What follows belongs to an exercise in optimizing a design on an open flow for small area; a production flow would make more cautious choices. At most, simulation tests tie the RTL to the original design; equivalence was not proved. Some runs may be left out. An edit can pass the tests and still lose a function that they never use. No functional check of the RTL was part of runs 8 and 9. No activity file was given, so power comes from the tool's default toggle rates.

===== flow/design.v =====
module car_ram_lut 
   #(
    parameter ADDR_WIDTH = 10,   
              DATA_WIDTH = 2     
   )
   (
    input  logic clk,
    input  logic we,
    input  logic [ADDR_WIDTH-1:0] addr_r,
    input  logic [ADDR_WIDTH-1:0] addr_w,
    input  logic [DATA_WIDTH-1:0] din,
    output logic [DATA_WIDTH-1:0] dout
   );
   logic [DATA_WIDTH-1:0] ram [0:2**ADDR_WIDTH-1];
   logic [DATA_WIDTH-1:0] data_reg;
   initial 
      $readmemb("car.mem", ram);
   always_ff @(posedge clk)
   begin
      data_reg <= ram[addr_r];
   end
   assign dout = data_reg;
endmodule   
module car_src 
   #(
    parameter CD = 12,       
              ADDR = 10,     
              KEY_COLOR =0   
   )
   (
    input  logic clk,
    input  logic [10:0] x, y,    
    input  logic [10:0] x0, y0,  
    input  logic [10:0] x1, y1,  
    input  logic [10:0] x2, y2,  
    input  logic [10:0] x3, y3,  
    input  logic [10:0] x4, y4,  
    input  logic [10:0] x5, y5,  
    input  logic [10:0] x6, y6,  
    input  logic [10:0] x7, y7,  
    input  logic [10:0] x8, y8,  
    input  logic [10:0] x9, y9,  
    input  logic [10:0] x10, y10,  
    input  logic [10:0] x11, y11,  
    input  logic [10:0] x12, y12,  
    input  logic [10:0] x13, y13,  
    input  logic [10:0] x14, y14,  
    input  logic [10:0] x15, y15,  
    input  logic [10:0] x16, y16,  
    input  logic [10:0] x17, y17,  
    input  logic [10:0] x18, y18,  
    input  logic [10:0] x19, y19,  
    input  logic [3:0] ctrl_0,     
    input  logic [3:0] ctrl_1,     
    input  logic [3:0] ctrl_2,     
    input  logic [3:0] ctrl_3,     
    input  logic [3:0] ctrl_4,     
    input  logic [3:0] ctrl_5,     
    input  logic [3:0] ctrl_6,     
    input  logic [3:0] ctrl_7,     
    input  logic [3:0] ctrl_8,     
    input  logic [3:0] ctrl_9,     
    input  logic [3:0] ctrl_10,     
    input  logic [3:0] ctrl_11,     
    input  logic [3:0] ctrl_12,     
    input  logic [3:0] ctrl_13,     
    input  logic [3:0] ctrl_14,     
    input  logic [3:0] ctrl_15,     
    input  logic [3:0] ctrl_16,     
    input  logic [3:0] ctrl_17,     
    input  logic [3:0] ctrl_18,     
    input  logic [3:0] ctrl_19,     
    input  logic we ,
    input  logic [ADDR-1:0] addr_w,
    input  logic [1:0] pixel_in,
    output logic [CD-1:0] sprite_rgb
   );
   localparam H_SIZE = 32;  
   localparam V_SIZE = 32;  
   logic signed [11:0] xr0, yr0, xr1, yr1, xr2, yr2, xr3, yr3,   
                        xr4, yr4, xr5, yr5, xr6, yr6, xr7, yr7,
                        xr8, yr8, xr9, yr9, xr10, yr10, xr11, yr11,
                        xr12, yr12, xr13, yr13, xr14, yr14, xr15, yr15,
                        xr16, yr16, xr17, yr17, xr18, yr18, xr19, yr19;  
   logic in_region, in_region0, in_region1, in_region2, in_region3,
            in_region4, in_region5, in_region6, in_region7,
            in_region8, in_region9, in_region10, in_region11,
            in_region12, in_region13, in_region14, in_region15,
            in_region16, in_region17, in_region18, in_region19;
   logic [ADDR-1:0] addr_r;
   logic [1:0] plt_code;      
   logic [10:0] x_d1_reg;
   logic [CD-1:0]  out_rgb;
   logic [CD-1:0] full_rgb, sel_rgb;
   logic [CD-1:0] out_rgb_d1_reg;
   logic [1:0] color_sel, color_sel_0, color_sel_1, color_sel_2, color_sel_3,    
                    color_sel_4, color_sel_5, color_sel_6, color_sel_7,  
                    color_sel_8, color_sel_9, color_sel_10, color_sel_11,  
                    color_sel_12, color_sel_13, color_sel_14, color_sel_15,  
                    color_sel_16, color_sel_17, color_sel_18, color_sel_19;
   logic [1:0] id_sel_0, id_sel_1, id_sel_2, id_sel_3, 
                id_sel_4, id_sel_5, id_sel_6, id_sel_7,   
                id_sel_8, id_sel_9, id_sel_10, id_sel_11, 
                id_sel_12, id_sel_13, id_sel_14, id_sel_15, 
                id_sel_16, id_sel_17, id_sel_18, id_sel_19;
    assign color_sel_0 = ctrl_0[3:2];
    assign id_sel_0 = ctrl_0[1:0];
    assign color_sel_1 = ctrl_1[3:2];
    assign id_sel_1 = ctrl_1[1:0];
    assign color_sel_2 = ctrl_2[3:2];
    assign id_sel_2 = ctrl_2[1:0];
    assign color_sel_3 = ctrl_3[3:2];
    assign id_sel_3 = ctrl_3[1:0];
    assign color_sel_4 = ctrl_4[3:2];
    assign id_sel_4 = ctrl_4[1:0];
    assign color_sel_5 = ctrl_5[3:2];
    assign id_sel_5 = ctrl_5[1:0];
    assign color_sel_6 = ctrl_6[3:2];
    assign id_sel_6 = ctrl_6[1:0];
    assign color_sel_7 = ctrl_7[3:2];
    assign id_sel_7 = ctrl_7[1:0];
    assign color_sel_8 = ctrl_8[3:2];
    assign id_sel_8 = ctrl_8[1:0];
    assign color_sel_9 = ctrl_9[3:2];
    assign id_sel_9 = ctrl_9[1:0];
    assign color_sel_10 = ctrl_10[3:2];
    assign id_sel_10 = ctrl_10[1:0];
    assign color_sel_11 = ctrl_11[3:2];
    assign id_sel_11 = ctrl_11[1:0];
    assign color_sel_12 = ctrl_12[3:2];
    assign id_sel_12 = ctrl_12[1:0];
    assign color_sel_13 = ctrl_13[3:2];
    assign id_sel_13 = ctrl_13[1:0];
    assign color_sel_14 = ctrl_14[3:2];
    assign id_sel_14 = ctrl_14[1:0];
    assign color_sel_15 = ctrl_15[3:2];
    assign id_sel_15 = ctrl_15[1:0];
    assign color_sel_16 = ctrl_16[3:2];
    assign id_sel_16 = ctrl_16[1:0];
    assign color_sel_17 = ctrl_17[3:2];
    assign id_sel_17 = ctrl_17[1:0];
    assign color_sel_18 = ctrl_18[3:2];
    assign id_sel_18 = ctrl_18[1:0];
    assign color_sel_19 = ctrl_19[3:2];
    assign id_sel_19 = ctrl_19[1:0];
   car_ram_lut #(.ADDR_WIDTH(ADDR), .DATA_WIDTH(2)) ram_unit (
      .clk(clk), .we(we), .addr_w(addr_w), .din(pixel_in),
      .addr_r(addr_r), .dout(plt_code));
   always_comb
      case (color_sel)
         2'b00:   sel_rgb = 12'hfff;   
         2'b01:   sel_rgb = 12'hf00;   
         2'b10:   sel_rgb = 12'hfa0;   
         default: sel_rgb = 12'h088;   
      endcase   
   always_comb
      case (plt_code)
         2'b00:   full_rgb = 12'h000;    
         2'b01:   full_rgb = 12'h0f0;    
         2'b10:   full_rgb = sel_rgb;    
         default: full_rgb = 12'hf00;    
      endcase     
    assign xr0 = $signed({1'b0, x}) - $signed({1'b0, x0});
    assign yr0 = $signed({1'b0, y}) - $signed({1'b0, y0});
    assign xr1 = $signed({1'b0, x}) - $signed({1'b0, x1});
    assign yr1 = $signed({1'b0, y}) - $signed({1'b0, y1});
    assign xr2 = $signed({1'b0, x}) - $signed({1'b0, x2});
    assign yr2 = $signed({1'b0, y}) - $signed({1'b0, y2});
    assign xr3 = $signed({1'b0, x}) - $signed({1'b0, x3});
    assign yr3 = $signed({1'b0, y}) - $signed({1'b0, y3});
    assign xr4 = $signed({1'b0, x}) - $signed({1'b0, x4});
    assign yr4 = $signed({1'b0, y}) - $signed({1'b0, y4});
    assign xr5 = $signed({1'b0, x}) - $signed({1'b0, x5});
    assign yr5 = $signed({1'b0, y}) - $signed({1'b0, y5});
    assign xr6 = $signed({1'b0, x}) - $signed({1'b0, x6});
    assign yr6 = $signed({1'b0, y}) - $signed({1'b0, y6});
    assign xr7 = $signed({1'b0, x}) - $signed({1'b0, x7});
    assign yr7 = $signed({1'b0, y}) - $signed({1'b0, y7});
    assign xr8 = $signed({1'b0, x}) - $signed({1'b0, x8});
    assign yr8 = $signed({1'b0, y}) - $signed({1'b0, y8});
    assign xr9 = $signed({1'b0, x}) - $signed({1'b0, x9});
    assign yr9 = $signed({1'b0, y}) - $signed({1'b0, y9});
    assign xr10 = $signed({1'b0, x}) - $signed({1'b0, x10});
    assign yr10 = $signed({1'b0, y}) - $signed({1'b0, y10});
    assign xr11 = $signed({1'b0, x}) - $signed({1'b0, x11});
    assign yr11 = $signed({1'b0, y}) - $signed({1'b0, y11});
    assign xr12 = $signed({1'b0, x}) - $signed({1'b0, x12});
    assign yr12 = $signed({1'b0, y}) - $signed({1'b0, y12});
    assign xr13 = $signed({1'b0, x}) - $signed({1'b0, x13});
    assign yr13 = $signed({1'b0, y}) - $signed({1'b0, y13});
    assign xr14 = $signed({1'b0, x}) - $signed({1'b0, x14});
    assign yr14 = $signed({1'b0, y}) - $signed({1'b0, y14});
    assign xr15 = $signed({1'b0, x}) - $signed({1'b0, x15});
    assign yr15 = $signed({1'b0, y}) - $signed({1'b0, y15});
    assign xr16 = $signed({1'b0, x}) - $signed({1'b0, x16});
    assign yr16 = $signed({1'b0, y}) - $signed({1'b0, y16});
    assign xr17 = $signed({1'b0, x}) - $signed({1'b0, x17});
    assign yr17 = $signed({1'b0, y}) - $signed({1'b0, y17});
    assign xr18 = $signed({1'b0, x}) - $signed({1'b0, x18});
    assign yr18 = $signed({1'b0, y}) - $signed({1'b0, y18});
    assign xr19 = $signed({1'b0, x}) - $signed({1'b0, x19});
    assign yr19 = $signed({1'b0, y}) - $signed({1'b0, y19});
    assign in_region0 = ((0<= xr0) && (xr0<H_SIZE) && (0<=yr0) && (yr0<V_SIZE));
    assign in_region1 = ((0<= xr1) && (xr1<H_SIZE) && (0<=yr1) && (yr1<V_SIZE));
    assign in_region2 = ((0<= xr2) && (xr2<H_SIZE) && (0<=yr2) && (yr2<V_SIZE));
    assign in_region3 = ((0<= xr3) && (xr3<H_SIZE) && (0<=yr3) && (yr3<V_SIZE));
    assign in_region4 = ((0<= xr4) && (xr4<H_SIZE) && (0<=yr4) && (yr4<V_SIZE));
    assign in_region5 = ((0<= xr5) && (xr5<H_SIZE) && (0<=yr5) && (yr5<V_SIZE));
    assign in_region6 = ((0<= xr6) && (xr6<H_SIZE) && (0<=yr6) && (yr6<V_SIZE));
    assign in_region7 = ((0<= xr7) && (xr7<H_SIZE) && (0<=yr7) && (yr7<V_SIZE));
    assign in_region8 = ((0<= xr8) && (xr8<H_SIZE) && (0<=yr8) && (yr8<V_SIZE));
    assign in_region9 = ((0<= xr9) && (xr9<H_SIZE) && (0<=yr9) && (yr9<V_SIZE));
    assign in_region10 = ((0<= xr10) && (xr10<H_SIZE) && (0<=yr10) && (yr10<V_SIZE));
    assign in_region11 = ((0<= xr11) && (xr11<H_SIZE) && (0<=yr11) && (yr11<V_SIZE));
    assign in_region12 = ((0<= xr12) && (xr12<H_SIZE) && (0<=yr12) && (yr12<V_SIZE));
    assign in_region13 = ((0<= xr13) && (xr13<H_SIZE) && (0<=yr13) && (yr13<V_SIZE));
    assign in_region14 = ((0<= xr14) && (xr14<H_SIZE) && (0<=yr14) && (yr14<V_SIZE));
    assign in_region15 = ((0<= xr15) && (xr15<H_SIZE) && (0<=yr15) && (yr15<V_SIZE));
    assign in_region16 = ((0<= xr16) && (xr16<H_SIZE) && (0<=yr16) && (yr16<V_SIZE));
    assign in_region17 = ((0<= xr17) && (xr17<H_SIZE) && (0<=yr17) && (yr17<V_SIZE));
    assign in_region18 = ((0<= xr18) && (xr18<H_SIZE) && (0<=yr18) && (yr18<V_SIZE));
    assign in_region19 = ((0<= xr19) && (xr19<H_SIZE) && (0<=yr19) && (yr19<V_SIZE));
    always_comb 
    begin
        if (in_region0) begin addr_r = {id_sel_0, yr0[4:0], xr0[4:0]}; color_sel = color_sel_0; end
        else if (in_region1) begin addr_r = {id_sel_1, yr1[4:0], xr1[4:0]}; color_sel = color_sel_1; end
        else if (in_region2) begin addr_r = {id_sel_2, yr2[4:0], xr2[4:0]}; color_sel = color_sel_2; end
        else if (in_region3) begin addr_r = {id_sel_3, yr3[4:0], xr3[4:0]}; color_sel = color_sel_3; end
        else if (in_region4) begin addr_r = {id_sel_4, yr4[4:0], xr4[4:0]}; color_sel = color_sel_4; end
        else if (in_region5) begin addr_r = {id_sel_5, yr5[4:0], xr5[4:0]}; color_sel = color_sel_5; end
        else if (in_region6) begin addr_r = {id_sel_6, yr6[4:0], xr6[4:0]}; color_sel = color_sel_6; end
        else if (in_region7) begin addr_r = {id_sel_7, yr7[4:0], xr7[4:0]}; color_sel = color_sel_7; end
        else if (in_region8) begin addr_r = {id_sel_8, yr8[4:0], xr8[4:0]}; color_sel = color_sel_8; end
        else if (in_region9) begin addr_r = {id_sel_9, yr9[4:0], xr9[4:0]}; color_sel = color_sel_9; end
        else if (in_region10) begin addr_r = {id_sel_10, yr10[4:0], xr10[4:0]}; color_sel = color_sel_10; end
        else if (in_region11) begin addr_r = {id_sel_11, yr11[4:0], xr11[4:0]}; color_sel = color_sel_11; end
        else if (in_region12) begin addr_r = {id_sel_12, yr12[4:0], xr12[4:0]}; color_sel = color_sel_12; end
        else if (in_region13) begin addr_r = {id_sel_13, yr13[4:0], xr13[4:0]}; color_sel = color_sel_13; end
        else if (in_region14) begin addr_r = {id_sel_14, yr14[4:0], xr14[4:0]}; color_sel = color_sel_14; end
        else if (in_region15) begin addr_r = {id_sel_15, yr15[4:0], xr15[4:0]}; color_sel = color_sel_15; end
        else if (in_region16) begin addr_r = {id_sel_16, yr16[4:0], xr16[4:0]}; color_sel = color_sel_16; end
        else if (in_region17) begin addr_r = {id_sel_17, yr17[4:0], xr17[4:0]}; color_sel = color_sel_17; end
        else if (in_region18) begin addr_r = {id_sel_18, yr18[4:0], xr18[4:0]}; color_sel = color_sel_18; end
        else begin addr_r = {id_sel_19, yr19[4:0], xr19[4:0]}; color_sel = color_sel_19; end
    end
   assign in_region = (in_region0) | (in_region1) | (in_region2) | (in_region3) |
            (in_region4) | (in_region5) | (in_region6) | (in_region7) |
            (in_region8) | (in_region9) | (in_region10) | (in_region11) |
            (in_region12) | (in_region13) | (in_region14) | (in_region15) |
            (in_region16) | (in_region17) | (in_region18) | (in_region19);
   assign out_rgb = in_region ? full_rgb : KEY_COLOR;
   always_ff @(posedge clk) begin
      x_d1_reg <= x;
   end
   always_ff @(posedge clk) 
      out_rgb_d1_reg <= out_rgb;
   assign sprite_rgb = out_rgb_d1_reg;
endmodule
module vga_sprite_car_core
   #(parameter CD = 12,    
               ADDR_WIDTH = 13,
               KEY_COLOR = 0
   )
   (
    input  logic clk, reset,
    input logic [10:0] x, y,
    input  logic cs,      
    input  logic write,  
    input  logic [13:0] addr,    
    input  logic [31:0] wr_data,
    input  logic [11:0] si_rgb,
    output logic [11:0] so_rgb
   );
   logic wr_en, wr_ram, wr_reg, wr_bypass;  
   logic wr_ctrl_0, wr_x0, wr_y0, wr_ctrl_1, wr_x1, wr_y1, wr_ctrl_2, wr_x2, wr_y2, wr_ctrl_3, wr_x3, wr_y3,
            wr_ctrl_4, wr_x4, wr_y4, wr_ctrl_5, wr_x5, wr_y5, wr_ctrl_6, wr_x6, wr_y6, wr_ctrl_7, wr_x7, wr_y7,
            wr_ctrl_8, wr_x8, wr_y8, wr_ctrl_9, wr_x9, wr_y9, wr_ctrl_10, wr_x10, wr_y10, wr_ctrl_11, wr_x11, wr_y11,
            wr_ctrl_12, wr_x12, wr_y12, wr_ctrl_13, wr_x13, wr_y13, wr_ctrl_14, wr_x14, wr_y14, wr_ctrl_15, wr_x15, wr_y15,
            wr_ctrl_16, wr_x16, wr_y16, wr_ctrl_17, wr_x17, wr_y17, wr_ctrl_18, wr_x18, wr_y18, wr_ctrl_19, wr_x19, wr_y19;
   logic [CD-1:0] sprite_rgb, chrom_rgb;
   logic [10:0] x0_reg, y0_reg, x1_reg, y1_reg, x2_reg, y2_reg, x3_reg, y3_reg, 
                x4_reg, y4_reg, x5_reg, y5_reg, x6_reg, y6_reg, x7_reg, y7_reg, 
                x8_reg, y8_reg, x9_reg, y9_reg, x10_reg, y10_reg, x11_reg, y11_reg, 
                x12_reg, y12_reg, x13_reg, y13_reg, x14_reg, y14_reg, x15_reg, y15_reg,
                x16_reg, y16_reg, x17_reg, y17_reg, x18_reg, y18_reg, x19_reg, y19_reg;
   logic [3:0] ctrl_0_reg, ctrl_1_reg, ctrl_2_reg, ctrl_3_reg,
                ctrl_4_reg, ctrl_5_reg, ctrl_6_reg, ctrl_7_reg,
                ctrl_8_reg, ctrl_9_reg, ctrl_10_reg, ctrl_11_reg,
                ctrl_12_reg, ctrl_13_reg, ctrl_14_reg, ctrl_15_reg,
            ctrl_16_reg, ctrl_17_reg, ctrl_18_reg, ctrl_19_reg;
   logic bypass_reg;
    car_src #(.CD(12), .KEY_COLOR(0), .ADDR(ADDR_WIDTH)) car_src_unit (
       .clk(clk), .x(x), .y(y), 
       .x0(x0_reg), .y0(y0_reg), .x1(x1_reg), .y1(y1_reg), .x2(x2_reg), .y2(y2_reg), .x3(x3_reg), .y3(y3_reg),
        .x4(x4_reg), .y4(y4_reg), .x5(x5_reg), .y5(y5_reg), .x6(x6_reg), .y6(y6_reg), .x7(x7_reg), .y7(y7_reg),
        .x8(x8_reg), .y8(y8_reg), .x9(x9_reg), .y9(y9_reg), .x10(x10_reg), .y10(y10_reg), .x11(x11_reg), .y11(y11_reg),
        .x12(x12_reg), .y12(y12_reg), .x13(x13_reg), .y13(y13_reg), .x14(x14_reg), .y14(y14_reg), .x15(x15_reg), .y15(y15_reg),
        .x16(x16_reg), .y16(y16_reg), .x17(x17_reg), .y17(y17_reg), .x18(x18_reg), .y18(y18_reg), .x19(x19_reg), .y19(y19_reg),
        .ctrl_0(ctrl_0_reg), .ctrl_1(ctrl_1_reg), .ctrl_2(ctrl_2_reg), .ctrl_3(ctrl_3_reg), 
        .ctrl_4(ctrl_4_reg), .ctrl_5(ctrl_5_reg), .ctrl_6(ctrl_6_reg), .ctrl_7(ctrl_7_reg), 
        .ctrl_8(ctrl_8_reg), .ctrl_9(ctrl_9_reg), .ctrl_10(ctrl_10_reg), .ctrl_11(ctrl_11_reg), 
        .ctrl_12(ctrl_12_reg), .ctrl_13(ctrl_13_reg), .ctrl_14(ctrl_14_reg), .ctrl_15(ctrl_15_reg), 
        .ctrl_16(ctrl_16_reg), .ctrl_17(ctrl_17_reg), .ctrl_18(ctrl_18_reg), .ctrl_19(ctrl_19_reg), 
       .we(wr_ram), .addr_w(addr[ADDR_WIDTH-1:0]),
       .pixel_in(wr_data[1:0]), .sprite_rgb(sprite_rgb));
   always_ff @(posedge clk, posedge reset)
      if (reset) begin
        x0_reg <= 0;
        y0_reg <= 0;
        x1_reg <= 0;
        y1_reg <= 0;
        x2_reg <= 0;
        y2_reg <= 0;
        x3_reg <= 0;
        y3_reg <= 0;
        x4_reg <= 0;
        y4_reg <= 0;
        x5_reg <= 0;
        y5_reg <= 0;
        x6_reg <= 0;
        y6_reg <= 0;
        x7_reg <= 0;
        y7_reg <= 0;
        x8_reg <= 0;
        y8_reg <= 0;
        x9_reg <= 0;
        y9_reg <= 0;
        x10_reg <= 0;
        y10_reg <= 0;
        x11_reg <= 0;
        y11_reg <= 0;
        x12_reg <= 0;
        y12_reg <= 0;
        x13_reg <= 0;
        y13_reg <= 0;
        x14_reg <= 0;
        y14_reg <= 0;
        x15_reg <= 0;
        y15_reg <= 0;
        x16_reg <= 0;
        y16_reg <= 0;
        x17_reg <= 0;
        y17_reg <= 0;
        x18_reg <= 0;
        y18_reg <= 0;
        x19_reg <= 0;
        y19_reg <= 0;
        ctrl_0_reg <= 4'b0000;    
        ctrl_1_reg <= 4'b0000;
        ctrl_2_reg <= 4'b0000;
        ctrl_3_reg <= 4'b0000;
        ctrl_4_reg <= 4'b0000;
        ctrl_5_reg <= 4'b0000;
        ctrl_6_reg <= 4'b0000;
        ctrl_7_reg <= 4'b0000;
        ctrl_8_reg <= 4'b0000;
        ctrl_9_reg <= 4'b0000;
        ctrl_10_reg <= 4'b0000;
        ctrl_11_reg <= 4'b0000;
        ctrl_12_reg <= 4'b0000;
        ctrl_13_reg <= 4'b0000;
        ctrl_14_reg <= 4'b0000;
        ctrl_15_reg <= 4'b0000;
        ctrl_16_reg <= 4'b0000;
        ctrl_17_reg <= 4'b0000;
        ctrl_18_reg <= 4'b0000;
        ctrl_19_reg <= 4'b0000;
        bypass_reg <= 0;
      end   
      else begin
        if (wr_x0)
            x0_reg <= wr_data[10:0];
        if (wr_y0)
            y0_reg <= wr_data[10:0];
        if (wr_x1)
            x1_reg <= wr_data[10:0];
        if (wr_y1)
            y1_reg <= wr_data[10:0];
        if (wr_x2)
            x2_reg <= wr_data[10:0];
        if (wr_y2)
            y2_reg <= wr_data[10:0];
        if (wr_x3)
            x3_reg <= wr_data[10:0];
        if (wr_y3)
            y3_reg <= wr_data[10:0];
        if (wr_x4)
            x4_reg <= wr_data[10:0];
        if (wr_y4)
            y4_reg <= wr_data[10:0];
        if (wr_x5)
            x5_reg <= wr_data[10:0];
        if (wr_y5)
            y5_reg <= wr_data[10:0];
        if (wr_x6)
            x6_reg <= wr_data[10:0];
        if (wr_y6)
            y6_reg <= wr_data[10:0];
        if (wr_x7)
            x7_reg <= wr_data[10:0];
        if (wr_y7)
            y7_reg <= wr_data[10:0];
        if (wr_x8)
            x8_reg <= wr_data[10:0];
        if (wr_y8)
            y8_reg <= wr_data[10:0];
        if (wr_x9)
            x9_reg <= wr_data[10:0];
        if (wr_y9)
            y9_reg <= wr_data[10:0];
        if (wr_x10)
            x10_reg <= wr_data[10:0];
        if (wr_y10)
            y10_reg <= wr_data[10:0];
        if (wr_x11)
            x11_reg <= wr_data[10:0];
        if (wr_y11)
            y11_reg <= wr_data[10:0];
        if (wr_x12)
            x12_reg <= wr_data[10:0];
        if (wr_y12)
            y12_reg <= wr_data[10:0];
        if (wr_x13)
            x13_reg <= wr_data[10:0];
        if (wr_y13)
            y13_reg <= wr_data[10:0];
        if (wr_x14)
            x14_reg <= wr_data[10:0];
        if (wr_y14)
            y14_reg <= wr_data[10:0];
        if (wr_x15)
            x15_reg <= wr_data[10:0];
        if (wr_y15)
            y15_reg <= wr_data[10:0];
        if (wr_x16)
            x16_reg <= wr_data[10:0];
        if (wr_y16)
            y16_reg <= wr_data[10:0];
        if (wr_x17)
            x17_reg <= wr_data[10:0];
        if (wr_y17)
            y17_reg <= wr_data[10:0];
        if (wr_x18)
            x18_reg <= wr_data[10:0];
        if (wr_y18)
            y18_reg <= wr_data[10:0];
        if (wr_x19)
            x19_reg <= wr_data[10:0];
        if (wr_y19)
            y19_reg <= wr_data[10:0];
         if (wr_bypass)
            bypass_reg <= wr_data[0];
        if (wr_ctrl_0)
            ctrl_0_reg <= wr_data[3:0];
        if (wr_ctrl_1)
            ctrl_1_reg <= wr_data[3:0];
        if (wr_ctrl_2)
            ctrl_2_reg <= wr_data[3:0];
        if (wr_ctrl_3)
            ctrl_3_reg <= wr_data[3:0];
        if (wr_ctrl_4)
            ctrl_4_reg <= wr_data[3:0];
        if (wr_ctrl_5)
            ctrl_5_reg <= wr_data[3:0];
        if (wr_ctrl_6)
            ctrl_6_reg <= wr_data[3:0];
        if (wr_ctrl_7)
            ctrl_7_reg <= wr_data[3:0];
        if (wr_ctrl_8)
            ctrl_8_reg <= wr_data[3:0];
        if (wr_ctrl_9)
            ctrl_9_reg <= wr_data[3:0];
        if (wr_ctrl_10)
            ctrl_10_reg <= wr_data[3:0];
        if (wr_ctrl_11)
            ctrl_11_reg <= wr_data[3:0];
        if (wr_ctrl_12)
            ctrl_12_reg <= wr_data[3:0];
        if (wr_ctrl_13)
            ctrl_13_reg <= wr_data[3:0];
        if (wr_ctrl_14)
            ctrl_14_reg <= wr_data[3:0];
        if (wr_ctrl_15)
            ctrl_15_reg <= wr_data[3:0];
        if (wr_ctrl_16)
            ctrl_16_reg <= wr_data[3:0];
        if (wr_ctrl_17)
            ctrl_17_reg <= wr_data[3:0];
        if (wr_ctrl_18)
            ctrl_18_reg <= wr_data[3:0];
        if (wr_ctrl_19)
            ctrl_19_reg <= wr_data[3:0];
      end      
    assign wr_en = write & cs;
    assign wr_ram = ~addr[13] && wr_en;
    assign wr_reg = addr[13] && wr_en;
    assign wr_bypass = wr_reg && (addr[5:0]==6'b000000);
    assign wr_x0 = wr_reg && (addr[5:0]==1);
    assign wr_y0 = wr_reg && (addr[5:0]==2);
    assign wr_ctrl_0 = wr_reg && (addr[5:0]==3);
    assign wr_x1 = wr_reg && (addr[5:0]==4);
    assign wr_y1 = wr_reg && (addr[5:0]==5);
    assign wr_ctrl_1 = wr_reg && (addr[5:0]==6);
    assign wr_x2 = wr_reg && (addr[5:0]==7);
    assign wr_y2 = wr_reg && (addr[5:0]==8);
    assign wr_ctrl_2 = wr_reg && (addr[5:0]==9);
    assign wr_x3 = wr_reg && (addr[5:0]==10);
    assign wr_y3 = wr_reg && (addr[5:0]==11);
    assign wr_ctrl_3 = wr_reg && (addr[5:0]==12);
    assign wr_x4 = wr_reg && (addr[5:0]==13);
    assign wr_y4 = wr_reg && (addr[5:0]==14);
    assign wr_ctrl_4 = wr_reg && (addr[5:0]==15);
    assign wr_x5 = wr_reg && (addr[5:0]==16);
    assign wr_y5 = wr_reg && (addr[5:0]==17);
    assign wr_ctrl_5 = wr_reg && (addr[5:0]==18);
    assign wr_x6 = wr_reg && (addr[5:0]==19);
    assign wr_y6 = wr_reg && (addr[5:0]==20);
    assign wr_ctrl_6 = wr_reg && (addr[5:0]==21);
    assign wr_x7 = wr_reg && (addr[5:0]==22);
    assign wr_y7 = wr_reg && (addr[5:0]==23);
    assign wr_ctrl_7 = wr_reg && (addr[5:0]==24);
    assign wr_x8 = wr_reg && (addr[5:0]==25);
    assign wr_y8 = wr_reg && (addr[5:0]==26);
    assign wr_ctrl_8 = wr_reg && (addr[5:0]==27);
    assign wr_x9 = wr_reg && (addr[5:0]==28);
    assign wr_y9 = wr_reg && (addr[5:0]==29);
    assign wr_ctrl_9 = wr_reg && (addr[5:0]==30);
    assign wr_x10 = wr_reg && (addr[5:0]==31);
    assign wr_y10 = wr_reg && (addr[5:0]==32);
    assign wr_ctrl_10 = wr_reg && (addr[5:0]==33);
    assign wr_x11 = wr_reg && (addr[5:0]==34);
    assign wr_y11 = wr_reg && (addr[5:0]==35);
    assign wr_ctrl_11 = wr_reg && (addr[5:0]==36);
    assign wr_x12 = wr_reg && (addr[5:0]==37);
    assign wr_y12 = wr_reg && (addr[5:0]==38);
    assign wr_ctrl_12 = wr_reg && (addr[5:0]==39);
    assign wr_x13 = wr_reg && (addr[5:0]==40);
    assign wr_y13 = wr_reg && (addr[5:0]==41);
    assign wr_ctrl_13 = wr_reg && (addr[5:0]==42);
    assign wr_x14 = wr_reg && (addr[5:0]==43);
    assign wr_y14 = wr_reg && (addr[5:0]==44);
    assign wr_ctrl_14 = wr_reg && (addr[5:0]==45);
    assign wr_x15 = wr_reg && (addr[5:0]==46);
    assign wr_y15 = wr_reg && (addr[5:0]==47);
    assign wr_ctrl_15 = wr_reg && (addr[5:0]==48);
    assign wr_x16 = wr_reg && (addr[5:0]==49);
    assign wr_y16 = wr_reg && (addr[5:0]==50);
    assign wr_ctrl_16 = wr_reg && (addr[5:0]==51);
    assign wr_x17 = wr_reg && (addr[5:0]==52);
    assign wr_y17 = wr_reg && (addr[5:0]==53);
    assign wr_ctrl_17 = wr_reg && (addr[5:0]==54);
    assign wr_x18 = wr_reg && (addr[5:0]==55);
    assign wr_y18 = wr_reg && (addr[5:0]==56);
    assign wr_ctrl_18 = wr_reg && (addr[5:0]==57);
    assign wr_x19 = wr_reg && (addr[5:0]==58);
    assign wr_y19 = wr_reg && (addr[5:0]==59);
    assign wr_ctrl_19 = wr_reg && (addr[5:0]==60);
   assign chrom_rgb = (sprite_rgb != KEY_COLOR) ? sprite_rgb : si_rgb;
   assign so_rgb = (bypass_reg) ? si_rgb : chrom_rgb;
endmodule

===== flow/car.mem =====
00
00
11
11
11
11
11
11
11
11
11
11
00
00
00
00
00
00
00
00
00
00
00
00
00
00
00
00
00
00
00
00
00
00
11
11
11
11
11
11
11
11
11
11
00
00
00
00
00
00
00
00
00
00
00
00
00
00
00
00
00
00
00
00
00
00
11
11
11
11
11
11
11
11
11
11
00
00
00
00
00
00
11
11
11
11
11
11
11
11
11
11
00
00
00
00
00
00
11
11
11
11
11
11
11
11
11
11
00
00
00
00
00
00
11
11
11
11
11
11
11
11
11
11
00
00
00
00
00
00
11
11
11
11
11
11
11
11
11
11
00
00
00
00
00
00
11
11
11
11
11
11
11
11
11
11
00
00
00
00
00
00
11
11
11
11
11
11
11
11
11
11
00
00
00
00
00
00
11
11
11
11
11
11
11
11
11
11
00
00
00
00
00
00
11
11
11
11
11
11
11
11
11
11
00
00
00
00
00
00
11
11
11
11
11
11
11
11
11
11
00
00
00
00
00
00
00
00
00
01
01
01
00
00
00
00
00
00
00
00
00
00
00
00
00
00
01
01
00
00
00
00
00
00
00
00
00
00
00
00
00
01
01
01
00
00
00
00
00
00
00
00
00
00
00
00
00
00
01
01
00
00
00
00
00
00
00
00
00
00
10
10
10
10
10
10
10
10
10
10
10
10
10
10
10
10
10
10
10
10
10
10
10
10
10
10
00
00
00
00
00
00
10
10
10
10
10
10
10
10
10
10
10
10
10
10
10
10
10
10
10
10
10
10
10
10
10
10
00
00
00
00
01
01
01
01
01
01
01
01
01
01
01
01
10
10
10
10
01
01
01
01
01
01
10
10
10
10
10
10
10
10
00
00
01
01
01
01
01
01
01
01
01
01
01
01
10
10
10
10
01
01
01
01
01
01
10
10
10
10
10
10
10
10
00
00
01
01
10
10
11
11
10
10
11
11
10
10
11
10
10
10
10
10
01
01
01
01
01
01
10
10
10
10
10
10
10
00
00
00
10
10
11
11
10
10
11
11
10
10
11
11
10
10
10
10
01
01
01
01
01
01
10
10
10
10
10
10
10
10
00
00
10
10
11
11
10
10
11
11
10
10
11
11
10
10
10
10
01
01
01
01
01
01
10
10
10
10
10
10
10
10
00
00
10
10
11
11
10
10
11
11
10
10
11
11
10
10
10
10
01
01
01
01
01
01
10
10
10
10
10
10
10
10
00
00
10
10
11
11
10
10
11
11
10
10
11
11
10
10
10
10
01
01
01
01
01
01
10
10
10
10
10
10
10
10
01
01
10
10
11
11
10
10
11
11
10
10
11
10
10
10
10
10
01
01
01
01
01
01
10
10
10
10
10
10
10
00
01
01
01
01
01
01
01
01
01
01
01
01
10
10
10
10
01
01
01
01
01
01
10
10
10
10
10
10
10
10
00
00
01
01
01
01
01
01
01
01
01
01
01
01
10
10
10
10
01
01
01
01
01
01
10
10
10
10
10
10
10
10
00
00
00
00
10
10
10
10
10
10
10
10
10
10
10
10
10
10
10
10
10
10
10
10
10
10
10
10
10
10
00
00
00
00
00
00
10
10
10
10
10
10
10
10
10
10
10
10
10
10
10
10
10
10
10
10
10
10
10
10
10
10
00
00
00
00
00
00
00
00
00
01
01
01
00
00
00
00
00
00
00
00
00
00
00
00
00
00
01
01
00
00
00
00
00
00
00
00
00
00
00
00
00
01
01
01
00
00
00
00
00
00
00
00
00
00
00
00
00
00
01
01
00
00
00
00
00
00
00
00
00
00
11
11
11
11
11
11
11
11
11
11
00
00
00
00
00
00
11
11
11
11
11
11
11
11
11
11
00
00
00
00
00
00
11
11
11
11
11
11
11
11
11
11
00
00
00
00
00
00
11
11
11
11
11
11
11
11
11
11
00
00
00
00
00
00
11
11
11
11
11
11
11
11
11
11
00
00
00
00
00
00
11
11
11
11
11
11
11
11
11
11
00
00
00
00
00
00
11
11
11
11
11
11
11
11
11
11
00
00
00
00
00
00
11
11
11
11
11
11
11
11
11
11
00
00
00
00
00
00
11
11
11
11
11
11
11
11
11
11
00
00
00
00
00
00
11
11
11
11
11
11
11
11
11
11
00
00
00
00
00
00
11
11
11
11
11
11
11
11
11
11
00
00
00
00
00
00
00
00
00
00
00
00
00
00
00
00
00
00
00
00
00
00
11
11
11
11
11
11
11
11
11
11
00
00
00
00
00
00
00
00
00
00
00
00
00
00
00
00
00
00
00
00
00
00
00
00
00
00
00
00
00
00
00
00
00
00
00
00
00
00
00
00
11
11
11
11
11
11
11
11
11
11
00
00
00
00
00
00
00
00
00
00
00
00
00
00
00
00
00
00
00
00
00
00
11
11
11
11
11
11
11
11
11
11
00
00
00
00
00
00
11
11
11
11
11
11
11
11
11
11
00
00
00
00
00
00
11
11
11
11
11
11
11
11
11
11
00
00
00
00
00
00
11
11
11
11
11
11
11
11
11
11
00
00
00
00
00
00
11
11
11
11
11
11
11
11
11
11
00
00
00
00
00
00
11
11
11
11
11
11
11
11
11
11
00
00
00
00
00
00
11
11
11
11
11
11
11
11
11
11
00
00
00
00
00
00
11
11
11
11
11
11
11
11
11
11
00
00
00
00
00
00
11
11
11
11
11
11
11
11
11
11
00
00
00
00
00
00
11
11
11
11
11
11
11
11
11
11
00
00
00
00
00
00
11
11
11
11
11
11
11
11
11
11
00
00
00
00
00
00
00
00
00
00
01
01
00
00
00
00
00
00
00
00
00
00
00
00
00
00
01
01
01
00
00
00
00
00
00
00
00
00
00
00
00
00
01
01
00
00
00
00
00
00
00
00
00
00
00
00
00
00
01
01
01
00
00
00
00
00
00
00
00
00
10
10
10
10
10
10
10
10
10
10
10
10
10
10
10
10
10
10
10
10
10
10
10
10
10
10
00
00
00
00
00
00
10
10
10
10
10
10
10
10
10
10
10
10
10
10
10
10
10
10
10
10
10
10
10
10
10
10
00
00
00
00
10
10
10
10
10
10
10
10
01
01
01
01
01
01
10
10
10
10
01
01
01
01
01
01
01
01
01
01
01
01
00
00
10
10
10
10
10
10
10
10
01
01
01
01
01
01
10
10
10
10
01
01
01
01
01
01
01
01
01
01
01
01
00
10
10
10
10
10
10
10
01
01
01
01
01
01
10
10
10
10
10
11
10
10
11
11
10
10
11
11
10
10
01
01
10
10
10
10
10
10
10
10
01
01
01
01
01
01
10
10
10
10
11
11
10
10
11
11
10
10
11
11
10
10
00
00
10
10
10
10
10
10
10
10
01
01
01
01
01
01
10
10
10
10
11
11
10
10
11
11
10
10
11
11
10
10
00
00
10
10
10
10
10
10
10
10
01
01
01
01
01
01
10
10
10
10
11
11
10
10
11
11
10
10
11
11
10
10
00
00
10
10
10
10
10
10
10
10
01
01
01
01
01
01
10
10
10
10
11
11
10
10
11
11
10
10
11
11
10
10
00
00
00
10
10
10
10
10
10
10
01
01
01
01
01
01
10
10
10
10
10
11
10
10
11
11
10
10
11
11
10
10
01
01
00
00
10
10
10
10
10
10
10
10
01
01
01
01
01
01
10
10
10
10
01
01
01
01
01
01
01
01
01
01
01
01
00
00
10
10
10
10
10
10
10
10
01
01
01
01
01
01
10
10
10
10
01
01
01
01
01
01
01
01
01
01
01
01
00
00
00
00
10
10
10
10
10
10
10
10
10
10
10
10
10
10
10
10
10
10
10
10
10
10
10
10
10
10
00
00
00
00
00
00
10
10
10
10
10
10
10
10
10
10
10
10
10
10
10
10
10
10
10
10
10
10
10
10
10
10
00
00
00
00
00
00
00
00
00
00
01
01
00
00
00
00
00
00
00
00
00
00
00
00
00
00
01
01
01
00
00
00
00
00
00
00
00
00
00
00
00
00
01
01
00
00
00
00
00
00
00
00
00
00
00
00
00
00
01
01
01
00
00
00
00
00
00
00
00
00
11
11
11
11
11
11
11
11
11
11
00
00
00
00
00
00
11
11
11
11
11
11
11
11
11
11
00
00
00
00
00
00
11
11
11
11
11
11
11
11
11
11
00
00
00
00
00
00
11
11
11
11
11
11
11
11
11
11
00
00
00
00
00
00
11
11
11
11
11
11
11
11
11
11
00
00
00
00
00
00
11
11
11
11
11
11
11
11
11
11
00
00
00
00
00
00
11
11
11
11
11
11
11
11
11
11
00
00
00
00
00
00
11
11
11
11
11
11
11
11
11
11
00
00
00
00
00
00
11
11
11
11
11
11
11
11
11
11
00
00
00
00
00
00
11
11
11
11
11
11
11
11
11
11
00
00
00
00
00
00
00
00
00
00
00
00
00
00
00
00
00
00
00
00
00
00
11
11
11
11
11
11
11
11
11
11
00
00
00
00
00
00
00
00
00
00
00
00
00
00
00
00
00
00
00
00
00
00
11
11
11
11
11
11
11
11
11
11
00
00
00
00
00
00
00
00
00
00
00
00
00
00
00
00
00
00
00
00
00
00
00
00
00
00
00
00
00
00
00
00
00
00
00
00
00
00
00
00
00
00
00
00
00
00
00
00
00
00
00
00
00
00
00
00
00
00
00
00
00
00
00
00
00
00
00
00
00
00
00
00
00
00
00
00
00
00
00
00
00
00
00
00
00
00
00
00
00
00
00
00
00
00
00
00
00
00
00
00
00
00
00
00
00
00
00
00
00
00
00
00
00
00
00
00
00
00
00
00
00
00
00
00
00
00
00
00
00
00
00
00
00
00
00
00
00
00
00
00
00
00
00
00
00
00
00
00
00
00
00
00
00
00
00
00
00
00
00
00
00
00
00
00
00
00
00
00
00
00
00
00
00
00
00
00
00
00
00
00
00
00
00
00
00
00
00
00
00
00
00
00
00
00
00
00
00
00
00
00
00
00
00
00
00
00
00
00
00
00
00
00
00
00
00
00
00
00
00
00
00
00
00
00
00
00
00
00
00
00
00
00
00
00
00
00
00
00
00
00
00
00
00
00
00
00
00
00
00
00
00
00
00
00
00
00
00
00
00
00
00
00
00
00
00
00
00
00
00
00
00
00
00
00
00
00
00
00
00
00
00
00
00
00
00
00
00
00
00
00
00
00
00
00
00
00
00
00
00
00
00
00
00
00
00
00
00
00
00
00
00
00
00
00
00
00
00
00
00
00
00
00
00
00
00
00
00
00
00
00
00
00
00
00
00
00
00
00
00
00
00
00
00
00
00
00
00
00
00
00
00
00
00
00
00
00
00
00
00
00
00
00
00
00
00
00
00
00
00
00
00
00
00
00
00
00
00
00
00
00
00
00
00
00
00
00
00
00
00
00
00
00
00
00
00
00
00
00
00
00
00
00
00
00
00
00
00
00
00
00
00
00
00
00
00
00
00
00
00
00
00
00
00
00
00
00
00
00
00
00
00
00
00
00
00
00
00
00
00
00
00
00
00
00
00
00
00
00
00
00
00
00
00
00
00
00
00
00
00
00
00
00
00
00
00
00
00
00
00
00
00
00
00
00
00
00
00
00
00
00
00
00
00
00
00
00
00
00
00
00
00
00
00
00
00
00
00
00
00
00
00
00
00
00
00
00
00
00
00
00
00
00
00
00
00
00
00
00
00
00
00
00
00
00
00
00
00
00
00
00
00
00
00
00
00
00
00
00
00
00
00
00
00
00
00
00
00
00
00
00
00
00
00
00
00
00
00
00
00
00
00
00
00
00
00
00
00
00
00
00
00
00
00
00
00
00
00
00
00
00
00
00
00
00
00
00
00
00
00
00
00
00
00
00
00
00
00
00
00
00
00
00
00
00
00
00
00
00
00
00
00
00
00
00
00
00
00
00
00
00
00
00
00
00
00
00
00
00
00
00
00
00
00
00
00
00
00
00
00
00
00
00
00
00
00
00
00
00
00
00
00
00
00
00
00
00
00
00
00
00
00
00
00
00
00
00
00
00
00
00
00
00
00
00
00
00
00
00
00
00
00
00
00
00
00
00
00
00
00
00
00
00
00
00
00
00
00
00
00
00
00
00
00
00
00
00
00
00
00
00
00
00
00
00
00
00
00
00
00
00
00
00
00
00
00
00
00
00
00
00
00
00
00
00
00
00
00
00
00
00
00
00
00
00
00
00
00
00
00
00
00
00
00
00
00
00
00
00
00
00
00
00
00
00
00
00
00
00
00
00
00
00
00
00
00
00
00
00
00
00
00
00
00
00
00
00
00
00
00
00
00
00
00
00
00
00
00
00
00
00
00
00
00
00
00
00
00
00
00
00
00
00
00
00
00
00
00
00
00
00
00
00
00
00
00
00
00
00
00
00
00
00
00
00
00
00
00
00
00
00
00
00
00
00
00
00
00
00
00
00
00
00
00
00
00
00
00
00
00
00
00
00
00
00
00
00
00
00
00
00
00
00
00
00
00
00
00
00
00
00
00
00
00
00
00
00
00
00
00
00
00
00
00
00
00
00
00
00
00
00
00
00
00
00
00
00
00
00
00
00
00
00
00
00
00
00
00
00
00
00
00
00
00
00
00
00
00
00
00
00
00
00
00
00
00
00
00
00
00
00
00
00
00
00
00
00
00
00
00
00
00
00
00
00
00
00
00
00
00
00
00
00
00
00
00
00
00
00
00
00
00
00
00
00
00
00
00
00
00
00
00
00
00
00
00
00
00
00
00
00
00
00
00
00
00
00
00
00
00
00
00
00
00
00
00
00
00
00
00
00
00
00
00
00
00
00
00
00
00
00
00
00
00
00
00
00
00
00
00
00
00
00
00
00
00
00
00
00
00
00
00
00
00
00
00
00
00
00
00
00
00
00
00
00
00
00
00
00
00
00
00
00
00
00
00
00
00
00
00
00
00
00
00
00
00
00
00
00
00
00
00
00
00
00
00
00
00
00
00
00
00
00
00
00
00
00
00
00
00
00
00
00
00
00
00
00
00
00
00
00
00
00
00
00
00
00
00
00
00
00
00
00
00
00
00
00
00
00
00
00
00
00
00
00
00
00
00
00
00
00
00
00
00
00
00
00
00
00
00
00
00
00
00
00
00
00
00
00
00
00
00
00
00
00
00
00
00
00
00
00
00
00
00
00
00
00
00
00
00
00
00
00
00
00
00
00
00
00
00
00
00
00
00
00
00
00
00
00
00
00
00
00
00
00
00
00
00
00
00
00
00
00
00
00
00
00
00
00
00
00
00
00
00
00
00
00
00
00
00
00
00
00
00
00
00
00
00
00
00
00
00
00
00
00
00
00
00
00
00
00
00
00
00
00
00
00
00
00
00
00
00
00
00
00
00
00
00
00
00
00
00
00
00
00
00
00
00
00
00
00
00
00
00
00
00
00
00
00
00
00
00
00
00
00
00
00
00
00
00
00
00
00
00
00
00
00
00
00
00
00
00
00
00
00
00
00
00
00
00
00
00
00
00
00
00
00
00
00
00
00
00
00
00
00
00
00
00
00
00
00
00
00
00
00
00
00
00
00
00
00
00
00
00
00
00
00
00
00
00
00
00
00
00
00
00
00
00
00
00
00
00
00
00
00
00
00
00
00
00
00
00
00
00
00
00
00
00
00
00
00
00
00
00
00
00
00
00
00
00
00
00
00
00
00
00
00
00
00
00
00
00
00
00
00
00
00
00
00
00
00
00
00
00
00
00
00
00
00
00
00
00
00
00
00
00
00
00
00
00
00
00
00
00
00
00
00
00
00
00
00
00
00
00
00
00
00
00
00
00
00
00
00
00
00
00
00
00
00
00
00
00
00
00
00
00
00
00
00
00
00
00
00
00
00
00
00
00
00
00
00
00
00
00
00
00
00
00
00
00
00
00
00
00
00
00
00
00
00
00
00
00
00
00
00
00
00
00
00
00
00
00
00
00
00
00
00
00
00
00
00
00
00
00
00
00
00
00
00
00
00
00
00
00
00
00
00
00
00
00
00
00
00
00
00
00
00
00
00
00
00
00
00
00
00
00
00
00
00
00
00
00
00
00
00
00
00
00
00
00
00
00
00
00
00
00
00
00
00
00
00
00
00
00
00
00
00
00
00
00
00
00
00
00
00
00
00
00
00
00
00
00
00
00
00
00
00
00
00
00
00
00
00
00
00
00
00
00
00
00
00
00
00
00
00
00
00
00
00
00
00
00
00
00
00
00
00
00
00
00
00
00
00
00
00
00
00
00
00
00
00
00
00
00
00
00
00
00
00
00
00
00
00
00
00
00
00
00
00
00
00
00
00
00
00
00
00
00
00
00
00
00
00
00
00
00
00
00
00
00
00
00
00
00
00
00
00
00
00
00
00
00
00
00
00
00
00
00
00
00
00
00
00
00
00
00
00
00
00
00
00
00
00
00
00
00
00
00
00
00
00
00
00
00
00
00
00
00
00
00
00
00
00
00
00
00
00
00
00
00
00
00
00
00
00
00
00
00
00
00
00
00
00
00
00
00
00
00
00
00
00
00
00
00
00
00
00
00
00
00
00
00
00
00
00
00
00
00
00
00
00
00
00
00
00
00
00
00
00
00
00
00
00
00
00
00
00
00
00
00
00
00
00
00
00
00
00
00
00
00
00
00
00
00
00
00
00
00
00
00
00
00
00
00
00
00
00
00
00
00
00
00
00
00
00
00
00
00
00
00
00
00
00
00
00
00
00
00
00
00
00
00
00
00
00
00
00
00
00
00
00
00
00
00
00
00
00
00
00
00
00
00
00
00
00
00
00
00
00
00
00
00
00
00
00
00
00
00
00
00
00
00
00
00
00
00
00
00
00
00
00
00
00
00
00
00
00
00
00
00
00
00
00
00
00
00
00
00
00
00
00
00
00
00
00
00
00
00
00
00
00
00
00
00
00
00
00
00
00
00
00
00
00
00
00
00
00
00
00
00
00
00
00
00
00
00
00
00
00
00
00
00
00
00
00
00
00
00
00
00
00
00
00
00
00
00
00
00
00
00
00
00
00
00
00
00
00
00
00
00
00
00
00
00
00
00
00
00
00
00
00
00
00
00
00
00
00
00
00
00
00
00
00
00
00
00
00
00
00
00
00
00
00
00
00
00
00
00
00
00
00
00
00
00
00
00
00
00
00
00
00
00
00
00
00
00
00
00
00
00
00
00
00
00
00
00
00
00
00
00
00
00
00
00
00
00
00
00
00
00
00
00
00
00
00
00
00
00
00
00
00
00
00
00
00
00
00
00
00
00
00
00
00
00
00
00
00
00
00
00
00
00
00
00
00
00
00
00
00
00
00
00
00
00
00
00
00
00
00
00
00
00
00
00
00
00
00
00
00
00
00
00
00
00
00
00
00
00
00
00
00
00
00
00
00
00
00
00
00
00
00
00
00
00
00
00
00
00
00
00
00
00
00
00
00
00
00
00
00
00
00
00
00
00
00
00
00
00
00
00
00
00
00
00
00
00
00
00
00
00
00
00
00
00
00
00
00
00
00
00
00
00
00
00
00
00
00
00
00
00
00
00
00
00
00
00
00
00
00
00
00
00
00
00
00
00
00
00
00
00
00
00
00
00
00
00
00
00
00
00
00
00
00
00
00
00
00
00
00
00
00
00
00
00
00
00
00
00
00
00
00
00
00
00
00
00
00
00
00
00
00
00
00
00
00
00
00
00
00
00
00
00
00
00
00
00
00
00
00
00
00
00
00
00
00
00
00
00
00
00
00
00
00
00
00
00
00
00
00
00
00
00
00
00
00
00
00
00
00
00
00
00
00
00
00
00
00
00
00
00
00
00
00
00
00
00
00
00
00
00
00
00
00
00
00
00
00
00
00
00
00
00
00
00
00
00
00
00
00
00
00
00
00
00
00
00
00
00
00
00
00
00
00
00
00
00
00
00
00
00
00
00
00
00
00
00
00
00
00
00
00
00
00
00
00
00
00
00
00
00
00
00
00
00
00
00
00
00
00
00
00
00
00
00
00
00
00
00
00
00
00
00
00
00
00
00
00
00
00
00
00
00
00
00
00
00
00
00
00
00
00
00
00
00
00
00
00
00
00
00
00
00
00
00
00
00
00
00
00
00
00
00
00
00
00
00
00
00
00
00
00
00
00
00
00
00
00
00
00
00
00
00
00
00
00
00
00
00
00
00
00
00
00
00
00
00
00
00
00
00
00
00
00
00
00
00
00
00
00
00
00
00
00
00
00
00
00
00
00
00
00
00
00
00
00
00
00
00
00
00
00
00
00
00
00
00
00
00
00
00
00
00
00
00
00
00
00
00
00
00
00
00
00
00
00
00
00
00
00
00
00
00
00
00
00
00
00
00
00
00
00
00
00
00
00
00
00
00
00
00
00
00
00
00
00
00
00
00
00
00
00
00
00
00
00
00
00
00
00
00
00
00
00
00
00
00
00
00
00
00
00
00
00
00
00
00
00
00
00
00
00
00
00
00
00
00
00
00
00
00
00
00
00
00
00
00
00
00
00
00
00
00
00
00
00
00
00
00
00
00
00
00
00
00
00
00
00
00
00
00
00
00
00
00
00
00
00
00
00
00
00
00
00
00
00
00
00
00
00
00
00
00
00
00
00
00
00
00
00
00
00
00
00
00
00
00
00
00
00
00
00
00
00
00
00
00
00
00
00
00
00
00
00
00
00
00
00
00
00
00
00
00
00
00
00
00
00
00
00
00
00
00
00
00
00
00
00
00
00
00
00
00
00
00
00
00
00
00
00
00
00
00
00
00
00
00
00
00
00
00
00
00
00
00
00
00
00
00
00
00
00
00
00
00
00
00
00
00
00
00
00
00
00
00
00
00
00
00
00
00
00
00
00
00
00
00
00
00
00
00
00
00
00
00
00
00
00
00
00
00
00
00
00
00
00
00
00
00
00
00
00
00
00
00
00
00
00
00
00
00
00
00
00
00
00
00
00
00
00
00
00
00
00
00
00
00
00
00
00
00
00
00
00
00
00
00
00
00
00
00
00
00
00
00
00
00
00
00
00
00
00
00
00
00
00
00
00
00
00
00
00
00
00
00
00
00
00
00
00
00
00
00
00
00
00
00
00
00
00
00
00
00
00
00
00
00
00
00
00
00
00
00
00
00
00
00
00
00
00
00
00
00
00
00
00
00
00
00
00
00
00
00
00
00
00
00
00
00
00
00
00
00
00
00
00
00
00
00
00
00
00
00
00
00
00
00
00
00
00
00
00
00
00
00
00
00
00
00
00
00
00
00
00
00
00
00
00
00
00
00
00
00
00
00
00
00
00
00
00
00
00
00
00
00
00
00
00
00
00
00
00
00
00
00
00
00
00
00
00
00
00
00
00
00
00
00
00
00
00
00
00
00
00
00
00
00
00
00
00
00
00
00
00
00
00
00
00
00
00
00
00
00
00
00
00
00
00
00
00
00
00
00
00
00
00
00
00
00
00
00
00
00
00
00
00
00
00
00
00
00
00
00
00
00
00
00
00
00
00
00
00
00
00
00
00
00
00
00
00
00
00
00
00
00
00
00
00
00
00
00
00
00
00
00
00
00
00
00
00
00
00
00
00
00
00
00
00
00
00
00
00
00
00
00
00
00
00
00
00
00
00
00
00
00
00
00
00
00
00
00
00
00
00
00
00
00
00
00
00
00
00
00
00
00
00
00
00
00
00
00
00
00
00
00
00
00
00
00
00
00
00
00
00
00
00
00
00
00
00
00
00
00
00
00
00
00
00
00
00
00
00
00
00
00
00
00
00
00
00
00
00
00
00
00
00
00
00
00
00
00
00
00
00
00
00
00
00
00
00
00
00
00
00
00
00
00
00
00
00
00
00
00
00
00
00
00
00
00
00
00
00
00
00
00
00
00
00
00
00
00
00
00
00
00
00
00
00
00
00
00
00
00
00
00
00
00
00
00
00
00
00
00
00
00
00
00
00
00
00
00
00
00
00
00
00
00
00
00
00
00
00
00
00
00
00
00
00
00
00
00
00
00
00
00
00
00
00
00
00
00
00
00
00
00
00
00
00
00
00
00
00
00
00
00
00
00
00
00
00
00
00
00
00
00
00
00
00
00
00
00
00
00
00
00
00
00
00
00
00
00
00
00
00
00
00
00
00
00
00
00
00
00
00
00
00
00
00
00
00
00
00
00
00
00
00
00
00
00
00
00
00
00
00
00
00
00
00
00
00
00
00
00
00
00
00
00
00
00
00
00
00
00
00
00
00
00
00
00
00
00
00
00
00
00
00
00
00
00
00
00
00
00
00
00
00
00
00
00
00
00
00
00
00
00
00
00
00
00
00
00
00
00
00
00
00
00
00
00
00
00
00
00
00
00
00
00
00
00
00
00
00
00
00
00
00
00
00
00
00
00
00
00
00
00
00
00
00
00
00
00
00
00
00
00
00
00
00
00
00
00
00
00
00
00
00
00
00
00
00
00
00
00
00
00
00
00
00
00
00
00
00
00
00
00
00
00
00
00
00
00
00
00
00
00
00
00
00
00
00
00
00
00
00
00
00
00
00
00
00
00
00
00
00
00
00
00
00
00
00
00
00
00
00
00
00
00
00
00
00
00
00
00
00
00
00
00
00
00
00
00
00
00
00
00
00
00
00
00
00
00
00
00
00
00
00
00
00
00
00
00
00
00
00
00
00
00
00
00
00
00
00
00
00
00
00
00
00
00
00
00
00
00
00
00
00
00
00
00
00
00
00
00
00
00
00
00
00
00
00
00
00
00
00
00
00
00
00
00
00
00
00
00
00
00
00
00
00
00
00
00
00
00
00
00
00
00
00
00
00
00
00
00
00
00
00
00
00
00
00
00
00
00
00
00
00
00
00
00
00
00
00
00
00
00
00
00
00
00
00
00
00
00
00
00
00
00
00
00
00
00
00
00
00
00
00
00
00
00
00
00
00
00
00
00
00
00
00
00
00
00
00
00
00
00
00
00
00
00
00
00
00
00
00
00
00
00
00
00
00
00
00
00
00
00
00
00
00
00
00
00
00
00
00
00
00
00
00
00
00
00
00
00
00
00
00
00
00
00
00
00
00
00
00
00
00
00
00
00
00
00
00
00
00
00
00
00
00
00
00
00
00
00
00
00
00
00
00
00
00
00
00
00
00
00
00
00
00
00
00
00
00
00
00
00
00
00
00
00
00
00
00
00
00
00
00
00
00
00
00
00
00
00
00
00
00
00
00
00
00
00
00
00
00
00
00
00
00
00
00
00
00
00
00
00
00
00
00
00
00
00
00
00
00
00
00
00
00
00
00
00
00
00
00
00
00
00
00
00
00
00
00
00
00
00
00
00
00
00
00
00
00
00
00
00
00
00
00
00
00
00
00
00
00
00
00
00
00
00
00
00
00
00
00
00
00
00
00
00
00
00
00
00
00
00
00
00
00
00
00
00
00
00
00
00
00
00
00
00
00
00
00
00
00
00
00
00
00
00
00
00
00
00
00
00
00
00
00
00
00
00
00
00
00
00
00
00
00
00
00
00
00
00
00
00
00
00
00
00
00
00
00
00
00
00
00
00
00
00
00
00
00
00
00
00
00
00
00
00
00
00
00
00
00
00
00
00
00
00
00
00
00
00
00
00
00
00
00
00
00
00
00
00
00
00
00
00
00
00
00
00
00
00
00
00
00
00
00
00
00
00
00
00
00
00
00
00
00
00
00
00
00
00
00
00
00
00
00
00
00
00
00
00
00
00
00
00
00
00
00
00
00
00
00
00
00
00
00
00
00
00
00
00
00
00
00
00
00
00
00
00
00
00
00
00
00
00
00
00
00
00
00
00
00
00
00
00
00
00
00
00
00
00
00
00
00
00
00
00
00
00
00
00
00
00
00
00
00
00
00
00
00
00
00
00
00
00
00
00
00
00
00
00
00
00
00
00
00
00
00
00
00
00
00
00
00
00
00
00
00
00
00
00
00
00
00
00
00
00
00
00
00
00
00
00
00
00
00
00
00
00
00
00
00
00
00
00
00
00
00
00
00
00
00
00
00
00
00
00
00
00
00
00
00
00
00
00
00
00
00
00
00
00
00
00
00
00
00
00
00
00
00
00
00
00
00
00
00
00
00
00
00
00
00
00
00
00
00
00
00
00
00
00
00
00
00
00
00
00
00
00
00
00
00
00
00
00
00
00
00
00
00
00
00
00
00
00
00
00
00
00
00
00
00
00
00
00
00
00
00
00
00
00
00
00
00
00
00
00
00
00
00
00
00
00
00
00
00
00
00
00
00
00
00
00
00
00
00
00
00
00
00
00
00
00
00
00
00
00
00
00
00
00
00
00
00
00
00
00
00
00
00
00
00
00
00
00
00
00
00
00
00
00
00
00
00
00
00
00
00
00
00
00
00
00
00
00
00
00
00
00
00
00
00
00
00
00
00
00
00
00
00
00
00
00
00
00
00
00
00
00
00
00
00
00
00
00
00
00
00
00
00
00
00
00
00
00
00
00
00
00
00
00
00
00
00
00
00
00
00
00
00
00
00
00
00
00
00
00
00
00
00
00
00
00
00
00
00
00
00
00
00
00
00
00
00
00
00
00
00
00
00
00
00
00
00
00
00
00
00
00
00
00
00
00
00
00
00
00
00
00
00
00
00
00
00
00
00
00
00
00
00
00
00
00
00
00
00
00
00
00
00
00
00
00
00
00
00
00
00
00
00
00
00
00
00
00
00
00
00
00
00
00
00
00
00
00
00
00
00
00
00
00
00
00
00
00
00
00
00
00
00
00
00
00
00
00
00
00
00
00
00
00
00
00
00
00
00
00
00
00
00
00
00
00
00
00
00
00
00
00
00
00
00
00
00
00
00
00
00
00
00
00
00
00
00
00
00
00
00
00
00
00
00
00
00
00
00
00
00
00
00
00
00
00
00
00
00
00
00
00
00
00
00
00
00
00
00
00
00
00
00
00
00
00
00
00
00
00
00
00
00
00
00
00
00
00
00
00
00
00
00
00
00
00
00
00
00
00
00
00
00
00
00
00
00
00
00
00
00
00
00
00
00
00
00
00
00
00
00
00
00
00
00
00
00
00
00
00
00
00
00
00
00
00
00
00
00
00
00
00
00
00
00
00
00
00
00
00
00
00
00
00
00
00
00
00
00
00
00
00
00
00
00
00
00
00
00
00
00
00
00
00
00
00
00
00
00
00
00
00
00
00
00
00
00
00
00
00
00
00
00
00
00
00
00
00
00
00
00
00
00
00
00
00
00
00
00
00
00
00
00
00
00
00
00
00
00
00
00
00
00
00
00
00
00
00
00
00
00
00
00
00
00
00
00
00
00
00
00
00
00
00
00
00
00
00
00
00
00
00
00
00
00
00
00
00
00
00
00
00
00
00
00
00
00
00
00
00
00
00
00
00
00
00
00
00
00
00
00
00
00
00
00
00
00
00
00
00
00
00
00
00
00
00
00
00
00
00
00
00
00
00
00
00
00
00
00
00
00
00
00
00
00
00
00
00
00
00
00
00
00
00
00
00
00
00
00
00
00
00
00
00
00
00
00
00
00
00
00
00
00
00
00
00
00
00
00
00
00
00
00
00
00
00
00
00
00
00
00
00
00
00
00
00
00
00
00
00
00
00
00
00
00
00
00
00
00
00
00
00
00
00
00
00
00
00
00
00
00
00
00
00
00
00
00
00
00
00
00
00
00
00
00
00
00
00
00
00
00
00
00
00
00
00
00
00
00
00
00
00
00
00
00
00
00
00
00
00
00
00
00
00
00
00
00
00
00
00
00
00
00
00
00
00
00
00
00
00
00
00
00
00
00
00
00
00
00
00
00
00
00
00
00
00
00
00
00
00
00
00
00
00
00
00
00
00
00
00
00
00
00
00
00
00
00
00
00
00
00
00
00
00
00
00
00
00
00
00
00
00
00
00
00
00
00
00
00
00
00
00
00
00
00
00
00
00
00
00
00
00
00
00
00
00
00
00
00
00
00
00
00
00
00
00
00
00
00
00
00
00
00
00
00
00
00
00
00
00
00
00
00
00
00
00
00
00
00
00
00
00
00
00
00
00
00
00
00
00
00
00
00
00
00
00
00
00
00
00
00
00
00
00
00
00
00
00
00
00
00
00
00
00
00
00
00
00
00
00
00
00
00
00
00
00
00
00
00
00
00
00
00
00
00
00
00
00
00
00
00
00
00
00
00
00
00
00
00
00
00
00
00
00
00
00
00
00
00
00
00
00
00
00
00
00
00
00
00
00
00
00
00
00
00
00
00
00
00
00
00
00
00
00
00
00
00
00
00
00
00
00
00
00
00
00
00
00
00
00
00
00
00
00
00
00
00
00
00
00
00
00
00
00
00
00
00
00
00
00
00
00
00
00
00
00
00
00
00
00
00
00
00
00
00
00
00
00
00
00
00
00
00
00
00
00
00
00
00
00
00
00
00
00
00
00
00
00
00
00
00
00
00
00
00
00
00
00
00
00
00
00
00
00
00
00
00
00
00
00
00
00
00
00
00
00
00
00
00
00
00
00
00
00
00
00
00
00
00
00
00
00
00
00
00
00
00
00
00
00
00
00
00
00
00
00
00
00
00
00
00
00
00
00
00
00
00
00
00
00
00
00
00
00
00
00
00
00
00
00
00
00
00
00
00
00
00
00
00
00
00
00
00
00
00
00
00
00
00
00
00
00
00
00
00
00
00
00
00
00
00
00
00
00
00
00
00
00
00
00
00
00
00
00
00
00
00
00
00
00
00
00
00
00
00
00
00
00
00
00
00
00
00
00
00
00
00
00
00
00
00
00
00
00
00
00
00
00
00
00
00
00
00
00
00
00
00
00
00
00
00
00
00
00
00
00
00
00
00
00
00
00
00
00
00
00
00
00
00
00
00
00
00
00
00
00
00
00
00
00
00
00
00
00
00
00
00
00
00
00
00
00
00
00
00
00
00
00
00
00
00
00
00
00
00
00
00
00
00
00
00
00
00
00
00
00
00
00
00
00
00
00
00
00
00
00
00
00
00
00
00
00
00
00
00
00
00
00
00
00
00
00
00
00
00
00
00
00
00
00
00
00
00
00
00
00
00
00
00
00
00
00
00
00
00
00
00
00
00
00
00
00
00
00
00
00
00
00
00
00
00
00
00
00
00
00
00
00
00
00
00
00
00
00
00
00
00
00
00
00
00
00
00
00
00
00
00
00
00
00
00
00
00
00
00
00
00
00
00
00
00
00
00
00
00
00
00
00
00
00
00
00
00
00
00
00
00
00
00
00
00
00
00
00
00
00
00
00
00
00
00
00
00
00
00
00
00
00
00
00
00
00
00
00
00
00
00
00
00
00
00
00
00
00
00
00
00
00
00
00
00
00
00
00
00
00
00
00
00
00
00
00
00
00
00
00
00
00
00
00
00
00
00
00
00
00
00
00
00
00
00
00
00
00
00
00
00
00
00
00
00
00
00
00
00
00
00
00
00
00
00
00
00
00
00
00
00
00
00
00
00
00
00
00
00
00
00
00
00
00
00
00
00
00
00
00
00
00
00
00
00
00
00
00
00
00
00
00
00
00
00
00
00
00
00
00
00
00
00
00
00
00
00
00
00
00
00
00
00
00
00
00
00
00
00
00
00
00
00
00
00
00
00
00
00
00
00
00
00
00
00
00
00
00
00
00
00
00
00
00
00
00
00
00
00
00
00
00
00
00
00
00
00
00
00
00
00
00
00
00
00
00
00
00
00
00
00
00
00
00
00
00
00
00
00
00
00
00
00
00
00
00
00
00
00
00
00
00
00
00
00
00
00
00
00
00
00
00
00
00
00
00
00
00
00
00
00
00
00
00
00
00
00
00
00
00
00
00
00
00
00
00
00
00
00
00
00
00
00
00
00
00
00
00
00
00
00
00
00
00
00
00
00
00
00
00
00
00
00
00
00
00
00
00
00
00
00
00
00
00
00
00
00
00
00
00
00
00
00
00
00
00
00
00
00
00
00
00
00
00
00
00
00
00
00
00
00
00
00
00
00
00
00
00
00
00
00
00
00
00
00
00
00
00
00
00
00
00
00
00
00
00
00
00
00
00
00
00
00
00
00
00
00
00
00
00
00
00
00
00
00
00
00
00
00
00
00
00
00
00
00
00
00
00
00
00
00
00
00
00
00
00
00
00
00
00
00
00
00
00
00
00
00
00
00
00
00
00
00
00
00
00
00
00
00
00
00
00
00
00
00
00
00
00
00
00
00
00
00
00
00
00
00
00
00
00
00
00
00
00
00
00
00
00
00
00
00
00
00
00
00
00
00
00
00
00
00
00
00
00
00
00
00
00
00
00
00
00
00
00
00
00
00
00
00
00
00
00
00
00
00
00
00
00
00
00
00
00
00
00
00
00
00
00
00
00
00
00
00

===== flow/run.sh =====
#!/bin/bash
# synth_recipe.tcl (not shown) runs the flow's synth.tcl, then flattens the netlist and writes it again
# the make line also repeats each setting of config.mk as NAME=value (left out here)
make -C /OpenROAD-flow-scripts/flow DESIGN_CONFIG=/design/flow/config.mk WORK_HOME=/design/flow/orfs CLKGATE_MAP_FILE= SYNTH_SCRIPT=/design/flow/synth_recipe.tcl finish

===== flow/config.mk =====
export PLATFORM = sky130hd
export DESIGN_NAME = vga_sprite_car_core
export DESIGN_NICKNAME = vga_sprite_car_core
export VERILOG_FILES = /design/flow/design.v
export SDC_FILE = /design/flow/constraint.sdc
export NUM_CORES = 4
export LEC_CHECK = 0
export CAP_MARGIN = 20
export CORE_MARGIN = 2
export CORE_UTILIZATION = 40
export PLACE_DENSITY = 0.6
export SLEW_MARGIN = 20
export SYNTH_MEMORY_MAX_BITS = 16384

===== flow/constraint.sdc =====
create_clock -name core_clock -period 10.0 [get_ports {clk}]
set_input_delay 2.0000 -clock core_clock [delete_from_list [all_inputs] [get_ports {clk}]]
set_output_delay 2.0000 -clock core_clock [all_outputs]
set_load 0.01 [all_outputs]

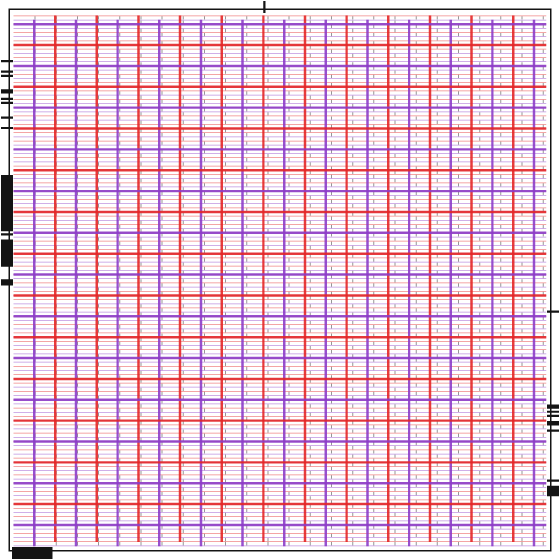
*Floorplan with the power grid, run 1*
Pins as bars on the die edge. Tap cells in grey.
legend:
  purple:
    net: VSS
  red:
    net: VDD
met5 straps: 25
rows: 127

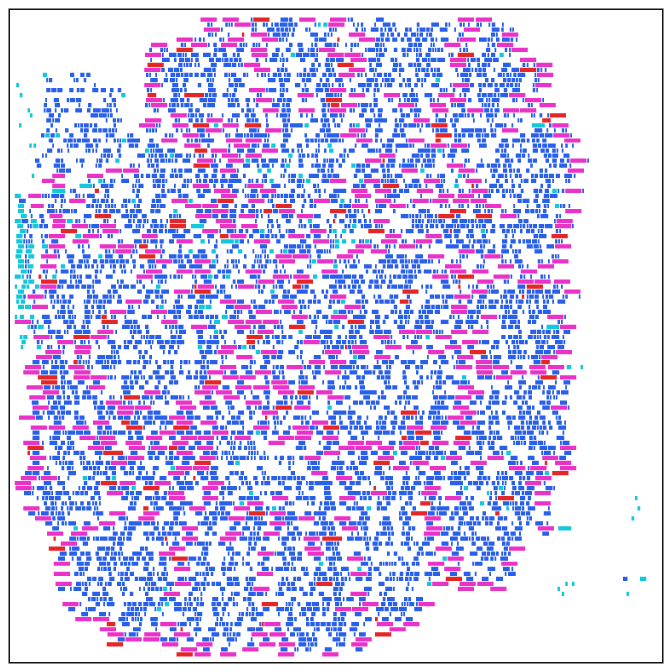
*Cell classes on the final placement, run 1*
legend:
  blue:
    class: combinational and other logic
    cells: 5014
    share_of_their_area: 67%
  cyan:
    class: remaining buffers and delay cells
    cells: 187
    share_of_their_area: 2.9%
  magenta:
    class: sequential cells
    cells: 529
    share_of_their_area: 26%
  red:
    class: clock drivers and dummy loads
    cells: 117
    share_of_their_area: 4.3%

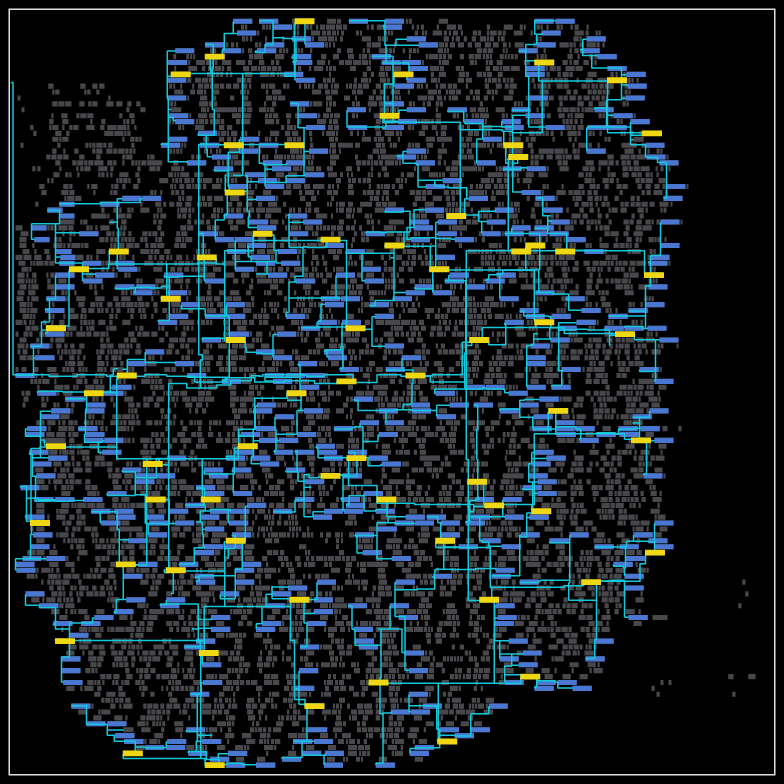
*Clock wires, drivers and flops, run 1*
legend:
  yellow:
    item: clock drivers
    count: 67
  cyan:
    item: clock wires
    length: 8880 um
  blue:
    item: flip-flops
    count: 529
routed clock nets: 68
clk pwr: 2.50 mW
clock share of power: 0.356
worst skew pair latency: 0.65 ns

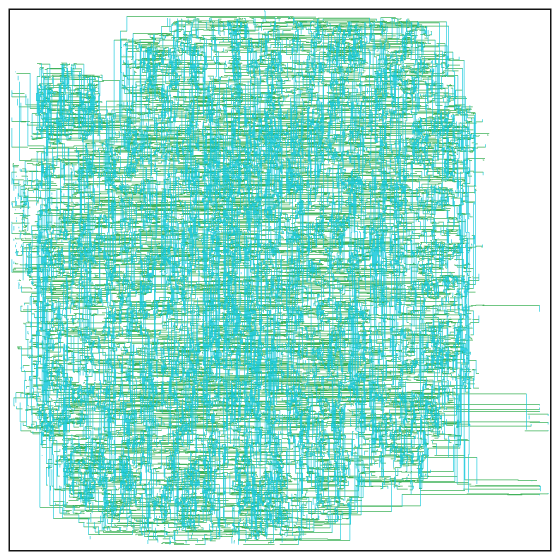
*Routed metal, one colour a layer, run 1*
Two of the layers only.
legend:
  cyan:
    layer: metal 2
    wire_length: 72.4 mm
  green:
    layer: metal 1
    wire_length: 79.8 mm

==> reports/metrics.cfg, run 1 <==
[yosys]
synthMuxAreaShare = 0.09034
yosysSeqAreaShare = 0.2725
synth_top_area_share = 0.2692
yosys_warnings = 3
yosysTopAreaCell = dfrtp_1
synthAdderAreaFrac = 0.1325
synthCells = 5756
synth_top_family_by_area = compound AO/OA/AOI/OAI gates
synth_xor_area_frac = 0.02242
ys_ff_latch = 529
synth_fp_nets = 6329
synth_ff_type = dfrtp_1
synth_compound_area_frac = 0.2345
async_flop_share = 0.9849
yosys.area_share.simple = 0.1834
synth_edf_count = 0

[grt]
use_met2 = 0.4051
grt_pass1_wl_um = 261200
grt_usage = 0.2727
antenna_found_initial = 14
top_usage_layer = met2
use_met1 = 0.3903
grt_max_degree = 151

[critical_path]
cp_max_fo = 7
startpoint = x[0]
start_kind = primary input
worst_path_dominant_cell_family = compound AO/OA/AOI/OAI gates
worstPathRequired_ns = 10.54
crit_buf_inv = 4
ff2ff_path_depth = 23
crit_type = in -> reg
crit_top_cell = inv_1
end_kind = flop
worst-path-stages = 25
r2r_end = car_src_unit.ram_unit.data_reg[0]$_SDFF_PP0_
arrival_ns = 9.35
r2r_slack_ns = 3.01

[worst_hold_path]
worstHoldEndpoint = car_src_unit.out_rgb_d1_reg[10]$_SDFF_PN0_
hold_start = car_src_unit.ram_unit.data_reg[1]$_SDFF_PP0_
min_path_type = reg -> reg

[route]
antenna_left = 0
vias = 45070
wl_met1_um = 79780
wl_met3_um = 14460
drt_iter0_drc = 4317
drc = 0
wl_met2_um = 72360
drt_pass1_iterations = 7
top_layer_used = met5
wl_per_cell_um = 23.30

[timing]
maxSlewHeadroom = 0.2191
hold_viol_final = 0
fin_ws_ns = 1.189
setup_viol = 0
post-route-min-period_ns = 8.811
fin_setup_tns_ns = 0
rsz0062_at_grt = no
slew_violations = 0
finalCritPeriodShare = 0.8811

[finish]
final_net_count = 6372
layout.filler_cells = 11880
antenna_cells = 2
clock_cell_area_share = 0.04125
design_area_um2 = 53350
multi_input_gates = 4411
final_util = 0.4447
register_area_um2 = 13200
multi_input_area_share = 0.6027
inv_count = 603
buffer_area_frac = 0.02833
final_cell_count_no_fill = 7461
final_layout_size_suffix_gt1_frac = 0.1177
largest_class = multi-input combinational cells
nFlopsAndLatches = 529
area_delta_synth_final_pct = 10.16
layout_commonest_cell = inv_1
seq_share = 0.2474

[power_and_ir_drop]
maxPowerGroup = the clock network
internal_power_mw = 4.558
powerSeq_mw = 2.32
p_switching_mw = 2.473
p_leak_nw = 23.98
seq_power_share = 0.330

[clock_network]
cts_resized = 0
hold_buffers = 0
tritoncts = yes
root_buffer = clkbuf_16
cts_setup_buffers = 0
htreeDepth = 3
cts_inserted_buffers = 67
clk_pin_slew_ns = 0.06
clk_path_buf_depth = 3

[placed_design]
pre_cts_ws_ns = 0.6828
place_congestion = 0.9892

[die]
die_y_um = 352.0
dieArea_um2 = 123900
pin_count = 96
initial_core_util = 0.4037
core_um2 = 120000

[outcome]
status = complete, no violations

### CTS result over the die, run 1

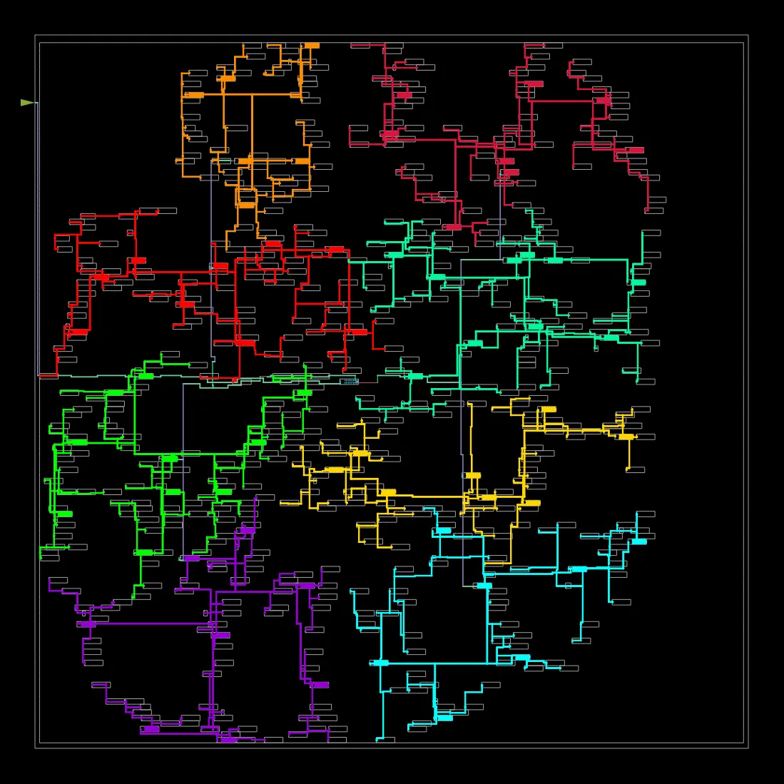

--- run 2 (changed files replaced; the others as in run 1) ---
removed: flow/car.mem
==> flow/design.v <==
module car_ram_lut (
   input  logic [3:0] yf,
   input  logic [4:0] xm,
   output logic [1:0] code
);
   always_comb
      case ({yf, xm})
         9'd2: code = 2'd3;
         9'd3: code = 2'd3;
         9'd4: code = 2'd3;
         9'd5: code = 2'd3;
         9'd6: code = 2'd3;
         9'd7: code = 2'd3;
         9'd8: code = 2'd3;
         9'd9: code = 2'd3;
         9'd10: code = 2'd3;
         9'd11: code = 2'd3;
         9'd34: code = 2'd3;
         9'd35: code = 2'd3;
         9'd36: code = 2'd3;
         9'd37: code = 2'd3;
         9'd38: code = 2'd3;
         9'd39: code = 2'd3;
         9'd40: code = 2'd3;
         9'd41: code = 2'd3;
         9'd42: code = 2'd3;
         9'd43: code = 2'd3;
         9'd66: code = 2'd3;
         9'd67: code = 2'd3;
         9'd68: code = 2'd3;
         9'd69: code = 2'd3;
         9'd70: code = 2'd3;
         9'd71: code = 2'd3;
         9'd72: code = 2'd3;
         9'd73: code = 2'd3;
         9'd74: code = 2'd3;
         9'd75: code = 2'd3;
         9'd82: code = 2'd3;
         9'd83: code = 2'd3;
         9'd84: code = 2'd3;
         9'd85: code = 2'd3;
         9'd86: code = 2'd3;
         9'd87: code = 2'd3;
         9'd88: code = 2'd3;
         9'd89: code = 2'd3;
         9'd90: code = 2'd3;
         9'd91: code = 2'd3;
         9'd98: code = 2'd3;
         9'd99: code = 2'd3;
         9'd100: code = 2'd3;
         9'd101: code = 2'd3;
         9'd102: code = 2'd3;
         9'd103: code = 2'd3;
         9'd104: code = 2'd3;
         9'd105: code = 2'd3;
         9'd106: code = 2'd3;
         9'd107: code = 2'd3;
         9'd114: code = 2'd3;
         9'd115: code = 2'd3;
         9'd116: code = 2'd3;
         9'd117: code = 2'd3;
         9'd118: code = 2'd3;
         9'd119: code = 2'd3;
         9'd120: code = 2'd3;
         9'd121: code = 2'd3;
         9'd122: code = 2'd3;
         9'd123: code = 2'd3;
         9'd130: code = 2'd3;
         9'd131: code = 2'd3;
         9'd132: code = 2'd3;
         9'd133: code = 2'd3;
         9'd134: code = 2'd3;
         9'd135: code = 2'd3;
         9'd136: code = 2'd3;
         9'd137: code = 2'd3;
         9'd138: code = 2'd3;
         9'd139: code = 2'd3;
         9'd146: code = 2'd3;
         9'd147: code = 2'd3;
         9'd148: code = 2'd3;
         9'd149: code = 2'd3;
         9'd150: code = 2'd3;
         9'd151: code = 2'd3;
         9'd152: code = 2'd3;
         9'd153: code = 2'd3;
         9'd154: code = 2'd3;
         9'd155: code = 2'd3;
         9'd162: code = 2'd3;
         9'd163: code = 2'd3;
         9'd164: code = 2'd3;
         9'd165: code = 2'd3;
         9'd166: code = 2'd3;
         9'd167: code = 2'd3;
         9'd168: code = 2'd3;
         9'd169: code = 2'd3;
         9'd170: code = 2'd3;
         9'd171: code = 2'd3;
         9'd178: code = 2'd3;
         9'd179: code = 2'd3;
         9'd180: code = 2'd3;
         9'd181: code = 2'd3;
         9'd182: code = 2'd3;
         9'd183: code = 2'd3;
         9'd184: code = 2'd3;
         9'd185: code = 2'd3;
         9'd186: code = 2'd3;
         9'd187: code = 2'd3;
         9'd194: code = 2'd3;
         9'd195: code = 2'd3;
         9'd196: code = 2'd3;
         9'd197: code = 2'd3;
         9'd198: code = 2'd3;
         9'd199: code = 2'd3;
         9'd200: code = 2'd3;
         9'd201: code = 2'd3;
         9'd202: code = 2'd3;
         9'd203: code = 2'd3;
         9'd210: code = 2'd3;
         9'd211: code = 2'd3;
         9'd212: code = 2'd3;
         9'd213: code = 2'd3;
         9'd214: code = 2'd3;
         9'd215: code = 2'd3;
         9'd216: code = 2'd3;
         9'd217: code = 2'd3;
         9'd218: code = 2'd3;
         9'd219: code = 2'd3;
         9'd229: code = 2'd1;
         9'd230: code = 2'd1;
         9'd231: code = 2'd1;
         9'd246: code = 2'd1;
         9'd247: code = 2'd1;
         9'd261: code = 2'd1;
         9'd262: code = 2'd1;
         9'd263: code = 2'd1;
         9'd278: code = 2'd1;
         9'd279: code = 2'd1;
         9'd290: code = 2'd2;
         9'd291: code = 2'd2;
         9'd292: code = 2'd2;
         9'd293: code = 2'd2;
         9'd294: code = 2'd2;
         9'd295: code = 2'd2;
         9'd296: code = 2'd2;
         9'd297: code = 2'd2;
         9'd298: code = 2'd2;
         9'd299: code = 2'd2;
         9'd300: code = 2'd2;
         9'd301: code = 2'd2;
         9'd302: code = 2'd2;
         9'd303: code = 2'd2;
         9'd304: code = 2'd2;
         9'd305: code = 2'd2;
         9'd306: code = 2'd2;
         9'd307: code = 2'd2;
         9'd308: code = 2'd2;
         9'd309: code = 2'd2;
         9'd310: code = 2'd2;
         9'd311: code = 2'd2;
         9'd312: code = 2'd2;
         9'd313: code = 2'd2;
         9'd314: code = 2'd2;
         9'd315: code = 2'd2;
         9'd322: code = 2'd2;
         9'd323: code = 2'd2;
         9'd324: code = 2'd2;
         9'd325: code = 2'd2;
         9'd326: code = 2'd2;
         9'd327: code = 2'd2;
         9'd328: code = 2'd2;
         9'd329: code = 2'd2;
         9'd330: code = 2'd2;
         9'd331: code = 2'd2;
         9'd332: code = 2'd2;
         9'd333: code = 2'd2;
         9'd334: code = 2'd2;
         9'd335: code = 2'd2;
         9'd336: code = 2'd2;
         9'd337: code = 2'd2;
         9'd338: code = 2'd2;
         9'd339: code = 2'd2;
         9'd340: code = 2'd2;
         9'd341: code = 2'd2;
         9'd342: code = 2'd2;
         9'd343: code = 2'd2;
         9'd344: code = 2'd2;
         9'd345: code = 2'd2;
         9'd346: code = 2'd2;
         9'd347: code = 2'd2;
         9'd352: code = 2'd1;
         9'd353: code = 2'd1;
         9'd354: code = 2'd1;
         9'd355: code = 2'd1;
         9'd356: code = 2'd1;
         9'd357: code = 2'd1;
         9'd358: code = 2'd1;
         9'd359: code = 2'd1;
         9'd360: code = 2'd1;
         9'd361: code = 2'd1;
         9'd362: code = 2'd1;
         9'd363: code = 2'd1;
         9'd364: code = 2'd2;
         9'd365: code = 2'd2;
         9'd366: code = 2'd2;
         9'd367: code = 2'd2;
         9'd368: code = 2'd1;
         9'd369: code = 2'd1;
         9'd370: code = 2'd1;
         9'd371: code = 2'd1;
         9'd372: code = 2'd1;
         9'd373: code = 2'd1;
         9'd374: code = 2'd2;
         9'd375: code = 2'd2;
         9'd376: code = 2'd2;
         9'd377: code = 2'd2;
         9'd378: code = 2'd2;
         9'd379: code = 2'd2;
         9'd380: code = 2'd2;
         9'd381: code = 2'd2;
         9'd384: code = 2'd1;
         9'd385: code = 2'd1;
         9'd386: code = 2'd1;
         9'd387: code = 2'd1;
         9'd388: code = 2'd1;
         9'd389: code = 2'd1;
         9'd390: code = 2'd1;
         9'd391: code = 2'd1;
         9'd392: code = 2'd1;
         9'd393: code = 2'd1;
         9'd394: code = 2'd1;
         9'd395: code = 2'd1;
         9'd396: code = 2'd2;
         9'd397: code = 2'd2;
         9'd398: code = 2'd2;
         9'd399: code = 2'd2;
         9'd400: code = 2'd1;
         9'd401: code = 2'd1;
         9'd402: code = 2'd1;
         9'd403: code = 2'd1;
         9'd404: code = 2'd1;
         9'd405: code = 2'd1;
         9'd406: code = 2'd2;
         9'd407: code = 2'd2;
         9'd408: code = 2'd2;
         9'd409: code = 2'd2;
         9'd410: code = 2'd2;
         9'd411: code = 2'd2;
         9'd412: code = 2'd2;
         9'd413: code = 2'd2;
         9'd416: code = 2'd1;
         9'd417: code = 2'd1;
         9'd418: code = 2'd2;
         9'd419: code = 2'd2;
         9'd420: code = 2'd3;
         9'd421: code = 2'd3;
         9'd422: code = 2'd2;
         9'd423: code = 2'd2;
         9'd424: code = 2'd3;
         9'd425: code = 2'd3;
         9'd426: code = 2'd2;
         9'd427: code = 2'd2;
         9'd428: code = 2'd3;
         9'd429: code = 2'd2;
         9'd430: code = 2'd2;
         9'd431: code = 2'd2;
         9'd432: code = 2'd2;
         9'd433: code = 2'd2;
         9'd434: code = 2'd1;
         9'd435: code = 2'd1;
         9'd436: code = 2'd1;
         9'd437: code = 2'd1;
         9'd438: code = 2'd1;
         9'd439: code = 2'd1;
         9'd440: code = 2'd2;
         9'd441: code = 2'd2;
         9'd442: code = 2'd2;
         9'd443: code = 2'd2;
         9'd444: code = 2'd2;
         9'd445: code = 2'd2;
         9'd446: code = 2'd2;
         9'd450: code = 2'd2;
         9'd451: code = 2'd2;
         9'd452: code = 2'd3;
         9'd453: code = 2'd3;
         9'd454: code = 2'd2;
         9'd455: code = 2'd2;
         9'd456: code = 2'd3;
         9'd457: code = 2'd3;
         9'd458: code = 2'd2;
         9'd459: code = 2'd2;
         9'd460: code = 2'd3;
         9'd461: code = 2'd3;
         9'd462: code = 2'd2;
         9'd463: code = 2'd2;
         9'd464: code = 2'd2;
         9'd465: code = 2'd2;
         9'd466: code = 2'd1;
         9'd467: code = 2'd1;
         9'd468: code = 2'd1;
         9'd469: code = 2'd1;
         9'd470: code = 2'd1;
         9'd471: code = 2'd1;
         9'd472: code = 2'd2;
         9'd473: code = 2'd2;
         9'd474: code = 2'd2;
         9'd475: code = 2'd2;
         9'd476: code = 2'd2;
         9'd477: code = 2'd2;
         9'd478: code = 2'd2;
         9'd479: code = 2'd2;
         9'd482: code = 2'd2;
         9'd483: code = 2'd2;
         9'd484: code = 2'd3;
         9'd485: code = 2'd3;
         9'd486: code = 2'd2;
         9'd487: code = 2'd2;
         9'd488: code = 2'd3;
         9'd489: code = 2'd3;
         9'd490: code = 2'd2;
         9'd491: code = 2'd2;
         9'd492: code = 2'd3;
         9'd493: code = 2'd3;
         9'd494: code = 2'd2;
         9'd495: code = 2'd2;
         9'd496: code = 2'd2;
         9'd497: code = 2'd2;
         9'd498: code = 2'd1;
         9'd499: code = 2'd1;
         9'd500: code = 2'd1;
         9'd501: code = 2'd1;
         9'd502: code = 2'd1;
         9'd503: code = 2'd1;
         9'd504: code = 2'd2;
         9'd505: code = 2'd2;
         9'd506: code = 2'd2;
         9'd507: code = 2'd2;
         9'd508: code = 2'd2;
         9'd509: code = 2'd2;
         9'd510: code = 2'd2;
         9'd511: code = 2'd2;
         default: code = 2'd0;
      endcase
endmodule
module car_src (
   input  logic [10:0] p,
   input  logic [5:0]  p_hi_m1,
   input  logic        p_hi_nz,
   input  logic [10:0] p0,
   output logic        hit
);
   logic [5:0] g;
   assign g[0] = 1'b1;
   for (genvar k = 0; k < 5; k++) begin : c
      assign g[k+1] = (~p0[k] & p[k]) | (~p0[k] & g[k]) | (p[k] & g[k]);
   end
   assign hit = g[5] ? (p0[10:5] == p[10:5])
                     : (p_hi_nz && (p0[10:5] == p_hi_m1));
endmodule
module vga_sprite_car_core
   #(parameter CD = 12,    
               ADDR_WIDTH = 13,
               KEY_COLOR = 0
   )
   (
    input  logic clk, reset,
    input  logic [10:0] x, y,
    input  logic cs,
    input  logic write,
    input  logic [13:0] addr,
    input  logic [31:0] wr_data,
    input  logic [11:0] si_rgb,
    output logic [11:0] so_rgb
   );
   localparam N = 20;
   logic [10:0] xo [0:N-1];
   logic [10:0] yo [0:N-1];
   logic [3:0]  ct [0:N-1];
   logic [N-1:0] vld;
   logic bypass_reg;
   logic wr_reg;
   logic [5:0] a;
   logic a_x, a_y, a_c;
   assign wr_reg = cs & write & addr[13];
   assign a = addr[5:0];
   always_comb begin
      a_x = 1'b0; a_y = 1'b0; a_c = 1'b0;
      for (int k = 0; k < N; k++) begin
         if (a == 6'(3*k+1)) a_x = 1'b1;
         if (a == 6'(3*k+2)) a_y = 1'b1;
         if (a == 6'(3*k+3)) a_c = 1'b1;
      end
   end
   logic [10:0] dx, dy;
   logic [3:0]  dc;
   assign dx = ~(wr_data[10:0] & {11{a_x}});    
   assign dy = ~(wr_data[10:0] & {11{a_y}});
   assign dc = wr_data[3:0] & {4{a_c}};
   always_ff @(posedge clk, posedge reset)
      if (reset)
         bypass_reg <= 1'b0;
      else if (wr_reg && a == 6'd0)
         bypass_reg <= wr_data[0];
   logic [5:0] x_hi_m1, y_hi_m1;
   logic x_hi_nz, y_hi_nz, base_hit;
   assign x_hi_m1 = x[10:5] - 6'd1;
   assign y_hi_m1 = y[10:5] - 6'd1;
   assign x_hi_nz = |x[10:5];
   assign y_hi_nz = |y[10:5];
   assign base_hit = ~x_hi_nz & ~y_hi_nz;    
   logic [N-1:0] hit;
   logic [14:0] d [0:N-1];
   genvar i;
   generate
      for (i = 0; i < N; i++) begin : spr
         logic wx, wy, wc, ws, hx, hy;
         assign wx = wr_reg && a == 6'(3*i+1);
         assign wy = wr_reg && a == 6'(3*i+2);
         assign wc = wr_reg && a == 6'(3*i+3);
         assign ws = wx | wy | wc;
         always_ff @(posedge clk)
            if (wx | (ws & ~vld[i])) xo[i] <= dx;
         always_ff @(posedge clk)
            if (wy | (ws & ~vld[i])) yo[i] <= dy;
         always_ff @(posedge clk)
            if (wc | (ws & ~vld[i])) ct[i] <= dc;
         always_ff @(posedge clk, posedge reset)
            if (reset)
               vld[i] <= 1'b0;
            else if (ws)
               vld[i] <= 1'b1;
         car_src hxu (.p(x), .p_hi_m1(x_hi_m1), .p_hi_nz(x_hi_nz), .p0(~xo[i]), .hit(hx));
         car_src hyu (.p(y), .p_hi_m1(y_hi_m1), .p_hi_nz(y_hi_nz), .p0(~yo[i]), .hit(hy));
         assign hit[i] = vld[i] ? (hx & hy) : base_hit;
         assign d[i] = {vld[i], ct[i], ~yo[i][4:0], ~xo[i][4:0]};
      end
   endgenerate
   logic [14:0] ds, de;
   always_comb begin
      ds = d[N-1];
      for (int k = N-2; k >= 0; k--)
         if (hit[k]) ds = d[k];
   end
   assign de = ds[14] ? ds : 15'd0;
   logic covered;
   assign covered = |hit;
   logic [4:0] xr, yr, xm;
   logic [3:0] yf;
   logic [1:0] img, body, code;
   assign xr = x[4:0] - de[4:0];
   assign yr = y[4:0] - de[9:5];
   assign img = de[11:10];
   assign body = de[13:12];
   assign xm = xr ^ {5{img[0]}};
   assign yf = yr[3:0] ^ {4{yr[4]}};
   car_ram_lut rom (.yf(yf), .xm(xm), .code(code));
   logic [1:0] code_reg, ecode_reg, body_reg;
   always_ff @(posedge clk)
      code_reg <= img[1] ? 2'd0 : code;
   always_ff @(posedge clk) begin
      ecode_reg <= covered ? code_reg : 2'd0;
      body_reg <= body;
   end
   logic [11:0] spr_rgb;
   always_comb
      case (ecode_reg)
         2'd1: spr_rgb = 12'h0f0;
         2'd2:
            case (body_reg)
               2'd0: spr_rgb = 12'hfff;
               2'd1: spr_rgb = 12'hf00;
               2'd2: spr_rgb = 12'hfa0;
               default: spr_rgb = 12'h088;
            endcase
         default: spr_rgb = 12'hf00;
      endcase
   assign so_rgb = (bypass_reg || ecode_reg == 2'd0) ? si_rgb : spr_rgb;
endmodule
==> flow/config.mk <==
export PLATFORM = sky130hd
export DESIGN_NAME = vga_sprite_car_core
export DESIGN_NICKNAME = vga_sprite_car_core
export VERILOG_FILES = /design/flow/design.v
export SDC_FILE = /design/flow/constraint.sdc
export NUM_CORES = 4
export LEC_CHECK = 0
export ABC_AREA = 1
export CAP_MARGIN = 20
export CORE_MARGIN = 2
export CORE_UTILIZATION = 40
export CTS_BUF_LIST = sky130_fd_sc_hd__clkbuf_8
export PLACE_DENSITY = 0.6
export SLEW_MARGIN = 20
export SYNTH_MEMORY_MAX_BITS = 16384
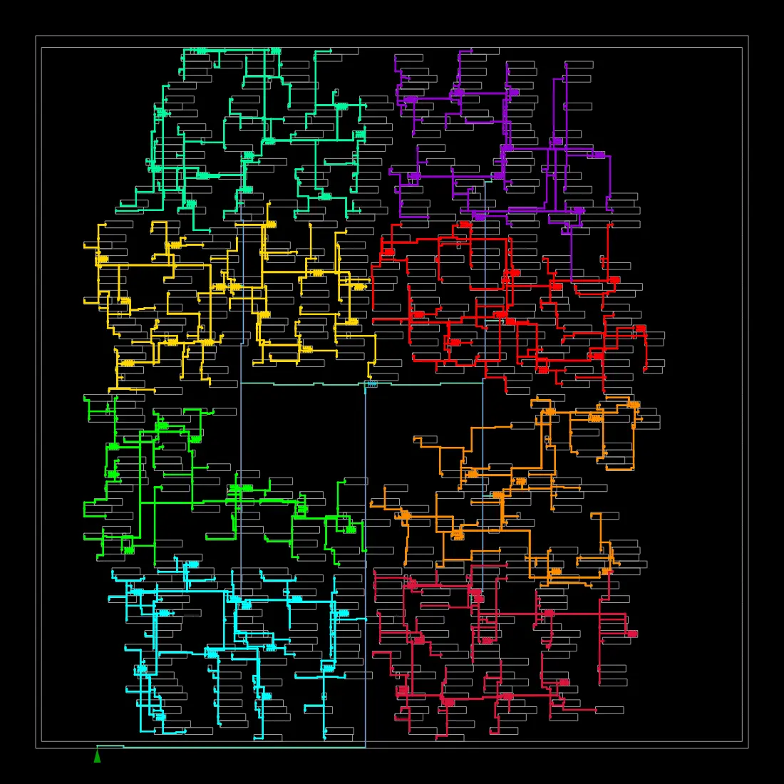
*CTS result over the die, run 2*
Seq Cell Count: 547
CTS Buf Count: 92
root buffer cell: clkbuf_8
CTS sink cnt: 547
H-tree Lvls: 3

==> run 2 against run 1 <==
  * Register-to-register slack better by 0.29 ns
  * Clock skew up 0.0040 ns
  * Setup slack worse by 0.11 ns
  * Synthesized area down 37%
  * Clock power down 22%
  * Combinational power down 74%
  * Flip-flop and latch count up 18
  * Largest power group is now sequential cells
==> reports/metrics.cfg, run 2 <==
[worst_hold_path]
worstHoldEndpoint = ecode_reg[0]$_SDFF_PN0_  ; was car_src_unit.out_rgb_d1_reg[10]$_SDFF_PN0_
hold_start = code_reg[0]$_SDFF_PP0_  ; was car_src_unit.ram_unit.data_reg[1]$_SDFF_PP0_
min_path_type = reg -> reg  ; unchanged

[placed_design]
place_congestion = 0.9554  ; was 0.9892
hpwl_um = 68830  ; was 125600 um
pre_cts_ws_ns = 0.4282  ; was 0.6828 ns

[critical_path]
crit_buf_inv = 5  ; was 4
worst_path_dominant_cell_family = compound AO/OA/AOI/OAI gates  ; unchanged
ff2ff_path_depth = 40  ; was 23
crit_top_cell = nand2_1  ; was inv_1
slowest_delay_ns = 0.48  ; was 0.64 ns
r2r_slack_ns = 3.30  ; was 3.01 ns
crit_type = in -> reg  ; unchanged
worstPathRequired_ns = 10.62  ; was 10.54 ns
end_kind = flop  ; unchanged
start_kind = primary input  ; unchanged
arrival_ns = 9.54  ; was 9.35 ns
startpoint = x[6]  ; was x[0]

[power_and_ir_drop]
combinationalPower_uw = 577  ; was 2.21 mW
powerClk_mw = 1.96  ; was 2.50 mW
p_switching_mw = 1.344  ; was 2.473 mW
seq_power_share = 0.501  ; was 0.330
p_leak_nw = 13.66  ; was 23.98 nW
powerSeq_mw = 2.54  ; was 2.32 mW
maxPowerGroup = sequential cells  ; was the clock network
clockPowerShare = 0.385  ; was 0.356

[yosys]
synth_top_family_by_area = simple AND/OR/NAND/NOR gates  ; was compound AO/OA/AOI/OAI gates
yosys.area_share.simple = 0.1581  ; was 0.1834
synthAdderAreaFrac = 0.01048  ; was 0.1325
synth_compound_area_frac = 0.1323  ; was 0.2345
yosysSeqAreaShare = 0.5362  ; was 0.2725
async_flop_share = 0.03839  ; was 0.9849
synthMuxAreaShare = 0  ; was 0.09034
synthCells = 3119  ; was 5756
synth_edf_count = 520  ; was 0
synth_top_area_share = 0.5149  ; was 0.2692
ys_ff_latch = 547  ; was 529
synth_xor_area_frac = 0.1060  ; was 0.02242
synth_ff_type = edfxtp_1  ; was dfrtp_1

[timing]
maxSlewHeadroom = 0.2880  ; was 0.2191
fin_ws_ns = 1.081  ; was 1.189 ns
hold_viol_final = 0  ; unchanged
setup_viol = 0  ; unchanged
finalCritPeriodShare = 0.8919  ; was 0.8811
rsz0062_at_grt = no  ; unchanged
slew_violations = 0  ; unchanged
fin_setup_tns_ns = 0  ; unchanged
fmaxAchievable_ghz = 0.1121  ; was 0.1135 GHz
post-route-min-period_ns = 8.919  ; was 8.811 ns

[route]
wl_per_cell_um = 21.93  ; was 23.30 um
antenna_left = 0  ; unchanged
vias = 23700  ; was 45070
wl_met3_um = 5973  ; was 14460 um
drc = 0  ; unchanged
wl_met1_um = 41830  ; was 79780 um
top_layer_used = met4  ; was met5
drt_pass1_iterations = 5  ; was 7
wl_met2_um = 43010  ; was 72360 um

[finish]
final_cell_count_no_fill = 4285  ; was 7461
final_net_count = 3340  ; was 6372
layout_commonest_cell = nand2_1  ; was inv_1
largest_class = sequential cells  ; was multi-input combinational cells
clock_cell_area_share = 0.05239  ; was 0.04125
design_area_um2 = 34030  ; was 53350 um^2
multi_input_gates = 2146  ; was 4411
final_layout_size_suffix_gt1_frac = 0.08175  ; was 0.1177
antenna_cells = 1  ; was 2
layout.filler_cells = 7049  ; was 11880
buffer_area_frac = 0.03897  ; was 0.02833
multi_input_area_share = 0.3626  ; was 0.6027
seq_share = 0.4778  ; was 0.2474
clock_buffers = 97  ; was 96
final_util = 0.4556  ; was 0.4447
area_delta_synth_final_pct = 12.23  ; was 10.16%

[clock_network]
hold_buffers = 0  ; unchanged
cts_resized = 0  ; unchanged
worstSkewPairLatency_ns = 0.70  ; was 0.65 ns
clk_path_buf_depth = 3  ; unchanged
clk_pin_slew_ns = 0.06  ; about the same
cts_setup_buffers = 0  ; unchanged

[outcome]
status = complete, no violations  ; unchanged

[die]
dieArea_um2 = 78030  ; was 123900 um^2
initial_core_util = 0.4060  ; was 0.4037
pin_count = 96  ; unchanged

[grt]
top_usage_layer = met2  ; unchanged
grt_usage = 0.2390  ; was 0.2727
use_met1 = 0.3293  ; was 0.3903
use_met2 = 0.3852  ; was 0.4051
grt_max_degree = 36  ; was 151
grt_pass1_wl_um = 139100  ; was 261200 um
antenna_found_initial = 1  ; was 14
met3_usage = 0.03203  ; was 0.04995

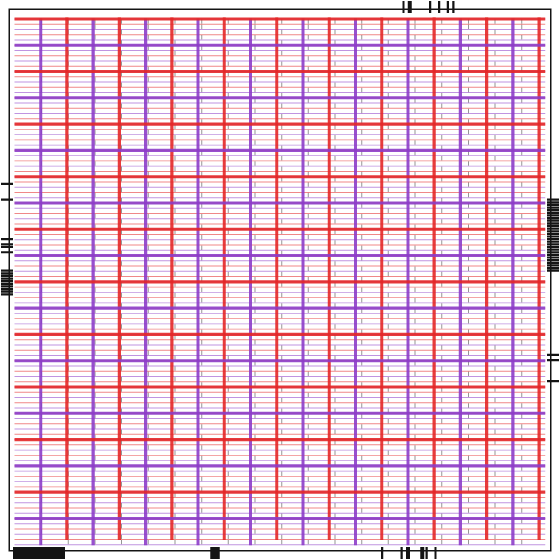
*Floorplan with the power grid, run 2*
Pins as bars on the die edge. Tap cells in grey.
legend:
  purple:
    net: VSS
  red:
    net: VDD
rows: 100
signal pins: 96
Die Y: 279.3 um
Die Wd: 279.3 um
Peak VDD IR: 0.08858 mV
CORE AREA: 74700 um^2

### Routed metal, one colour a layer, run 2

Two of the layers only.
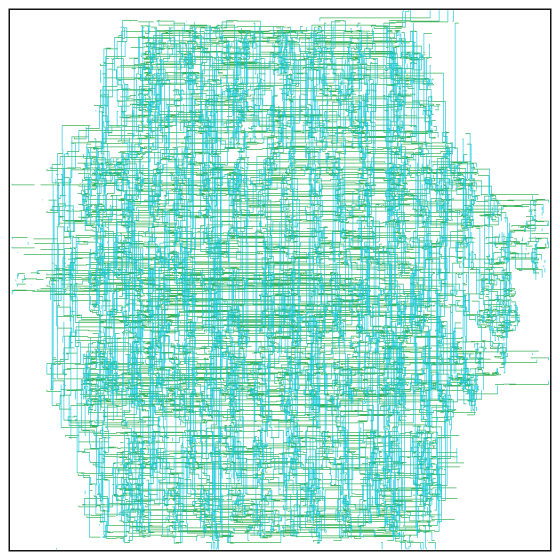

==> inputs of run 3 (changes only) <==
--- a/flow/config.mk
+++ b/flow/config.mk
@@ -10,5 +10,5 @@
 export CORE_MARGIN = 2
 export CORE_UTILIZATION = 40
-export CTS_BUF_LIST = sky130_fd_sc_hd__clkbuf_8
+export CTS_BUF_LIST = sky130_fd_sc_hd__clkbuf_4
 export PLACE_DENSITY = 0.6
 export SLEW_MARGIN = 20
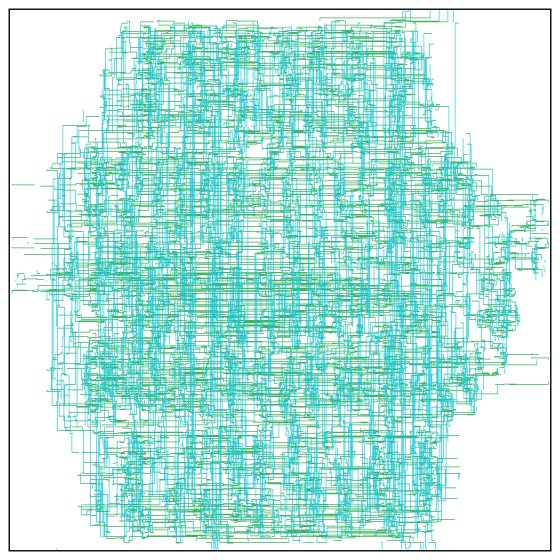
*Routed metal, one colour a layer, run 3*
Two of the layers only.
legend:
  cyan:
    layer: metal 2
    wire_length: 43.2 mm
  green:
    layer: metal 1
    wire_length: 41.1 mm
Routed WL: 94440 um
vias: 24130
routed wire length per instance: 21.57 um

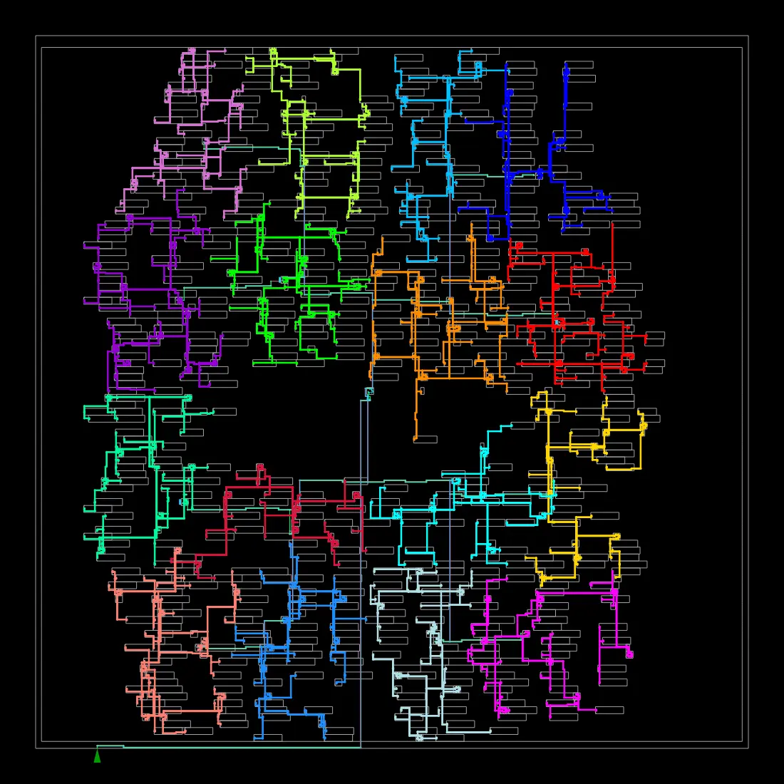
*CTS result over the die, run 3*
root buffer cell: clkbuf_4
H-tree Lvls: 4
CTS Buf Count: 148

==> run 3 against run 2 <==
  * Still clean
  * Global-route usage rose by 0.22 points
  * Final cell count grew 2.2%
  * Wire length rose by 0.50%
  * Die area did not move
  * Setup slack improved by 0.28 ns
  * Cell area rose by 0.64%
  * Combinational power about the same
  * Critical path depth unchanged
  * Non-clock buffer count unchanged
  * Via count up 1.8%
  * Core utilization up 0.29 points
  * Critical endpoint unchanged
  * Largest cell class unchanged
==> reports/metrics.cfg, run 3 <==
[placed_design]
hpwl_um = 68830  ; unchanged
pre_cts_ws_ns = 0.4282  ; unchanged

[route]
drt_iter0_drc = 2075  ; was 2263
drc = 0  ; unchanged

[timing]
fin_setup_tns_ns = 0  ; unchanged
post-route-min-period_ns = 8.636  ; was 8.919 ns
slew_violations = 0  ; unchanged
maxSlewHeadroom = 0.2730  ; was 0.2880
setup_viol = 0  ; unchanged

[finish]
area_delta_synth_final_pct = 12.95  ; was 12.23%
multi_input_area_share = 0.3603  ; was 0.3626
layout_commonest_cell = nand2_1  ; unchanged
final_layout_size_suffix_gt1_frac = 0.1134  ; was 0.08175
register_area_um2 = 16260  ; unchanged
nFlopsAndLatches = 547  ; unchanged
buffer_area_frac = 0.03872  ; was 0.03897
largest_class = sequential cells  ; unchanged
multi_input_gates = 2146  ; unchanged
seq_share = 0.4747  ; was 0.4778
clock_buffers = 212  ; was 97
antenna_cells = 5  ; was 1

[yosys]
synthAdderAreaFrac = 0.01048  ; unchanged
yosysTopAreaCell = edfxtp_1  ; unchanged
yosysSeqAreaShare = 0.5362  ; unchanged
synth_top_family_by_area = simple AND/OR/NAND/NOR gates  ; unchanged
synth_xor_area_frac = 0.1060  ; unchanged
yosys_warnings = 6  ; unchanged
synth_edf_count = 520  ; unchanged
async_flop_share = 0.03839  ; unchanged
ys_ff_latch = 547  ; unchanged
synth_fp_nets = 3224  ; unchanged
synth_compound_area_frac = 0.1323  ; unchanged

[critical_path]
arrival_ns = 9.56  ; was 9.54 ns
end_kind = flop  ; unchanged
crit_buf_inv = 5  ; unchanged
worst-path-stages = 41  ; unchanged
r2r_slack_ns = 3.28  ; was 3.30 ns
start_kind = primary input  ; unchanged
ff2ff_path_depth = 40  ; unchanged
worstPathRequired_ns = 10.92  ; was 10.62 ns
startpoint = x[6]  ; unchanged

[power_and_ir_drop]
maxPowerGroup = sequential cells  ; unchanged
internal_power_mw = 3.882  ; was 3.735 mW
ir_worst_vdd_mv = 0.07651  ; was 0.08858 mV
p_leak_nw = 13.79  ; was 13.66 nW

[clock_network]
clk_path_buf_depth = 3  ; unchanged
cts_resized = 0  ; unchanged
cts_setup_buffers = 0  ; unchanged
clk_pin_slew_ns = 0.06  ; about the same

[outcome]
status = complete, no violations  ; unchanged

[die]
initial_core_util = 0.4060  ; unchanged
die_y_um = 279.3  ; unchanged
core_um2 = 74700  ; unchanged
dieArea_um2 = 78030  ; unchanged

[worst_hold_path]
min_path_type = reg -> reg  ; unchanged
worstHoldEndpoint = ecode_reg[0]$_SDFF_PN0_  ; unchanged
hold_start = code_reg[0]$_SDFF_PP0_  ; unchanged

[grt]
met3_usage = 0.04520  ; was 0.03203
use_met2 = 0.3850  ; was 0.3852
grt_max_degree = 36  ; unchanged

### Cell classes on the final placement, run 3

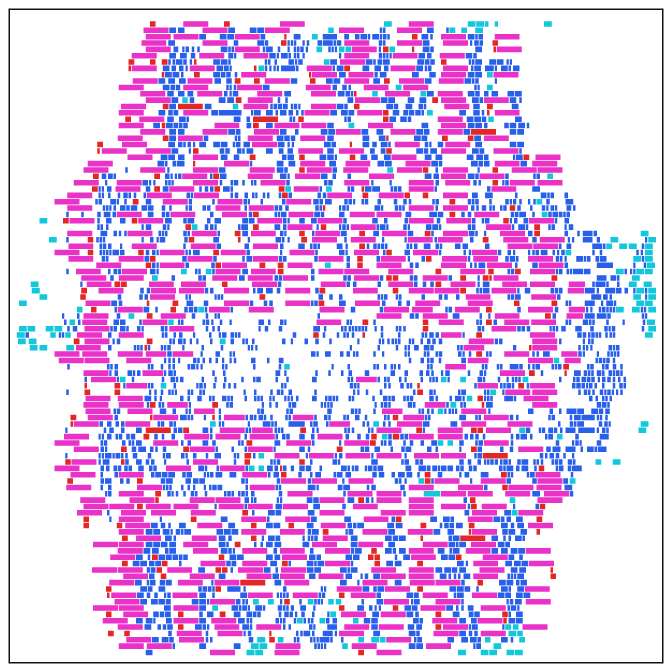

==> inputs of run 4 (changes only) <==
--- a/flow/config.mk
+++ b/flow/config.mk
@@ -7,9 +7,11 @@
 export LEC_CHECK = 0
 export ABC_AREA = 1
-export CAP_MARGIN = 20
+export CAP_MARGIN = 0
 export CORE_MARGIN = 2
 export CORE_UTILIZATION = 40
-export CTS_BUF_LIST = sky130_fd_sc_hd__clkbuf_4
+export CTS_BUF_LIST = sky130_fd_sc_hd__clkbuf_16
+export CTS_CLUSTER_DIAMETER = 100
+export CTS_CLUSTER_SIZE = 30
 export PLACE_DENSITY = 0.6
-export SLEW_MARGIN = 20
+export SLEW_MARGIN = 0
 export SYNTH_MEMORY_MAX_BITS = 16384
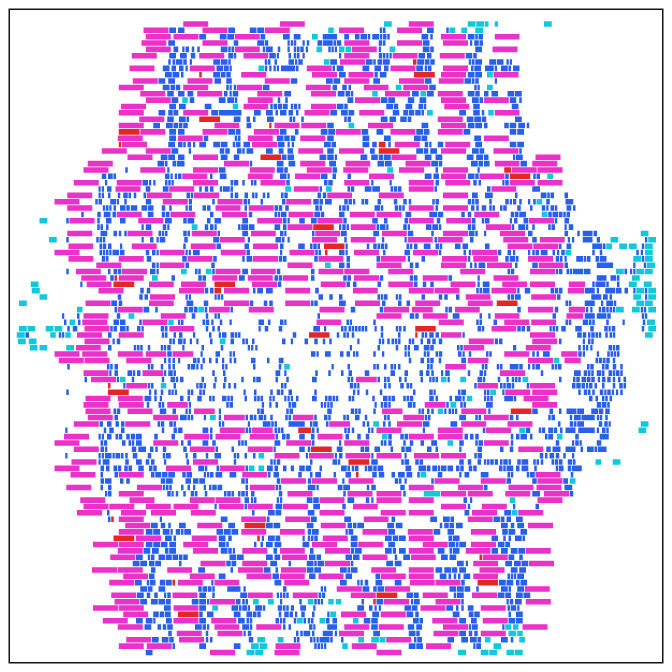
*Cell classes on the final placement, run 4*
legend:
  cyan:
    class: remaining buffers and delay cells
    cells: 153
    share_of_their_area: 4.2%
  magenta:
    class: sequential cells
    cells: 547
    share_of_their_area: 51%
  blue:
    class: combinational and other logic
    cells: 2440
    share_of_their_area: 42%
  red:
    class: clock drivers and dummy loads
    cells: 40
    share_of_their_area: 2.0%

==> run 4 against run 3 <==
  * Cell area is 4.0% lower
  * Combinational power hardly changed
  * Wire length is 2.3% lower
  * Total power is 19% lower
  * First-iteration DRC count is 18% higher
  * Clock-buffer cell count is 190 lower
  * Core utilization is 1.8 points lower
  * Clock power is 47% lower
  * Setup slack worse by 0.41 ns
  * Largest power group unchanged
==> reports/metrics.cfg, run 4 <==
[timing]
fin_setup_tns_ns = 0  ; unchanged
fmaxAchievable_ghz = 0.1106  ; was 0.1158 GHz
finalCritPeriodShare = 0.9046  ; was 0.8636
rsz0062_at_grt = no  ; unchanged
hold_viol_final = 0  ; unchanged
setup_viol = 0  ; unchanged
fin_ws_ns = 0.9544  ; was 1.364 ns
maxSlewHeadroom = 0.2695  ; was 0.2730

[finish]
final_net_count = 3269  ; was 3396
nFlopsAndLatches = 547  ; unchanged
final_util = 0.4403  ; was 0.4585
clock_cell_area_share = 0.01967  ; was 0.05812
multi_input_gates = 2146  ; unchanged
design_area_um2 = 32890  ; was 34250 um^2
layout_commonest_cell = nand2_1  ; unchanged
final_cell_count_no_fill = 4149  ; was 4378
largest_class = sequential cells  ; unchanged
buffer_area_frac = 0.04010  ; was 0.03872
register_area_um2 = 16260  ; unchanged
seq_share = 0.4944  ; was 0.4747

[clock_network]
hold_buffers = 0  ; unchanged
cts_setup_buffers = 0  ; unchanged
cts_inserted_buffers = 22  ; was 148
clk_pin_slew_ns = 0.12  ; was 0.06 ns
clk_path_buf_depth = 3  ; unchanged
cts_sinks = 547  ; unchanged
root_buffer = clkbuf_16  ; was clkbuf_4
htreeDepth = 1  ; was 4

[yosys]
synth_edf_count = 520  ; unchanged
yosysSeqAreaShare = 0.5362  ; unchanged
synthMuxAreaShare = 0  ; unchanged
synth_top_area_share = 0.5149  ; unchanged
synth_ff_type = edfxtp_1  ; unchanged
yosys_warnings = 6  ; unchanged
ys_ff_latch = 547  ; unchanged
synthCells = 3119  ; unchanged
synthAdderAreaFrac = 0.01048  ; unchanged

[critical_path]
r2r_slack_ns = 3.22  ; was 3.28 ns
slowest_delay_ns = 0.49  ; was 0.47 ns
crit_buf_inv = 5  ; unchanged
arrival_ns = 9.58  ; was 9.56 ns
end_kind = flop  ; unchanged
worst-path-stages = 41  ; unchanged
crit_type = in -> reg  ; unchanged
crit_top_cell = nand2_1  ; unchanged

[die]
dieArea_um2 = 78030  ; unchanged
die_y_um = 279.3  ; unchanged

[route]
vias = 23110  ; was 24130
drt_iter0_drc = 2443  ; was 2075
wl_per_cell_um = 22.25  ; was 21.57 um
antenna_left = 0  ; unchanged
drc = 0  ; unchanged

[outcome]
status = complete, no violations  ; unchanged

[power_and_ir_drop]
p_leak_nw = 12.99  ; was 13.79 nW
ir_worst_vdd_mv = 0.09543  ; was 0.07651 mV
internal_power_mw = 3.138  ; was 3.882 mW
clockPowerShare = 0.266  ; was 0.406
powerClk_mw = 1.13  ; was 2.13 mW

[grt]
grt_max_degree = 36  ; unchanged
grt_usage = 0.2329  ; was 0.2412
top_usage_layer = met2  ; unchanged
use_met2 = 0.3871  ; was 0.3850
antenna_found_initial = 0  ; was 2
use_met1 = 0.3317  ; was 0.3252

[placed_design]
hpwl_um = 68830  ; unchanged
place_congestion = 0.9554  ; unchanged
pre_cts_ws_ns = 0.4282  ; unchanged

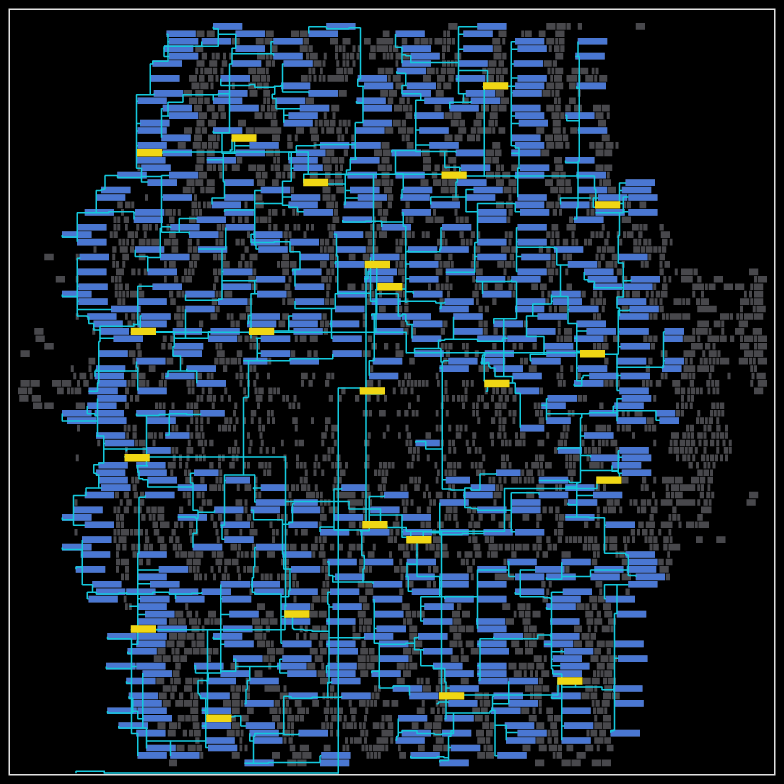
*Clock wires, drivers and flops, run 4*
legend:
  yellow:
    item: clock drivers
    count: 22
  blue:
    item: flip-flops
    count: 547
  cyan:
    item: clock wires
    length: 6130 um
routed clock nets: 23

### Routed metal, one colour a layer, run 4

Two of the layers only.
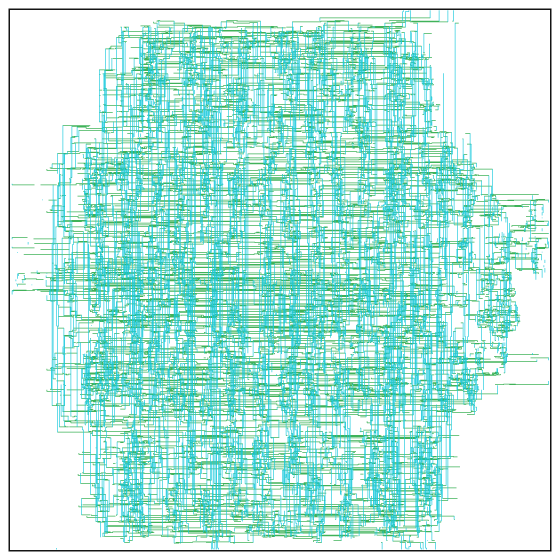

==> inputs of run 5 (changes only) <==
--- a/flow/design.v
+++ b/flow/design.v
@@ -349,11 +349,8 @@
    output logic        hit
 );
-   logic [5:0] g;
-   assign g[0] = 1'b1;
-   for (genvar k = 0; k < 5; k++) begin : c
-      assign g[k+1] = (~p0[k] & p[k]) | (~p0[k] & g[k]) | (p[k] & g[k]);
-   end
-   assign hit = g[5] ? (p0[10:5] == p[10:5])
-                     : (p_hi_nz && (p0[10:5] == p_hi_m1));
+   logic lo_ok;
+   assign lo_ok = p0[4:0] <= p[4:0];
+   assign hit = lo_ok ? (p0[10:5] == p[10:5])
+                      : (p_hi_nz && (p0[10:5] == p_hi_m1));
 endmodule
 module vga_sprite_car_core
@@ -393,6 +390,6 @@
    logic [10:0] dx, dy;
    logic [3:0]  dc;
-   assign dx = ~(wr_data[10:0] & {11{a_x}});    
-   assign dy = ~(wr_data[10:0] & {11{a_y}});
+   assign dx = wr_data[10:0] & {11{a_x}};
+   assign dy = wr_data[10:0] & {11{a_y}};
    assign dc = wr_data[3:0] & {4{a_c}};
    always_ff @(posedge clk, posedge reset)
@@ -429,8 +426,8 @@
             else if (ws)
                vld[i] <= 1'b1;
-         car_src hxu (.p(x), .p_hi_m1(x_hi_m1), .p_hi_nz(x_hi_nz), .p0(~xo[i]), .hit(hx));
-         car_src hyu (.p(y), .p_hi_m1(y_hi_m1), .p_hi_nz(y_hi_nz), .p0(~yo[i]), .hit(hy));
+         car_src hxu (.p(x), .p_hi_m1(x_hi_m1), .p_hi_nz(x_hi_nz), .p0(xo[i]), .hit(hx));
+         car_src hyu (.p(y), .p_hi_m1(y_hi_m1), .p_hi_nz(y_hi_nz), .p0(yo[i]), .hit(hy));
          assign hit[i] = vld[i] ? (hx & hy) : base_hit;
-         assign d[i] = {vld[i], ct[i], ~yo[i][4:0], ~xo[i][4:0]};
+         assign d[i] = {vld[i], ct[i], yo[i][4:0], xo[i][4:0]};
       end
    endgenerate
==> flow/config.mk (replaced) <==
export PLATFORM = sky130hd
export DESIGN_NAME = vga_sprite_car_core
export DESIGN_NICKNAME = vga_sprite_car_core
export VERILOG_FILES = /design/flow/design.v
export SDC_FILE = /design/flow/constraint.sdc
export NUM_CORES = 4
export LEC_CHECK = 0
export ABC_AREA = 1
export CAP_MARGIN = 20
export CORE_MARGIN = 2
export CORE_UTILIZATION = 40
export PLACE_DENSITY = 0.6
export SLEW_MARGIN = 20
export SYNTH_MEMORY_MAX_BITS = 16384
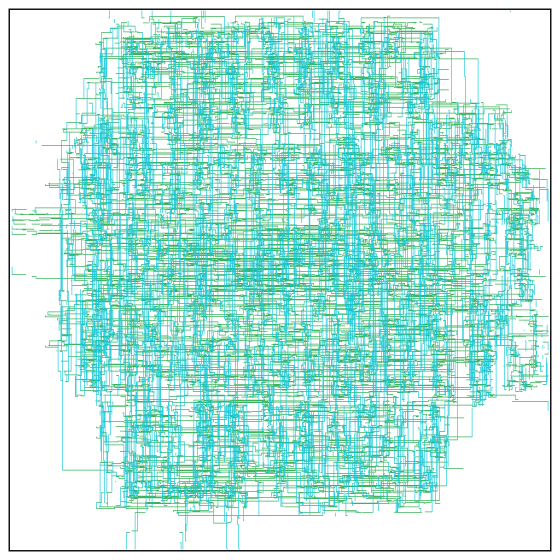
*Routed metal, one colour a layer, run 5*
Two of the layers only.
legend:
  green:
    layer: metal 1
    wire_length: 44.3 mm
  cyan:
    layer: metal 2
    wire_length: 45.6 mm

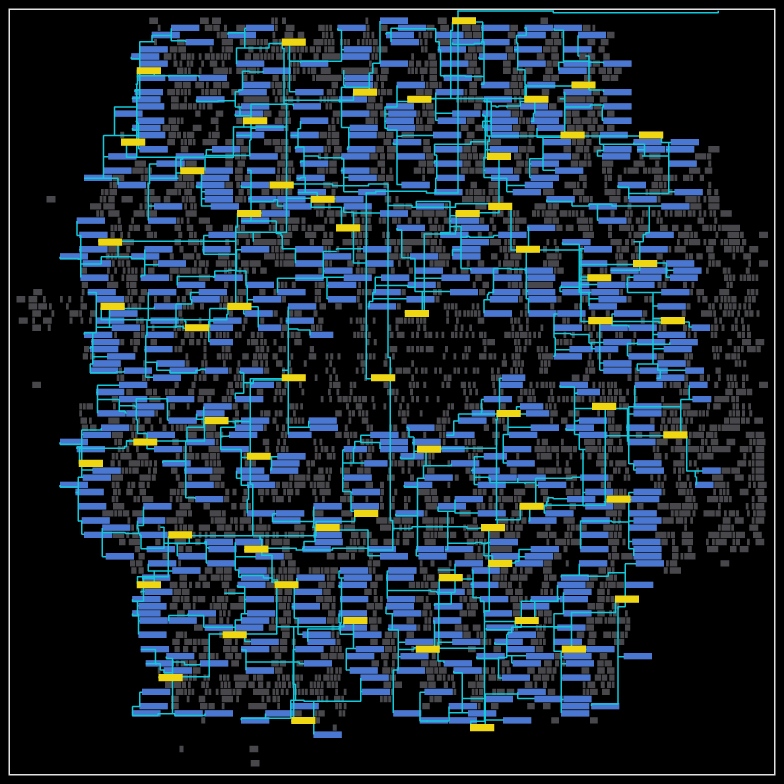
*Clock wires, drivers and flops, run 5*
legend:
  cyan:
    item: clock wires
    length: 7240 um
  blue:
    item: flip-flops
    count: 547
  yellow:
    item: clock drivers
    count: 59
flops lie: widely spread
routed clock nets: 60

==> run 5 against run 4 <==
  * Still clean on timing, DRC and antenna
  * Clock skew shrank 0.0066 ns
  * Final cell count grew 11%
  * Clock power grew 100%
  * Setup slack gained 0.12 ns
  * Flip-flop and latch count is the same
  * Critical path depth shrank 1
  * Non-clock buffer count grew 6
  * Worst hold slack lost 0.017 ns
  * Synthesized cell count grew 8.1%
==> reports/metrics.cfg, run 5 <==
[finish]
buffer_area_frac = 0.03590  ; was 0.04010
clock_buffers = 79  ; was 22
layout.filler_cells = 7660  ; was 7078
design_area_um2 = 37220  ; was 32890 um^2
final_cell_count_no_fill = 4609  ; was 4149
multi_input_area_share = 0.4043  ; was 0.3752
final_net_count = 3796  ; was 3269
layout_commonest_cell = nand2_1  ; unchanged
area_delta_synth_final_pct = 12.93  ; was 8.450%
inv_count = 322  ; was 294
antenna_cells = 0  ; unchanged
largest_class = sequential cells  ; unchanged
final_layout_size_suffix_gt1_frac = 0.08166  ; was 0.05723
clock_cell_area_share = 0.05452  ; was 0.01967
seq_share = 0.4368  ; was 0.4944

[power_and_ir_drop]
clockPowerShare = 0.409  ; was 0.266
p_switching_mw = 1.451  ; was 1.112 mW
p_leak_nw = 14.60  ; was 12.99 nW
combinationalPower_uw = 781  ; was 577 uW
seq_power_share = 0.453  ; was 0.598
powerSeq_mw = 2.55  ; was 2.54 mW
ir_worst_vdd_mv = 0.1252  ; was 0.09543 mV
maxPowerGroup = sequential cells  ; unchanged
internal_power_mw = 4.179  ; was 3.138 mW

[die]
core_um2 = 81850  ; was 74700 um^2
die_w_um = 291.1  ; was 279.3 um
pin_count = 96  ; unchanged
dieArea_um2 = 84720  ; was 78030 um^2
initial_core_util = 0.4027  ; was 0.4060
die_y_um = 291.1  ; was 279.3 um

[route]
drc = 0  ; unchanged
wl_met3_um = 5866  ; was 5666 um
antenna_left = 0  ; unchanged
wl_met1_um = 44310  ; was 41400 um
drt_iter0_drc = 2166  ; was 2443
wl_met2_um = 45620  ; was 43050 um
vias = 25040  ; was 23110
top_layer_used = met4  ; unchanged
drt_pass1_iterations = 5  ; was 6

[critical_path]
worstPathRequired_ns = 10.55  ; was 10.54 ns
slowest_delay_ns = 0.62  ; was 0.49 ns
startpoint = x[5]  ; unchanged
crit_type = in -> reg  ; unchanged
r2r_end = code_reg[0]$_SDFF_PP0_  ; unchanged
ff2ff_path_depth = 42  ; was 40
crit_top_cell = nand2_1  ; unchanged
cp_max_fo = 20  ; was 15
worst-path-stages = 40  ; was 41
end_kind = flop  ; unchanged
arrival_ns = 9.48  ; was 9.58 ns
crit_buf_inv = 6  ; was 5
worst_path_dominant_cell_family = compound AO/OA/AOI/OAI gates  ; unchanged

[clock_network]
cts_inserted_buffers = 59  ; was 22
cts_setup_buffers = 0  ; unchanged
htreeDepth = 2  ; was 1
root_buffer = clkbuf_16  ; unchanged
worstSkewPairLatency_ns = 0.63  ; was 0.61 ns
tritoncts = yes  ; unchanged
hold_buffers = 0  ; unchanged
clk_path_buf_depth = 3  ; unchanged
cts_resized = 0  ; unchanged

[yosys]
synth_edf_count = 520  ; unchanged
yosysTopAreaCell = edfxtp_1  ; unchanged
yosys.area_share.simple = 0.1633  ; was 0.1581
yosys_warnings = 10  ; was 6
synth_top_area_share = 0.4737  ; was 0.5149
synth_top_family_by_area = simple AND/OR/NAND/NOR gates  ; unchanged
ys_ff_latch = 547  ; unchanged
synthMuxAreaShare = 0.0006073  ; was 0
synth_fp_nets = 3676  ; was 3224
synthAdderAreaFrac = 0.08435  ; was 0.01048
yosysSeqAreaShare = 0.4933  ; was 0.5362
synth_compound_area_frac = 0.1099  ; was 0.1323
synth_xor_area_frac = 0.09664  ; was 0.1060

[grt]
grt_max_degree = 35  ; was 36
grt_pass1_wl_um = 148100  ; was 136500 um
met3_usage = 0.02993  ; was 0.01776
top_usage_layer = met2  ; unchanged
grt_usage = 0.2308  ; was 0.2329
antenna_found_initial = 1  ; was 0

[outcome]
status = complete, no violations  ; unchanged

[timing]
fin_setup_tns_ns = 0  ; unchanged
fin_ws_ns = 1.074  ; was 0.9544 ns
slew_violations = 0  ; unchanged
fmaxAchievable_ghz = 0.1120  ; was 0.1106 GHz
maxSlewHeadroom = 0.2413  ; was 0.2695
hold_viol_final = 0  ; unchanged
finalCritPeriodShare = 0.8926  ; was 0.9046
post-route-min-period_ns = 8.926  ; was 9.046 ns
rsz0062_at_grt = no  ; unchanged

[placed_design]
place_congestion = 0.9211  ; was 0.9554
pre_cts_ws_ns = 0.4869  ; was 0.4282 ns

[worst_hold_path]
min_path_type = reg -> reg  ; unchanged

### Cell classes on the final placement, run 5

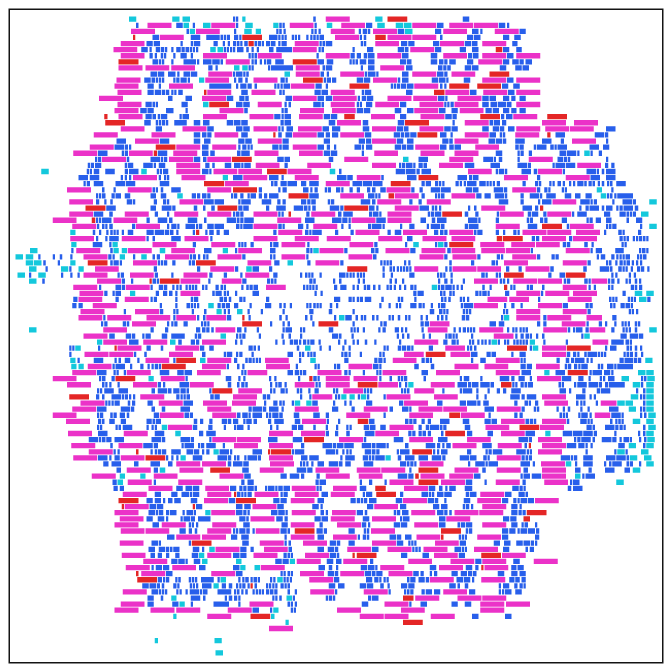

==> inputs of run 6 (changes only) <==
--- a/flow/design.v
+++ b/flow/design.v
@@ -349,8 +349,11 @@
    output logic        hit
 );
-   logic lo_ok;
-   assign lo_ok = p0[4:0] <= p[4:0];
-   assign hit = lo_ok ? (p0[10:5] == p[10:5])
-                      : (p_hi_nz && (p0[10:5] == p_hi_m1));
+   logic [5:0] g;
+   assign g[0] = 1'b1;
+   for (genvar k = 0; k < 5; k++) begin : c
+      assign g[k+1] = (~p0[k] & p[k]) | (~p0[k] & g[k]) | (p[k] & g[k]);
+   end
+   assign hit = g[5] ? (p0[10:5] == p[10:5])
+                     : (p_hi_nz && (p0[10:5] == p_hi_m1));
 endmodule
 module vga_sprite_car_core
@@ -390,6 +393,6 @@
    logic [10:0] dx, dy;
    logic [3:0]  dc;
-   assign dx = wr_data[10:0] & {11{a_x}};
-   assign dy = wr_data[10:0] & {11{a_y}};
+   assign dx = ~(wr_data[10:0] & {11{a_x}});    
+   assign dy = ~(wr_data[10:0] & {11{a_y}});
    assign dc = wr_data[3:0] & {4{a_c}};
    always_ff @(posedge clk, posedge reset)
@@ -426,8 +429,8 @@
             else if (ws)
                vld[i] <= 1'b1;
-         car_src hxu (.p(x), .p_hi_m1(x_hi_m1), .p_hi_nz(x_hi_nz), .p0(xo[i]), .hit(hx));
-         car_src hyu (.p(y), .p_hi_m1(y_hi_m1), .p_hi_nz(y_hi_nz), .p0(yo[i]), .hit(hy));
+         car_src hxu (.p(x), .p_hi_m1(x_hi_m1), .p_hi_nz(x_hi_nz), .p0(~xo[i]), .hit(hx));
+         car_src hyu (.p(y), .p_hi_m1(y_hi_m1), .p_hi_nz(y_hi_nz), .p0(~yo[i]), .hit(hy));
          assign hit[i] = vld[i] ? (hx & hy) : base_hit;
-         assign d[i] = {vld[i], ct[i], yo[i][4:0], xo[i][4:0]};
+         assign d[i] = {vld[i], ct[i], ~yo[i][4:0], ~xo[i][4:0]};
       end
    endgenerate
==> flow/flow/run.sh (new file) <==
#!/bin/bash
# The standard layout (standard.sh, the standard synthesis script included) with
# three changes made through ORFS's own variables:
#  - ABC maps the logic for area only (flow/abc_area.script: deepsyn, then an
#    area-recovering map, no delay-driven buffering or upsizing);
#  - clock tree synthesis without dummy loads;
#  - the port buffers are the smallest buffer cell.
# Registers are untouched: ABC runs without -dff, so the standard synthesis's
# flip-flops, their names and cell types, are kept.
set -euo pipefail
W=$PWD
rm -rf "$W/scripts_local"
cp -r "$FLOW_HOME/scripts" "$W/scripts_local"
cp "$W/flow/abc_area.script" "$W/scripts_local/abc_area.script"
export SCRIPTS_DIR="$W/scripts_local"
export CTS_ARGS="-sink_clustering_enable -repair_clock_nets -dont_use_dummy_load -buf_list sky130_fd_sc_hd__clkbuf_16 -sink_clustering_size 20 -sink_clustering_max_diameter 100"
export BUFFER_PORTS_ARGS="-buffer_cell sky130_fd_sc_hd__buf_1"
bash standard.sh > "$W/standard_flow.log" 2>&1
==> flow/flow/abc_area.script (new file) <==
strash
&get -n
&deepsyn -T 60
&put
dch -f
map -a
topo
dnsize -c
==> flow/standard.sh (new file) <==
#!/bin/bash
# synth_recipe.tcl (not shown) runs the flow's synth.tcl, then flattens the netlist and writes it again
# the make line also repeats each setting of config.mk as NAME=value (left out here)
make -C /OpenROAD-flow-scripts/flow DESIGN_CONFIG=/design/flow/config.mk WORK_HOME=/design/flow/orfs CLKGATE_MAP_FILE= SYNTH_SCRIPT=/design/flow/synth_recipe.tcl "${@:-finish}"
--- a/flow/config.mk
+++ b/flow/config.mk
@@ -7,8 +7,12 @@
 export LEC_CHECK = 0
 export ABC_AREA = 1
-export CAP_MARGIN = 20
+export CAP_MARGIN = 0
 export CORE_MARGIN = 2
 export CORE_UTILIZATION = 40
+export CTS_BUF_LIST = sky130_fd_sc_hd__clkbuf_16
+export CTS_CLUSTER_DIAMETER = 100
+export CTS_CLUSTER_SIZE = 20
+export GPL_TIMING_DRIVEN = 0
 export PLACE_DENSITY = 0.6
-export SLEW_MARGIN = 20
+export SLEW_MARGIN = 0
 export SYNTH_MEMORY_MAX_BITS = 16384
removed: flow/run.sh
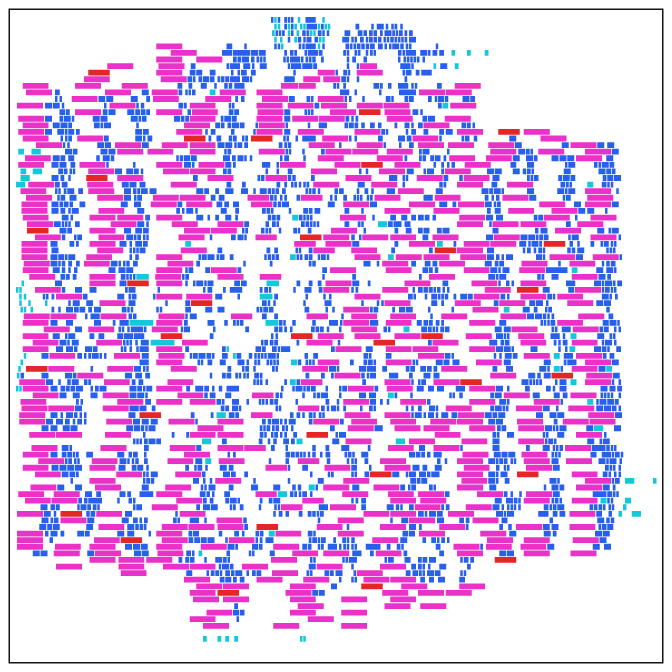
*Cell classes on the final placement, run 6*
legend:
  blue:
    class: combinational and other logic
    cells: 2111
    share_of_their_area: 41%
  cyan:
    class: remaining buffers and delay cells
    cells: 105
    share_of_their_area: 2.3%
  magenta:
    class: sequential cells
    cells: 547
    share_of_their_area: 54%
  red:
    class: clock drivers
    cells: 31
    share_of_their_area: 2.6%

==> run 6 against run 5 <==
  * Still clean
  * Clock power down 45%
  * Fmax down 7.0%
  * Die area fell by 14%
  * Synthesized cell count decreased by 21%
  * Total power shrank 21%
  * Final cell count down 19%
  * Critical path depth up 4
  * Register-to-register slack worse by 0.55 ns
  * Critical path type unchanged
  * Largest cell class unchanged
==> reports/metrics.cfg, run 6 <==
[grt]
grt_usage = 0.2562  ; was 0.2308
use_met1 = 0.3551  ; was 0.3161
antenna_found_initial = 3  ; was 1
use_met2 = 0.4179  ; was 0.3779
top_usage_layer = met2  ; unchanged
overflow = 0  ; unchanged
met3_usage = 0.03313  ; was 0.02993
grt_pass1_wl_um = 140100  ; was 148100 um
grt_max_degree = 42  ; was 35

[critical_path]
arrival_ns = 10.11  ; was 9.48 ns
slowest_delay_ns = 0.44  ; was 0.62 ns
ff2ff_path_depth = 36  ; was 42
crit_type = in -> reg  ; unchanged
r2r_start = xo[6][2]$_DFFE_PP_  ; was yo[16][4]$_DFFE_PP_
r2r_slack_ns = 2.47  ; was 3.02 ns
startpoint = y[6]  ; was x[5]
worst-path-stages = 44  ; was 40
end_kind = flop  ; unchanged
r2r_end = code_reg[0]$_SDFF_PP0_  ; unchanged
crit_buf_inv = 9  ; was 6
worst_path_dominant_cell_family = compound AO/OA/AOI/OAI gates  ; unchanged
crit_top_cell = nand2_1  ; unchanged
cp_max_fo = 21  ; was 20
slowest_stage = fa_1  ; was a2111oi_0
start_kind = primary input  ; unchanged
worstPathRequired_ns = 10.51  ; was 10.55 ns

[power_and_ir_drop]
seq_power_share = 0.578  ; was 0.453
internal_power_mw = 3.259  ; was 4.179 mW
combPwrFrac = 0.134  ; was 0.139
clockPowerShare = 0.288  ; was 0.409
p_leak_nw = 10.52  ; was 14.60 nW
total_power_mw = 4.422  ; was 5.631 mW
powerSeq_mw = 2.56  ; was 2.55 mW
ir_worst_vdd_mv = 0.1588  ; was 0.1252 mV
powerClk_mw = 1.27  ; was 2.30 mW
combinationalPower_uw = 592  ; was 781 uW
p_switching_mw = 1.163  ; was 1.451 mW
maxPowerGroup = sequential cells  ; unchanged

[clock_network]
htreeDepth = 1  ; was 2
hold_buffers = 0  ; unchanged
clk_path_buf_depth = 3  ; unchanged
cts_sinks = 547  ; unchanged
root_buffer = clkbuf_16  ; unchanged
cts_inserted_buffers = 31  ; was 59
cts_setup_buffers = 4  ; was 0
clk_pin_slew_ns = 0.08  ; was 0.06 ns
worstSkewPairLatency_ns = 0.63  ; about the same
cts_resized = 65  ; was 0
tritoncts = yes  ; unchanged

[finish]
reg_top3 = xo: 220 flops, yo: 220 flops, ct: 80 flops  ; unchanged
final_util = 0.4465  ; was 0.4548
buffer_area_frac = 0.02245  ; was 0.03590
clock_cell_area_share = 0.02485  ; was 0.05452
layout.filler_cells = 6644  ; was 7660
inv_count = 280  ; was 322
area_delta_synth_final_pct = 10.86  ; was 12.93%
final_net_count = 2901  ; was 3796
layout_commonest_cell = edfxtp_1  ; was nand2_1
final_cell_count_no_fill = 3734  ; was 4609
multi_input_area_share = 0.3577  ; was 0.4043
register_area_um2 = 16260  ; unchanged
antenna_cells = 0  ; unchanged
design_area_um2 = 31210  ; was 37220 um^2
largest_class = sequential cells  ; unchanged
nFlopsAndLatches = 547  ; unchanged
final_layout_size_suffix_gt1_frac = 0.07623  ; was 0.08166
seq_share = 0.5209  ; was 0.4368
layout_common_cells = 520 x edfxtp_1, 328 x nand2_1, 253 x clkinv_1, 234 x nor2_1, 152 x a21oi_1  ; was 632 x nand2_1, 520 x edfxtp_1, 301 x inv_1, 293 x nor2_1, 254 x xor2_1
multi_input_gates = 1831  ; was 2402
clock_buffers = 31  ; was 79
multiInputGateArea_um2 = 11160  ; was 15050 um^2

[yosys]
ys_types = 55  ; was 76
synthAdderAreaFrac = 0.01058  ; was 0.08435
synth_top_area_share = 0.5545  ; was 0.4737
yosys_warnings = 6  ; was 10
yosys.area_share.simple = 0.1161  ; was 0.1633
synth_xor_area_frac = 0.07807  ; was 0.09664
synth_compound_area_frac = 0.1804  ; was 0.1099
ys_ff_latch = 547  ; unchanged
syn_area_um2 = 28160  ; was 32960 um^2
synthCells = 2658  ; was 3371
synth_top_family_by_area = compound AO/OA/AOI/OAI gates  ; was simple AND/OR/NAND/NOR gates
synth_ff_type = edfxtp_1  ; unchanged
synth_fp_nets = 2763  ; was 3676
synthMuxAreaShare = 0  ; was 0.0006073
async_flop_share = 0.03839  ; unchanged
synth_commonest_cells = 520 x edfxtp_1, 336 x nand2_1, 280 x clkinv_1  ; was 632 x nand2_1, 520 x edfxtp_1, 302 x nor2_1
synth_edf_count = 520  ; unchanged
yosysSeqAreaShare = 0.5775  ; was 0.4933
yosysTopAreaCell = edfxtp_1  ; unchanged

[die]
die_w_um = 269.3  ; was 291.1 um
rows = 97  ; was 105
die_y_um = 269.3  ; was 291.1 um
dieArea_um2 = 72530  ; was 84720 um^2
core_um2 = 69910  ; was 81850 um^2
pin_count = 96  ; unchanged
initial_core_util = 0.4028  ; was 0.4027

[timing]
finalCritPeriodShare = 0.9594  ; was 0.8926
fmaxAchievable_ghz = 0.1042  ; was 0.1120 GHz
fin_setup_tns_ns = 0  ; unchanged
slew_violations = 0  ; unchanged
hold_viol_final = 0  ; unchanged
post-route-min-period_ns = 9.594  ; was 8.926 ns
fin_ws_ns = 0.4057  ; was 1.074 ns
rsz0062_at_grt = no  ; unchanged
setup_viol = 0  ; unchanged
maxSlewHeadroom = 0.06887  ; was 0.2413

[worst_hold_path]
hold_start = code_reg[1]$_SDFF_PP0_  ; was code_reg[0]$_SDFF_PP0_
worstHoldPathCells = 2  ; unchanged
min_path_type = reg -> reg  ; unchanged
worstHoldEndpoint = ecode_reg[1]$_SDFF_PN0_  ; was ecode_reg[0]$_SDFF_PN0_

[route]
drt_pass1_iterations = 6  ; was 5
drc = 0  ; unchanged
wl_met2_um = 44160  ; was 45620 um
wl_per_cell_um = 25.67  ; was 21.51 um
top_layer_used = met5  ; was met4
wl_um = 95870  ; was 99140 um
drt_iter0_drc = 2269  ; was 2166
wl_met1_um = 40020  ; was 44310 um
wl_met3_um = 8298  ; was 5866 um
vias = 22890  ; was 25040
antenna_left = 0  ; unchanged

[placed_design]
pre_cts_ws_ns = -4.327  ; was 0.4869 ns
hpwl_um = 70060  ; was 73230 um
place_congestion = 1.011  ; was 0.9211
placed_area_um2 = 29920  ; was 35200 um^2
dp.cells = 3690  ; was 4500
numPortBuffers = 67  ; unchanged

[outcome]
status = complete, no violations  ; unchanged

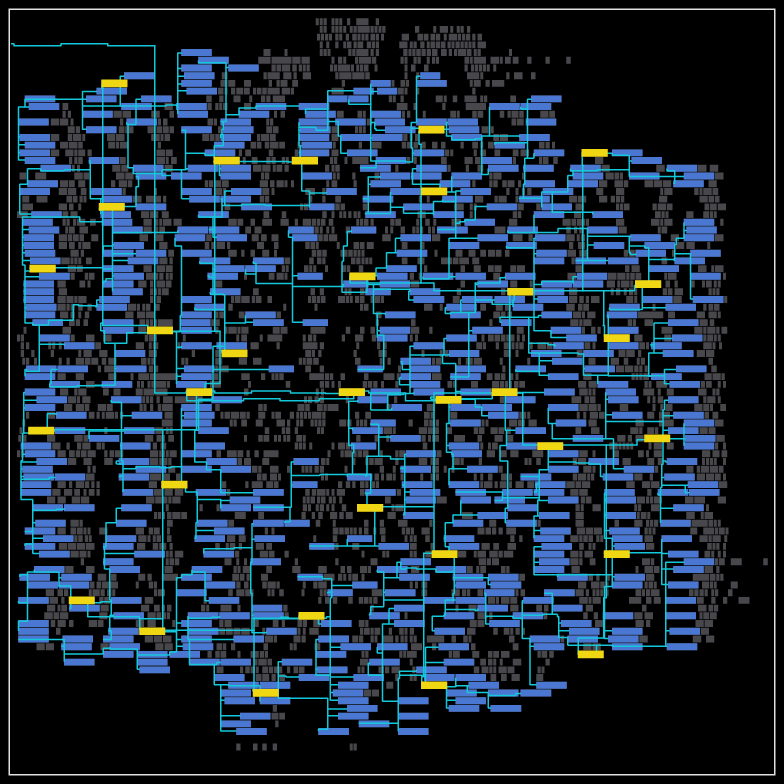
*Clock wires, drivers and flops, run 6*
legend:
  blue:
    item: flip-flops
    count: 547
  cyan:
    item: clock wires
    length: 6380 um
  yellow:
    item: clock drivers
    count: 31
flops lie: widely spread
routed clock nets: 32

### Routed metal, one colour a layer, run 6

Two of the layers only.
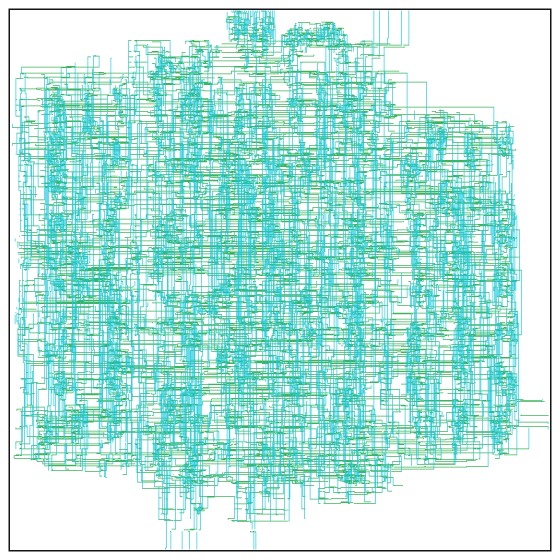

==> inputs of run 7 (changes only) <==
--- a/flow/config.mk
+++ b/flow/config.mk
@@ -13,5 +13,4 @@
 export CTS_CLUSTER_DIAMETER = 100
 export CTS_CLUSTER_SIZE = 20
-export GPL_TIMING_DRIVEN = 0
 export PLACE_DENSITY = 0.6
 export SLEW_MARGIN = 0
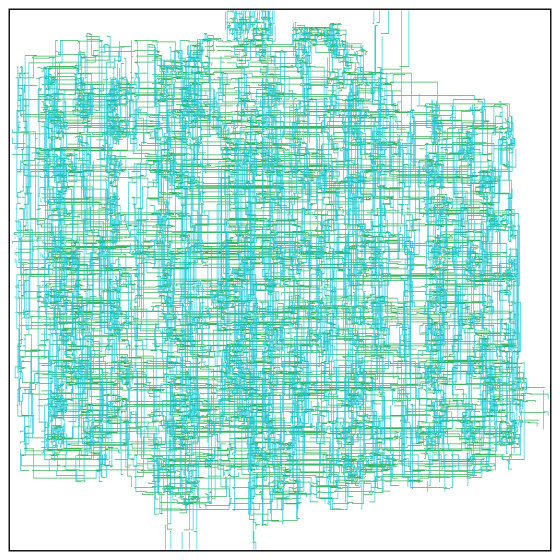
*Routed metal, one colour a layer, run 7*
Two of the layers only.
legend:
  cyan:
    layer: metal 2
    wire_length: 45.4 mm
  green:
    layer: metal 1
    wire_length: 40.6 mm

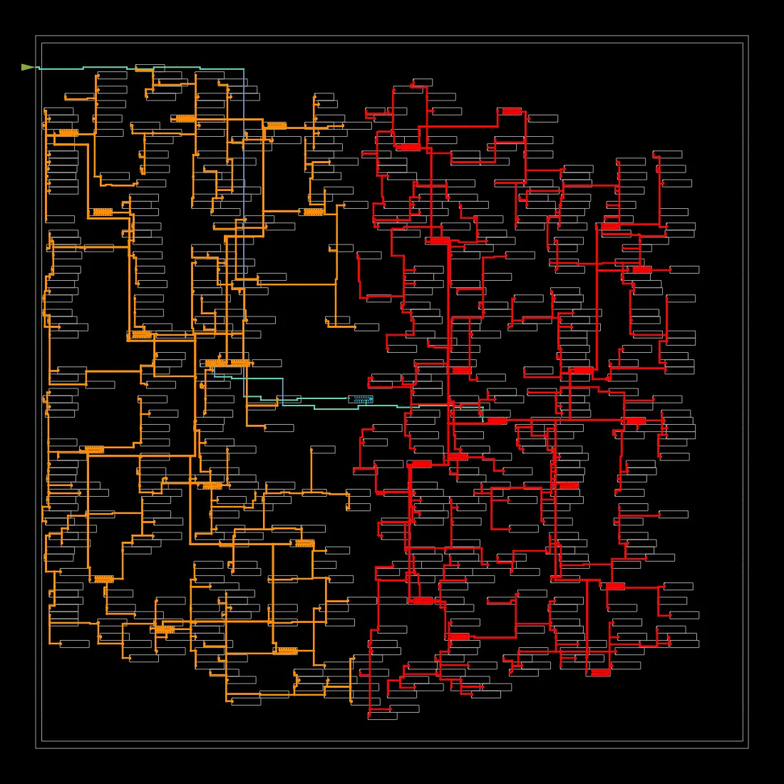
*CTS result over the die, run 7*
CTS Buf Count: 31
H-tree Lvls: 1
root buffer cell: clkbuf_16

==> run 7 against run 6 <==
  * Synthesized cell count unchanged
  * Flip-flop and latch count unchanged
  * Sequential share of layout area down 0.54 points
  * Cell area grew 1.0%
  * Clock skew fell by 0.015 ns
  * Clock power about the same
  * Critical endpoint unchanged
==> reports/metrics.cfg, run 7 <==
[yosys]
synth_area_per_cell_um2 = 10.59  ; unchanged
ys_ff_latch = 547  ; unchanged
yosysTopAreaCell = edfxtp_1  ; unchanged
synth_most_common_cell = edfxtp_1  ; unchanged
synth_fp_nets = 2763  ; unchanged
synth_top_family_by_area = compound AO/OA/AOI/OAI gates  ; unchanged
yosys_warnings = 6  ; unchanged
ys_types = 55  ; unchanged
synth_edf_count = 520  ; unchanged
yosysSeqAreaShare = 0.5775  ; unchanged
synth_top_area_share = 0.5545  ; unchanged
synthAdderAreaFrac = 0.01058  ; unchanged
synth_xor_area_frac = 0.07807  ; unchanged
async_flop_share = 0.03839  ; unchanged
synthCells = 2658  ; unchanged
synthMuxAreaShare = 0  ; unchanged
synth_commonest_cells = 520 x edfxtp_1, 336 x nand2_1, 280 x clkinv_1  ; unchanged
synth_compound_area_frac = 0.1804  ; unchanged
yosys.area_share.simple = 0.1161  ; unchanged
synth_ff_type = edfxtp_1  ; unchanged
synth_area_leaders = edfxtp_1 55%, nand2_1 4.5%, xor2_1 4.2%  ; unchanged
syn_area_um2 = 28160  ; unchanged

[clock_network]
worstSkewPairLatency_ns = 0.63  ; about the same
tritoncts = yes  ; unchanged
cts_resized = 0  ; was 65
cts_setup_buffers = 0  ; was 4
cts_sinks = 547  ; unchanged
hold_buffers = 0  ; unchanged
clk_path_buf_depth = 3  ; unchanged
clk_pin_slew_ns = 0.09  ; was 0.08 ns

[timing]
post-route-min-period_ns = 9.265  ; was 9.594 ns
setup_viol = 0  ; unchanged
clock_skew_ns = 0.02008  ; was 0.03499 ns
fin_setup_tns_ns = 0  ; unchanged
worst_slew_pin_slew_ns = 1.318  ; was 1.397 ns
holdWs_ns = 0.4400  ; was 0.4219 ns
maxSlewHeadroom = 0.1213  ; was 0.06887
slew_violations = 0  ; unchanged
finalCritPeriodShare = 0.9265  ; was 0.9594
fmaxAchievable_ghz = 0.1079  ; was 0.1042 GHz
fin_ws_ns = 0.7351  ; was 0.4057 ns
hold_viol_final = 0  ; unchanged

[finish]
clock_buffers = 31  ; unchanged
buffers = 217  ; was 105
antenna_cells = 0  ; unchanged
design_area_um2 = 31540  ; was 31210 um^2
final_cell_count_no_fill = 3846  ; was 3734
register_area_um2 = 16260  ; unchanged
final_util = 0.4512  ; was 0.4465
inv_count = 280  ; unchanged
layout_commonest_cell = edfxtp_1  ; unchanged
multiInputGateArea_um2 = 10880  ; was 11160 um^2
buffer_area_frac = 0.04423  ; was 0.02245
final_net_count = 3013  ; was 2901
nFlopsAndLatches = 547  ; unchanged
reg_top3 = xo: 220 flops, yo: 220 flops, ct: 80 flops  ; unchanged
clock_cell_area_share = 0.02460  ; was 0.02485
multi_input_area_share = 0.3449  ; was 0.3577
final_layout_size_suffix_gt1_frac = 0.08259  ; was 0.07623
layout.filler_cells = 6625  ; was 6644
seq_share = 0.5156  ; was 0.5209
area_delta_synth_final_pct = 12.01  ; was 10.86%
largest_class = sequential cells  ; unchanged
multi_input_gates = 1831  ; unchanged
layout_common_cells = 520 x edfxtp_1, 336 x nand2_1, 278 x clkinv_1, 255 x nor2_1, 160 x a21oi_1  ; was 520 x edfxtp_1, 328 x nand2_1, 253 x clkinv_1, 234 x nor2_1, 152 x a21oi_1

[worst_hold_path]
min_path_type = reg -> reg  ; unchanged
worstHoldEndpoint = ecode_reg[0]$_SDFF_PN0_  ; was ecode_reg[1]$_SDFF_PN0_
hold_start = code_reg[0]$_SDFF_PP0_  ; was code_reg[1]$_SDFF_PP0_
worstHoldPathCells = 2  ; unchanged

[route]
wl_um = 97690  ; was 95870 um
via_per_inst = 5.947  ; was 6.130
top_layer_used = met5  ; unchanged
drt_pass1_iterations = 5  ; was 6
drc = 0  ; unchanged
wl_met1_um = 40620  ; was 40020 um
drt_iter0_drc = 2417  ; was 2269
wl_per_cell_um = 25.40  ; was 25.67 um
wl_met2_um = 45350  ; was 44160 um
vias = 22870  ; was 22890
wl_met3_um = 7931  ; was 8298 um
antenna_left = 0  ; unchanged

[critical_path]
r2r_end = code_reg[0]$_SDFF_PP0_  ; unchanged
arrival_ns = 9.79  ; was 10.11 ns
slowest_stage = o41ai_1  ; was fa_1
ff2ff_path_depth = 39  ; was 36
worstPathRequired_ns = 10.52  ; was 10.51 ns
crit_top_cell = nand2_1  ; unchanged
r2r_start = xo[15][1]$_DFFE_PP_  ; was xo[6][2]$_DFFE_PP_
worst_path_dominant_cell_family = compound AO/OA/AOI/OAI gates  ; unchanged
cp_max_fo = 9  ; was 21
cp-endpoint = code_reg[0]$_SDFF_PP0_  ; unchanged
end_kind = flop  ; unchanged
slowest_delay_ns = 0.86  ; was 0.44 ns
crit_type = in -> reg  ; unchanged
worst-path-stages = 47  ; was 44
crit_buf_inv = 8  ; was 9
startpoint = y[5]  ; was y[6]
start_kind = primary input  ; unchanged
r2r_slack_ns = 2.50  ; was 2.47 ns

[power_and_ir_drop]
p_sw_frac = 0.2622  ; was 0.2631
powerClk_mw = 1.27  ; about the same
powerSeq_mw = 2.56  ; about the same
power_density_nw_per_um2 = 140.5  ; was 141.7 nW/um^2
internal_power_mw = 3.269  ; was 3.259 mW
p_leak_nw = 10.90  ; was 10.52 nW
total_power_mw = 4.431  ; was 4.422 mW
maxPowerGroup = sequential cells  ; unchanged
seq_power_share = 0.577  ; was 0.578
clockPowerShare = 0.287  ; was 0.288
ir_worst_vdd_mv = 0.1807  ; was 0.1588 mV
combinationalPower_uw = 604  ; was 592 uW
combPwrFrac = 0.136  ; was 0.134
p_switching_mw = 1.162  ; was 1.163 mW

[grt]
overflow = 0  ; unchanged
grt_usage = 0.2618  ; was 0.2562
antenna_found_initial = 3  ; unchanged
top_usage_layer = met2  ; unchanged
met3_usage = 0.03642  ; was 0.03313
grt_pass1_vias = 21850  ; was 21670
grt_max_degree = 36  ; was 42
grt_pass1_wl_um = 141800  ; was 140100 um
use_met2 = 0.4320  ; was 0.4179
use_met1 = 0.3562  ; was 0.3551

[placed_design]
place_congestion = 1.027  ; was 1.011
placed_area_um2 = 30740  ; was 29920 um^2
numPortBuffers = 67  ; unchanged
pre_cts_ws_ns = -0.1016  ; was -4.327 ns
dp.cells = 3813  ; was 3690
hpwl_um = 73950  ; was 70060 um

[outcome]
status = complete, no violations  ; unchanged

[job]
cap_violations = 0  ; unchanged

[die]
rows = 97  ; unchanged
pin_count = 96  ; unchanged
die_w_um = 269.3  ; unchanged
dieArea_um2 = 72530  ; unchanged
die_y_um = 269.3  ; unchanged
core_um2 = 69910  ; unchanged
initial_core_util = 0.4028  ; unchanged
taps = 940  ; unchanged

### Routing view, run 7

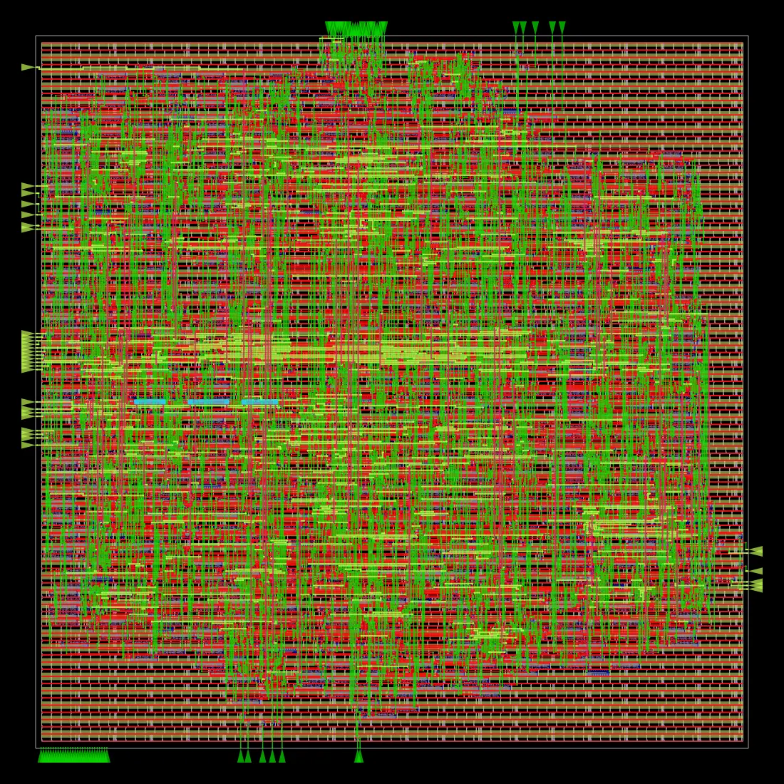

==> inputs of run 8 (changes only) <==
--- a/flow/design.v
+++ b/flow/design.v
@@ -354,6 +354,7 @@
       assign g[k+1] = (~p0[k] & p[k]) | (~p0[k] & g[k]) | (p[k] & g[k]);
    end
-   assign hit = g[5] ? (p0[10:5] == p[10:5])
-                     : (p_hi_nz && (p0[10:5] == p_hi_m1));
+   logic [5:0] tgt;
+   assign tgt = g[5] ? p[10:5] : p_hi_m1;
+   assign hit = (g[5] | p_hi_nz) & (p0[10:5] == tgt);
 endmodule
 module vga_sprite_car_core
@@ -413,15 +414,12 @@
    generate
       for (i = 0; i < N; i++) begin : spr
-         logic wx, wy, wc, ws, hx, hy;
-         assign wx = wr_reg && a == 6'(3*i+1);
-         assign wy = wr_reg && a == 6'(3*i+2);
-         assign wc = wr_reg && a == 6'(3*i+3);
-         assign ws = wx | wy | wc;
+         logic ws, hx, hy;
+         assign ws = wr_reg && a >= 6'(3*i+1) && a <= 6'(3*i+3);
          always_ff @(posedge clk)
-            if (wx | (ws & ~vld[i])) xo[i] <= dx;
+            if (ws & (a_x | ~vld[i])) xo[i] <= dx;
          always_ff @(posedge clk)
-            if (wy | (ws & ~vld[i])) yo[i] <= dy;
+            if (ws & (a_y | ~vld[i])) yo[i] <= dy;
          always_ff @(posedge clk)
-            if (wc | (ws & ~vld[i])) ct[i] <= dc;
+            if (ws & (a_c | ~vld[i])) ct[i] <= dc;
          always_ff @(posedge clk, posedge reset)
             if (reset)
@@ -435,11 +433,18 @@
       end
    endgenerate
-   logic [14:0] ds, de;
+   logic [N-1:0] sel, above;
    always_comb begin
-      ds = d[N-1];
-      for (int k = N-2; k >= 0; k--)
-         if (hit[k]) ds = d[k];
+      above[0] = 1'b0;
+      for (int k = 1; k < N; k++)
+         above[k] = above[k-1] | hit[k-1];
+      for (int k = 0; k < N; k++)
+         sel[k] = (k == N-1 ? 1'b1 : hit[k]) & ~above[k] & vld[k];
+   end
+   logic [13:0] de;
+   always_comb begin
+      de = 14'd0;
+      for (int k = 0; k < N; k++)
+         de = de | ({14{sel[k]}} & d[k][13:0]);
    end
-   assign de = ds[14] ? ds : 15'd0;
    logic covered;
    assign covered = |hit;
--- a/flow/flow/run.sh
+++ b/flow/flow/run.sh
@@ -2,6 +2,6 @@
 # The standard layout (standard.sh, the standard synthesis script included) with
 # three changes made through ORFS's own variables:
-#  - ABC maps the logic for area only (flow/abc_area.script: deepsyn, then an
-#    area-recovering map, no delay-driven buffering or upsizing);
+#  - ABC maps the logic for area only (flow/abc_area.script: deepsyn, then
+#    area-oriented &nf map with the delay target relaxed, no buffering or upsizing);
 #  - clock tree synthesis without dummy loads;
 #  - the port buffers are the smallest buffer cell.
==> flow/flow/abc_area.script (replaced) <==
strash
&get -n
&deepsyn -J 10 -T 900
&put
strash
&get -n
&nf -p -R 1000
&put
topo
dnsize -c
==> flow/config.mk (replaced) <==
export PLATFORM = sky130hd
export DESIGN_NAME = vga_sprite_car_core
export DESIGN_NICKNAME = vga_sprite_car_core
export VERILOG_FILES = /design/flow/design.v
export SDC_FILE = /design/flow/constraint.sdc
export NUM_CORES = 4
export LEC_CHECK = 0
export ABC_AREA = 1
export CAP_MARGIN = 10
export CORE_MARGIN = 2
export CORE_UTILIZATION = 40
export PLACE_DENSITY = 0.6
export SLEW_MARGIN = 10
export SYNTH_MEMORY_MAX_BITS = 16384
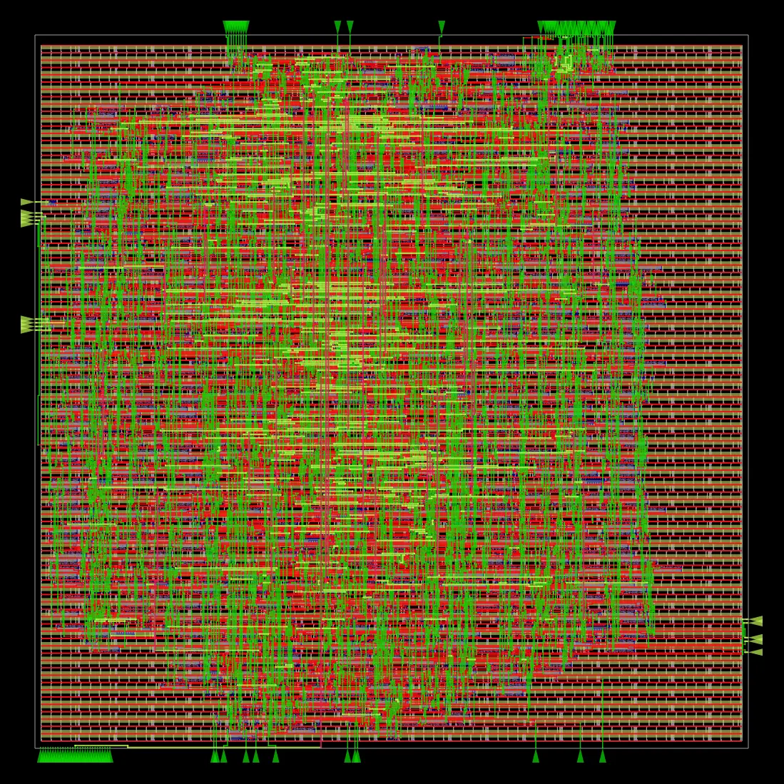
*Routing view, run 8*
met3 wire len: 6047 um
vias: 19290
GR Util All Layers: 0.2281
uppermost layer routed: met4

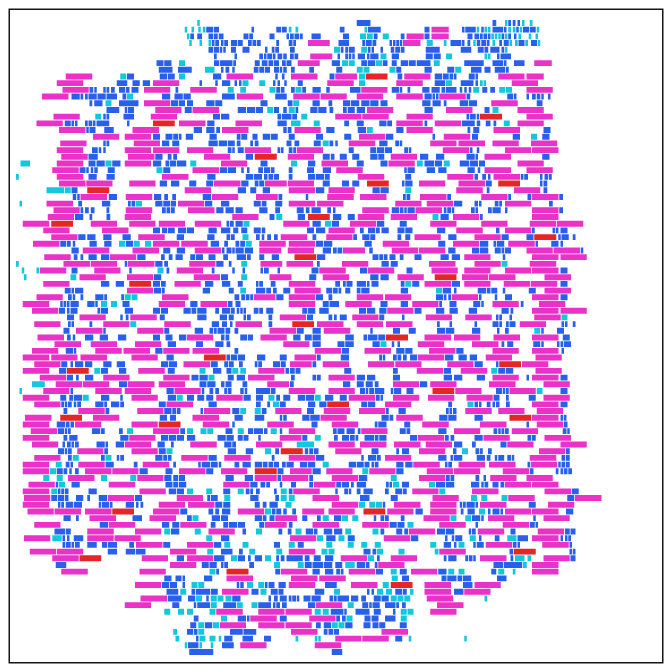
*Cell classes on the final placement, run 8*
legend:
  red:
    class: clock drivers
    cells: 31
    share_of_their_area: 2.5%
  magenta:
    class: sequential cells
    cells: 547
    share_of_their_area: 53%
  cyan:
    class: remaining buffers and delay cells
    cells: 293
    share_of_their_area: 6.6%
  blue:
    class: combinational and other logic
    cells: 1624
    share_of_their_area: 37%

==> run 8 against run 7 <==
  * The layout now fails its checks (setup timing)
  * Flip-flop and latch count stayed put
  * Critical path depth is 2 lower
  * Register-to-register slack worse by 2.0 ns
  * First-iteration DRC count is 23% lower
  * Cell area hardly changed
  * Synthesized area is 3.2% lower
  * Sequential power is 2% higher
  * Largest cell class unchanged
  * Highest routed layer is now met4
==> reports/metrics.cfg, run 8 <==
[clock_network]
hold_buffers = 0  ; unchanged
tritoncts = yes  ; unchanged
cts_sinks = 547  ; unchanged
clk_pin_slew_ns = 0.09  ; about the same
cts_resized = 45  ; was 0
root_buffer = clkbuf_16  ; unchanged
worstSkewPairLatency_ns = 0.62  ; was 0.63 ns
clk_path_buf_depth = 3  ; unchanged
htreeDepth = 1  ; unchanged
cts_setup_buffers = 8  ; was 0
cts_inserted_buffers = 31  ; unchanged

[finish]
layout_common_cells = 520 x edfxtp_1, 218 x buf_4, 154 x a21oi_1, 152 x nor2_1, 131 x clkinv_1  ; was 520 x edfxtp_1, 336 x nand2_1, 278 x clkinv_1, 255 x nor2_1, 160 x a21oi_1
clock_cell_area_share = 0.02461  ; was 0.02460
final_net_count = 2602  ; was 3013
clock_buffers = 31  ; unchanged
design_area_um2 = 31520  ; was 31540 um^2
inv_count = 133  ; was 280
final_cell_count_no_fill = 3368  ; was 3846
buffer_area_frac = 0.06416  ; was 0.04423
multi_input_area_share = 0.3446  ; was 0.3449
final_layout_size_suffix_gt1_frac = 0.1379  ; was 0.08259
area_delta_synth_final_pct = 15.64  ; was 12.01%
register_area_um2 = 16260  ; unchanged
antenna_cells = 0  ; unchanged
multi_input_gates = 1491  ; was 1831
reg_top3 = xo: 220 flops, yo: 220 flops, ct: 80 flops  ; unchanged
buffers = 293  ; was 217
layout_commonest_cell = edfxtp_1  ; unchanged
seq_share = 0.5160  ; was 0.5156
multiInputGateArea_um2 = 10860  ; was 10880 um^2
layout.filler_cells = 6095  ; was 6625
nFlopsAndLatches = 547  ; unchanged
largest_class = sequential cells  ; unchanged
final_util = 0.4684  ; was 0.4512

[die]
taps = 873  ; was 940
core_um2 = 67280  ; was 69910 um^2
pin_count = 96  ; unchanged
dieArea_um2 = 70240  ; was 72530 um^2
die_w_um = 265.0  ; was 269.3 um
initial_core_util = 0.4051  ; was 0.4028
rows = 95  ; was 97
die_y_um = 265.0  ; was 269.3 um

[power_and_ir_drop]
combinationalPower_uw = 807  ; was 604 uW
clockPowerShare = 0.271  ; was 0.287
ir_worst_vdd_mv = 0.1341  ; was 0.1807 mV
p_leak_nw = 11.24  ; was 10.90 nW
seq_power_share = 0.557  ; was 0.577
p_switching_mw = 1.249  ; was 1.162 mW
power_density_nw_per_um2 = 148.6  ; was 140.5 nW/um^2
powerSeq_mw = 2.61  ; was 2.56 mW
combPwrFrac = 0.172  ; was 0.136
total_power_mw = 4.682  ; was 4.431 mW
powerClk_mw = 1.27  ; about the same
internal_power_mw = 3.433  ; was 3.269 mW
p_sw_frac = 0.2668  ; was 0.2622
maxPowerGroup = sequential cells  ; unchanged

[timing]
fin_ws_ns = -0.6048  ; was 0.7351 ns
post-route-min-period_ns = 10.60  ; was 9.265 ns
hold_viol_final = 0  ; unchanged
maxSlewHeadroom = 0.1836  ; was 0.1213
holdWs_ns = 0.4414  ; was 0.4400 ns
rsz0062_at_grt = yes
worst_slew_pin_slew_ns = 1.194  ; was 1.318 ns
slew_violations = 0  ; unchanged
fin_setup_tns_ns = -1.142  ; was 0 ns
fmaxAchievable_ghz = 0.09430  ; was 0.1079 GHz
setup_viol = 2  ; was 0
finalCritPeriodShare = 1.060  ; was 0.9265
clock_skew_ns = 0.04018  ; was 0.02008 ns

[route]
wl_met1_um = 36090  ; was 40620 um
via_per_inst = 5.728  ; was 5.947
drc = 0  ; unchanged
wl_um = 81460  ; was 97690 um
drt_iter0_drc = 1853  ; was 2417
wl_met2_um = 37300  ; was 45350 um
antenna_left = 0  ; unchanged
wl_per_cell_um = 24.19  ; was 25.40 um
drt_pass1_iterations = 6  ; was 5

[yosys]
synth_top_family_by_area = compound AO/OA/AOI/OAI gates  ; unchanged
ys_ff_latch = 547  ; unchanged
yosys_warnings = 6  ; unchanged
synth_area_per_cell_um2 = 12.55  ; was 10.59 um^2
yosysSeqAreaShare = 0.5966  ; was 0.5775
synth_fp_nets = 2276  ; was 2763
synthCells = 2171  ; was 2658
synth_xor_area_frac = 0.07809  ; was 0.07807
async_flop_share = 0.03839  ; unchanged
yosys.area_share.simple = 0.08176  ; was 0.1161
synth_most_common_cell = edfxtp_1  ; unchanged
syn_area_um2 = 27250  ; was 28160 um^2
yosysTopAreaCell = edfxtp_1  ; unchanged
synthAdderAreaFrac = 0.05426  ; was 0.01058
synth_edf_count = 520  ; unchanged
ys_types = 54  ; was 55
synth_ff_type = edfxtp_1  ; unchanged
synth_top_area_share = 0.5730  ; was 0.5545
synthMuxAreaShare = 0.04715  ; was 0
synth_compound_area_frac = 0.1238  ; was 0.1804
synth_area_leaders = edfxtp_1 57%, maj3_1 4.4%, xnor2_1 4.0%  ; was edfxtp_1 55%, nand2_1 4.5%, xor2_1 4.2%
synth_commonest_cells = 520 x edfxtp_1, 164 x a21oi_1, 155 x nor2_1  ; was 520 x edfxtp_1, 336 x nand2_1, 280 x clkinv_1

[critical_path]
slowest_stage = xnor2_1  ; was o41ai_1
r2r_end = code_reg[1]$_SDFF_PP0_  ; was code_reg[0]$_SDFF_PP0_
arrival_ns = 11.15  ; was 9.79 ns
crit_type = in -> reg  ; unchanged
startpoint = x[0]  ; was y[5]
worst-path-stages = 45  ; was 47
slowest_delay_ns = 0.54  ; was 0.86 ns
crit_top_cell = buf_4  ; was nand2_1
worst_path_dominant_cell_family = simple AND/OR/NAND/NOR gates  ; was compound AO/OA/AOI/OAI gates
ff2ff_path_depth = 43  ; was 39
start_kind = primary input  ; unchanged
cp_max_fo = 8  ; was 9
r2r_start = xo[0][1]$_DFFE_PP_  ; was xo[15][1]$_DFFE_PP_
worstPathRequired_ns = 10.54  ; was 10.52 ns
end_kind = flop  ; unchanged
r2r_slack_ns = 0.49  ; was 2.50 ns
cp-endpoint = code_reg[1]$_SDFF_PP0_  ; was code_reg[0]$_SDFF_PP0_
crit_buf_inv = 8  ; unchanged

[worst_hold_path]
worstHoldPathCells = 1  ; was 2
min_path_type = reg -> reg  ; unchanged
hold_start = code_reg[0]$_SDFF_PP0_  ; unchanged
worstHoldEndpoint = ecode_reg[0]$_SDFF_PN0_  ; unchanged

[outcome]
so_faults = setup timing
status = finished with violations  ; was complete, no violations

[grt]
grt_pass1_vias = 18600  ; was 21850
top_usage_layer = met2  ; unchanged
antenna_found_initial = 2  ; was 3
use_met2 = 0.3666  ; was 0.4320
grt_pass1_wl_um = 120500  ; was 141800 um
overflow = 0  ; unchanged
use_met1 = 0.3239  ; was 0.3562
met3_usage = 0.03675  ; was 0.03642
grt_max_degree = 29  ; was 36

[placed_design]
dp.cells = 3322  ; was 3813
pre_cts_ws_ns = -1.477  ; was -0.1016 ns
place_congestion = 0.9049  ; was 1.027
placed_area_um2 = 30400  ; was 30740 um^2
hpwl_um = 62360  ; was 73950 um
numPortBuffers = 67  ; unchanged

[job]
cap_violations = 0  ; unchanged

### Routed metal, one colour a layer, run 8

Two of the layers only.
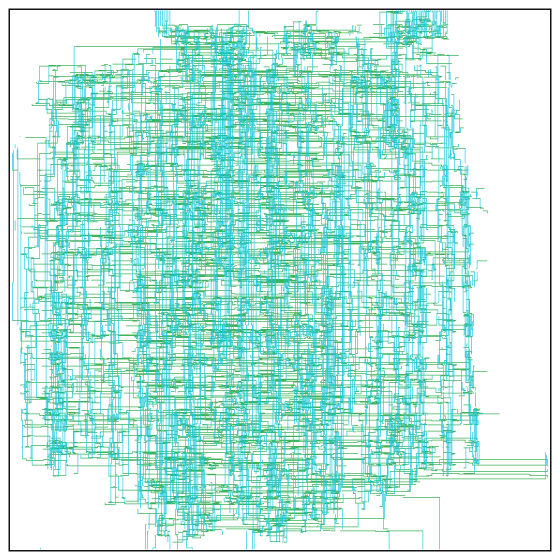

==> inputs of run 9 (changes only) <==
--- a/flow/config.mk
+++ b/flow/config.mk
@@ -10,4 +10,5 @@
 export CORE_MARGIN = 2
 export CORE_UTILIZATION = 40
+export GPL_TIMING_DRIVEN = 0
 export PLACE_DENSITY = 0.6
 export SLEW_MARGIN = 10
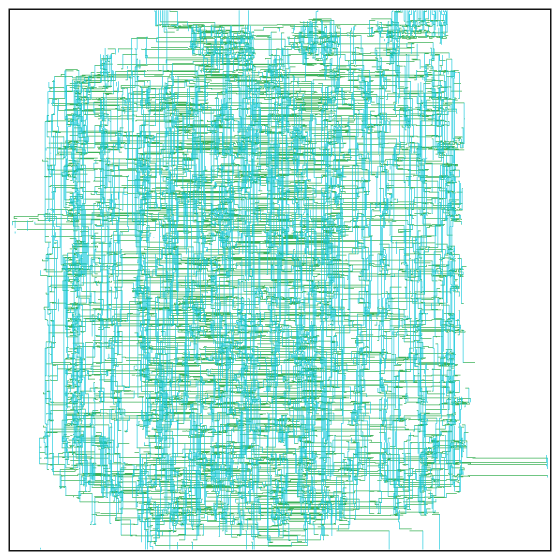
*Routed metal, one colour a layer, run 9*
Two of the layers only.
legend:
  cyan:
    layer: metal 2
    wire_length: 37.7 mm
  green:
    layer: metal 1
    wire_length: 35.1 mm

==> run 9 against run 8 <==
  * Still fails the layout checks on setup timing
  * Via count is 1.3% lower
  * Sequential power hardly changed
  * Sequential share of layout area is 0.92 points higher
  * Clock power hardly changed
  * Combinational power is 1% higher
  * Register-to-register slack worse by 0.19 ns
  * Setup slack worse by 0.15 ns
  * Clock skew is 0.0016 ns lower
==> reports/metrics.cfg, run 9 <==
[yosys]
yosysSeqAreaShare = 0.5966  ; unchanged
ys_ff_latch = 547  ; unchanged
yosysTopAreaCell = edfxtp_1  ; unchanged
synthAdderAreaFrac = 0.05426  ; unchanged
synth_ff_type = edfxtp_1  ; unchanged
synth_commonest_cells = 520 x edfxtp_1, 164 x a21oi_1, 155 x nor2_1  ; unchanged
synth_area_leaders = edfxtp_1 57%, maj3_1 4.4%, xnor2_1 4.0%  ; unchanged
synthMuxAreaShare = 0.04715  ; unchanged
synth_fp_nets = 2276  ; unchanged
synth_xor_area_frac = 0.07809  ; unchanged
ys_types = 54  ; unchanged
synth_most_common_cell = edfxtp_1  ; unchanged
syn_area_um2 = 27250  ; unchanged
synth_edf_count = 520  ; unchanged
yosys.area_share.simple = 0.08176  ; unchanged
synth_top_area_share = 0.5730  ; unchanged
synth_compound_area_frac = 0.1238  ; unchanged
async_flop_share = 0.03839  ; unchanged
synth_top_family_by_area = compound AO/OA/AOI/OAI gates  ; unchanged
synth_area_per_cell_um2 = 12.55  ; unchanged
yosys_warnings = 6  ; unchanged
synthCells = 2171  ; unchanged

[die]
core_um2 = 67280  ; unchanged
die_y_um = 265.0  ; unchanged
taps = 873  ; unchanged
die_w_um = 265.0  ; unchanged
initial_core_util = 0.4051  ; unchanged
dieArea_um2 = 70240  ; unchanged
rows = 95  ; unchanged
pin_count = 96  ; unchanged

[grt]
use_met2 = 0.3642  ; was 0.3666
grt_pass1_vias = 18490  ; was 18600
grt_max_degree = 34  ; was 29
overflow = 0  ; unchanged
met3_usage = 0.02305  ; was 0.03675
use_met1 = 0.3204  ; was 0.3239
top_usage_layer = met2  ; unchanged
antenna_found_initial = 1  ; was 2
grt_pass1_wl_um = 119400  ; was 120500 um
grt_usage = 0.2273  ; was 0.2281

[worst_hold_path]
min_path_type = reg -> reg  ; unchanged
hold_start = code_reg[1]$_SDFF_PP0_  ; was code_reg[0]$_SDFF_PP0_
worstHoldEndpoint = ecode_reg[1]$_SDFF_PN0_  ; was ecode_reg[0]$_SDFF_PN0_
worstHoldPathCells = 1  ; unchanged

[critical_path]
arrival_ns = 11.24  ; was 11.15 ns
worstPathRequired_ns = 10.48  ; was 10.54 ns
startpoint = y[1]  ; was x[0]
cp_max_fo = 33  ; was 8
crit_type = in -> reg  ; unchanged
r2r_end = code_reg[1]$_SDFF_PP0_  ; unchanged
crit_buf_inv = 9  ; was 8
slowest_stage = a2111oi_0  ; was xnor2_1
crit_top_cell = buf_4  ; unchanged
slowest_delay_ns = 0.72  ; was 0.54 ns
worst_path_dominant_cell_family = compound AO/OA/AOI/OAI gates  ; was simple AND/OR/NAND/NOR gates
start_kind = primary input  ; unchanged
cp-endpoint = code_reg[1]$_SDFF_PP0_  ; unchanged
worst-path-stages = 43  ; was 45
ff2ff_path_depth = 46  ; was 43
r2r_start = xo[1][1]$_DFFE_PP_  ; was xo[0][1]$_DFFE_PP_
end_kind = flop  ; unchanged
r2r_slack_ns = 0.30  ; was 0.49 ns

[clock_network]
worstSkewPairLatency_ns = 0.62  ; about the same
clk_path_buf_depth = 3  ; unchanged
cts_setup_buffers = 48  ; was 8
cts_resized = 122  ; was 45
htreeDepth = 1  ; unchanged
clk_pin_slew_ns = 0.08  ; was 0.09 ns
cts_inserted_buffers = 31  ; unchanged
tritoncts = yes  ; unchanged
cts_sinks = 547  ; unchanged
hold_buffers = 0  ; unchanged
root_buffer = clkbuf_16  ; unchanged

[route]
drt_iter0_drc = 2005  ; was 1853
wl_met3_um = 5356  ; was 6047 um
antenna_left = 0  ; unchanged
drt_pass1_iterations = 5  ; was 6
top_layer_used = met4  ; unchanged
wl_met2_um = 37740  ; was 37300 um
wl_met1_um = 35090  ; was 36090 um
via_per_inst = 5.924  ; was 5.728
wl_um = 81380  ; was 81460 um
drc = 0  ; unchanged
vias = 19040  ; was 19290
wl_per_cell_um = 25.32  ; was 24.19 um

[power_and_ir_drop]
p_leak_nw = 10.67  ; was 11.24 nW
ir_worst_vdd_mv = 0.1221  ; was 0.1341 mV
maxPowerGroup = sequential cells  ; unchanged
powerClk_mw = 1.26  ; was 1.27 mW
total_power_mw = 4.688  ; was 4.682 mW
combPwrFrac = 0.175  ; was 0.172
power_density_nw_per_um2 = 151.4  ; was 148.6 nW/um^2
powerSeq_mw = 2.61  ; about the same
p_switching_mw = 1.269  ; was 1.249 mW
p_sw_frac = 0.2707  ; was 0.2668
clockPowerShare = 0.269  ; was 0.271
combinationalPower_uw = 819  ; was 807 uW
seq_power_share = 0.557  ; about the same
internal_power_mw = 3.419  ; was 3.433 mW

[timing]
finalCritPeriodShare = 1.076  ; was 1.060
maxSlewHeadroom = 0.1795  ; was 0.1836
setup_viol = 2  ; unchanged
slew_violations = 0  ; unchanged
fmaxAchievable_ghz = 0.09294  ; was 0.09430 GHz
hold_viol_final = 0  ; unchanged
worst_slew_pin_slew_ns = 1.231  ; was 1.194 ns
holdWs_ns = 0.4427  ; was 0.4414 ns
post-route-min-period_ns = 10.76  ; was 10.60 ns
clock_skew_ns = 0.03860  ; was 0.04018 ns
fin_ws_ns = -0.7598  ; was -0.6048 ns
rsz0062_at_grt = yes  ; unchanged
fin_setup_tns_ns = -1.459  ; was -1.142 ns

[job]
cap_violations = 0  ; unchanged

[finish]
final_util = 0.4602  ; was 0.4684
buffer_area_frac = 0.03140  ; was 0.06416
seq_share = 0.5252  ; was 0.5160
nFlopsAndLatches = 547  ; unchanged
multi_input_gates = 1493  ; was 1491
layout_commonest_cell = edfxtp_1  ; unchanged
area_delta_synth_final_pct = 13.60  ; was 15.64%
register_area_um2 = 16260  ; unchanged
layout.filler_cells = 6023  ; was 6095
buffers = 137  ; was 293
layout_common_cells = 520 x edfxtp_1, 149 x nor2_1, 137 x a21oi_1, 125 x clkinv_1, 115 x xnor2_1  ; was 520 x edfxtp_1, 218 x buf_4, 154 x a21oi_1, 152 x nor2_1, 131 x clkinv_1
clock_buffers = 31  ; unchanged
inv_count = 133  ; unchanged
antenna_cells = 0  ; unchanged
final_layout_size_suffix_gt1_frac = 0.1119  ; was 0.1379
reg_top3 = xo: 220 flops, yo: 220 flops, ct: 80 flops  ; unchanged
design_area_um2 = 30960  ; was 31520 um^2
clock_cell_area_share = 0.02506  ; was 0.02461
multiInputGateArea_um2 = 11330  ; was 10860 um^2
multi_input_area_share = 0.3660  ; was 0.3446
final_cell_count_no_fill = 3214  ; was 3368
final_net_count = 2448  ; was 2602
largest_class = sequential cells  ; unchanged

[placed_design]
hpwl_um = 58050  ; was 62360 um
placed_area_um2 = 29000  ; was 30400 um^2
dp.cells = 3117  ; was 3322
place_congestion = 0.8717  ; was 0.9049
numPortBuffers = 67  ; unchanged
pre_cts_ws_ns = -4.213  ; was -1.477 ns

[outcome]
status = finished with violations  ; unchanged
so_faults = setup timing  ; unchanged

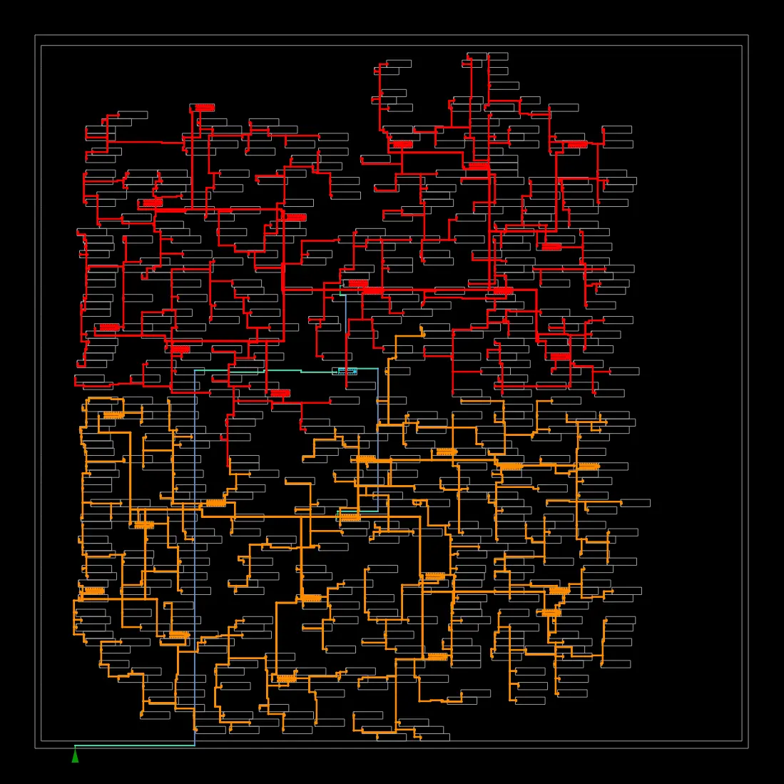
*CTS result over the die, run 9*

### Clock wires, drivers and flops, run 9

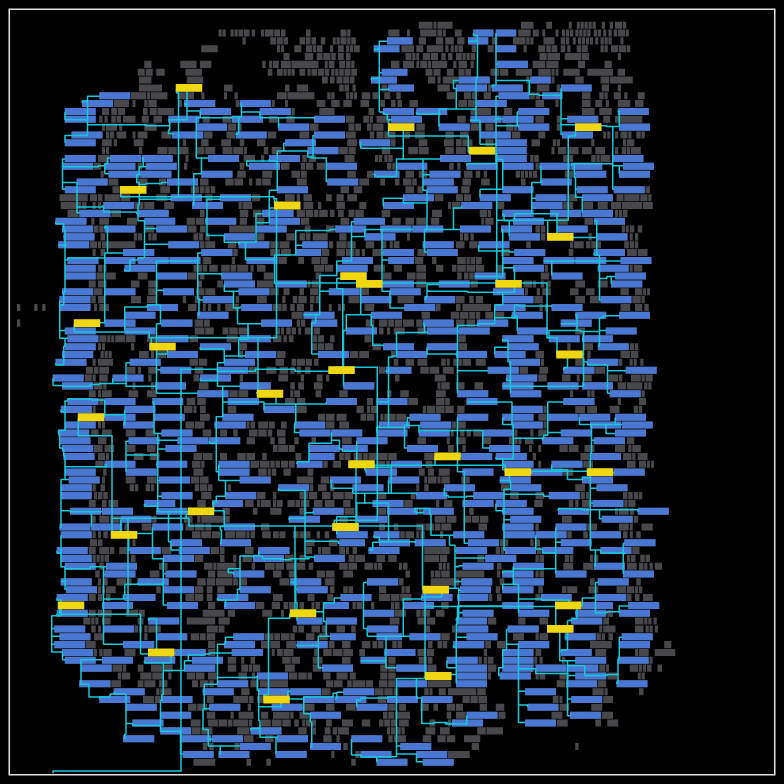

==> inputs of run 10 (changes only) <==
--- a/flow/design.v
+++ b/flow/design.v
@@ -433,18 +433,30 @@
       end
    endgenerate
-   logic [N-1:0] sel, above;
+   logic [15:0] t0 [0:19];
+   logic [15:0] t1 [0:9];
+   logic [15:0] t2 [0:4];
+   logic [15:0] t3 [0:2];
+   logic [15:0] t4 [0:1];
+   logic [15:0] t5;
+   function automatic logic [15:0] pick(input logic [15:0] lo, input logic [15:0] hi);
+      pick = {lo[15] | hi[15], lo[15] ? lo[14:0] : hi[14:0]};
+   endfunction
    always_comb begin
-      above[0] = 1'b0;
-      for (int k = 1; k < N; k++)
-         above[k] = above[k-1] | hit[k-1];
       for (int k = 0; k < N; k++)
-         sel[k] = (k == N-1 ? 1'b1 : hit[k]) & ~above[k] & vld[k];
-   end
-   logic [13:0] de;
-   always_comb begin
-      de = 14'd0;
-      for (int k = 0; k < N; k++)
-         de = de | ({14{sel[k]}} & d[k][13:0]);
+         t0[k] = {(k == N-1) ? 1'b1 : hit[k], d[k]};
+      for (int k = 0; k < 10; k++)
+         t1[k] = pick(t0[2*k], t0[2*k+1]);
+      for (int k = 0; k < 5; k++)
+         t2[k] = pick(t1[2*k], t1[2*k+1]);
+      t3[0] = pick(t2[0], t2[1]);
+      t3[1] = pick(t2[2], t2[3]);
+      t3[2] = t2[4];
+      t4[0] = pick(t3[0], t3[1]);
+      t4[1] = t3[2];
+      t5 = pick(t4[0], t4[1]);
    end
+   logic [14:0] ds, de;
+   assign ds = t5[14:0];
+   assign de = ds[14] ? ds : 15'd0;
    logic covered;
    assign covered = |hit;
==> flow/flow/abc_area.script (replaced) <==
strash
&get -n
&deepsyn -J 10 -T 900
&put
strash
&get -n
&nf -p -R 1000
&put
topo
buffer -c -N 12
dnsize -c
--- a/flow/config.mk
+++ b/flow/config.mk
@@ -10,5 +10,4 @@
 export CORE_MARGIN = 2
 export CORE_UTILIZATION = 40
-export GPL_TIMING_DRIVEN = 0
 export PLACE_DENSITY = 0.6
 export SLEW_MARGIN = 10
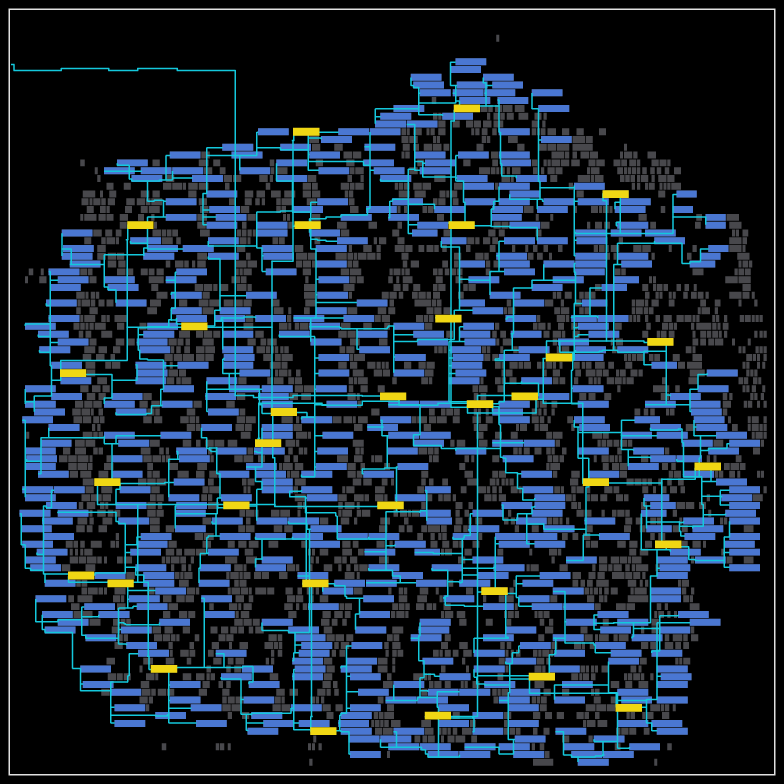
*Clock wires, drivers and flops, run 10*
legend:
  blue:
    item: flip-flops
    count: 547
  cyan:
    item: clock wires
    length: 6290 um
  yellow:
    item: clock drivers
    count: 31
routed clock nets: 32
flops lie: widely spread

==> run 10 against run 9 <==
  * Now clean on timing, DRC and antenna
  * Wire length grew 26%
  * Clock power is essentially flat
  * First-iteration DRC count grew 57%
  * Critical endpoint is now code_reg[0]$_SDFF_PP0_
  * Die area grew 1.4%
  * Worst hold slack lost 0.0066 ns
  * Critical path type unchanged
  * Highest routed layer is now met5
  * Non-clock buffer count grew 107
  * Flip-flop and latch count is the same
  * Global-route usage grew 5.6 points
  * Critical path depth shrank 15
==> reports/metrics.cfg, run 10 <==
[clock_network]
root_buffer = clkbuf_16  ; unchanged
htreeDepth = 1  ; unchanged
hold_buffers = 0  ; unchanged
clk_path_buf_depth = 3  ; unchanged
clk_pin_slew_ns = 0.08  ; about the same
tritoncts = yes  ; unchanged
cts_inserted_buffers = 31  ; unchanged
worstSkewPairLatency_ns = 0.62  ; about the same
cts_setup_buffers = 0  ; was 48

[finish]
area_delta_synth_final_pct = 11.54  ; was 13.60%
layout.filler_cells = 6281  ; was 6023
multi_input_gates = 1619  ; was 1493
final_util = 0.4505  ; was 0.4602
seq_share = 0.5272  ; was 0.5252
layout_commonest_cell = edfxtp_1  ; unchanged
antenna_cells = 1  ; was 0
final_net_count = 2609  ; was 2448
multi_input_area_share = 0.3523  ; was 0.3660
final_cell_count_no_fill = 3385  ; was 3214
reg_top3 = xo: 220 flops, yo: 220 flops, ct: 80 flops  ; unchanged
clock_buffers = 31  ; unchanged
clock_cell_area_share = 0.02515  ; was 0.02506
buffer_area_frac = 0.05213  ; was 0.03140
layout_common_cells = 520 x edfxtp_1, 196 x nand2_1, 183 x a21oi_1, 176 x buf_4, 136 x nor2_1  ; was 520 x edfxtp_1, 149 x nor2_1, 137 x a21oi_1, 125 x clkinv_1, 115 x xnor2_1
inv_count = 61  ; was 133
largest_class = sequential cells  ; unchanged

[critical_path]
start_kind = primary input  ; unchanged
cp-endpoint = code_reg[0]$_SDFF_PP0_  ; was code_reg[1]$_SDFF_PP0_
crit_buf_inv = 4  ; was 9
worst-path-stages = 28  ; was 43
r2r_start = xo[17][1]$_DFFE_PP_  ; was xo[1][1]$_DFFE_PP_
ff2ff_path_depth = 27  ; was 46
r2r_end = code_reg[0]$_SDFF_PP0_  ; was code_reg[1]$_SDFF_PP0_
end_kind = flop  ; unchanged
worstPathRequired_ns = 10.56  ; was 10.48 ns
startpoint = y[1]  ; unchanged
cp_max_fo = 20  ; was 33
arrival_ns = 10.26  ; was 11.24 ns

[power_and_ir_drop]
ir_worst_vdd_mv = 0.1581  ; was 0.1221 mV
power_density_nw_per_um2 = 152.6  ; was 151.4 nW/um^2
combinationalPower_uw = 787  ; was 819 uW
seq_power_share = 0.561  ; was 0.557
p_sw_frac = 0.2794  ; was 0.2707
combPwrFrac = 0.167  ; was 0.175
powerClk_mw = 1.28  ; was 1.26 mW
powerSeq_mw = 2.64  ; was 2.61 mW
maxPowerGroup = sequential cells  ; unchanged
total_power_mw = 4.708  ; was 4.688 mW
p_switching_mw = 1.315  ; was 1.269 mW

[grt]
use_met1 = 0.3832  ; was 0.3204
grt_usage = 0.2833  ; was 0.2273
grt_max_degree = 26  ; was 34
grt_pass1_vias = 20280  ; was 18490
grt_pass1_wl_um = 143500  ; was 119400 um
met3_usage = 0.04853  ; was 0.02305

[yosys]
synth_edf_count = 520  ; unchanged
synthAdderAreaFrac = 0.01258  ; was 0.05426
synthCells = 2327  ; was 2171
yosys_warnings = 11  ; was 6
synth_top_area_share = 0.5647  ; was 0.5730
yosysTopAreaCell = edfxtp_1  ; unchanged
synth_top_family_by_area = compound AO/OA/AOI/OAI gates  ; unchanged
synth_ff_type = edfxtp_1  ; unchanged
ys_types = 72  ; was 54
synth_area_leaders = edfxtp_1 56%, xnor2_1 3.6%, xor2_1 3.4%  ; was edfxtp_1 57%, maj3_1 4.4%, xnor2_1 4.0%
yosys.area_share.simple = 0.09022  ; was 0.08176
synthMuxAreaShare = 0.04687  ; was 0.04715
yosysSeqAreaShare = 0.5880  ; was 0.5966
synth_compound_area_frac = 0.1700  ; was 0.1238

[timing]
holdWs_ns = 0.4361  ; was 0.4427 ns
setup_viol = 0  ; was 2
hold_viol_final = 0  ; unchanged
worst_slew_pin_slew_ns = 1.234  ; was 1.231 ns
clock_skew_ns = 0.02377  ; was 0.03860 ns
rsz0062_at_grt = no  ; was yes
post-route-min-period_ns = 9.700  ; was 10.76 ns
finalCritPeriodShare = 0.9700  ; was 1.076
fin_ws_ns = 0.3001  ; was -0.7598 ns
slew_violations = 0  ; unchanged

[route]
top_layer_used = met5  ; was met4
wl_met1_um = 40250  ; was 35090 um
wl_met3_um = 10520  ; was 5356 um
wl_um = 102900  ; was 81380 um
via_per_inst = 6.445  ; was 5.924
drc = 0  ; unchanged
drt_pass1_iterations = 6  ; was 5
vias = 21820  ; was 19040
wl_met2_um = 45720  ; was 37740 um
wl_per_cell_um = 30.41  ; was 25.32 um
antenna_left = 0  ; unchanged

[die]
die_w_um = 266.9  ; was 265.0 um
dieArea_um2 = 71250  ; was 70240 um^2
core_um2 = 68470  ; was 67280 um^2
die_y_um = 266.9  ; was 265.0 um
initial_core_util = 0.4039  ; was 0.4051
pin_count = 96  ; unchanged
taps = 882  ; was 873

[worst_hold_path]
min_path_type = reg -> reg  ; unchanged
worstHoldPathCells = 1  ; unchanged
hold_start = code_reg[0]$_SDFF_PP0_  ; was code_reg[1]$_SDFF_PP0_

[job]
cap_violations = 0  ; unchanged

[outcome]
status = complete, no violations  ; was finished with violations

[placed_design]
place_congestion = 0.9438  ; was 0.8717
pre_cts_ws_ns = -0.1411  ; was -4.213 ns
dp.cells = 3353  ; was 3117
hpwl_um = 73400  ; was 58050 um
numPortBuffers = 67  ; unchanged
placed_area_um2 = 30050  ; was 29000 um^2

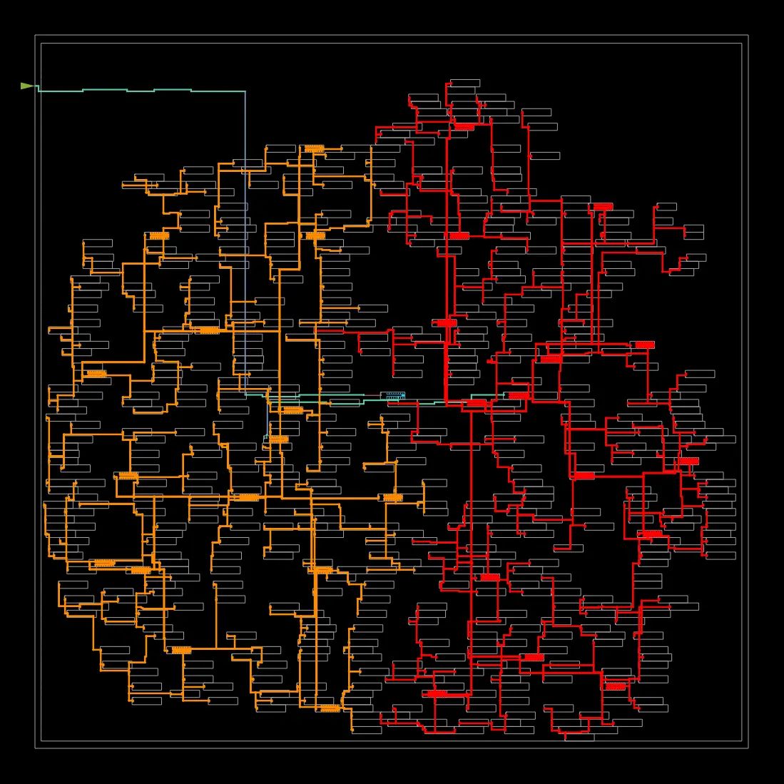
*CTS result over the die, run 10*

### Routing view, run 10

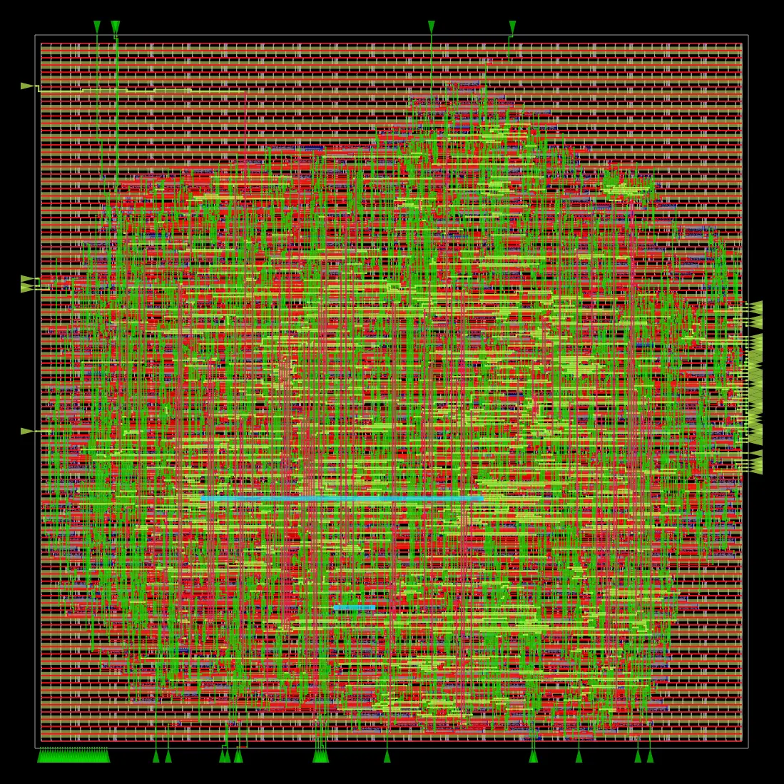

==> inputs of run 11 (changes only) <==
--- a/flow/config.mk
+++ b/flow/config.mk
@@ -10,5 +10,7 @@
 export CORE_MARGIN = 2
 export CORE_UTILIZATION = 40
+export GPL_TIMING_DRIVEN = 0
 export PLACE_DENSITY = 0.6
+export SETUP_SLACK_MARGIN = 0.3
 export SLEW_MARGIN = 10
 export SYNTH_MEMORY_MAX_BITS = 16384
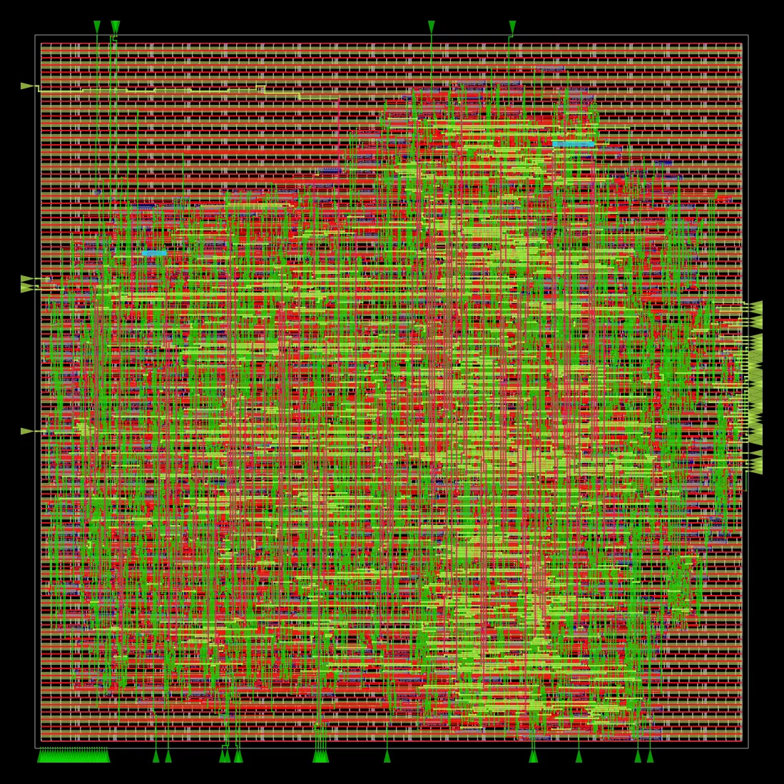
*Routing view, run 11*
uppermost layer routed: met5
GR Util All Layers: 0.2962
met2 wire length: 47700 um

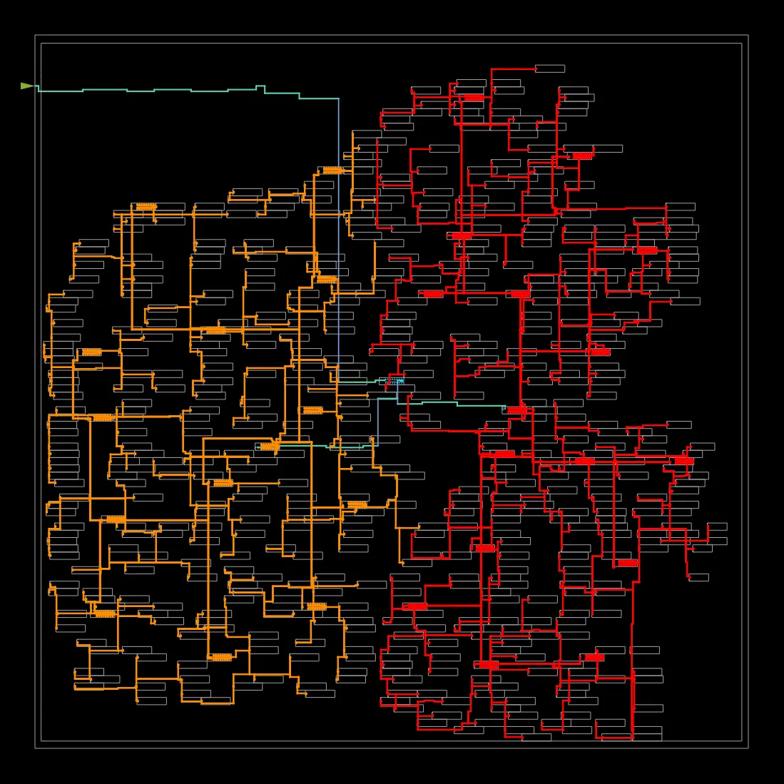
*CTS result over the die, run 11*

==> run 11 against run 10 <==
  * Combinational power grew 1%
  * Critical endpoint unchanged
  * First-iteration DRC count grew 3.9%
  * Core utilization grew 0.63 points
  * Fmax grew 1.9%
  * Register-to-register slack gained 0.23 ns
  * Critical path depth is the same
  * Clock skew grew 0.027 ns
  * Clock-buffer cell count is the same
  * Total power grew 0.78%
  * Non-clock buffer count shrank 28
==> reports/metrics.cfg, run 11 <==
[grt]
overflow = 0  ; unchanged
use_met1 = 0.3828  ; was 0.3832
grt_pass1_vias = 20890  ; was 20280
met3_usage = 0.06587  ; was 0.04853
grt_pass1_wl_um = 149200  ; was 143500 um
antenna_found_initial = 5  ; was 2

[clock_network]
clk_pin_slew_ns = 0.09  ; was 0.08 ns
tritoncts = yes  ; unchanged
root_buffer = clkbuf_16  ; unchanged
hold_buffers = 0  ; unchanged

[yosys]
synth_most_common_cell = edfxtp_1  ; unchanged
ys_ff_latch = 547  ; unchanged
synth_area_per_cell_um2 = 11.88  ; unchanged
synth_xor_area_frac = 0.07031  ; unchanged
synth_edf_count = 520  ; unchanged
synthCells = 2327  ; unchanged
synthMuxAreaShare = 0.04687  ; unchanged
synthAdderAreaFrac = 0.01258  ; unchanged

[route]
wl_met3_um = 12560  ; was 10520 um
antenna_left = 0  ; unchanged
vias = 21890  ; was 21820
wl_met1_um = 39970  ; was 40250 um
drc = 0  ; unchanged

[finish]
nFlopsAndLatches = 547  ; unchanged
multi_input_area_share = 0.3693  ; was 0.3523
clock_buffers = 31  ; unchanged
final_layout_size_suffix_gt1_frac = 0.1314  ; was 0.1203
clock_cell_area_share = 0.02480  ; was 0.02515
seq_share = 0.5199  ; was 0.5272
layout_common_cells = 520 x edfxtp_1, 195 x nand2_1, 140 x a21oi_1, 130 x nor2_1, 109 x xnor2_1  ; was 520 x edfxtp_1, 196 x nand2_1, 183 x a21oi_1, 176 x buf_4, 136 x nor2_1
antenna_cells = 1  ; unchanged
final_util = 0.4568  ; was 0.4505
final_net_count = 2581  ; was 2609
final_cell_count_no_fill = 3357  ; was 3385

[outcome]
status = complete, no violations  ; unchanged

[power_and_ir_drop]
powerSeq_mw = 2.66  ; was 2.64 mW
clockPowerShare = 0.272  ; about the same
combPwrFrac = 0.168  ; was 0.167
power_density_nw_per_um2 = 151.7  ; was 152.6 nW/um^2
powerClk_mw = 1.29  ; was 1.28 mW
total_power_mw = 4.744  ; was 4.708 mW
combinationalPower_uw = 798  ; was 787 uW

[placed_design]
numPortBuffers = 55  ; was 67
dp.cells = 3302  ; was 3353
placed_area_um2 = 29650  ; was 30050 um^2

[die]
die_y_um = 266.9  ; unchanged
rows = 96  ; unchanged
pin_count = 96  ; unchanged
initial_core_util = 0.4039  ; unchanged
taps = 882  ; unchanged

[timing]
finalCritPeriodShare = 0.9516  ; was 0.9700
fin_setup_tns_ns = 0  ; unchanged
rsz0062_at_grt = no  ; unchanged
post-route-min-period_ns = 9.516  ; was 9.700 ns
maxSlewHeadroom = 0.1295  ; was 0.1774

[critical_path]
crit_top_cell = nor2_1
arrival_ns = 10.12  ; was 10.26 ns
start_kind = primary input  ; unchanged
cp-endpoint = code_reg[0]$_SDFF_PP0_  ; unchanged
worst-path-stages = 28  ; unchanged

[worst_hold_path]
min_path_type = reg -> reg  ; unchanged
worstHoldPathCells = 1  ; unchanged

[job]
cap_violations = 0  ; unchanged

### Clock wires, drivers and flops, run 11

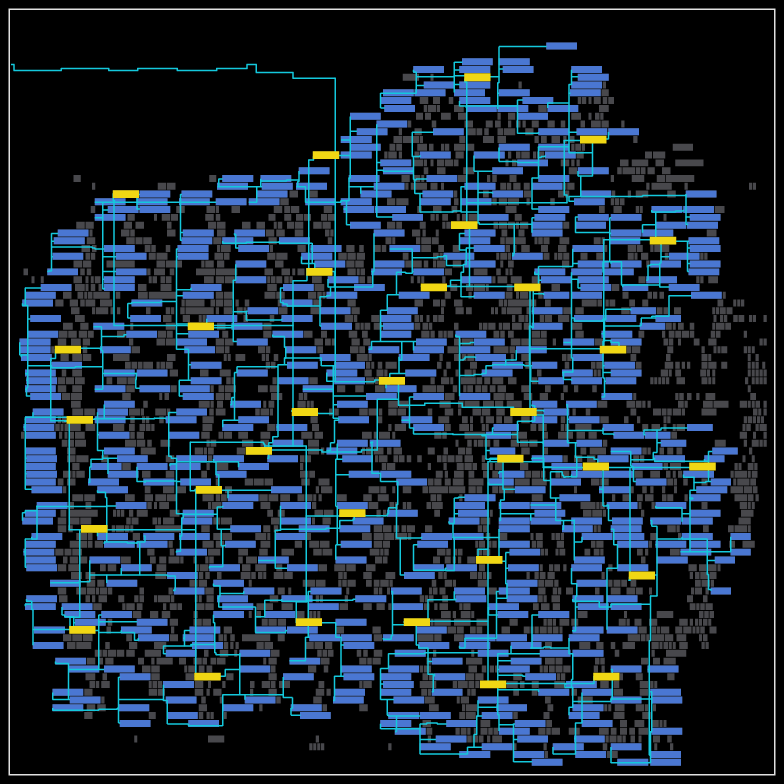

==> inputs of run 12 (changes only) <==
==> flow/flow/abc_area.script (replaced) <==
strash
&get -n
&deepsyn -J 10 -T 900
&put
strash
&get -n
&nf -p -R 10
&put
topo
buffer -c -N 12
dnsize -c
--- a/flow/config.mk
+++ b/flow/config.mk
@@ -10,7 +10,5 @@
 export CORE_MARGIN = 2
 export CORE_UTILIZATION = 40
-export GPL_TIMING_DRIVEN = 0
 export PLACE_DENSITY = 0.6
-export SETUP_SLACK_MARGIN = 0.3
 export SLEW_MARGIN = 10
 export SYNTH_MEMORY_MAX_BITS = 16384
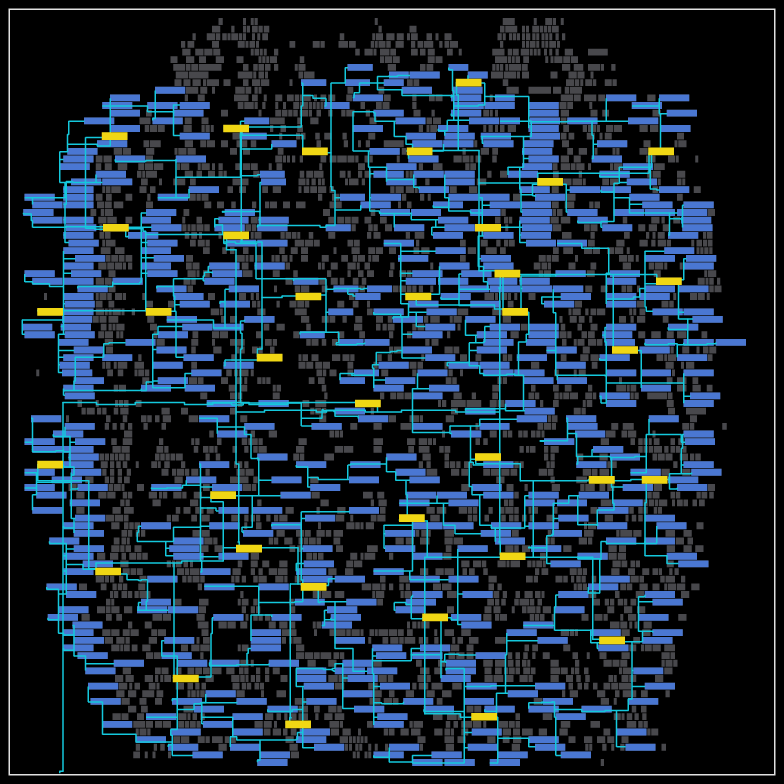
*Clock wires, drivers and flops, run 12*
legend:
  yellow:
    item: clock drivers
    count: 35
  blue:
    item: flip-flops
    count: 547
  cyan:
    item: clock wires
    length: 6810 um
flops lie: widely spread
routed clock nets: 36

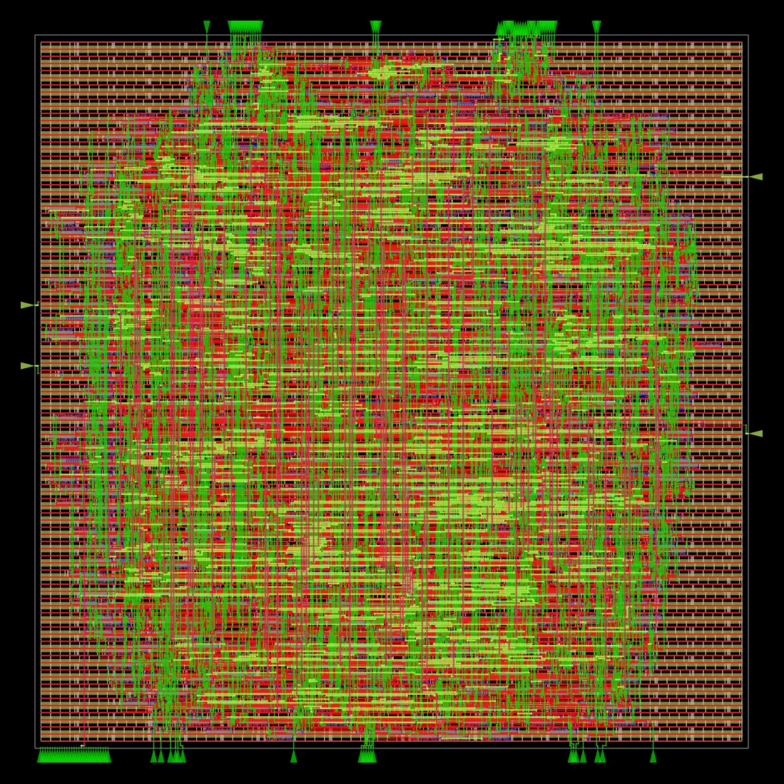
*Routing view, run 12*
Metal-1 WL: 48170 um
routed wire length per instance: 32.66 um
uppermost layer routed: met4
Routed WL: 120700 um

==> run 12 against run 11 <==
  * Combinational power up 13%
  * Still clean
  * Final cell count up 10%
  * Critical path type unchanged
  * Register-to-register slack better by 0.24 ns
  * Fmax about the same
  * Sequential power about the same
  * Highest routed layer is now met4
==> reports/metrics.cfg, run 12 <==
[outcome]
status = complete, no violations  ; unchanged

[finish]
antenna_cells = 0  ; was 1
multi_input_area_share = 0.3662  ; was 0.3693
largest_class = sequential cells  ; unchanged
final_net_count = 2852  ; was 2581
final_cell_count_no_fill = 3695  ; was 3357
reg_top3 = xo: 220 flops, yo: 220 flops, ct: 80 flops  ; unchanged
seq_share = 0.5007  ; was 0.5199
multiInputGateArea_um2 = 11890  ; was 11550 um^2
layout_common_cells = 520 x edfxtp_1, 222 x buf_4, 201 x a21oi_1, 171 x nand2_1, 131 x o21ai_0  ; was 520 x edfxtp_1, 195 x nand2_1, 140 x a21oi_1, 130 x nor2_1, 109 x xnor2_1
clock_cell_area_share = 0.02697  ; was 0.02480

[clock_network]
worstSkewPairLatency_ns = 0.59  ; was 0.65 ns
htreeDepth = 2  ; was 1
root_buffer = clkbuf_16  ; unchanged
cts_inserted_buffers = 35  ; was 31
tritoncts = yes  ; unchanged
cts_setup_buffers = 0  ; was 18
cts_resized = 0  ; was 131

[timing]
setup_viol = 0  ; unchanged
finalCritPeriodShare = 0.9522  ; was 0.9516
fmaxAchievable_ghz = 0.1050  ; was 0.1051 GHz
fin_ws_ns = 0.4782  ; was 0.4839 ns
fin_setup_tns_ns = 0  ; unchanged
rsz0062_at_grt = no  ; unchanged

[die]
rows = 98  ; was 96
taps = 950  ; was 882
pin_count = 96  ; unchanged
dieArea_um2 = 73990  ; was 71250 um^2

[grt]
overflow = 0  ; unchanged
grt_usage = 0.3193  ; was 0.2962
met3_usage = 0.08093  ; was 0.06587
antenna_found_initial = 1  ; was 5
grt_pass1_vias = 22220  ; was 20890

[placed_design]
hpwl_um = 89770  ; was 78660 um
pre_cts_ws_ns = 0.2531  ; was -4.225 ns
placed_area_um2 = 31600  ; was 29650 um^2

[yosys]
yosys_warnings = 11  ; unchanged
yosysTopAreaCell = edfxtp_1  ; unchanged
synth_area_leaders = edfxtp_1 54%, a21oi_1 3.6%, xnor2_1 3.6%  ; was edfxtp_1 56%, xnor2_1 3.6%, xor2_1 3.4%
synth_most_common_cell = edfxtp_1  ; unchanged
synth_top_area_share = 0.5435  ; was 0.5647
synth_fp_nets = 2628  ; was 2432
synth_commonest_cells = 520 x edfxtp_1, 209 x a21oi_1, 171 x nand2_1  ; was 520 x edfxtp_1, 196 x nand2_1, 187 x a21oi_1
synth_ff_type = edfxtp_1  ; unchanged
synth_area_per_cell_um2 = 11.39  ; was 11.88 um^2
synthCells = 2523  ; was 2327
yosys.area_share.simple = 0.1190  ; was 0.09022
synth_edf_count = 520  ; unchanged

[power_and_ir_drop]
powerSeq_mw = 2.65  ; was 2.66 mW
power_density_nw_per_um2 = 152.3  ; was 151.7 nW/um^2
ir_worst_vdd_mv = 0.1414  ; was 0.1564 mV
total_power_mw = 4.947  ; was 4.744 mW
clockPowerShare = 0.283  ; was 0.272
p_leak_nw = 11.51  ; was 10.66 nW
maxPowerGroup = sequential cells  ; unchanged

[job]
cap_violations = 0  ; unchanged

[route]
wl_met3_um = 14430  ; was 12560 um
antenna_left = 0  ; unchanged

[worst_hold_path]
worstHoldPathCells = 1  ; unchanged
worstHoldEndpoint = ecode_reg[0]$_SDFF_PN0_  ; was ecode_reg[1]$_SDFF_PN0_
hold_start = code_reg[0]$_SDFF_PP0_  ; was code_reg[1]$_SDFF_PP0_

[critical_path]
r2r_slack_ns = 2.20  ; was 1.96 ns
crit_type = in -> reg  ; unchanged
arrival_ns = 10.04  ; was 10.12 ns
crit_buf_inv = 4  ; unchanged
slowest_delay_ns = 1.05  ; was 0.91 ns
end_kind = flop  ; unchanged

### Floorplan with the power grid, run 12

Pins as bars on the die edge. Tap cells in grey.
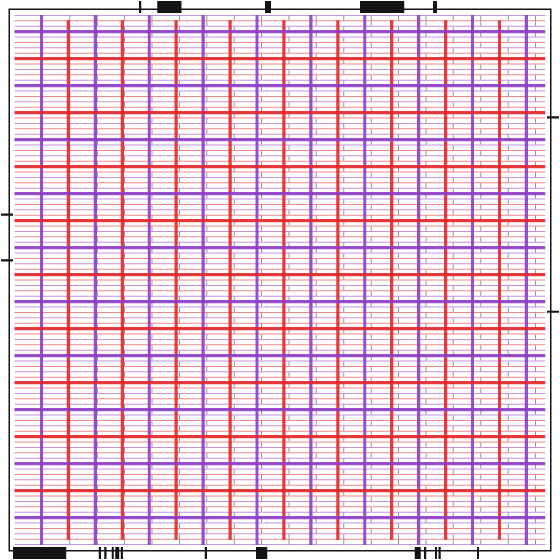

==> inputs of run 13 (changes only) <==
==> flow/flow/abc_area.script (replaced) <==
strash
&get -n
&deepsyn -J 10 -T 900
&put
strash
&get -n
&nf -p
&put
topo
buffer -c -N 12
dnsize -c
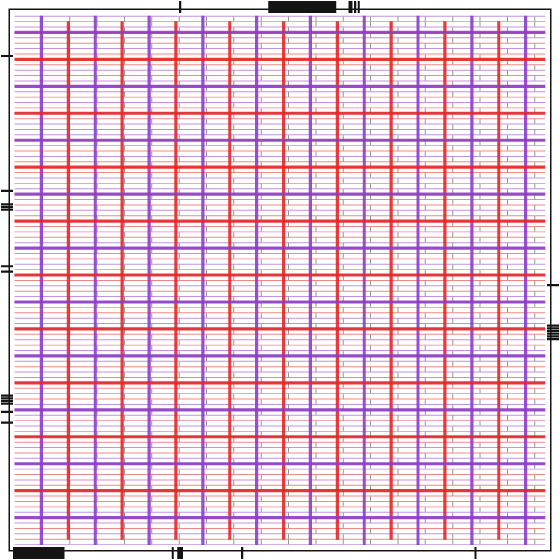
*Floorplan with the power grid, run 13*
Pins as bars on the die edge. Tap cells in grey.
legend:
  red:
    net: VDD
  purple:
    net: VSS
met4 straps: 19
met1 rails: 99

==> run 13 against run 12 <==
  * Die area is 0.30% higher
  * Combinational power is 4.3% lower
  * Critical path type unchanged
  * Cell area decreased by 0.64%
  * Via count about the same
==> reports/metrics.cfg, run 13 <==
[yosys]
syn_area_um2 = 28820  ; was 28730 um^2
yosys_warnings = 11  ; unchanged
synth_fp_nets = 2629  ; was 2628
synth_ff_type = edfxtp_1  ; unchanged
synth_compound_area_frac = 0.2018  ; was 0.1990
synth_xor_area_frac = 0.06117  ; was 0.06070
yosysSeqAreaShare = 0.5642  ; was 0.5659
yosys.area_share.simple = 0.1176  ; was 0.1190
synthCells = 2524  ; was 2523
ys_ff_latch = 547  ; unchanged
synth_area_per_cell_um2 = 11.42  ; was 11.39 um^2
ys_types = 82  ; was 80
synth_commonest_cells = 520 x edfxtp_1, 204 x a21oi_1, 172 x nand2_1  ; was 520 x edfxtp_1, 209 x a21oi_1, 171 x nand2_1
synth_top_family_by_area = compound AO/OA/AOI/OAI gates  ; unchanged
yosysTopAreaCell = edfxtp_1  ; unchanged
synth_most_common_cell = edfxtp_1  ; unchanged
synth_top_area_share = 0.5418  ; was 0.5435
synth_edf_count = 520  ; unchanged
async_flop_share = 0.03839  ; unchanged
synthMuxAreaShare = 0.02210  ; was 0.02291
synth_area_leaders = edfxtp_1 54%, xnor2_1 3.6%, a21oi_1 3.5%  ; was edfxtp_1 54%, a21oi_1 3.6%, xnor2_1 3.6%
synthAdderAreaFrac = 0.009638  ; was 0.009667

[placed_design]
dp.cells = 3640  ; was 3660
place_congestion = 0.9717  ; was 0.9899
hpwl_um = 80220  ; was 89770 um
numPortBuffers = 67  ; unchanged
pre_cts_ws_ns = 0.6708  ; was 0.2531 ns
placed_area_um2 = 31480  ; was 31600 um^2

[route]
drc = 0  ; unchanged
vias = 23970  ; was 23980
wl_um = 110200  ; was 120700 um
drt_iter0_drc = 3735  ; was 3860
wl_met1_um = 43320  ; was 48170 um
via_per_inst = 6.522  ; was 6.489
antenna_left = 0  ; unchanged
wl_met2_um = 50250  ; was 50650 um
top_layer_used = met5  ; was met4
drt_pass1_iterations = 8  ; unchanged
wl_per_cell_um = 29.99  ; was 32.66 um
wl_met3_um = 11280  ; was 14430 um

[timing]
worst_slew_pin_slew_ns = 1.208  ; was 1.224 ns
fmaxAchievable_ghz = 0.1134  ; was 0.1050 GHz
post-route-min-period_ns = 8.821  ; was 9.522 ns
clock_skew_ns = 0.03949  ; was 0.03498 ns
setup_viol = 0  ; unchanged
finalCritPeriodShare = 0.8821  ; was 0.9522
maxSlewHeadroom = 0.1946  ; was 0.1752
slew_violations = 0  ; unchanged
rsz0062_at_grt = no  ; unchanged
fin_setup_tns_ns = 0  ; unchanged
hold_viol_final = 0  ; unchanged
fin_ws_ns = 1.179  ; was 0.4782 ns
holdWs_ns = 0.4346  ; was 0.4572 ns

[die]
die_y_um = 272.4  ; was 272.0 um
initial_core_util = 0.4039  ; was 0.4033
core_um2 = 71360  ; was 71240 um^2
die_w_um = 272.4  ; was 272.0 um
taps = 950  ; unchanged
rows = 98  ; unchanged
pin_count = 96  ; unchanged
dieArea_um2 = 74220  ; was 73990 um^2

[clock_network]
cts_resized = 0  ; unchanged
cts_sinks = 547  ; unchanged
hold_buffers = 0  ; unchanged
cts_inserted_buffers = 31  ; was 35
root_buffer = clkbuf_16  ; unchanged
tritoncts = yes  ; unchanged
clk_pin_slew_ns = 0.08  ; about the same
cts_setup_buffers = 0  ; unchanged
worstSkewPairLatency_ns = 0.64  ; was 0.59 ns
clk_path_buf_depth = 3  ; unchanged
htreeDepth = 1  ; was 2

[critical_path]
crit_buf_inv = 4  ; unchanged
r2r_end = code_reg[0]$_SDFF_PP0_  ; was code_reg[1]$_SDFF_PP0_
worstPathRequired_ns = 10.56  ; was 10.52 ns
worst_path_dominant_cell_family = compound AO/OA/AOI/OAI gates  ; was simple AND/OR/NAND/NOR gates
cp_max_fo = 7  ; was 9
crit_type = in -> reg  ; unchanged
start_kind = primary input  ; unchanged
slowest_delay_ns = 0.84  ; was 1.05 ns
cp-endpoint = code_reg[0]$_SDFF_PP0_  ; was code_reg[1]$_SDFF_PP0_
worst-path-stages = 28  ; was 24
ff2ff_path_depth = 24  ; was 25
slowest_stage = nor3b_2  ; was xnor2_1
r2r_start = yo[12][2]$_DFFE_PP_  ; was yo[14][1]$_DFFE_PP_
end_kind = flop  ; unchanged
r2r_slack_ns = 2.67  ; was 2.20 ns
startpoint = y[5]  ; was y[9]
crit_top_cell = a21oi_1  ; was xnor2_1
arrival_ns = 9.38  ; was 10.04 ns

[grt]
met3_usage = 0.04523  ; was 0.08093
antenna_found_initial = 5  ; was 1
overflow = 0  ; unchanged
grt_usage = 0.2893  ; was 0.3193
use_met1 = 0.3899  ; was 0.4400
grt_pass1_vias = 22720  ; was 22220
grt_pass1_wl_um = 156100  ; was 167400 um
top_usage_layer = met2  ; unchanged
use_met2 = 0.4636  ; was 0.4613
grt_max_degree = 31  ; was 35

[finish]
buffers = 270  ; was 292
final_cell_count_no_fill = 3675  ; was 3695
clock_buffers = 31  ; was 35
seq_share = 0.5040  ; was 0.5007
register_area_um2 = 16260  ; unchanged
clock_cell_area_share = 0.02404  ; was 0.02697
layout.filler_cells = 6604  ; was 6532
final_layout_size_suffix_gt1_frac = 0.1117  ; was 0.1199
multi_input_area_share = 0.3701  ; was 0.3662
inv_count = 76  ; was 70
design_area_um2 = 32270  ; was 32470 um^2
multi_input_gates = 1797  ; was 1801
reg_top3 = xo: 220 flops, yo: 220 flops, ct: 80 flops  ; unchanged
layout_commonest_cell = edfxtp_1  ; unchanged
final_util = 0.4521  ; was 0.4558
final_net_count = 2828  ; was 2852
area_delta_synth_final_pct = 11.95  ; was 13.02%
layout_common_cells = 520 x edfxtp_1, 204 x a21oi_1, 202 x buf_4, 172 x nand2_1, 135 x o21ai_0  ; was 520 x edfxtp_1, 222 x buf_4, 201 x a21oi_1, 171 x nand2_1, 131 x o21ai_0
antenna_cells = 4  ; was 0
buffer_area_frac = 0.05588  ; was 0.06138
largest_class = sequential cells  ; unchanged
nFlopsAndLatches = 547  ; unchanged
multiInputGateArea_um2 = 11940  ; was 11890 um^2

[power_and_ir_drop]
seq_power_share = 0.550  ; was 0.535
total_power_mw = 4.791  ; was 4.947 mW
power_density_nw_per_um2 = 148.5  ; was 152.3 nW/um^2
p_leak_nw = 11.40  ; was 11.51 nW
powerSeq_mw = 2.64  ; was 2.65 mW
combinationalPower_uw = 863  ; was 902 uW
p_switching_mw = 1.366  ; was 1.425 mW
clockPowerShare = 0.269  ; was 0.283
internal_power_mw = 3.425  ; was 3.521 mW
powerClk_mw = 1.29  ; was 1.40 mW
ir_worst_vdd_mv = 0.1470  ; was 0.1414 mV
combPwrFrac = 0.180  ; was 0.182
maxPowerGroup = sequential cells  ; unchanged
p_sw_frac = 0.2850  ; was 0.2882

[worst_hold_path]
worstHoldPathCells = 1  ; unchanged
hold_start = code_reg[1]$_SDFF_PP0_  ; was code_reg[0]$_SDFF_PP0_
min_path_type = reg -> reg  ; unchanged
worstHoldEndpoint = ecode_reg[1]$_SDFF_PN0_  ; was ecode_reg[0]$_SDFF_PN0_

[job]
cap_violations = 0  ; unchanged

[outcome]
status = complete, no violations  ; unchanged

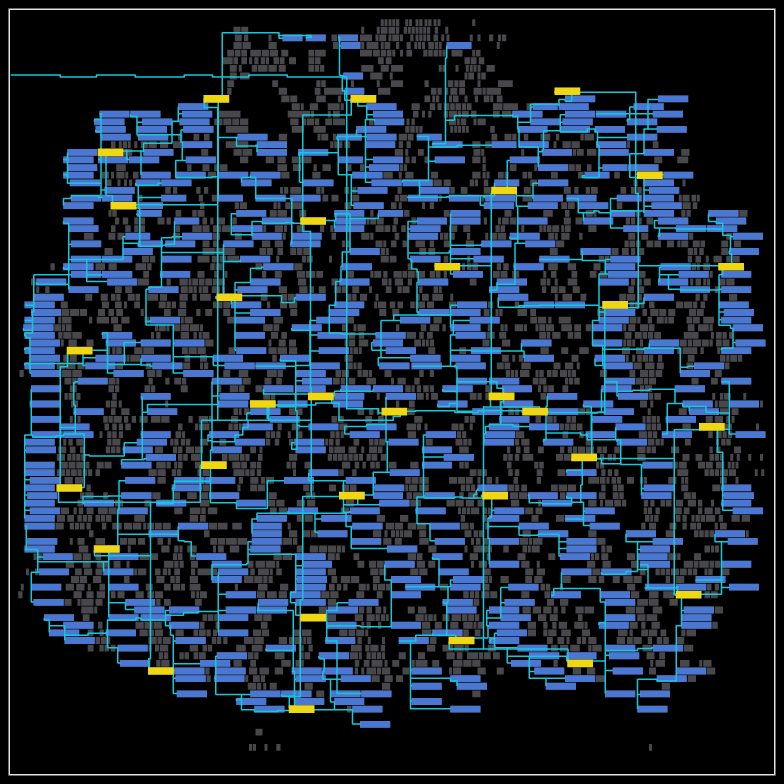
*Clock wires, drivers and flops, run 13*
legend:
  cyan:
    item: clock wires
    length: 6540 um
  blue:
    item: flip-flops
    count: 547
  yellow:
    item: clock drivers
    count: 31
routed clock nets: 32
flops lie: widely spread

### Cell classes on the final placement, run 13

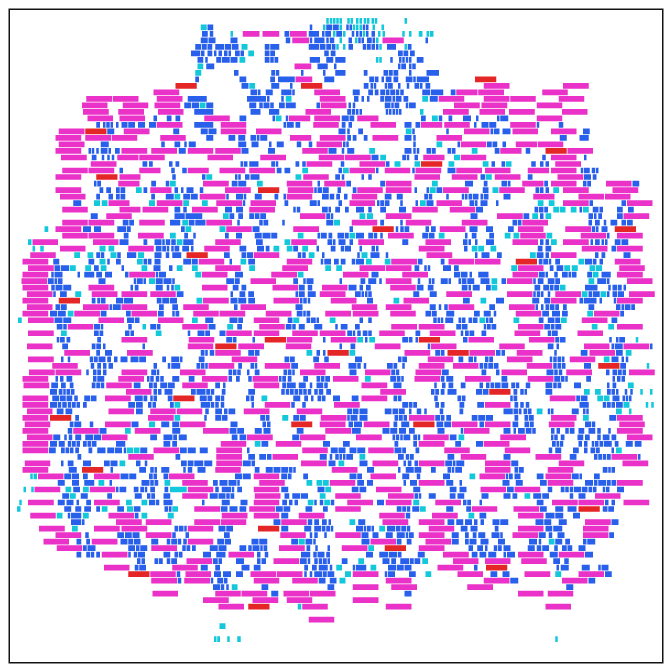

==> inputs of run 14 (changes only) <==
--- a/flow/flow/run.sh
+++ b/flow/flow/run.sh
@@ -16,3 +16,4 @@
 export CTS_ARGS="-sink_clustering_enable -repair_clock_nets -dont_use_dummy_load -buf_list sky130_fd_sc_hd__clkbuf_16 -sink_clustering_size 20 -sink_clustering_max_diameter 100"
 export BUFFER_PORTS_ARGS="-buffer_cell sky130_fd_sc_hd__buf_1"
+export GPL_KEEP_OVERFLOW=0
 bash standard.sh > "$W/standard_flow.log" 2>&1
==> flow/flow/abc_area.script (replaced) <==
strash
&get -n
&deepsyn -J 10 -T 900
&put
strash
&get -n
&nf -p -R 1000
&put
topo
buffer -c -N 12
dnsize -c
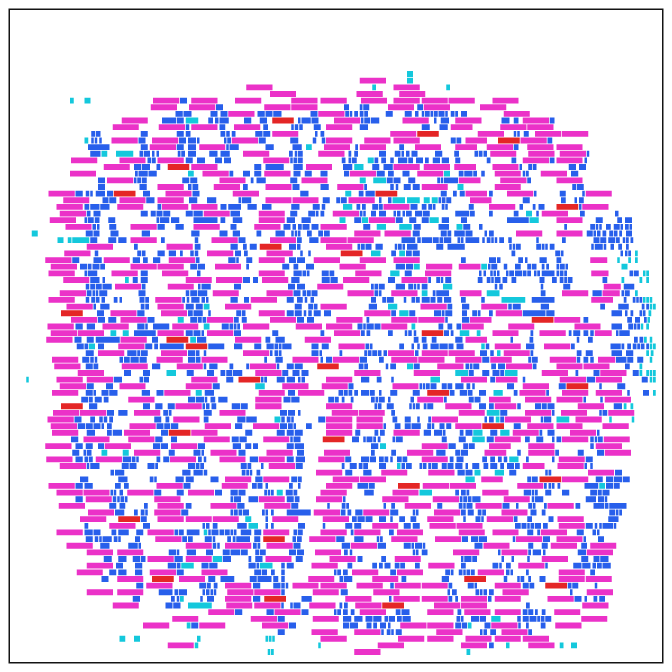
*Cell classes on the final placement, run 14*
legend:
  cyan:
    class: remaining buffers and delay cells
    cells: 151
    share_of_their_area: 3.9%
  magenta:
    class: sequential cells
    cells: 547
    share_of_their_area: 55%
  blue:
    class: combinational and other logic
    cells: 1680
    share_of_their_area: 39%
  red:
    class: clock drivers
    cells: 31
    share_of_their_area: 2.6%

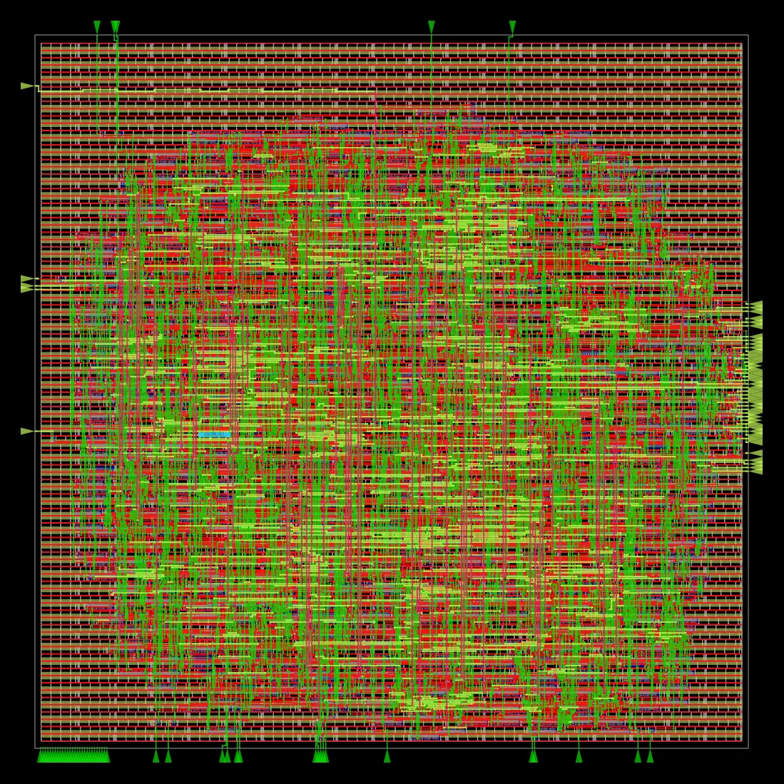
*Routing view, run 14*
Metal-1 WL: 39060 um
routed wire length per instance: 30.07 um
vias: 21360
GR Util All Layers: 0.2725

==> run 14 against run 13 <==
  * Fmax decreased by 9.7%
  * Final cell count decreased by 10%
  * Clock-buffer cell count unchanged
  * First-iteration DRC count decreased by 12%
  * Sequential power about the same
  * Sequential share of layout area increased by 2.2 points
  * Global-route usage decreased by 1.7 points
  * Critical path type unchanged
  * Register-to-register slack got worse by 0.74 ns
==> reports/metrics.cfg, run 14 <==
[outcome]
status = complete, no violations  ; unchanged

[finish]
buffers = 151  ; was 270
multiInputGateArea_um2 = 11350  ; was 11940 um^2
final_net_count = 2516  ; was 2828
register_area_um2 = 16260  ; unchanged
final_layout_size_suffix_gt1_frac = 0.1233  ; was 0.1117
seq_share = 0.5262  ; was 0.5040
clock_cell_area_share = 0.02511  ; was 0.02404
buffer_area_frac = 0.03782  ; was 0.05588
antenna_cells = 3  ; was 4
layout_commonest_cell = edfxtp_1  ; unchanged
design_area_um2 = 30900  ; was 32270 um^2
area_delta_synth_final_pct = 11.74  ; was 11.95%
layout_common_cells = 520 x edfxtp_1, 194 x nand2_1, 147 x a21oi_1, 132 x nor2_1, 110 x xnor2_1  ; was 520 x edfxtp_1, 204 x a21oi_1, 202 x buf_4, 172 x nand2_1, 135 x o21ai_0
multi_input_gates = 1619  ; was 1797
inv_count = 61  ; was 76
layout.filler_cells = 6146  ; was 6604
clock_buffers = 31  ; unchanged
final_util = 0.4513  ; was 0.4521
multi_input_area_share = 0.3673  ; was 0.3701
largest_class = sequential cells  ; unchanged
final_cell_count_no_fill = 3294  ; was 3675
nFlopsAndLatches = 547  ; unchanged

[timing]
worst_slew_pin_slew_ns = 1.291  ; was 1.208 ns
fin_ws_ns = 0.2277  ; was 1.179 ns
hold_viol_final = 0  ; unchanged
fin_setup_tns_ns = 0  ; unchanged
holdWs_ns = 0.4414  ; was 0.4346 ns
maxSlewHeadroom = 0.1370  ; was 0.1946
finalCritPeriodShare = 0.9772  ; was 0.8821
fmaxAchievable_ghz = 0.1023  ; was 0.1134 GHz

[clock_network]
clk_pin_slew_ns = 0.09  ; was 0.08 ns
cts_setup_buffers = 22  ; was 0
cts_sinks = 547  ; unchanged
worstSkewPairLatency_ns = 0.65  ; was 0.64 ns
htreeDepth = 1  ; unchanged
root_buffer = clkbuf_16  ; unchanged
clk_path_buf_depth = 3  ; unchanged
hold_buffers = 0  ; unchanged
tritoncts = yes  ; unchanged
cts_resized = 34  ; was 0

[grt]
antenna_found_initial = 2  ; was 5
overflow = 0  ; unchanged
top_usage_layer = met2  ; unchanged
met3_usage = 0.03967  ; was 0.04523
use_met2 = 0.4300  ; was 0.4636
grt_pass1_wl_um = 139300  ; was 156100 um
grt_pass1_vias = 20210  ; was 22720
grt_max_degree = 43  ; was 31

[yosys]
synth_xor_area_frac = 0.07031  ; was 0.06117
yosysTopAreaCell = edfxtp_1  ; unchanged
synth_edf_count = 520  ; unchanged
yosys.area_share.simple = 0.09022  ; was 0.1176
synth_area_leaders = edfxtp_1 56%, xnor2_1 3.6%, xor2_1 3.4%  ; was edfxtp_1 54%, xnor2_1 3.6%, a21oi_1 3.5%
synth_area_per_cell_um2 = 11.88  ; was 11.42 um^2
syn_area_um2 = 27650  ; was 28820 um^2
synth_top_family_by_area = compound AO/OA/AOI/OAI gates  ; unchanged
synth_fp_nets = 2432  ; was 2629
synth_compound_area_frac = 0.1700  ; was 0.2018
yosysSeqAreaShare = 0.5880  ; was 0.5642
ys_ff_latch = 547  ; unchanged
synth_top_area_share = 0.5647  ; was 0.5418
synth_commonest_cells = 520 x edfxtp_1, 196 x nand2_1, 187 x a21oi_1  ; was 520 x edfxtp_1, 204 x a21oi_1, 172 x nand2_1
ys_types = 72  ; was 82
synthCells = 2327  ; was 2524
synthMuxAreaShare = 0.04687  ; was 0.02210
synthAdderAreaFrac = 0.01258  ; was 0.009638
synth_ff_type = edfxtp_1  ; unchanged
async_flop_share = 0.03839  ; unchanged

[critical_path]
end_kind = flop  ; unchanged
r2r_start = xo[17][1]$_DFFE_PP_  ; was yo[12][2]$_DFFE_PP_
crit_type = in -> reg  ; unchanged
r2r_end = code_reg[1]$_SDFF_PP0_  ; was code_reg[0]$_SDFF_PP0_
slowest_delay_ns = 0.55  ; was 0.84 ns
slowest_stage = and3_1  ; was nor3b_2
worst-path-stages = 31  ; was 28
cp-endpoint = code_reg[1]$_SDFF_PP0_  ; was code_reg[0]$_SDFF_PP0_
startpoint = y[6]  ; was y[5]
cp_max_fo = 19  ; was 7
start_kind = primary input  ; unchanged
crit_buf_inv = 3  ; was 4
r2r_slack_ns = 1.93  ; was 2.67 ns
worstPathRequired_ns = 10.56  ; about the same
worst_path_dominant_cell_family = simple AND/OR/NAND/NOR gates  ; was compound AO/OA/AOI/OAI gates

[power_and_ir_drop]
p_sw_frac = 0.2818  ; was 0.2850
combinationalPower_uw = 785  ; was 863 uW
powerSeq_mw = 2.64  ; about the same
combPwrFrac = 0.167  ; was 0.180
total_power_mw = 4.713  ; was 4.791 mW
power_density_nw_per_um2 = 152.5  ; was 148.5 nW/um^2
seq_power_share = 0.561  ; was 0.550
p_switching_mw = 1.328  ; was 1.366 mW
maxPowerGroup = sequential cells  ; unchanged
clockPowerShare = 0.272  ; was 0.269
internal_power_mw = 3.385  ; was 3.425 mW
powerClk_mw = 1.28  ; was 1.29 mW
ir_worst_vdd_mv = 0.1422  ; was 0.1470 mV
p_leak_nw = 10.54  ; was 11.40 nW

[route]
top_layer_used = met5  ; unchanged
drt_pass1_iterations = 7  ; was 8
wl_um = 99050  ; was 110200 um
via_per_inst = 6.485  ; was 6.522
antenna_left = 0  ; unchanged
drc = 0  ; unchanged
wl_met3_um = 10200  ; was 11280 um
wl_met2_um = 44250  ; was 50250 um
drt_iter0_drc = 3301  ; was 3735

[job]
cap_violations = 0  ; unchanged

[die]
die_y_um = 266.9  ; was 272.4 um
taps = 882  ; was 950
dieArea_um2 = 71250  ; was 74220 um^2
core_um2 = 68470  ; was 71360 um^2
die_w_um = 266.9  ; was 272.4 um
initial_core_util = 0.4039  ; about the same
pin_count = 96  ; unchanged

[placed_design]
dp.cells = 3229  ; was 3640
hpwl_um = 68930  ; was 80220 um
placed_area_um2 = 29640  ; was 31480 um^2
place_congestion = 0.9332  ; was 0.9717
pre_cts_ws_ns = -3.574  ; was 0.6708 ns
numPortBuffers = 67  ; unchanged

[worst_hold_path]
worstHoldPathCells = 1  ; unchanged
hold_start = code_reg[0]$_SDFF_PP0_  ; was code_reg[1]$_SDFF_PP0_
min_path_type = reg -> reg  ; unchanged
worstHoldEndpoint = ecode_reg[0]$_SDFF_PN0_  ; was ecode_reg[1]$_SDFF_PN0_

### CTS result over the die, run 14

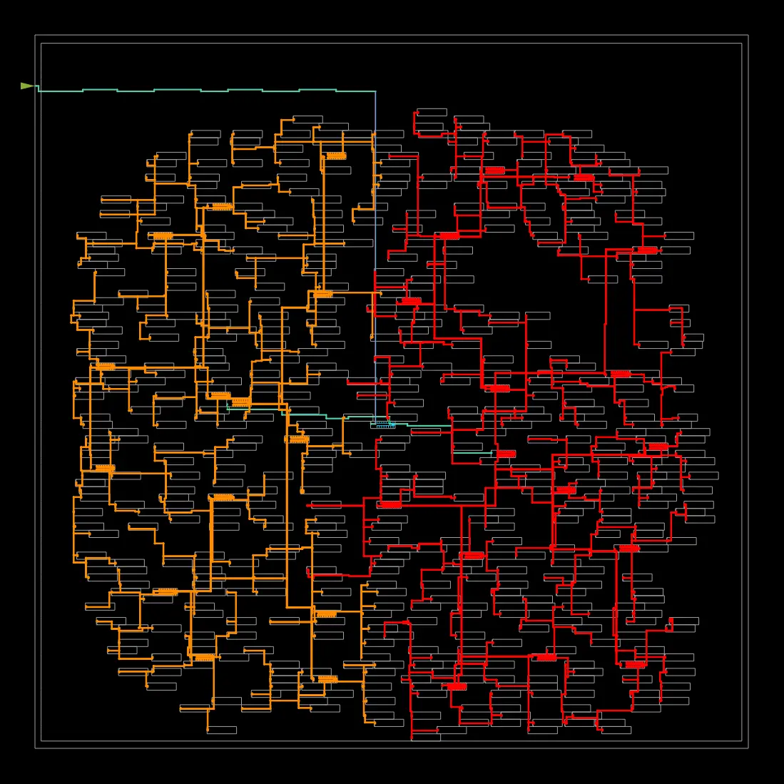

==> inputs of run 15 (changes only) <==
--- a/flow/flow/run.sh
+++ b/flow/flow/run.sh
@@ -16,4 +16,3 @@
 export CTS_ARGS="-sink_clustering_enable -repair_clock_nets -dont_use_dummy_load -buf_list sky130_fd_sc_hd__clkbuf_16 -sink_clustering_size 20 -sink_clustering_max_diameter 100"
 export BUFFER_PORTS_ARGS="-buffer_cell sky130_fd_sc_hd__buf_1"
-export GPL_KEEP_OVERFLOW=0
 bash standard.sh > "$W/standard_flow.log" 2>&1
==> flow/flow/abc_area.script (replaced) <==
strash
&get -n
&deepsyn -J 10 -T 900
&put
strash
&get -n
&nf -p -R 1000
&put
topo
dnsize -c
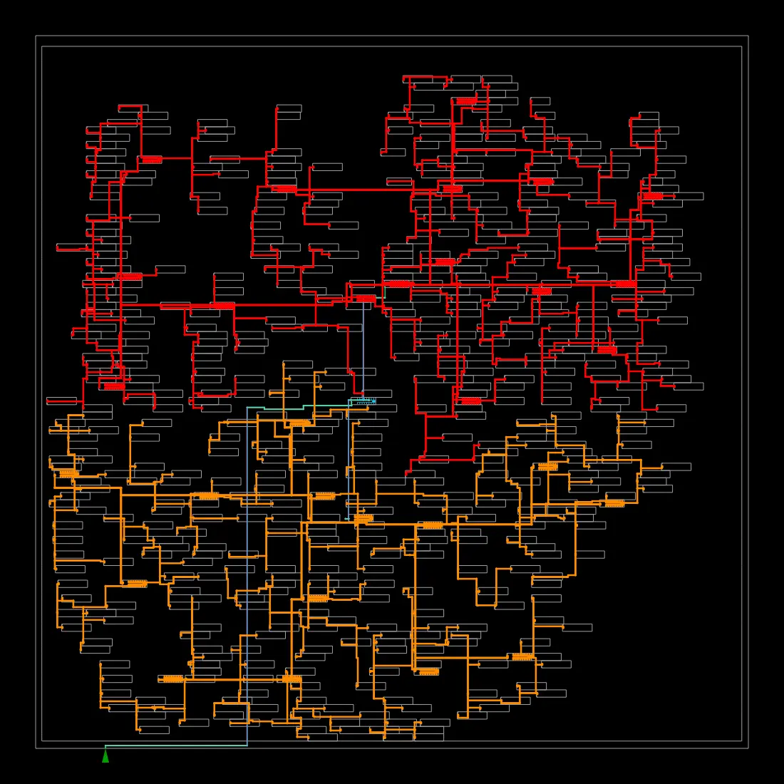
*CTS result over the die, run 15*

==> run 15 against run 14 <==
  * Still clean
  * Clock power barely moved
  * Worst hold slack improved by 0.074 ns
  * Clock-buffer cell count did not move
  * Sequential share of layout area fell by 0.40 points
  * Largest cell class unchanged
  * Highest routed layer is now met4
==> reports/metrics.cfg, run 15 <==
[outcome]
status = complete, no violations  ; unchanged

[clock_network]
htreeDepth = 1  ; unchanged
root_buffer = clkbuf_16  ; unchanged
worstSkewPairLatency_ns = 0.63  ; was 0.65 ns
cts_resized = 0  ; was 34
cts_inserted_buffers = 31  ; unchanged
tritoncts = yes  ; unchanged
clk_pin_slew_ns = 0.09  ; about the same
cts_setup_buffers = 0  ; was 22
clk_path_buf_depth = 3  ; unchanged
cts_sinks = 547  ; unchanged
hold_buffers = 0  ; unchanged

[route]
vias = 21850  ; was 21360
drt_pass1_iterations = 6  ; was 7
wl_met2_um = 46810  ; was 44250 um
top_layer_used = met4  ; was met5
wl_met3_um = 10600  ; was 10200 um
wl_um = 103500  ; was 99050 um
wl_met1_um = 41850  ; was 39060 um
drt_iter0_drc = 3394  ; was 3301
via_per_inst = 6.397  ; was 6.485
drc = 0  ; unchanged

[power_and_ir_drop]
p_sw_frac = 0.2778  ; was 0.2818
clockPowerShare = 0.271  ; was 0.272
combPwrFrac = 0.168  ; was 0.167
p_switching_mw = 1.308  ; was 1.328 mW
combinationalPower_uw = 791  ; was 785 uW
power_density_nw_per_um2 = 151.2  ; was 152.5 nW/um^2
p_leak_nw = 10.84  ; was 10.54 nW
total_power_mw = 4.708  ; was 4.713 mW
powerSeq_mw = 2.64  ; about the same
maxPowerGroup = sequential cells  ; unchanged
powerClk_mw = 1.28  ; about the same
internal_power_mw = 3.400  ; was 3.385 mW

[finish]
clock_cell_area_share = 0.02491  ; was 0.02511
layout_commonest_cell = edfxtp_1  ; unchanged
layout_common_cells = 520 x edfxtp_1, 217 x buf_4, 196 x nand2_1, 183 x a21oi_1, 136 x nor2_1  ; was 520 x edfxtp_1, 194 x nand2_1, 147 x a21oi_1, 132 x nor2_1, 110 x xnor2_1
multiInputGateArea_um2 = 10870  ; was 11350 um^2
multi_input_area_share = 0.3489  ; was 0.3673
final_layout_size_suffix_gt1_frac = 0.1081  ; was 0.1233
clock_buffers = 31  ; unchanged
register_area_um2 = 16260  ; unchanged
inv_count = 61  ; unchanged
nFlopsAndLatches = 547  ; unchanged
final_util = 0.4628  ; was 0.4513
seq_share = 0.5222  ; was 0.5262
layout.filler_cells = 6075  ; was 6146
reg_top3 = xo: 220 flops, yo: 220 flops, ct: 80 flops  ; unchanged
final_cell_count_no_fill = 3416  ; was 3294
buffer_area_frac = 0.06152  ; was 0.03782
multi_input_gates = 1619  ; unchanged
largest_class = sequential cells  ; unchanged
design_area_um2 = 31140  ; was 30900 um^2
final_net_count = 2650  ; was 2516

[critical_path]
r2r_start = yo[13][1]$_DFFE_PP_  ; was xo[17][1]$_DFFE_PP_
slowest_delay_ns = 0.50  ; was 0.55 ns
r2r_end = code_reg[1]$_SDFF_PP0_  ; unchanged
r2r_slack_ns = 2.51  ; was 1.93 ns
worstPathRequired_ns = 10.55  ; was 10.56 ns
cp_max_fo = 24  ; was 19
worst_path_dominant_cell_family = compound AO/OA/AOI/OAI gates  ; was simple AND/OR/NAND/NOR gates
slowest_stage = fa_1  ; was and3_1
end_kind = flop  ; unchanged
startpoint = x[1]  ; was y[6]
ff2ff_path_depth = 32  ; was 28
crit_top_cell = buf_4
arrival_ns = 9.49  ; was 10.34 ns
crit_type = in -> reg  ; unchanged
cp-endpoint = code_reg[1]$_SDFF_PP0_  ; unchanged

[timing]
slew_violations = 0  ; unchanged
clock_skew_ns = 0.04391  ; was 0.05951 ns
worst_slew_pin_slew_ns = 1.296  ; was 1.291 ns
finalCritPeriodShare = 0.8947  ; was 0.9772
post-route-min-period_ns = 8.947  ; was 9.772 ns
fmaxAchievable_ghz = 0.1118  ; was 0.1023 GHz
hold_viol_final = 0  ; unchanged
holdWs_ns = 0.5156  ; was 0.4414 ns
fin_setup_tns_ns = 0  ; unchanged
rsz0062_at_grt = no
setup_viol = 0  ; unchanged

[die]
taps = 873  ; was 882
pin_count = 96  ; unchanged
core_um2 = 67280  ; was 68470 um^2
dieArea_um2 = 70280  ; was 71250 um^2
initial_core_util = 0.4053  ; was 0.4039
rows = 95  ; was 96

[yosys]
synth_area_per_cell_um2 = 12.25  ; was 11.88 um^2
synthAdderAreaFrac = 0.01276  ; was 0.01258
synth_area_leaders = edfxtp_1 57%, xnor2_1 3.7%, xor2_1 3.4%  ; was edfxtp_1 56%, xnor2_1 3.6%, xor2_1 3.4%
syn_area_um2 = 27270  ; was 27650 um^2
ys_types = 64  ; was 72
synth_most_common_cell = edfxtp_1  ; unchanged
yosys_warnings = 11  ; unchanged
synth_compound_area_frac = 0.1724  ; was 0.1700
synth_fp_nets = 2332  ; was 2432
yosys.area_share.simple = 0.09131  ; was 0.09022
synth_xor_area_frac = 0.07130  ; was 0.07031
synth_ff_type = edfxtp_1  ; unchanged
ys_ff_latch = 547  ; unchanged
async_flop_share = 0.03839  ; unchanged
synth_top_area_share = 0.5726  ; was 0.5647
synth_top_family_by_area = compound AO/OA/AOI/OAI gates  ; unchanged
yosysSeqAreaShare = 0.5963  ; was 0.5880
synth_commonest_cells = 520 x edfxtp_1, 196 x nand2_1, 187 x a21oi_1  ; unchanged
synthMuxAreaShare = 0.04753  ; was 0.04687
synthCells = 2227  ; was 2327
yosysTopAreaCell = edfxtp_1  ; unchanged

[grt]
grt_max_degree = 27  ; was 43
use_met2 = 0.4544  ; was 0.4300
grt_pass1_vias = 20200  ; was 20210
overflow = 0  ; unchanged
antenna_found_initial = 2  ; unchanged
top_usage_layer = met2  ; unchanged
grt_usage = 0.2880  ; was 0.2725
grt_pass1_wl_um = 145800  ; was 139300 um

[placed_design]
numPortBuffers = 67  ; unchanged
placed_area_um2 = 30360  ; was 29640 um^2
dp.cells = 3385  ; was 3229
pre_cts_ws_ns = 0.3838  ; was -3.574 ns
hpwl_um = 75000  ; was 68930 um
place_congestion = 0.9594  ; was 0.9332

[worst_hold_path]
min_path_type = reg -> reg  ; unchanged
worstHoldPathCells = 1  ; unchanged
hold_start = code_reg[1]$_SDFF_PP0_  ; was code_reg[0]$_SDFF_PP0_
worstHoldEndpoint = ecode_reg[1]$_SDFF_PN0_  ; was ecode_reg[0]$_SDFF_PN0_

[job]
cap_violations = 0  ; unchanged

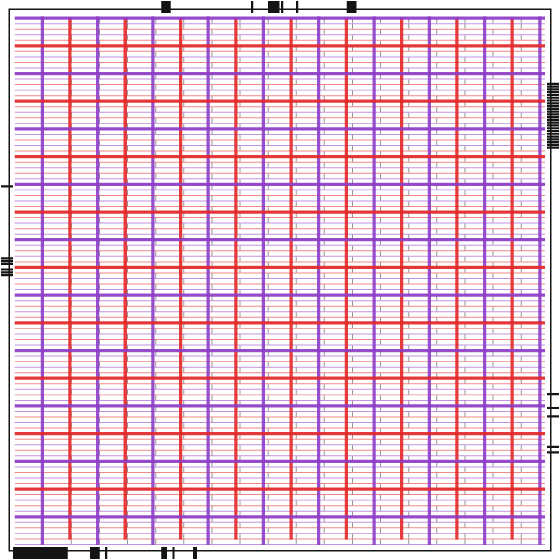
*Floorplan with the power grid, run 15*
Pins as bars on the die edge. Tap cells in grey.
legend:
  red:
    net: VDD
  purple:
    net: VSS
met5 straps: 19
rows: 95
tap cells: 873
met1 rails: 96
signal pins: 96
Peak VDD IR: 0.1489 mV
Die Wd: 265.1 um

==> inputs of run 16 (changes only) <==
--- a/flow/flow/run.sh
+++ b/flow/flow/run.sh
@@ -16,3 +16,4 @@
 export CTS_ARGS="-sink_clustering_enable -repair_clock_nets -dont_use_dummy_load -buf_list sky130_fd_sc_hd__clkbuf_16 -sink_clustering_size 20 -sink_clustering_max_diameter 100"
 export BUFFER_PORTS_ARGS="-buffer_cell sky130_fd_sc_hd__buf_1"
+export DONT_USE_CELLS="sky130_fd_sc_hd__buf_4 sky130_fd_sc_hd__buf_6 sky130_fd_sc_hd__buf_8 sky130_fd_sc_hd__buf_12 sky130_fd_sc_hd__buf_16"
 bash standard.sh > "$W/standard_flow.log" 2>&1
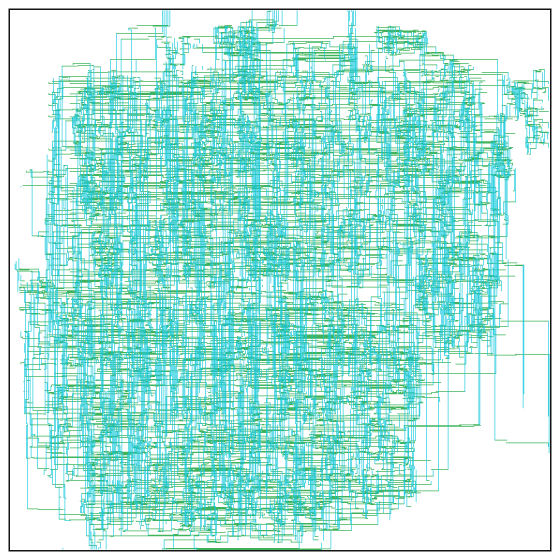
*Routed metal, one colour a layer, run 16*
Two of the layers only.
legend:
  cyan:
    layer: metal 2
    wire_length: 46.8 mm
  green:
    layer: metal 1
    wire_length: 41.8 mm

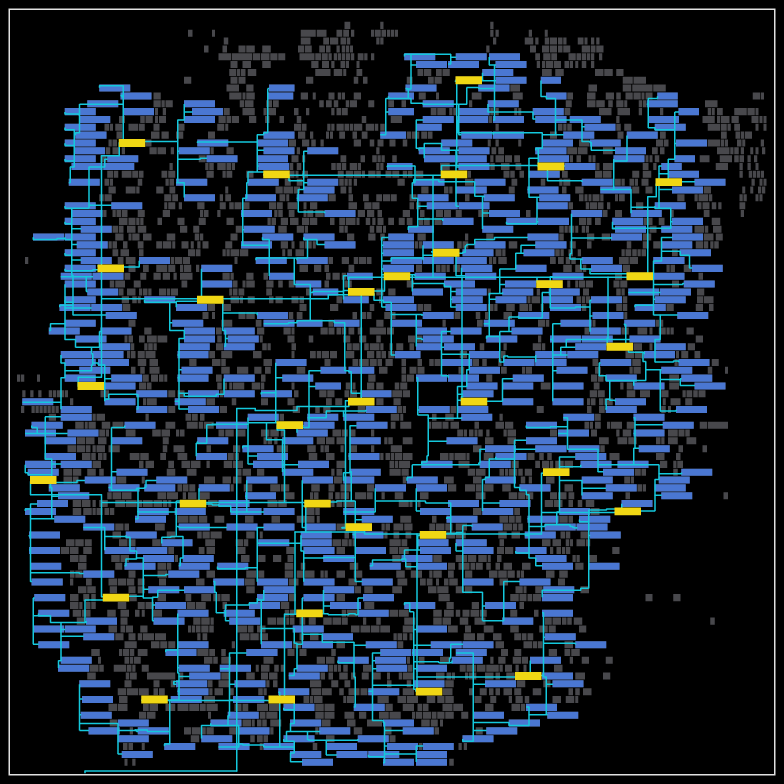
*Clock wires, drivers and flops, run 16*
legend:
  cyan:
    item: clock wires
    length: 6220 um
  yellow:
    item: clock drivers
    count: 31
  blue:
    item: flip-flops
    count: 547
routed clock nets: 32
flops lie: widely spread
clk pwr: 1.28 mW
worst clock skew: 0.04391 ns
clock share of power: 0.271

==> run 16 against run 15 <==
  * Still clean
  * Die area is the same
  * Synthesized cell count is the same
  * Non-clock buffer count is the same
  * Cell area is the same
  * Largest power group unchanged
==> reports/metrics.cfg, run 16 <==
[outcome]
status = complete, no violations  ; unchanged

[yosys]
yosysSeqAreaShare = 0.5963  ; unchanged
synth_fp_nets = 2332  ; unchanged
synth_edf_count = 520  ; unchanged
synthAdderAreaFrac = 0.01276  ; unchanged
synth_most_common_cell = edfxtp_1  ; unchanged
yosys_warnings = 11  ; unchanged
synth_compound_area_frac = 0.1724  ; unchanged
yosysTopAreaCell = edfxtp_1  ; unchanged
synthMuxAreaShare = 0.04753  ; unchanged
synth_top_area_share = 0.5726  ; unchanged
async_flop_share = 0.03839  ; unchanged

[power_and_ir_drop]
internal_power_mw = 3.400  ; unchanged
ir_worst_vdd_mv = 0.1489  ; unchanged
combPwrFrac = 0.168  ; about the same
maxPowerGroup = sequential cells  ; unchanged

[grt]
grt_max_degree = 27  ; unchanged
grt_pass1_wl_um = 145800  ; unchanged

[timing]
post-route-min-period_ns = 8.947  ; unchanged
slew_violations = 0  ; unchanged
fin_ws_ns = 1.053  ; unchanged
rsz0062_at_grt = no  ; unchanged
hold_viol_final = 0  ; unchanged
fmaxAchievable_ghz = 0.1118  ; unchanged
holdWs_ns = 0.5156  ; unchanged

[finish]
inv_count = 61  ; unchanged
layout_common_cells = 520 x edfxtp_1, 217 x buf_4, 196 x nand2_1, 183 x a21oi_1, 136 x nor2_1  ; unchanged
register_area_um2 = 16260  ; unchanged
multi_input_area_share = 0.3489  ; unchanged
design_area_um2 = 31140  ; unchanged
nFlopsAndLatches = 547  ; unchanged
reg_top3 = xo: 220 flops, yo: 220 flops, ct: 80 flops  ; unchanged
final_cell_count_no_fill = 3416  ; unchanged
multiInputGateArea_um2 = 10870  ; unchanged
final_net_count = 2650  ; unchanged
layout.filler_cells = 6075  ; unchanged
buffer_area_frac = 0.06152  ; unchanged
buffers = 285  ; unchanged
antenna_cells = 0  ; unchanged

[job]
cap_violations = 0  ; unchanged

[route]
wl_met3_um = 10600  ; unchanged
via_per_inst = 6.397  ; unchanged
vias = 21850  ; unchanged
drt_iter0_drc = 3394  ; unchanged
wl_met1_um = 41850  ; unchanged
wl_met2_um = 46810  ; unchanged
wl_per_cell_um = 30.30  ; unchanged

[die]
die_y_um = 265.1  ; unchanged

[critical_path]
cp_max_fo = 24  ; unchanged
cp-endpoint = code_reg[1]$_SDFF_PP0_  ; unchanged
slowest_stage = fa_1  ; unchanged
worstPathRequired_ns = 10.55  ; about the same
startpoint = x[1]  ; unchanged
end_kind = flop  ; unchanged
worst-path-stages = 36  ; unchanged

[clock_network]
clk_path_buf_depth = 3  ; unchanged
cts_resized = 0  ; unchanged
worstSkewPairLatency_ns = 0.63  ; about the same
htreeDepth = 1  ; unchanged

[placed_design]
pre_cts_ws_ns = 0.3838  ; unchanged
placed_area_um2 = 30360  ; unchanged
place_congestion = 0.9594  ; unchanged

### Cell classes on the final placement, run 16

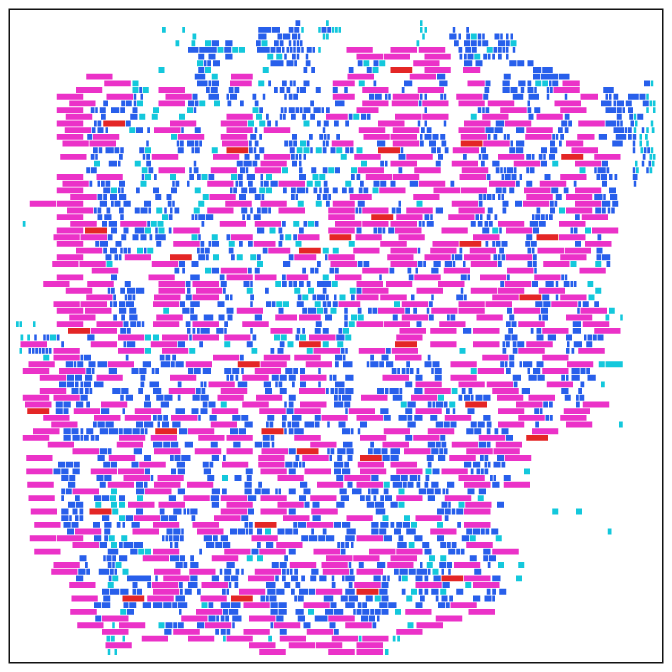

==> inputs of run 17 (changes only) <==
--- a/flow/flow/run.sh
+++ b/flow/flow/run.sh
@@ -14,6 +14,5 @@
 cp "$W/flow/abc_area.script" "$W/scripts_local/abc_area.script"
 export SCRIPTS_DIR="$W/scripts_local"
-export CTS_ARGS="-sink_clustering_enable -repair_clock_nets -dont_use_dummy_load -buf_list sky130_fd_sc_hd__clkbuf_16 -sink_clustering_size 20 -sink_clustering_max_diameter 100"
+export CTS_ARGS='-sink_clustering_enable -repair_clock_nets -dont_use_dummy_load -buf_list {sky130_fd_sc_hd__clkbuf_8 sky130_fd_sc_hd__clkbuf_16} -sink_clustering_size 20 -sink_clustering_max_diameter 100'
 export BUFFER_PORTS_ARGS="-buffer_cell sky130_fd_sc_hd__buf_1"
-export DONT_USE_CELLS="sky130_fd_sc_hd__buf_4 sky130_fd_sc_hd__buf_6 sky130_fd_sc_hd__buf_8 sky130_fd_sc_hd__buf_12 sky130_fd_sc_hd__buf_16"
 bash standard.sh > "$W/standard_flow.log" 2>&1
==> flow/flow/abc_area.script (replaced) <==
strash
&get -n
&deepsyn -J 10 -T 900
&put
strash
&get -n
&nf -p -R 1000
&put
topo
buffer -c -N 12
dnsize -c
--- a/flow/config.mk
+++ b/flow/config.mk
@@ -10,5 +10,7 @@
 export CORE_MARGIN = 2
 export CORE_UTILIZATION = 40
+export GPL_TIMING_DRIVEN = 0
 export PLACE_DENSITY = 0.6
+export SETUP_SLACK_MARGIN = 0.3
 export SLEW_MARGIN = 10
 export SYNTH_MEMORY_MAX_BITS = 16384
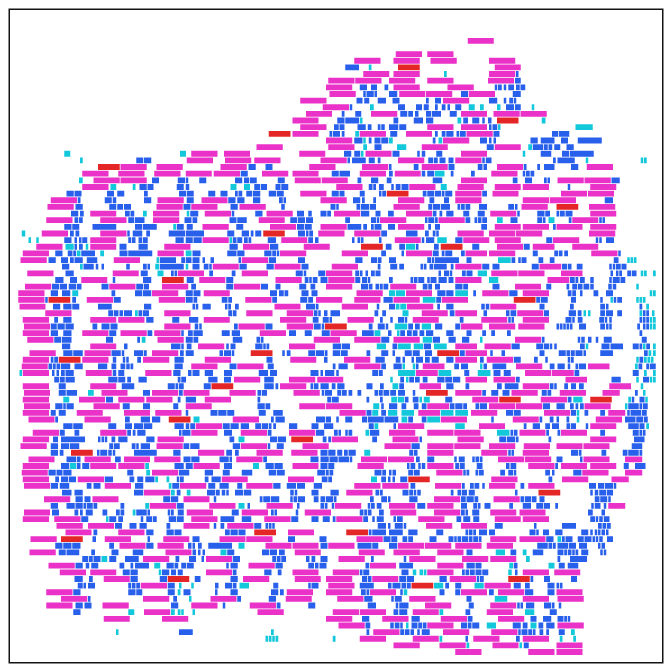
*Cell classes on the final placement, run 17*
legend:
  blue:
    class: combinational and other logic
    cells: 1680
    share_of_their_area: 39%
  magenta:
    class: sequential cells
    cells: 547
    share_of_their_area: 54%
  cyan:
    class: remaining buffers and delay cells
    cells: 216
    share_of_their_area: 4.5%
  red:
    class: clock drivers
    cells: 31
    share_of_their_area: 2.6%
CORE AREA: 68470 um^2
Seq/total area: 0.5199
fin area: 31280 um^2
Final Util: 0.4568
Rows: 96

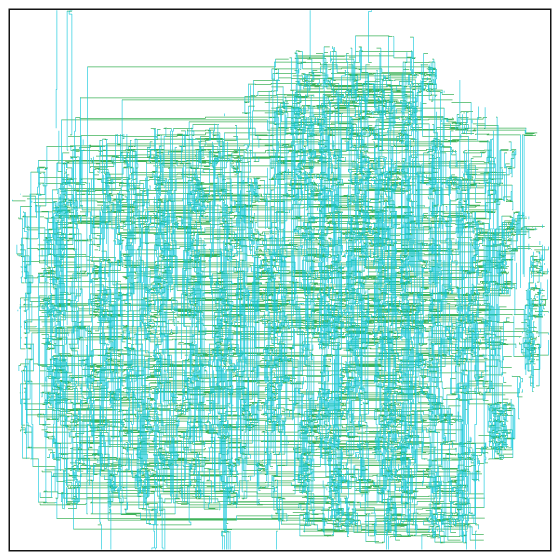
*Routed metal, one colour a layer, run 17*
Two of the layers only.
legend:
  green:
    layer: metal 1
    wire_length: 40.0 mm
  cyan:
    layer: metal 2
    wire_length: 47.7 mm
routed wire length per instance: 32.07 um
GR Util All Layers: 0.2962
Routed WL: 107600 um
vias: 21890

==> run 17 against run 16 <==
  * Worst hold slack worse by 0.063 ns
  * Largest cell class unchanged
  * Non-clock buffer count is 69 lower
  * Wire length is 4.0% higher
  * Fmax is 6.0% lower
  * Clock power hardly changed
  * Clock skew is 0.0065 ns higher
  * Final cell count is 1.7% lower
  * Total power is 0.78% higher
  * Sequential share of layout area is 0.23 points lower
  * Still clean on timing, DRC and antenna
  * Sequential power hardly changed
  * Critical endpoint is now code_reg[0]$_SDFF_PP0_
==> reports/metrics.cfg, run 17 <==
[timing]
clock_skew_ns = 0.05042  ; was 0.04391 ns
slew_violations = 0  ; unchanged
holdWs_ns = 0.4524  ; was 0.5156 ns
hold_viol_final = 0  ; unchanged
finalCritPeriodShare = 0.9516  ; was 0.8947
fin_setup_tns_ns = 0  ; unchanged
worst_slew_pin_slew_ns = 1.306  ; was 1.296 ns

[finish]
clock_buffers = 31  ; unchanged
layout_commonest_cell = edfxtp_1  ; unchanged
multi_input_gates = 1619  ; unchanged
largest_class = sequential cells  ; unchanged
layout.filler_cells = 6205  ; was 6075
final_cell_count_no_fill = 3357  ; was 3416
reg_top3 = xo: 220 flops, yo: 220 flops, ct: 80 flops  ; unchanged
area_delta_synth_final_pct = 13.10  ; was 14.19%
multi_input_area_share = 0.3693  ; was 0.3489
layout_common_cells = 520 x edfxtp_1, 195 x nand2_1, 140 x a21oi_1, 130 x nor2_1, 109 x xnor2_1  ; was 520 x edfxtp_1, 217 x buf_4, 196 x nand2_1, 183 x a21oi_1, 136 x nor2_1
antenna_cells = 1  ; was 0
final_layout_size_suffix_gt1_frac = 0.1314  ; was 0.1081
buffers = 216  ; was 285
inv_count = 61  ; unchanged
multiInputGateArea_um2 = 11550  ; was 10870 um^2

[worst_hold_path]
hold_start = code_reg[1]$_SDFF_PP0_  ; unchanged
min_path_type = reg -> reg  ; unchanged
worstHoldPathCells = 1  ; unchanged

[outcome]
status = complete, no violations  ; unchanged

[critical_path]
worstPathRequired_ns = 10.61  ; was 10.55 ns
slowest_stage = buf_1  ; was fa_1
ff2ff_path_depth = 31  ; was 32
r2r_start = xo[1][1]$_DFFE_PP_  ; was yo[13][1]$_DFFE_PP_
cp-endpoint = code_reg[0]$_SDFF_PP0_  ; was code_reg[1]$_SDFF_PP0_
r2r_slack_ns = 1.96  ; was 2.51 ns
cp_max_fo = 12  ; was 24
start_kind = primary input  ; unchanged
end_kind = flop  ; unchanged
crit_top_cell = nor2_1  ; was buf_4
arrival_ns = 10.12  ; was 9.49 ns
worst_path_dominant_cell_family = compound AO/OA/AOI/OAI gates  ; unchanged

[clock_network]
hold_buffers = 0  ; unchanged
htreeDepth = 1  ; unchanged
worstSkewPairLatency_ns = 0.65  ; was 0.63 ns
cts_resized = 131  ; was 0
tritoncts = yes  ; unchanged
cts_sinks = 547  ; unchanged
cts_setup_buffers = 18  ; was 0
clk_pin_slew_ns = 0.09  ; about the same
root_buffer = clkbuf_16  ; unchanged

[yosys]
synthAdderAreaFrac = 0.01258  ; was 0.01276
synthMuxAreaShare = 0.04687  ; was 0.04753
synth_ff_type = edfxtp_1  ; unchanged
synth_compound_area_frac = 0.1700  ; was 0.1724
ys_ff_latch = 547  ; unchanged
synth_area_leaders = edfxtp_1 56%, xnor2_1 3.6%, xor2_1 3.4%  ; was edfxtp_1 57%, xnor2_1 3.7%, xor2_1 3.4%
syn_area_um2 = 27650  ; was 27270 um^2
synth_xor_area_frac = 0.07031  ; was 0.07130
synth_top_family_by_area = compound AO/OA/AOI/OAI gates  ; unchanged
yosysTopAreaCell = edfxtp_1  ; unchanged
synthCells = 2327  ; was 2227
synth_area_per_cell_um2 = 11.88  ; was 12.25 um^2
synth_most_common_cell = edfxtp_1  ; unchanged
synth_fp_nets = 2432  ; was 2332
synth_edf_count = 520  ; unchanged

[power_and_ir_drop]
p_sw_frac = 0.2879  ; was 0.2778
power_density_nw_per_um2 = 151.7  ; was 151.2 nW/um^2
p_switching_mw = 1.366  ; was 1.308 mW
total_power_mw = 4.744  ; was 4.708 mW
clockPowerShare = 0.272  ; was 0.271
seq_power_share = 0.560  ; was 0.561
powerClk_mw = 1.29  ; was 1.28 mW
internal_power_mw = 3.378  ; was 3.400 mW
combPwrFrac = 0.168  ; about the same
powerSeq_mw = 2.66  ; was 2.64 mW
maxPowerGroup = sequential cells  ; unchanged

[grt]
met3_usage = 0.06587  ; was 0.04620
overflow = 0  ; unchanged
grt_pass1_wl_um = 149200  ; was 145800 um
antenna_found_initial = 5  ; was 2
use_met1 = 0.3828  ; was 0.4030
grt_pass1_vias = 20890  ; was 20200
use_met2 = 0.4630  ; was 0.4544

[die]
pin_count = 96  ; unchanged
die_y_um = 266.9  ; was 265.1 um
taps = 882  ; was 873
dieArea_um2 = 71250  ; was 70280 um^2
die_w_um = 266.9  ; was 265.1 um

[route]
wl_met2_um = 47700  ; was 46810 um
drt_iter0_drc = 3272  ; was 3394
wl_met1_um = 39970  ; was 41850 um
drc = 0  ; unchanged
antenna_left = 0  ; unchanged
via_per_inst = 6.520  ; was 6.397
wl_met3_um = 12560  ; was 10600 um

[placed_design]
place_congestion = 0.9768  ; was 0.9594
placed_area_um2 = 29650  ; was 30360 um^2
hpwl_um = 78660  ; was 75000 um
dp.cells = 3302  ; was 3385

[job]
cap_violations = 0  ; unchanged

separate check: timing with driven ports:
How much do the figures lean on ideal ports? The routed layouts below were timed once more, with nothing changed but the port constraints. Step 1 sets driving cells, clkbuf_16 on the clock port and buf_2 on the other inputs (assumed; they add their load-dependent delay and slew). Step 2 times the ports against the registers' clock, not the clock port: input delays grow and output delays shrink by t, the midpoint of the rising clock arrivals with the driver on. Three values: ideal, step 1, step 2; two values: the first two.
run | shift t [ns] | setup slack, ns | latest minus earliest clock arrival (ns)
run 1 | 0.708 | 1.189 / 1.220 / 0.512 | 0.031 / 0.031
run 2 | 0.738 | 1.081 / 1.097 / 0.358 | 0.032 / 0.033
run 3 | 1.043 | 1.364 / 1.384 / 0.340 | 0.059 / 0.059
run 4 | 0.653 | 0.954 / 0.954 / 0.301 | 0.023 / 0.022
run 5 | 0.684 | 1.074 / 1.117 / 0.433 | 0.018 / 0.018
run 6 | 0.671 | 0.406 / 0.433 / -0.239 | 0.036 / 0.037
run 7 | 0.682 | 0.735 / 0.775 / 0.092 | 0.020 / 0.021
run 8 | 0.657 | -0.605 / -0.612 / -1.269 | 0.042 / 0.042
run 9 | 0.663 | -0.760 / -0.758 / -1.421 | 0.041 / 0.041
run 10 | 0.673 | 0.300 / 0.336 / -0.337 | 0.027 / 0.027
run 11 | 0.692 | 0.484 / 0.515 / -0.177 | 0.053 / 0.053
run 12 | 0.633 | 0.478 / 0.518 / -0.115 | 0.039 / 0.039
run 13 | 0.689 | 1.179 / 1.223 / 0.534 | 0.054 / 0.054
run 14 | 0.682 | 0.228 / 0.267 / -0.415 | 0.059 / 0.060
run 15 | 0.665 | 1.053 / 1.029 / 0.364 | 0.046 / 0.046
run 16 | 0.665 | 1.053 / 1.029 / 0.364 | 0.046 / 0.046
run 17 | 0.692 | 0.484 / 0.515 / -0.177 | 0.053 / 0.053
With both steps, setup timing fails in 6 of these runs, where it was met with ideal ports. The setup slack of run 3, which loses most, moves by +0.020 ns with the drivers and by -1.024 ns with both steps.
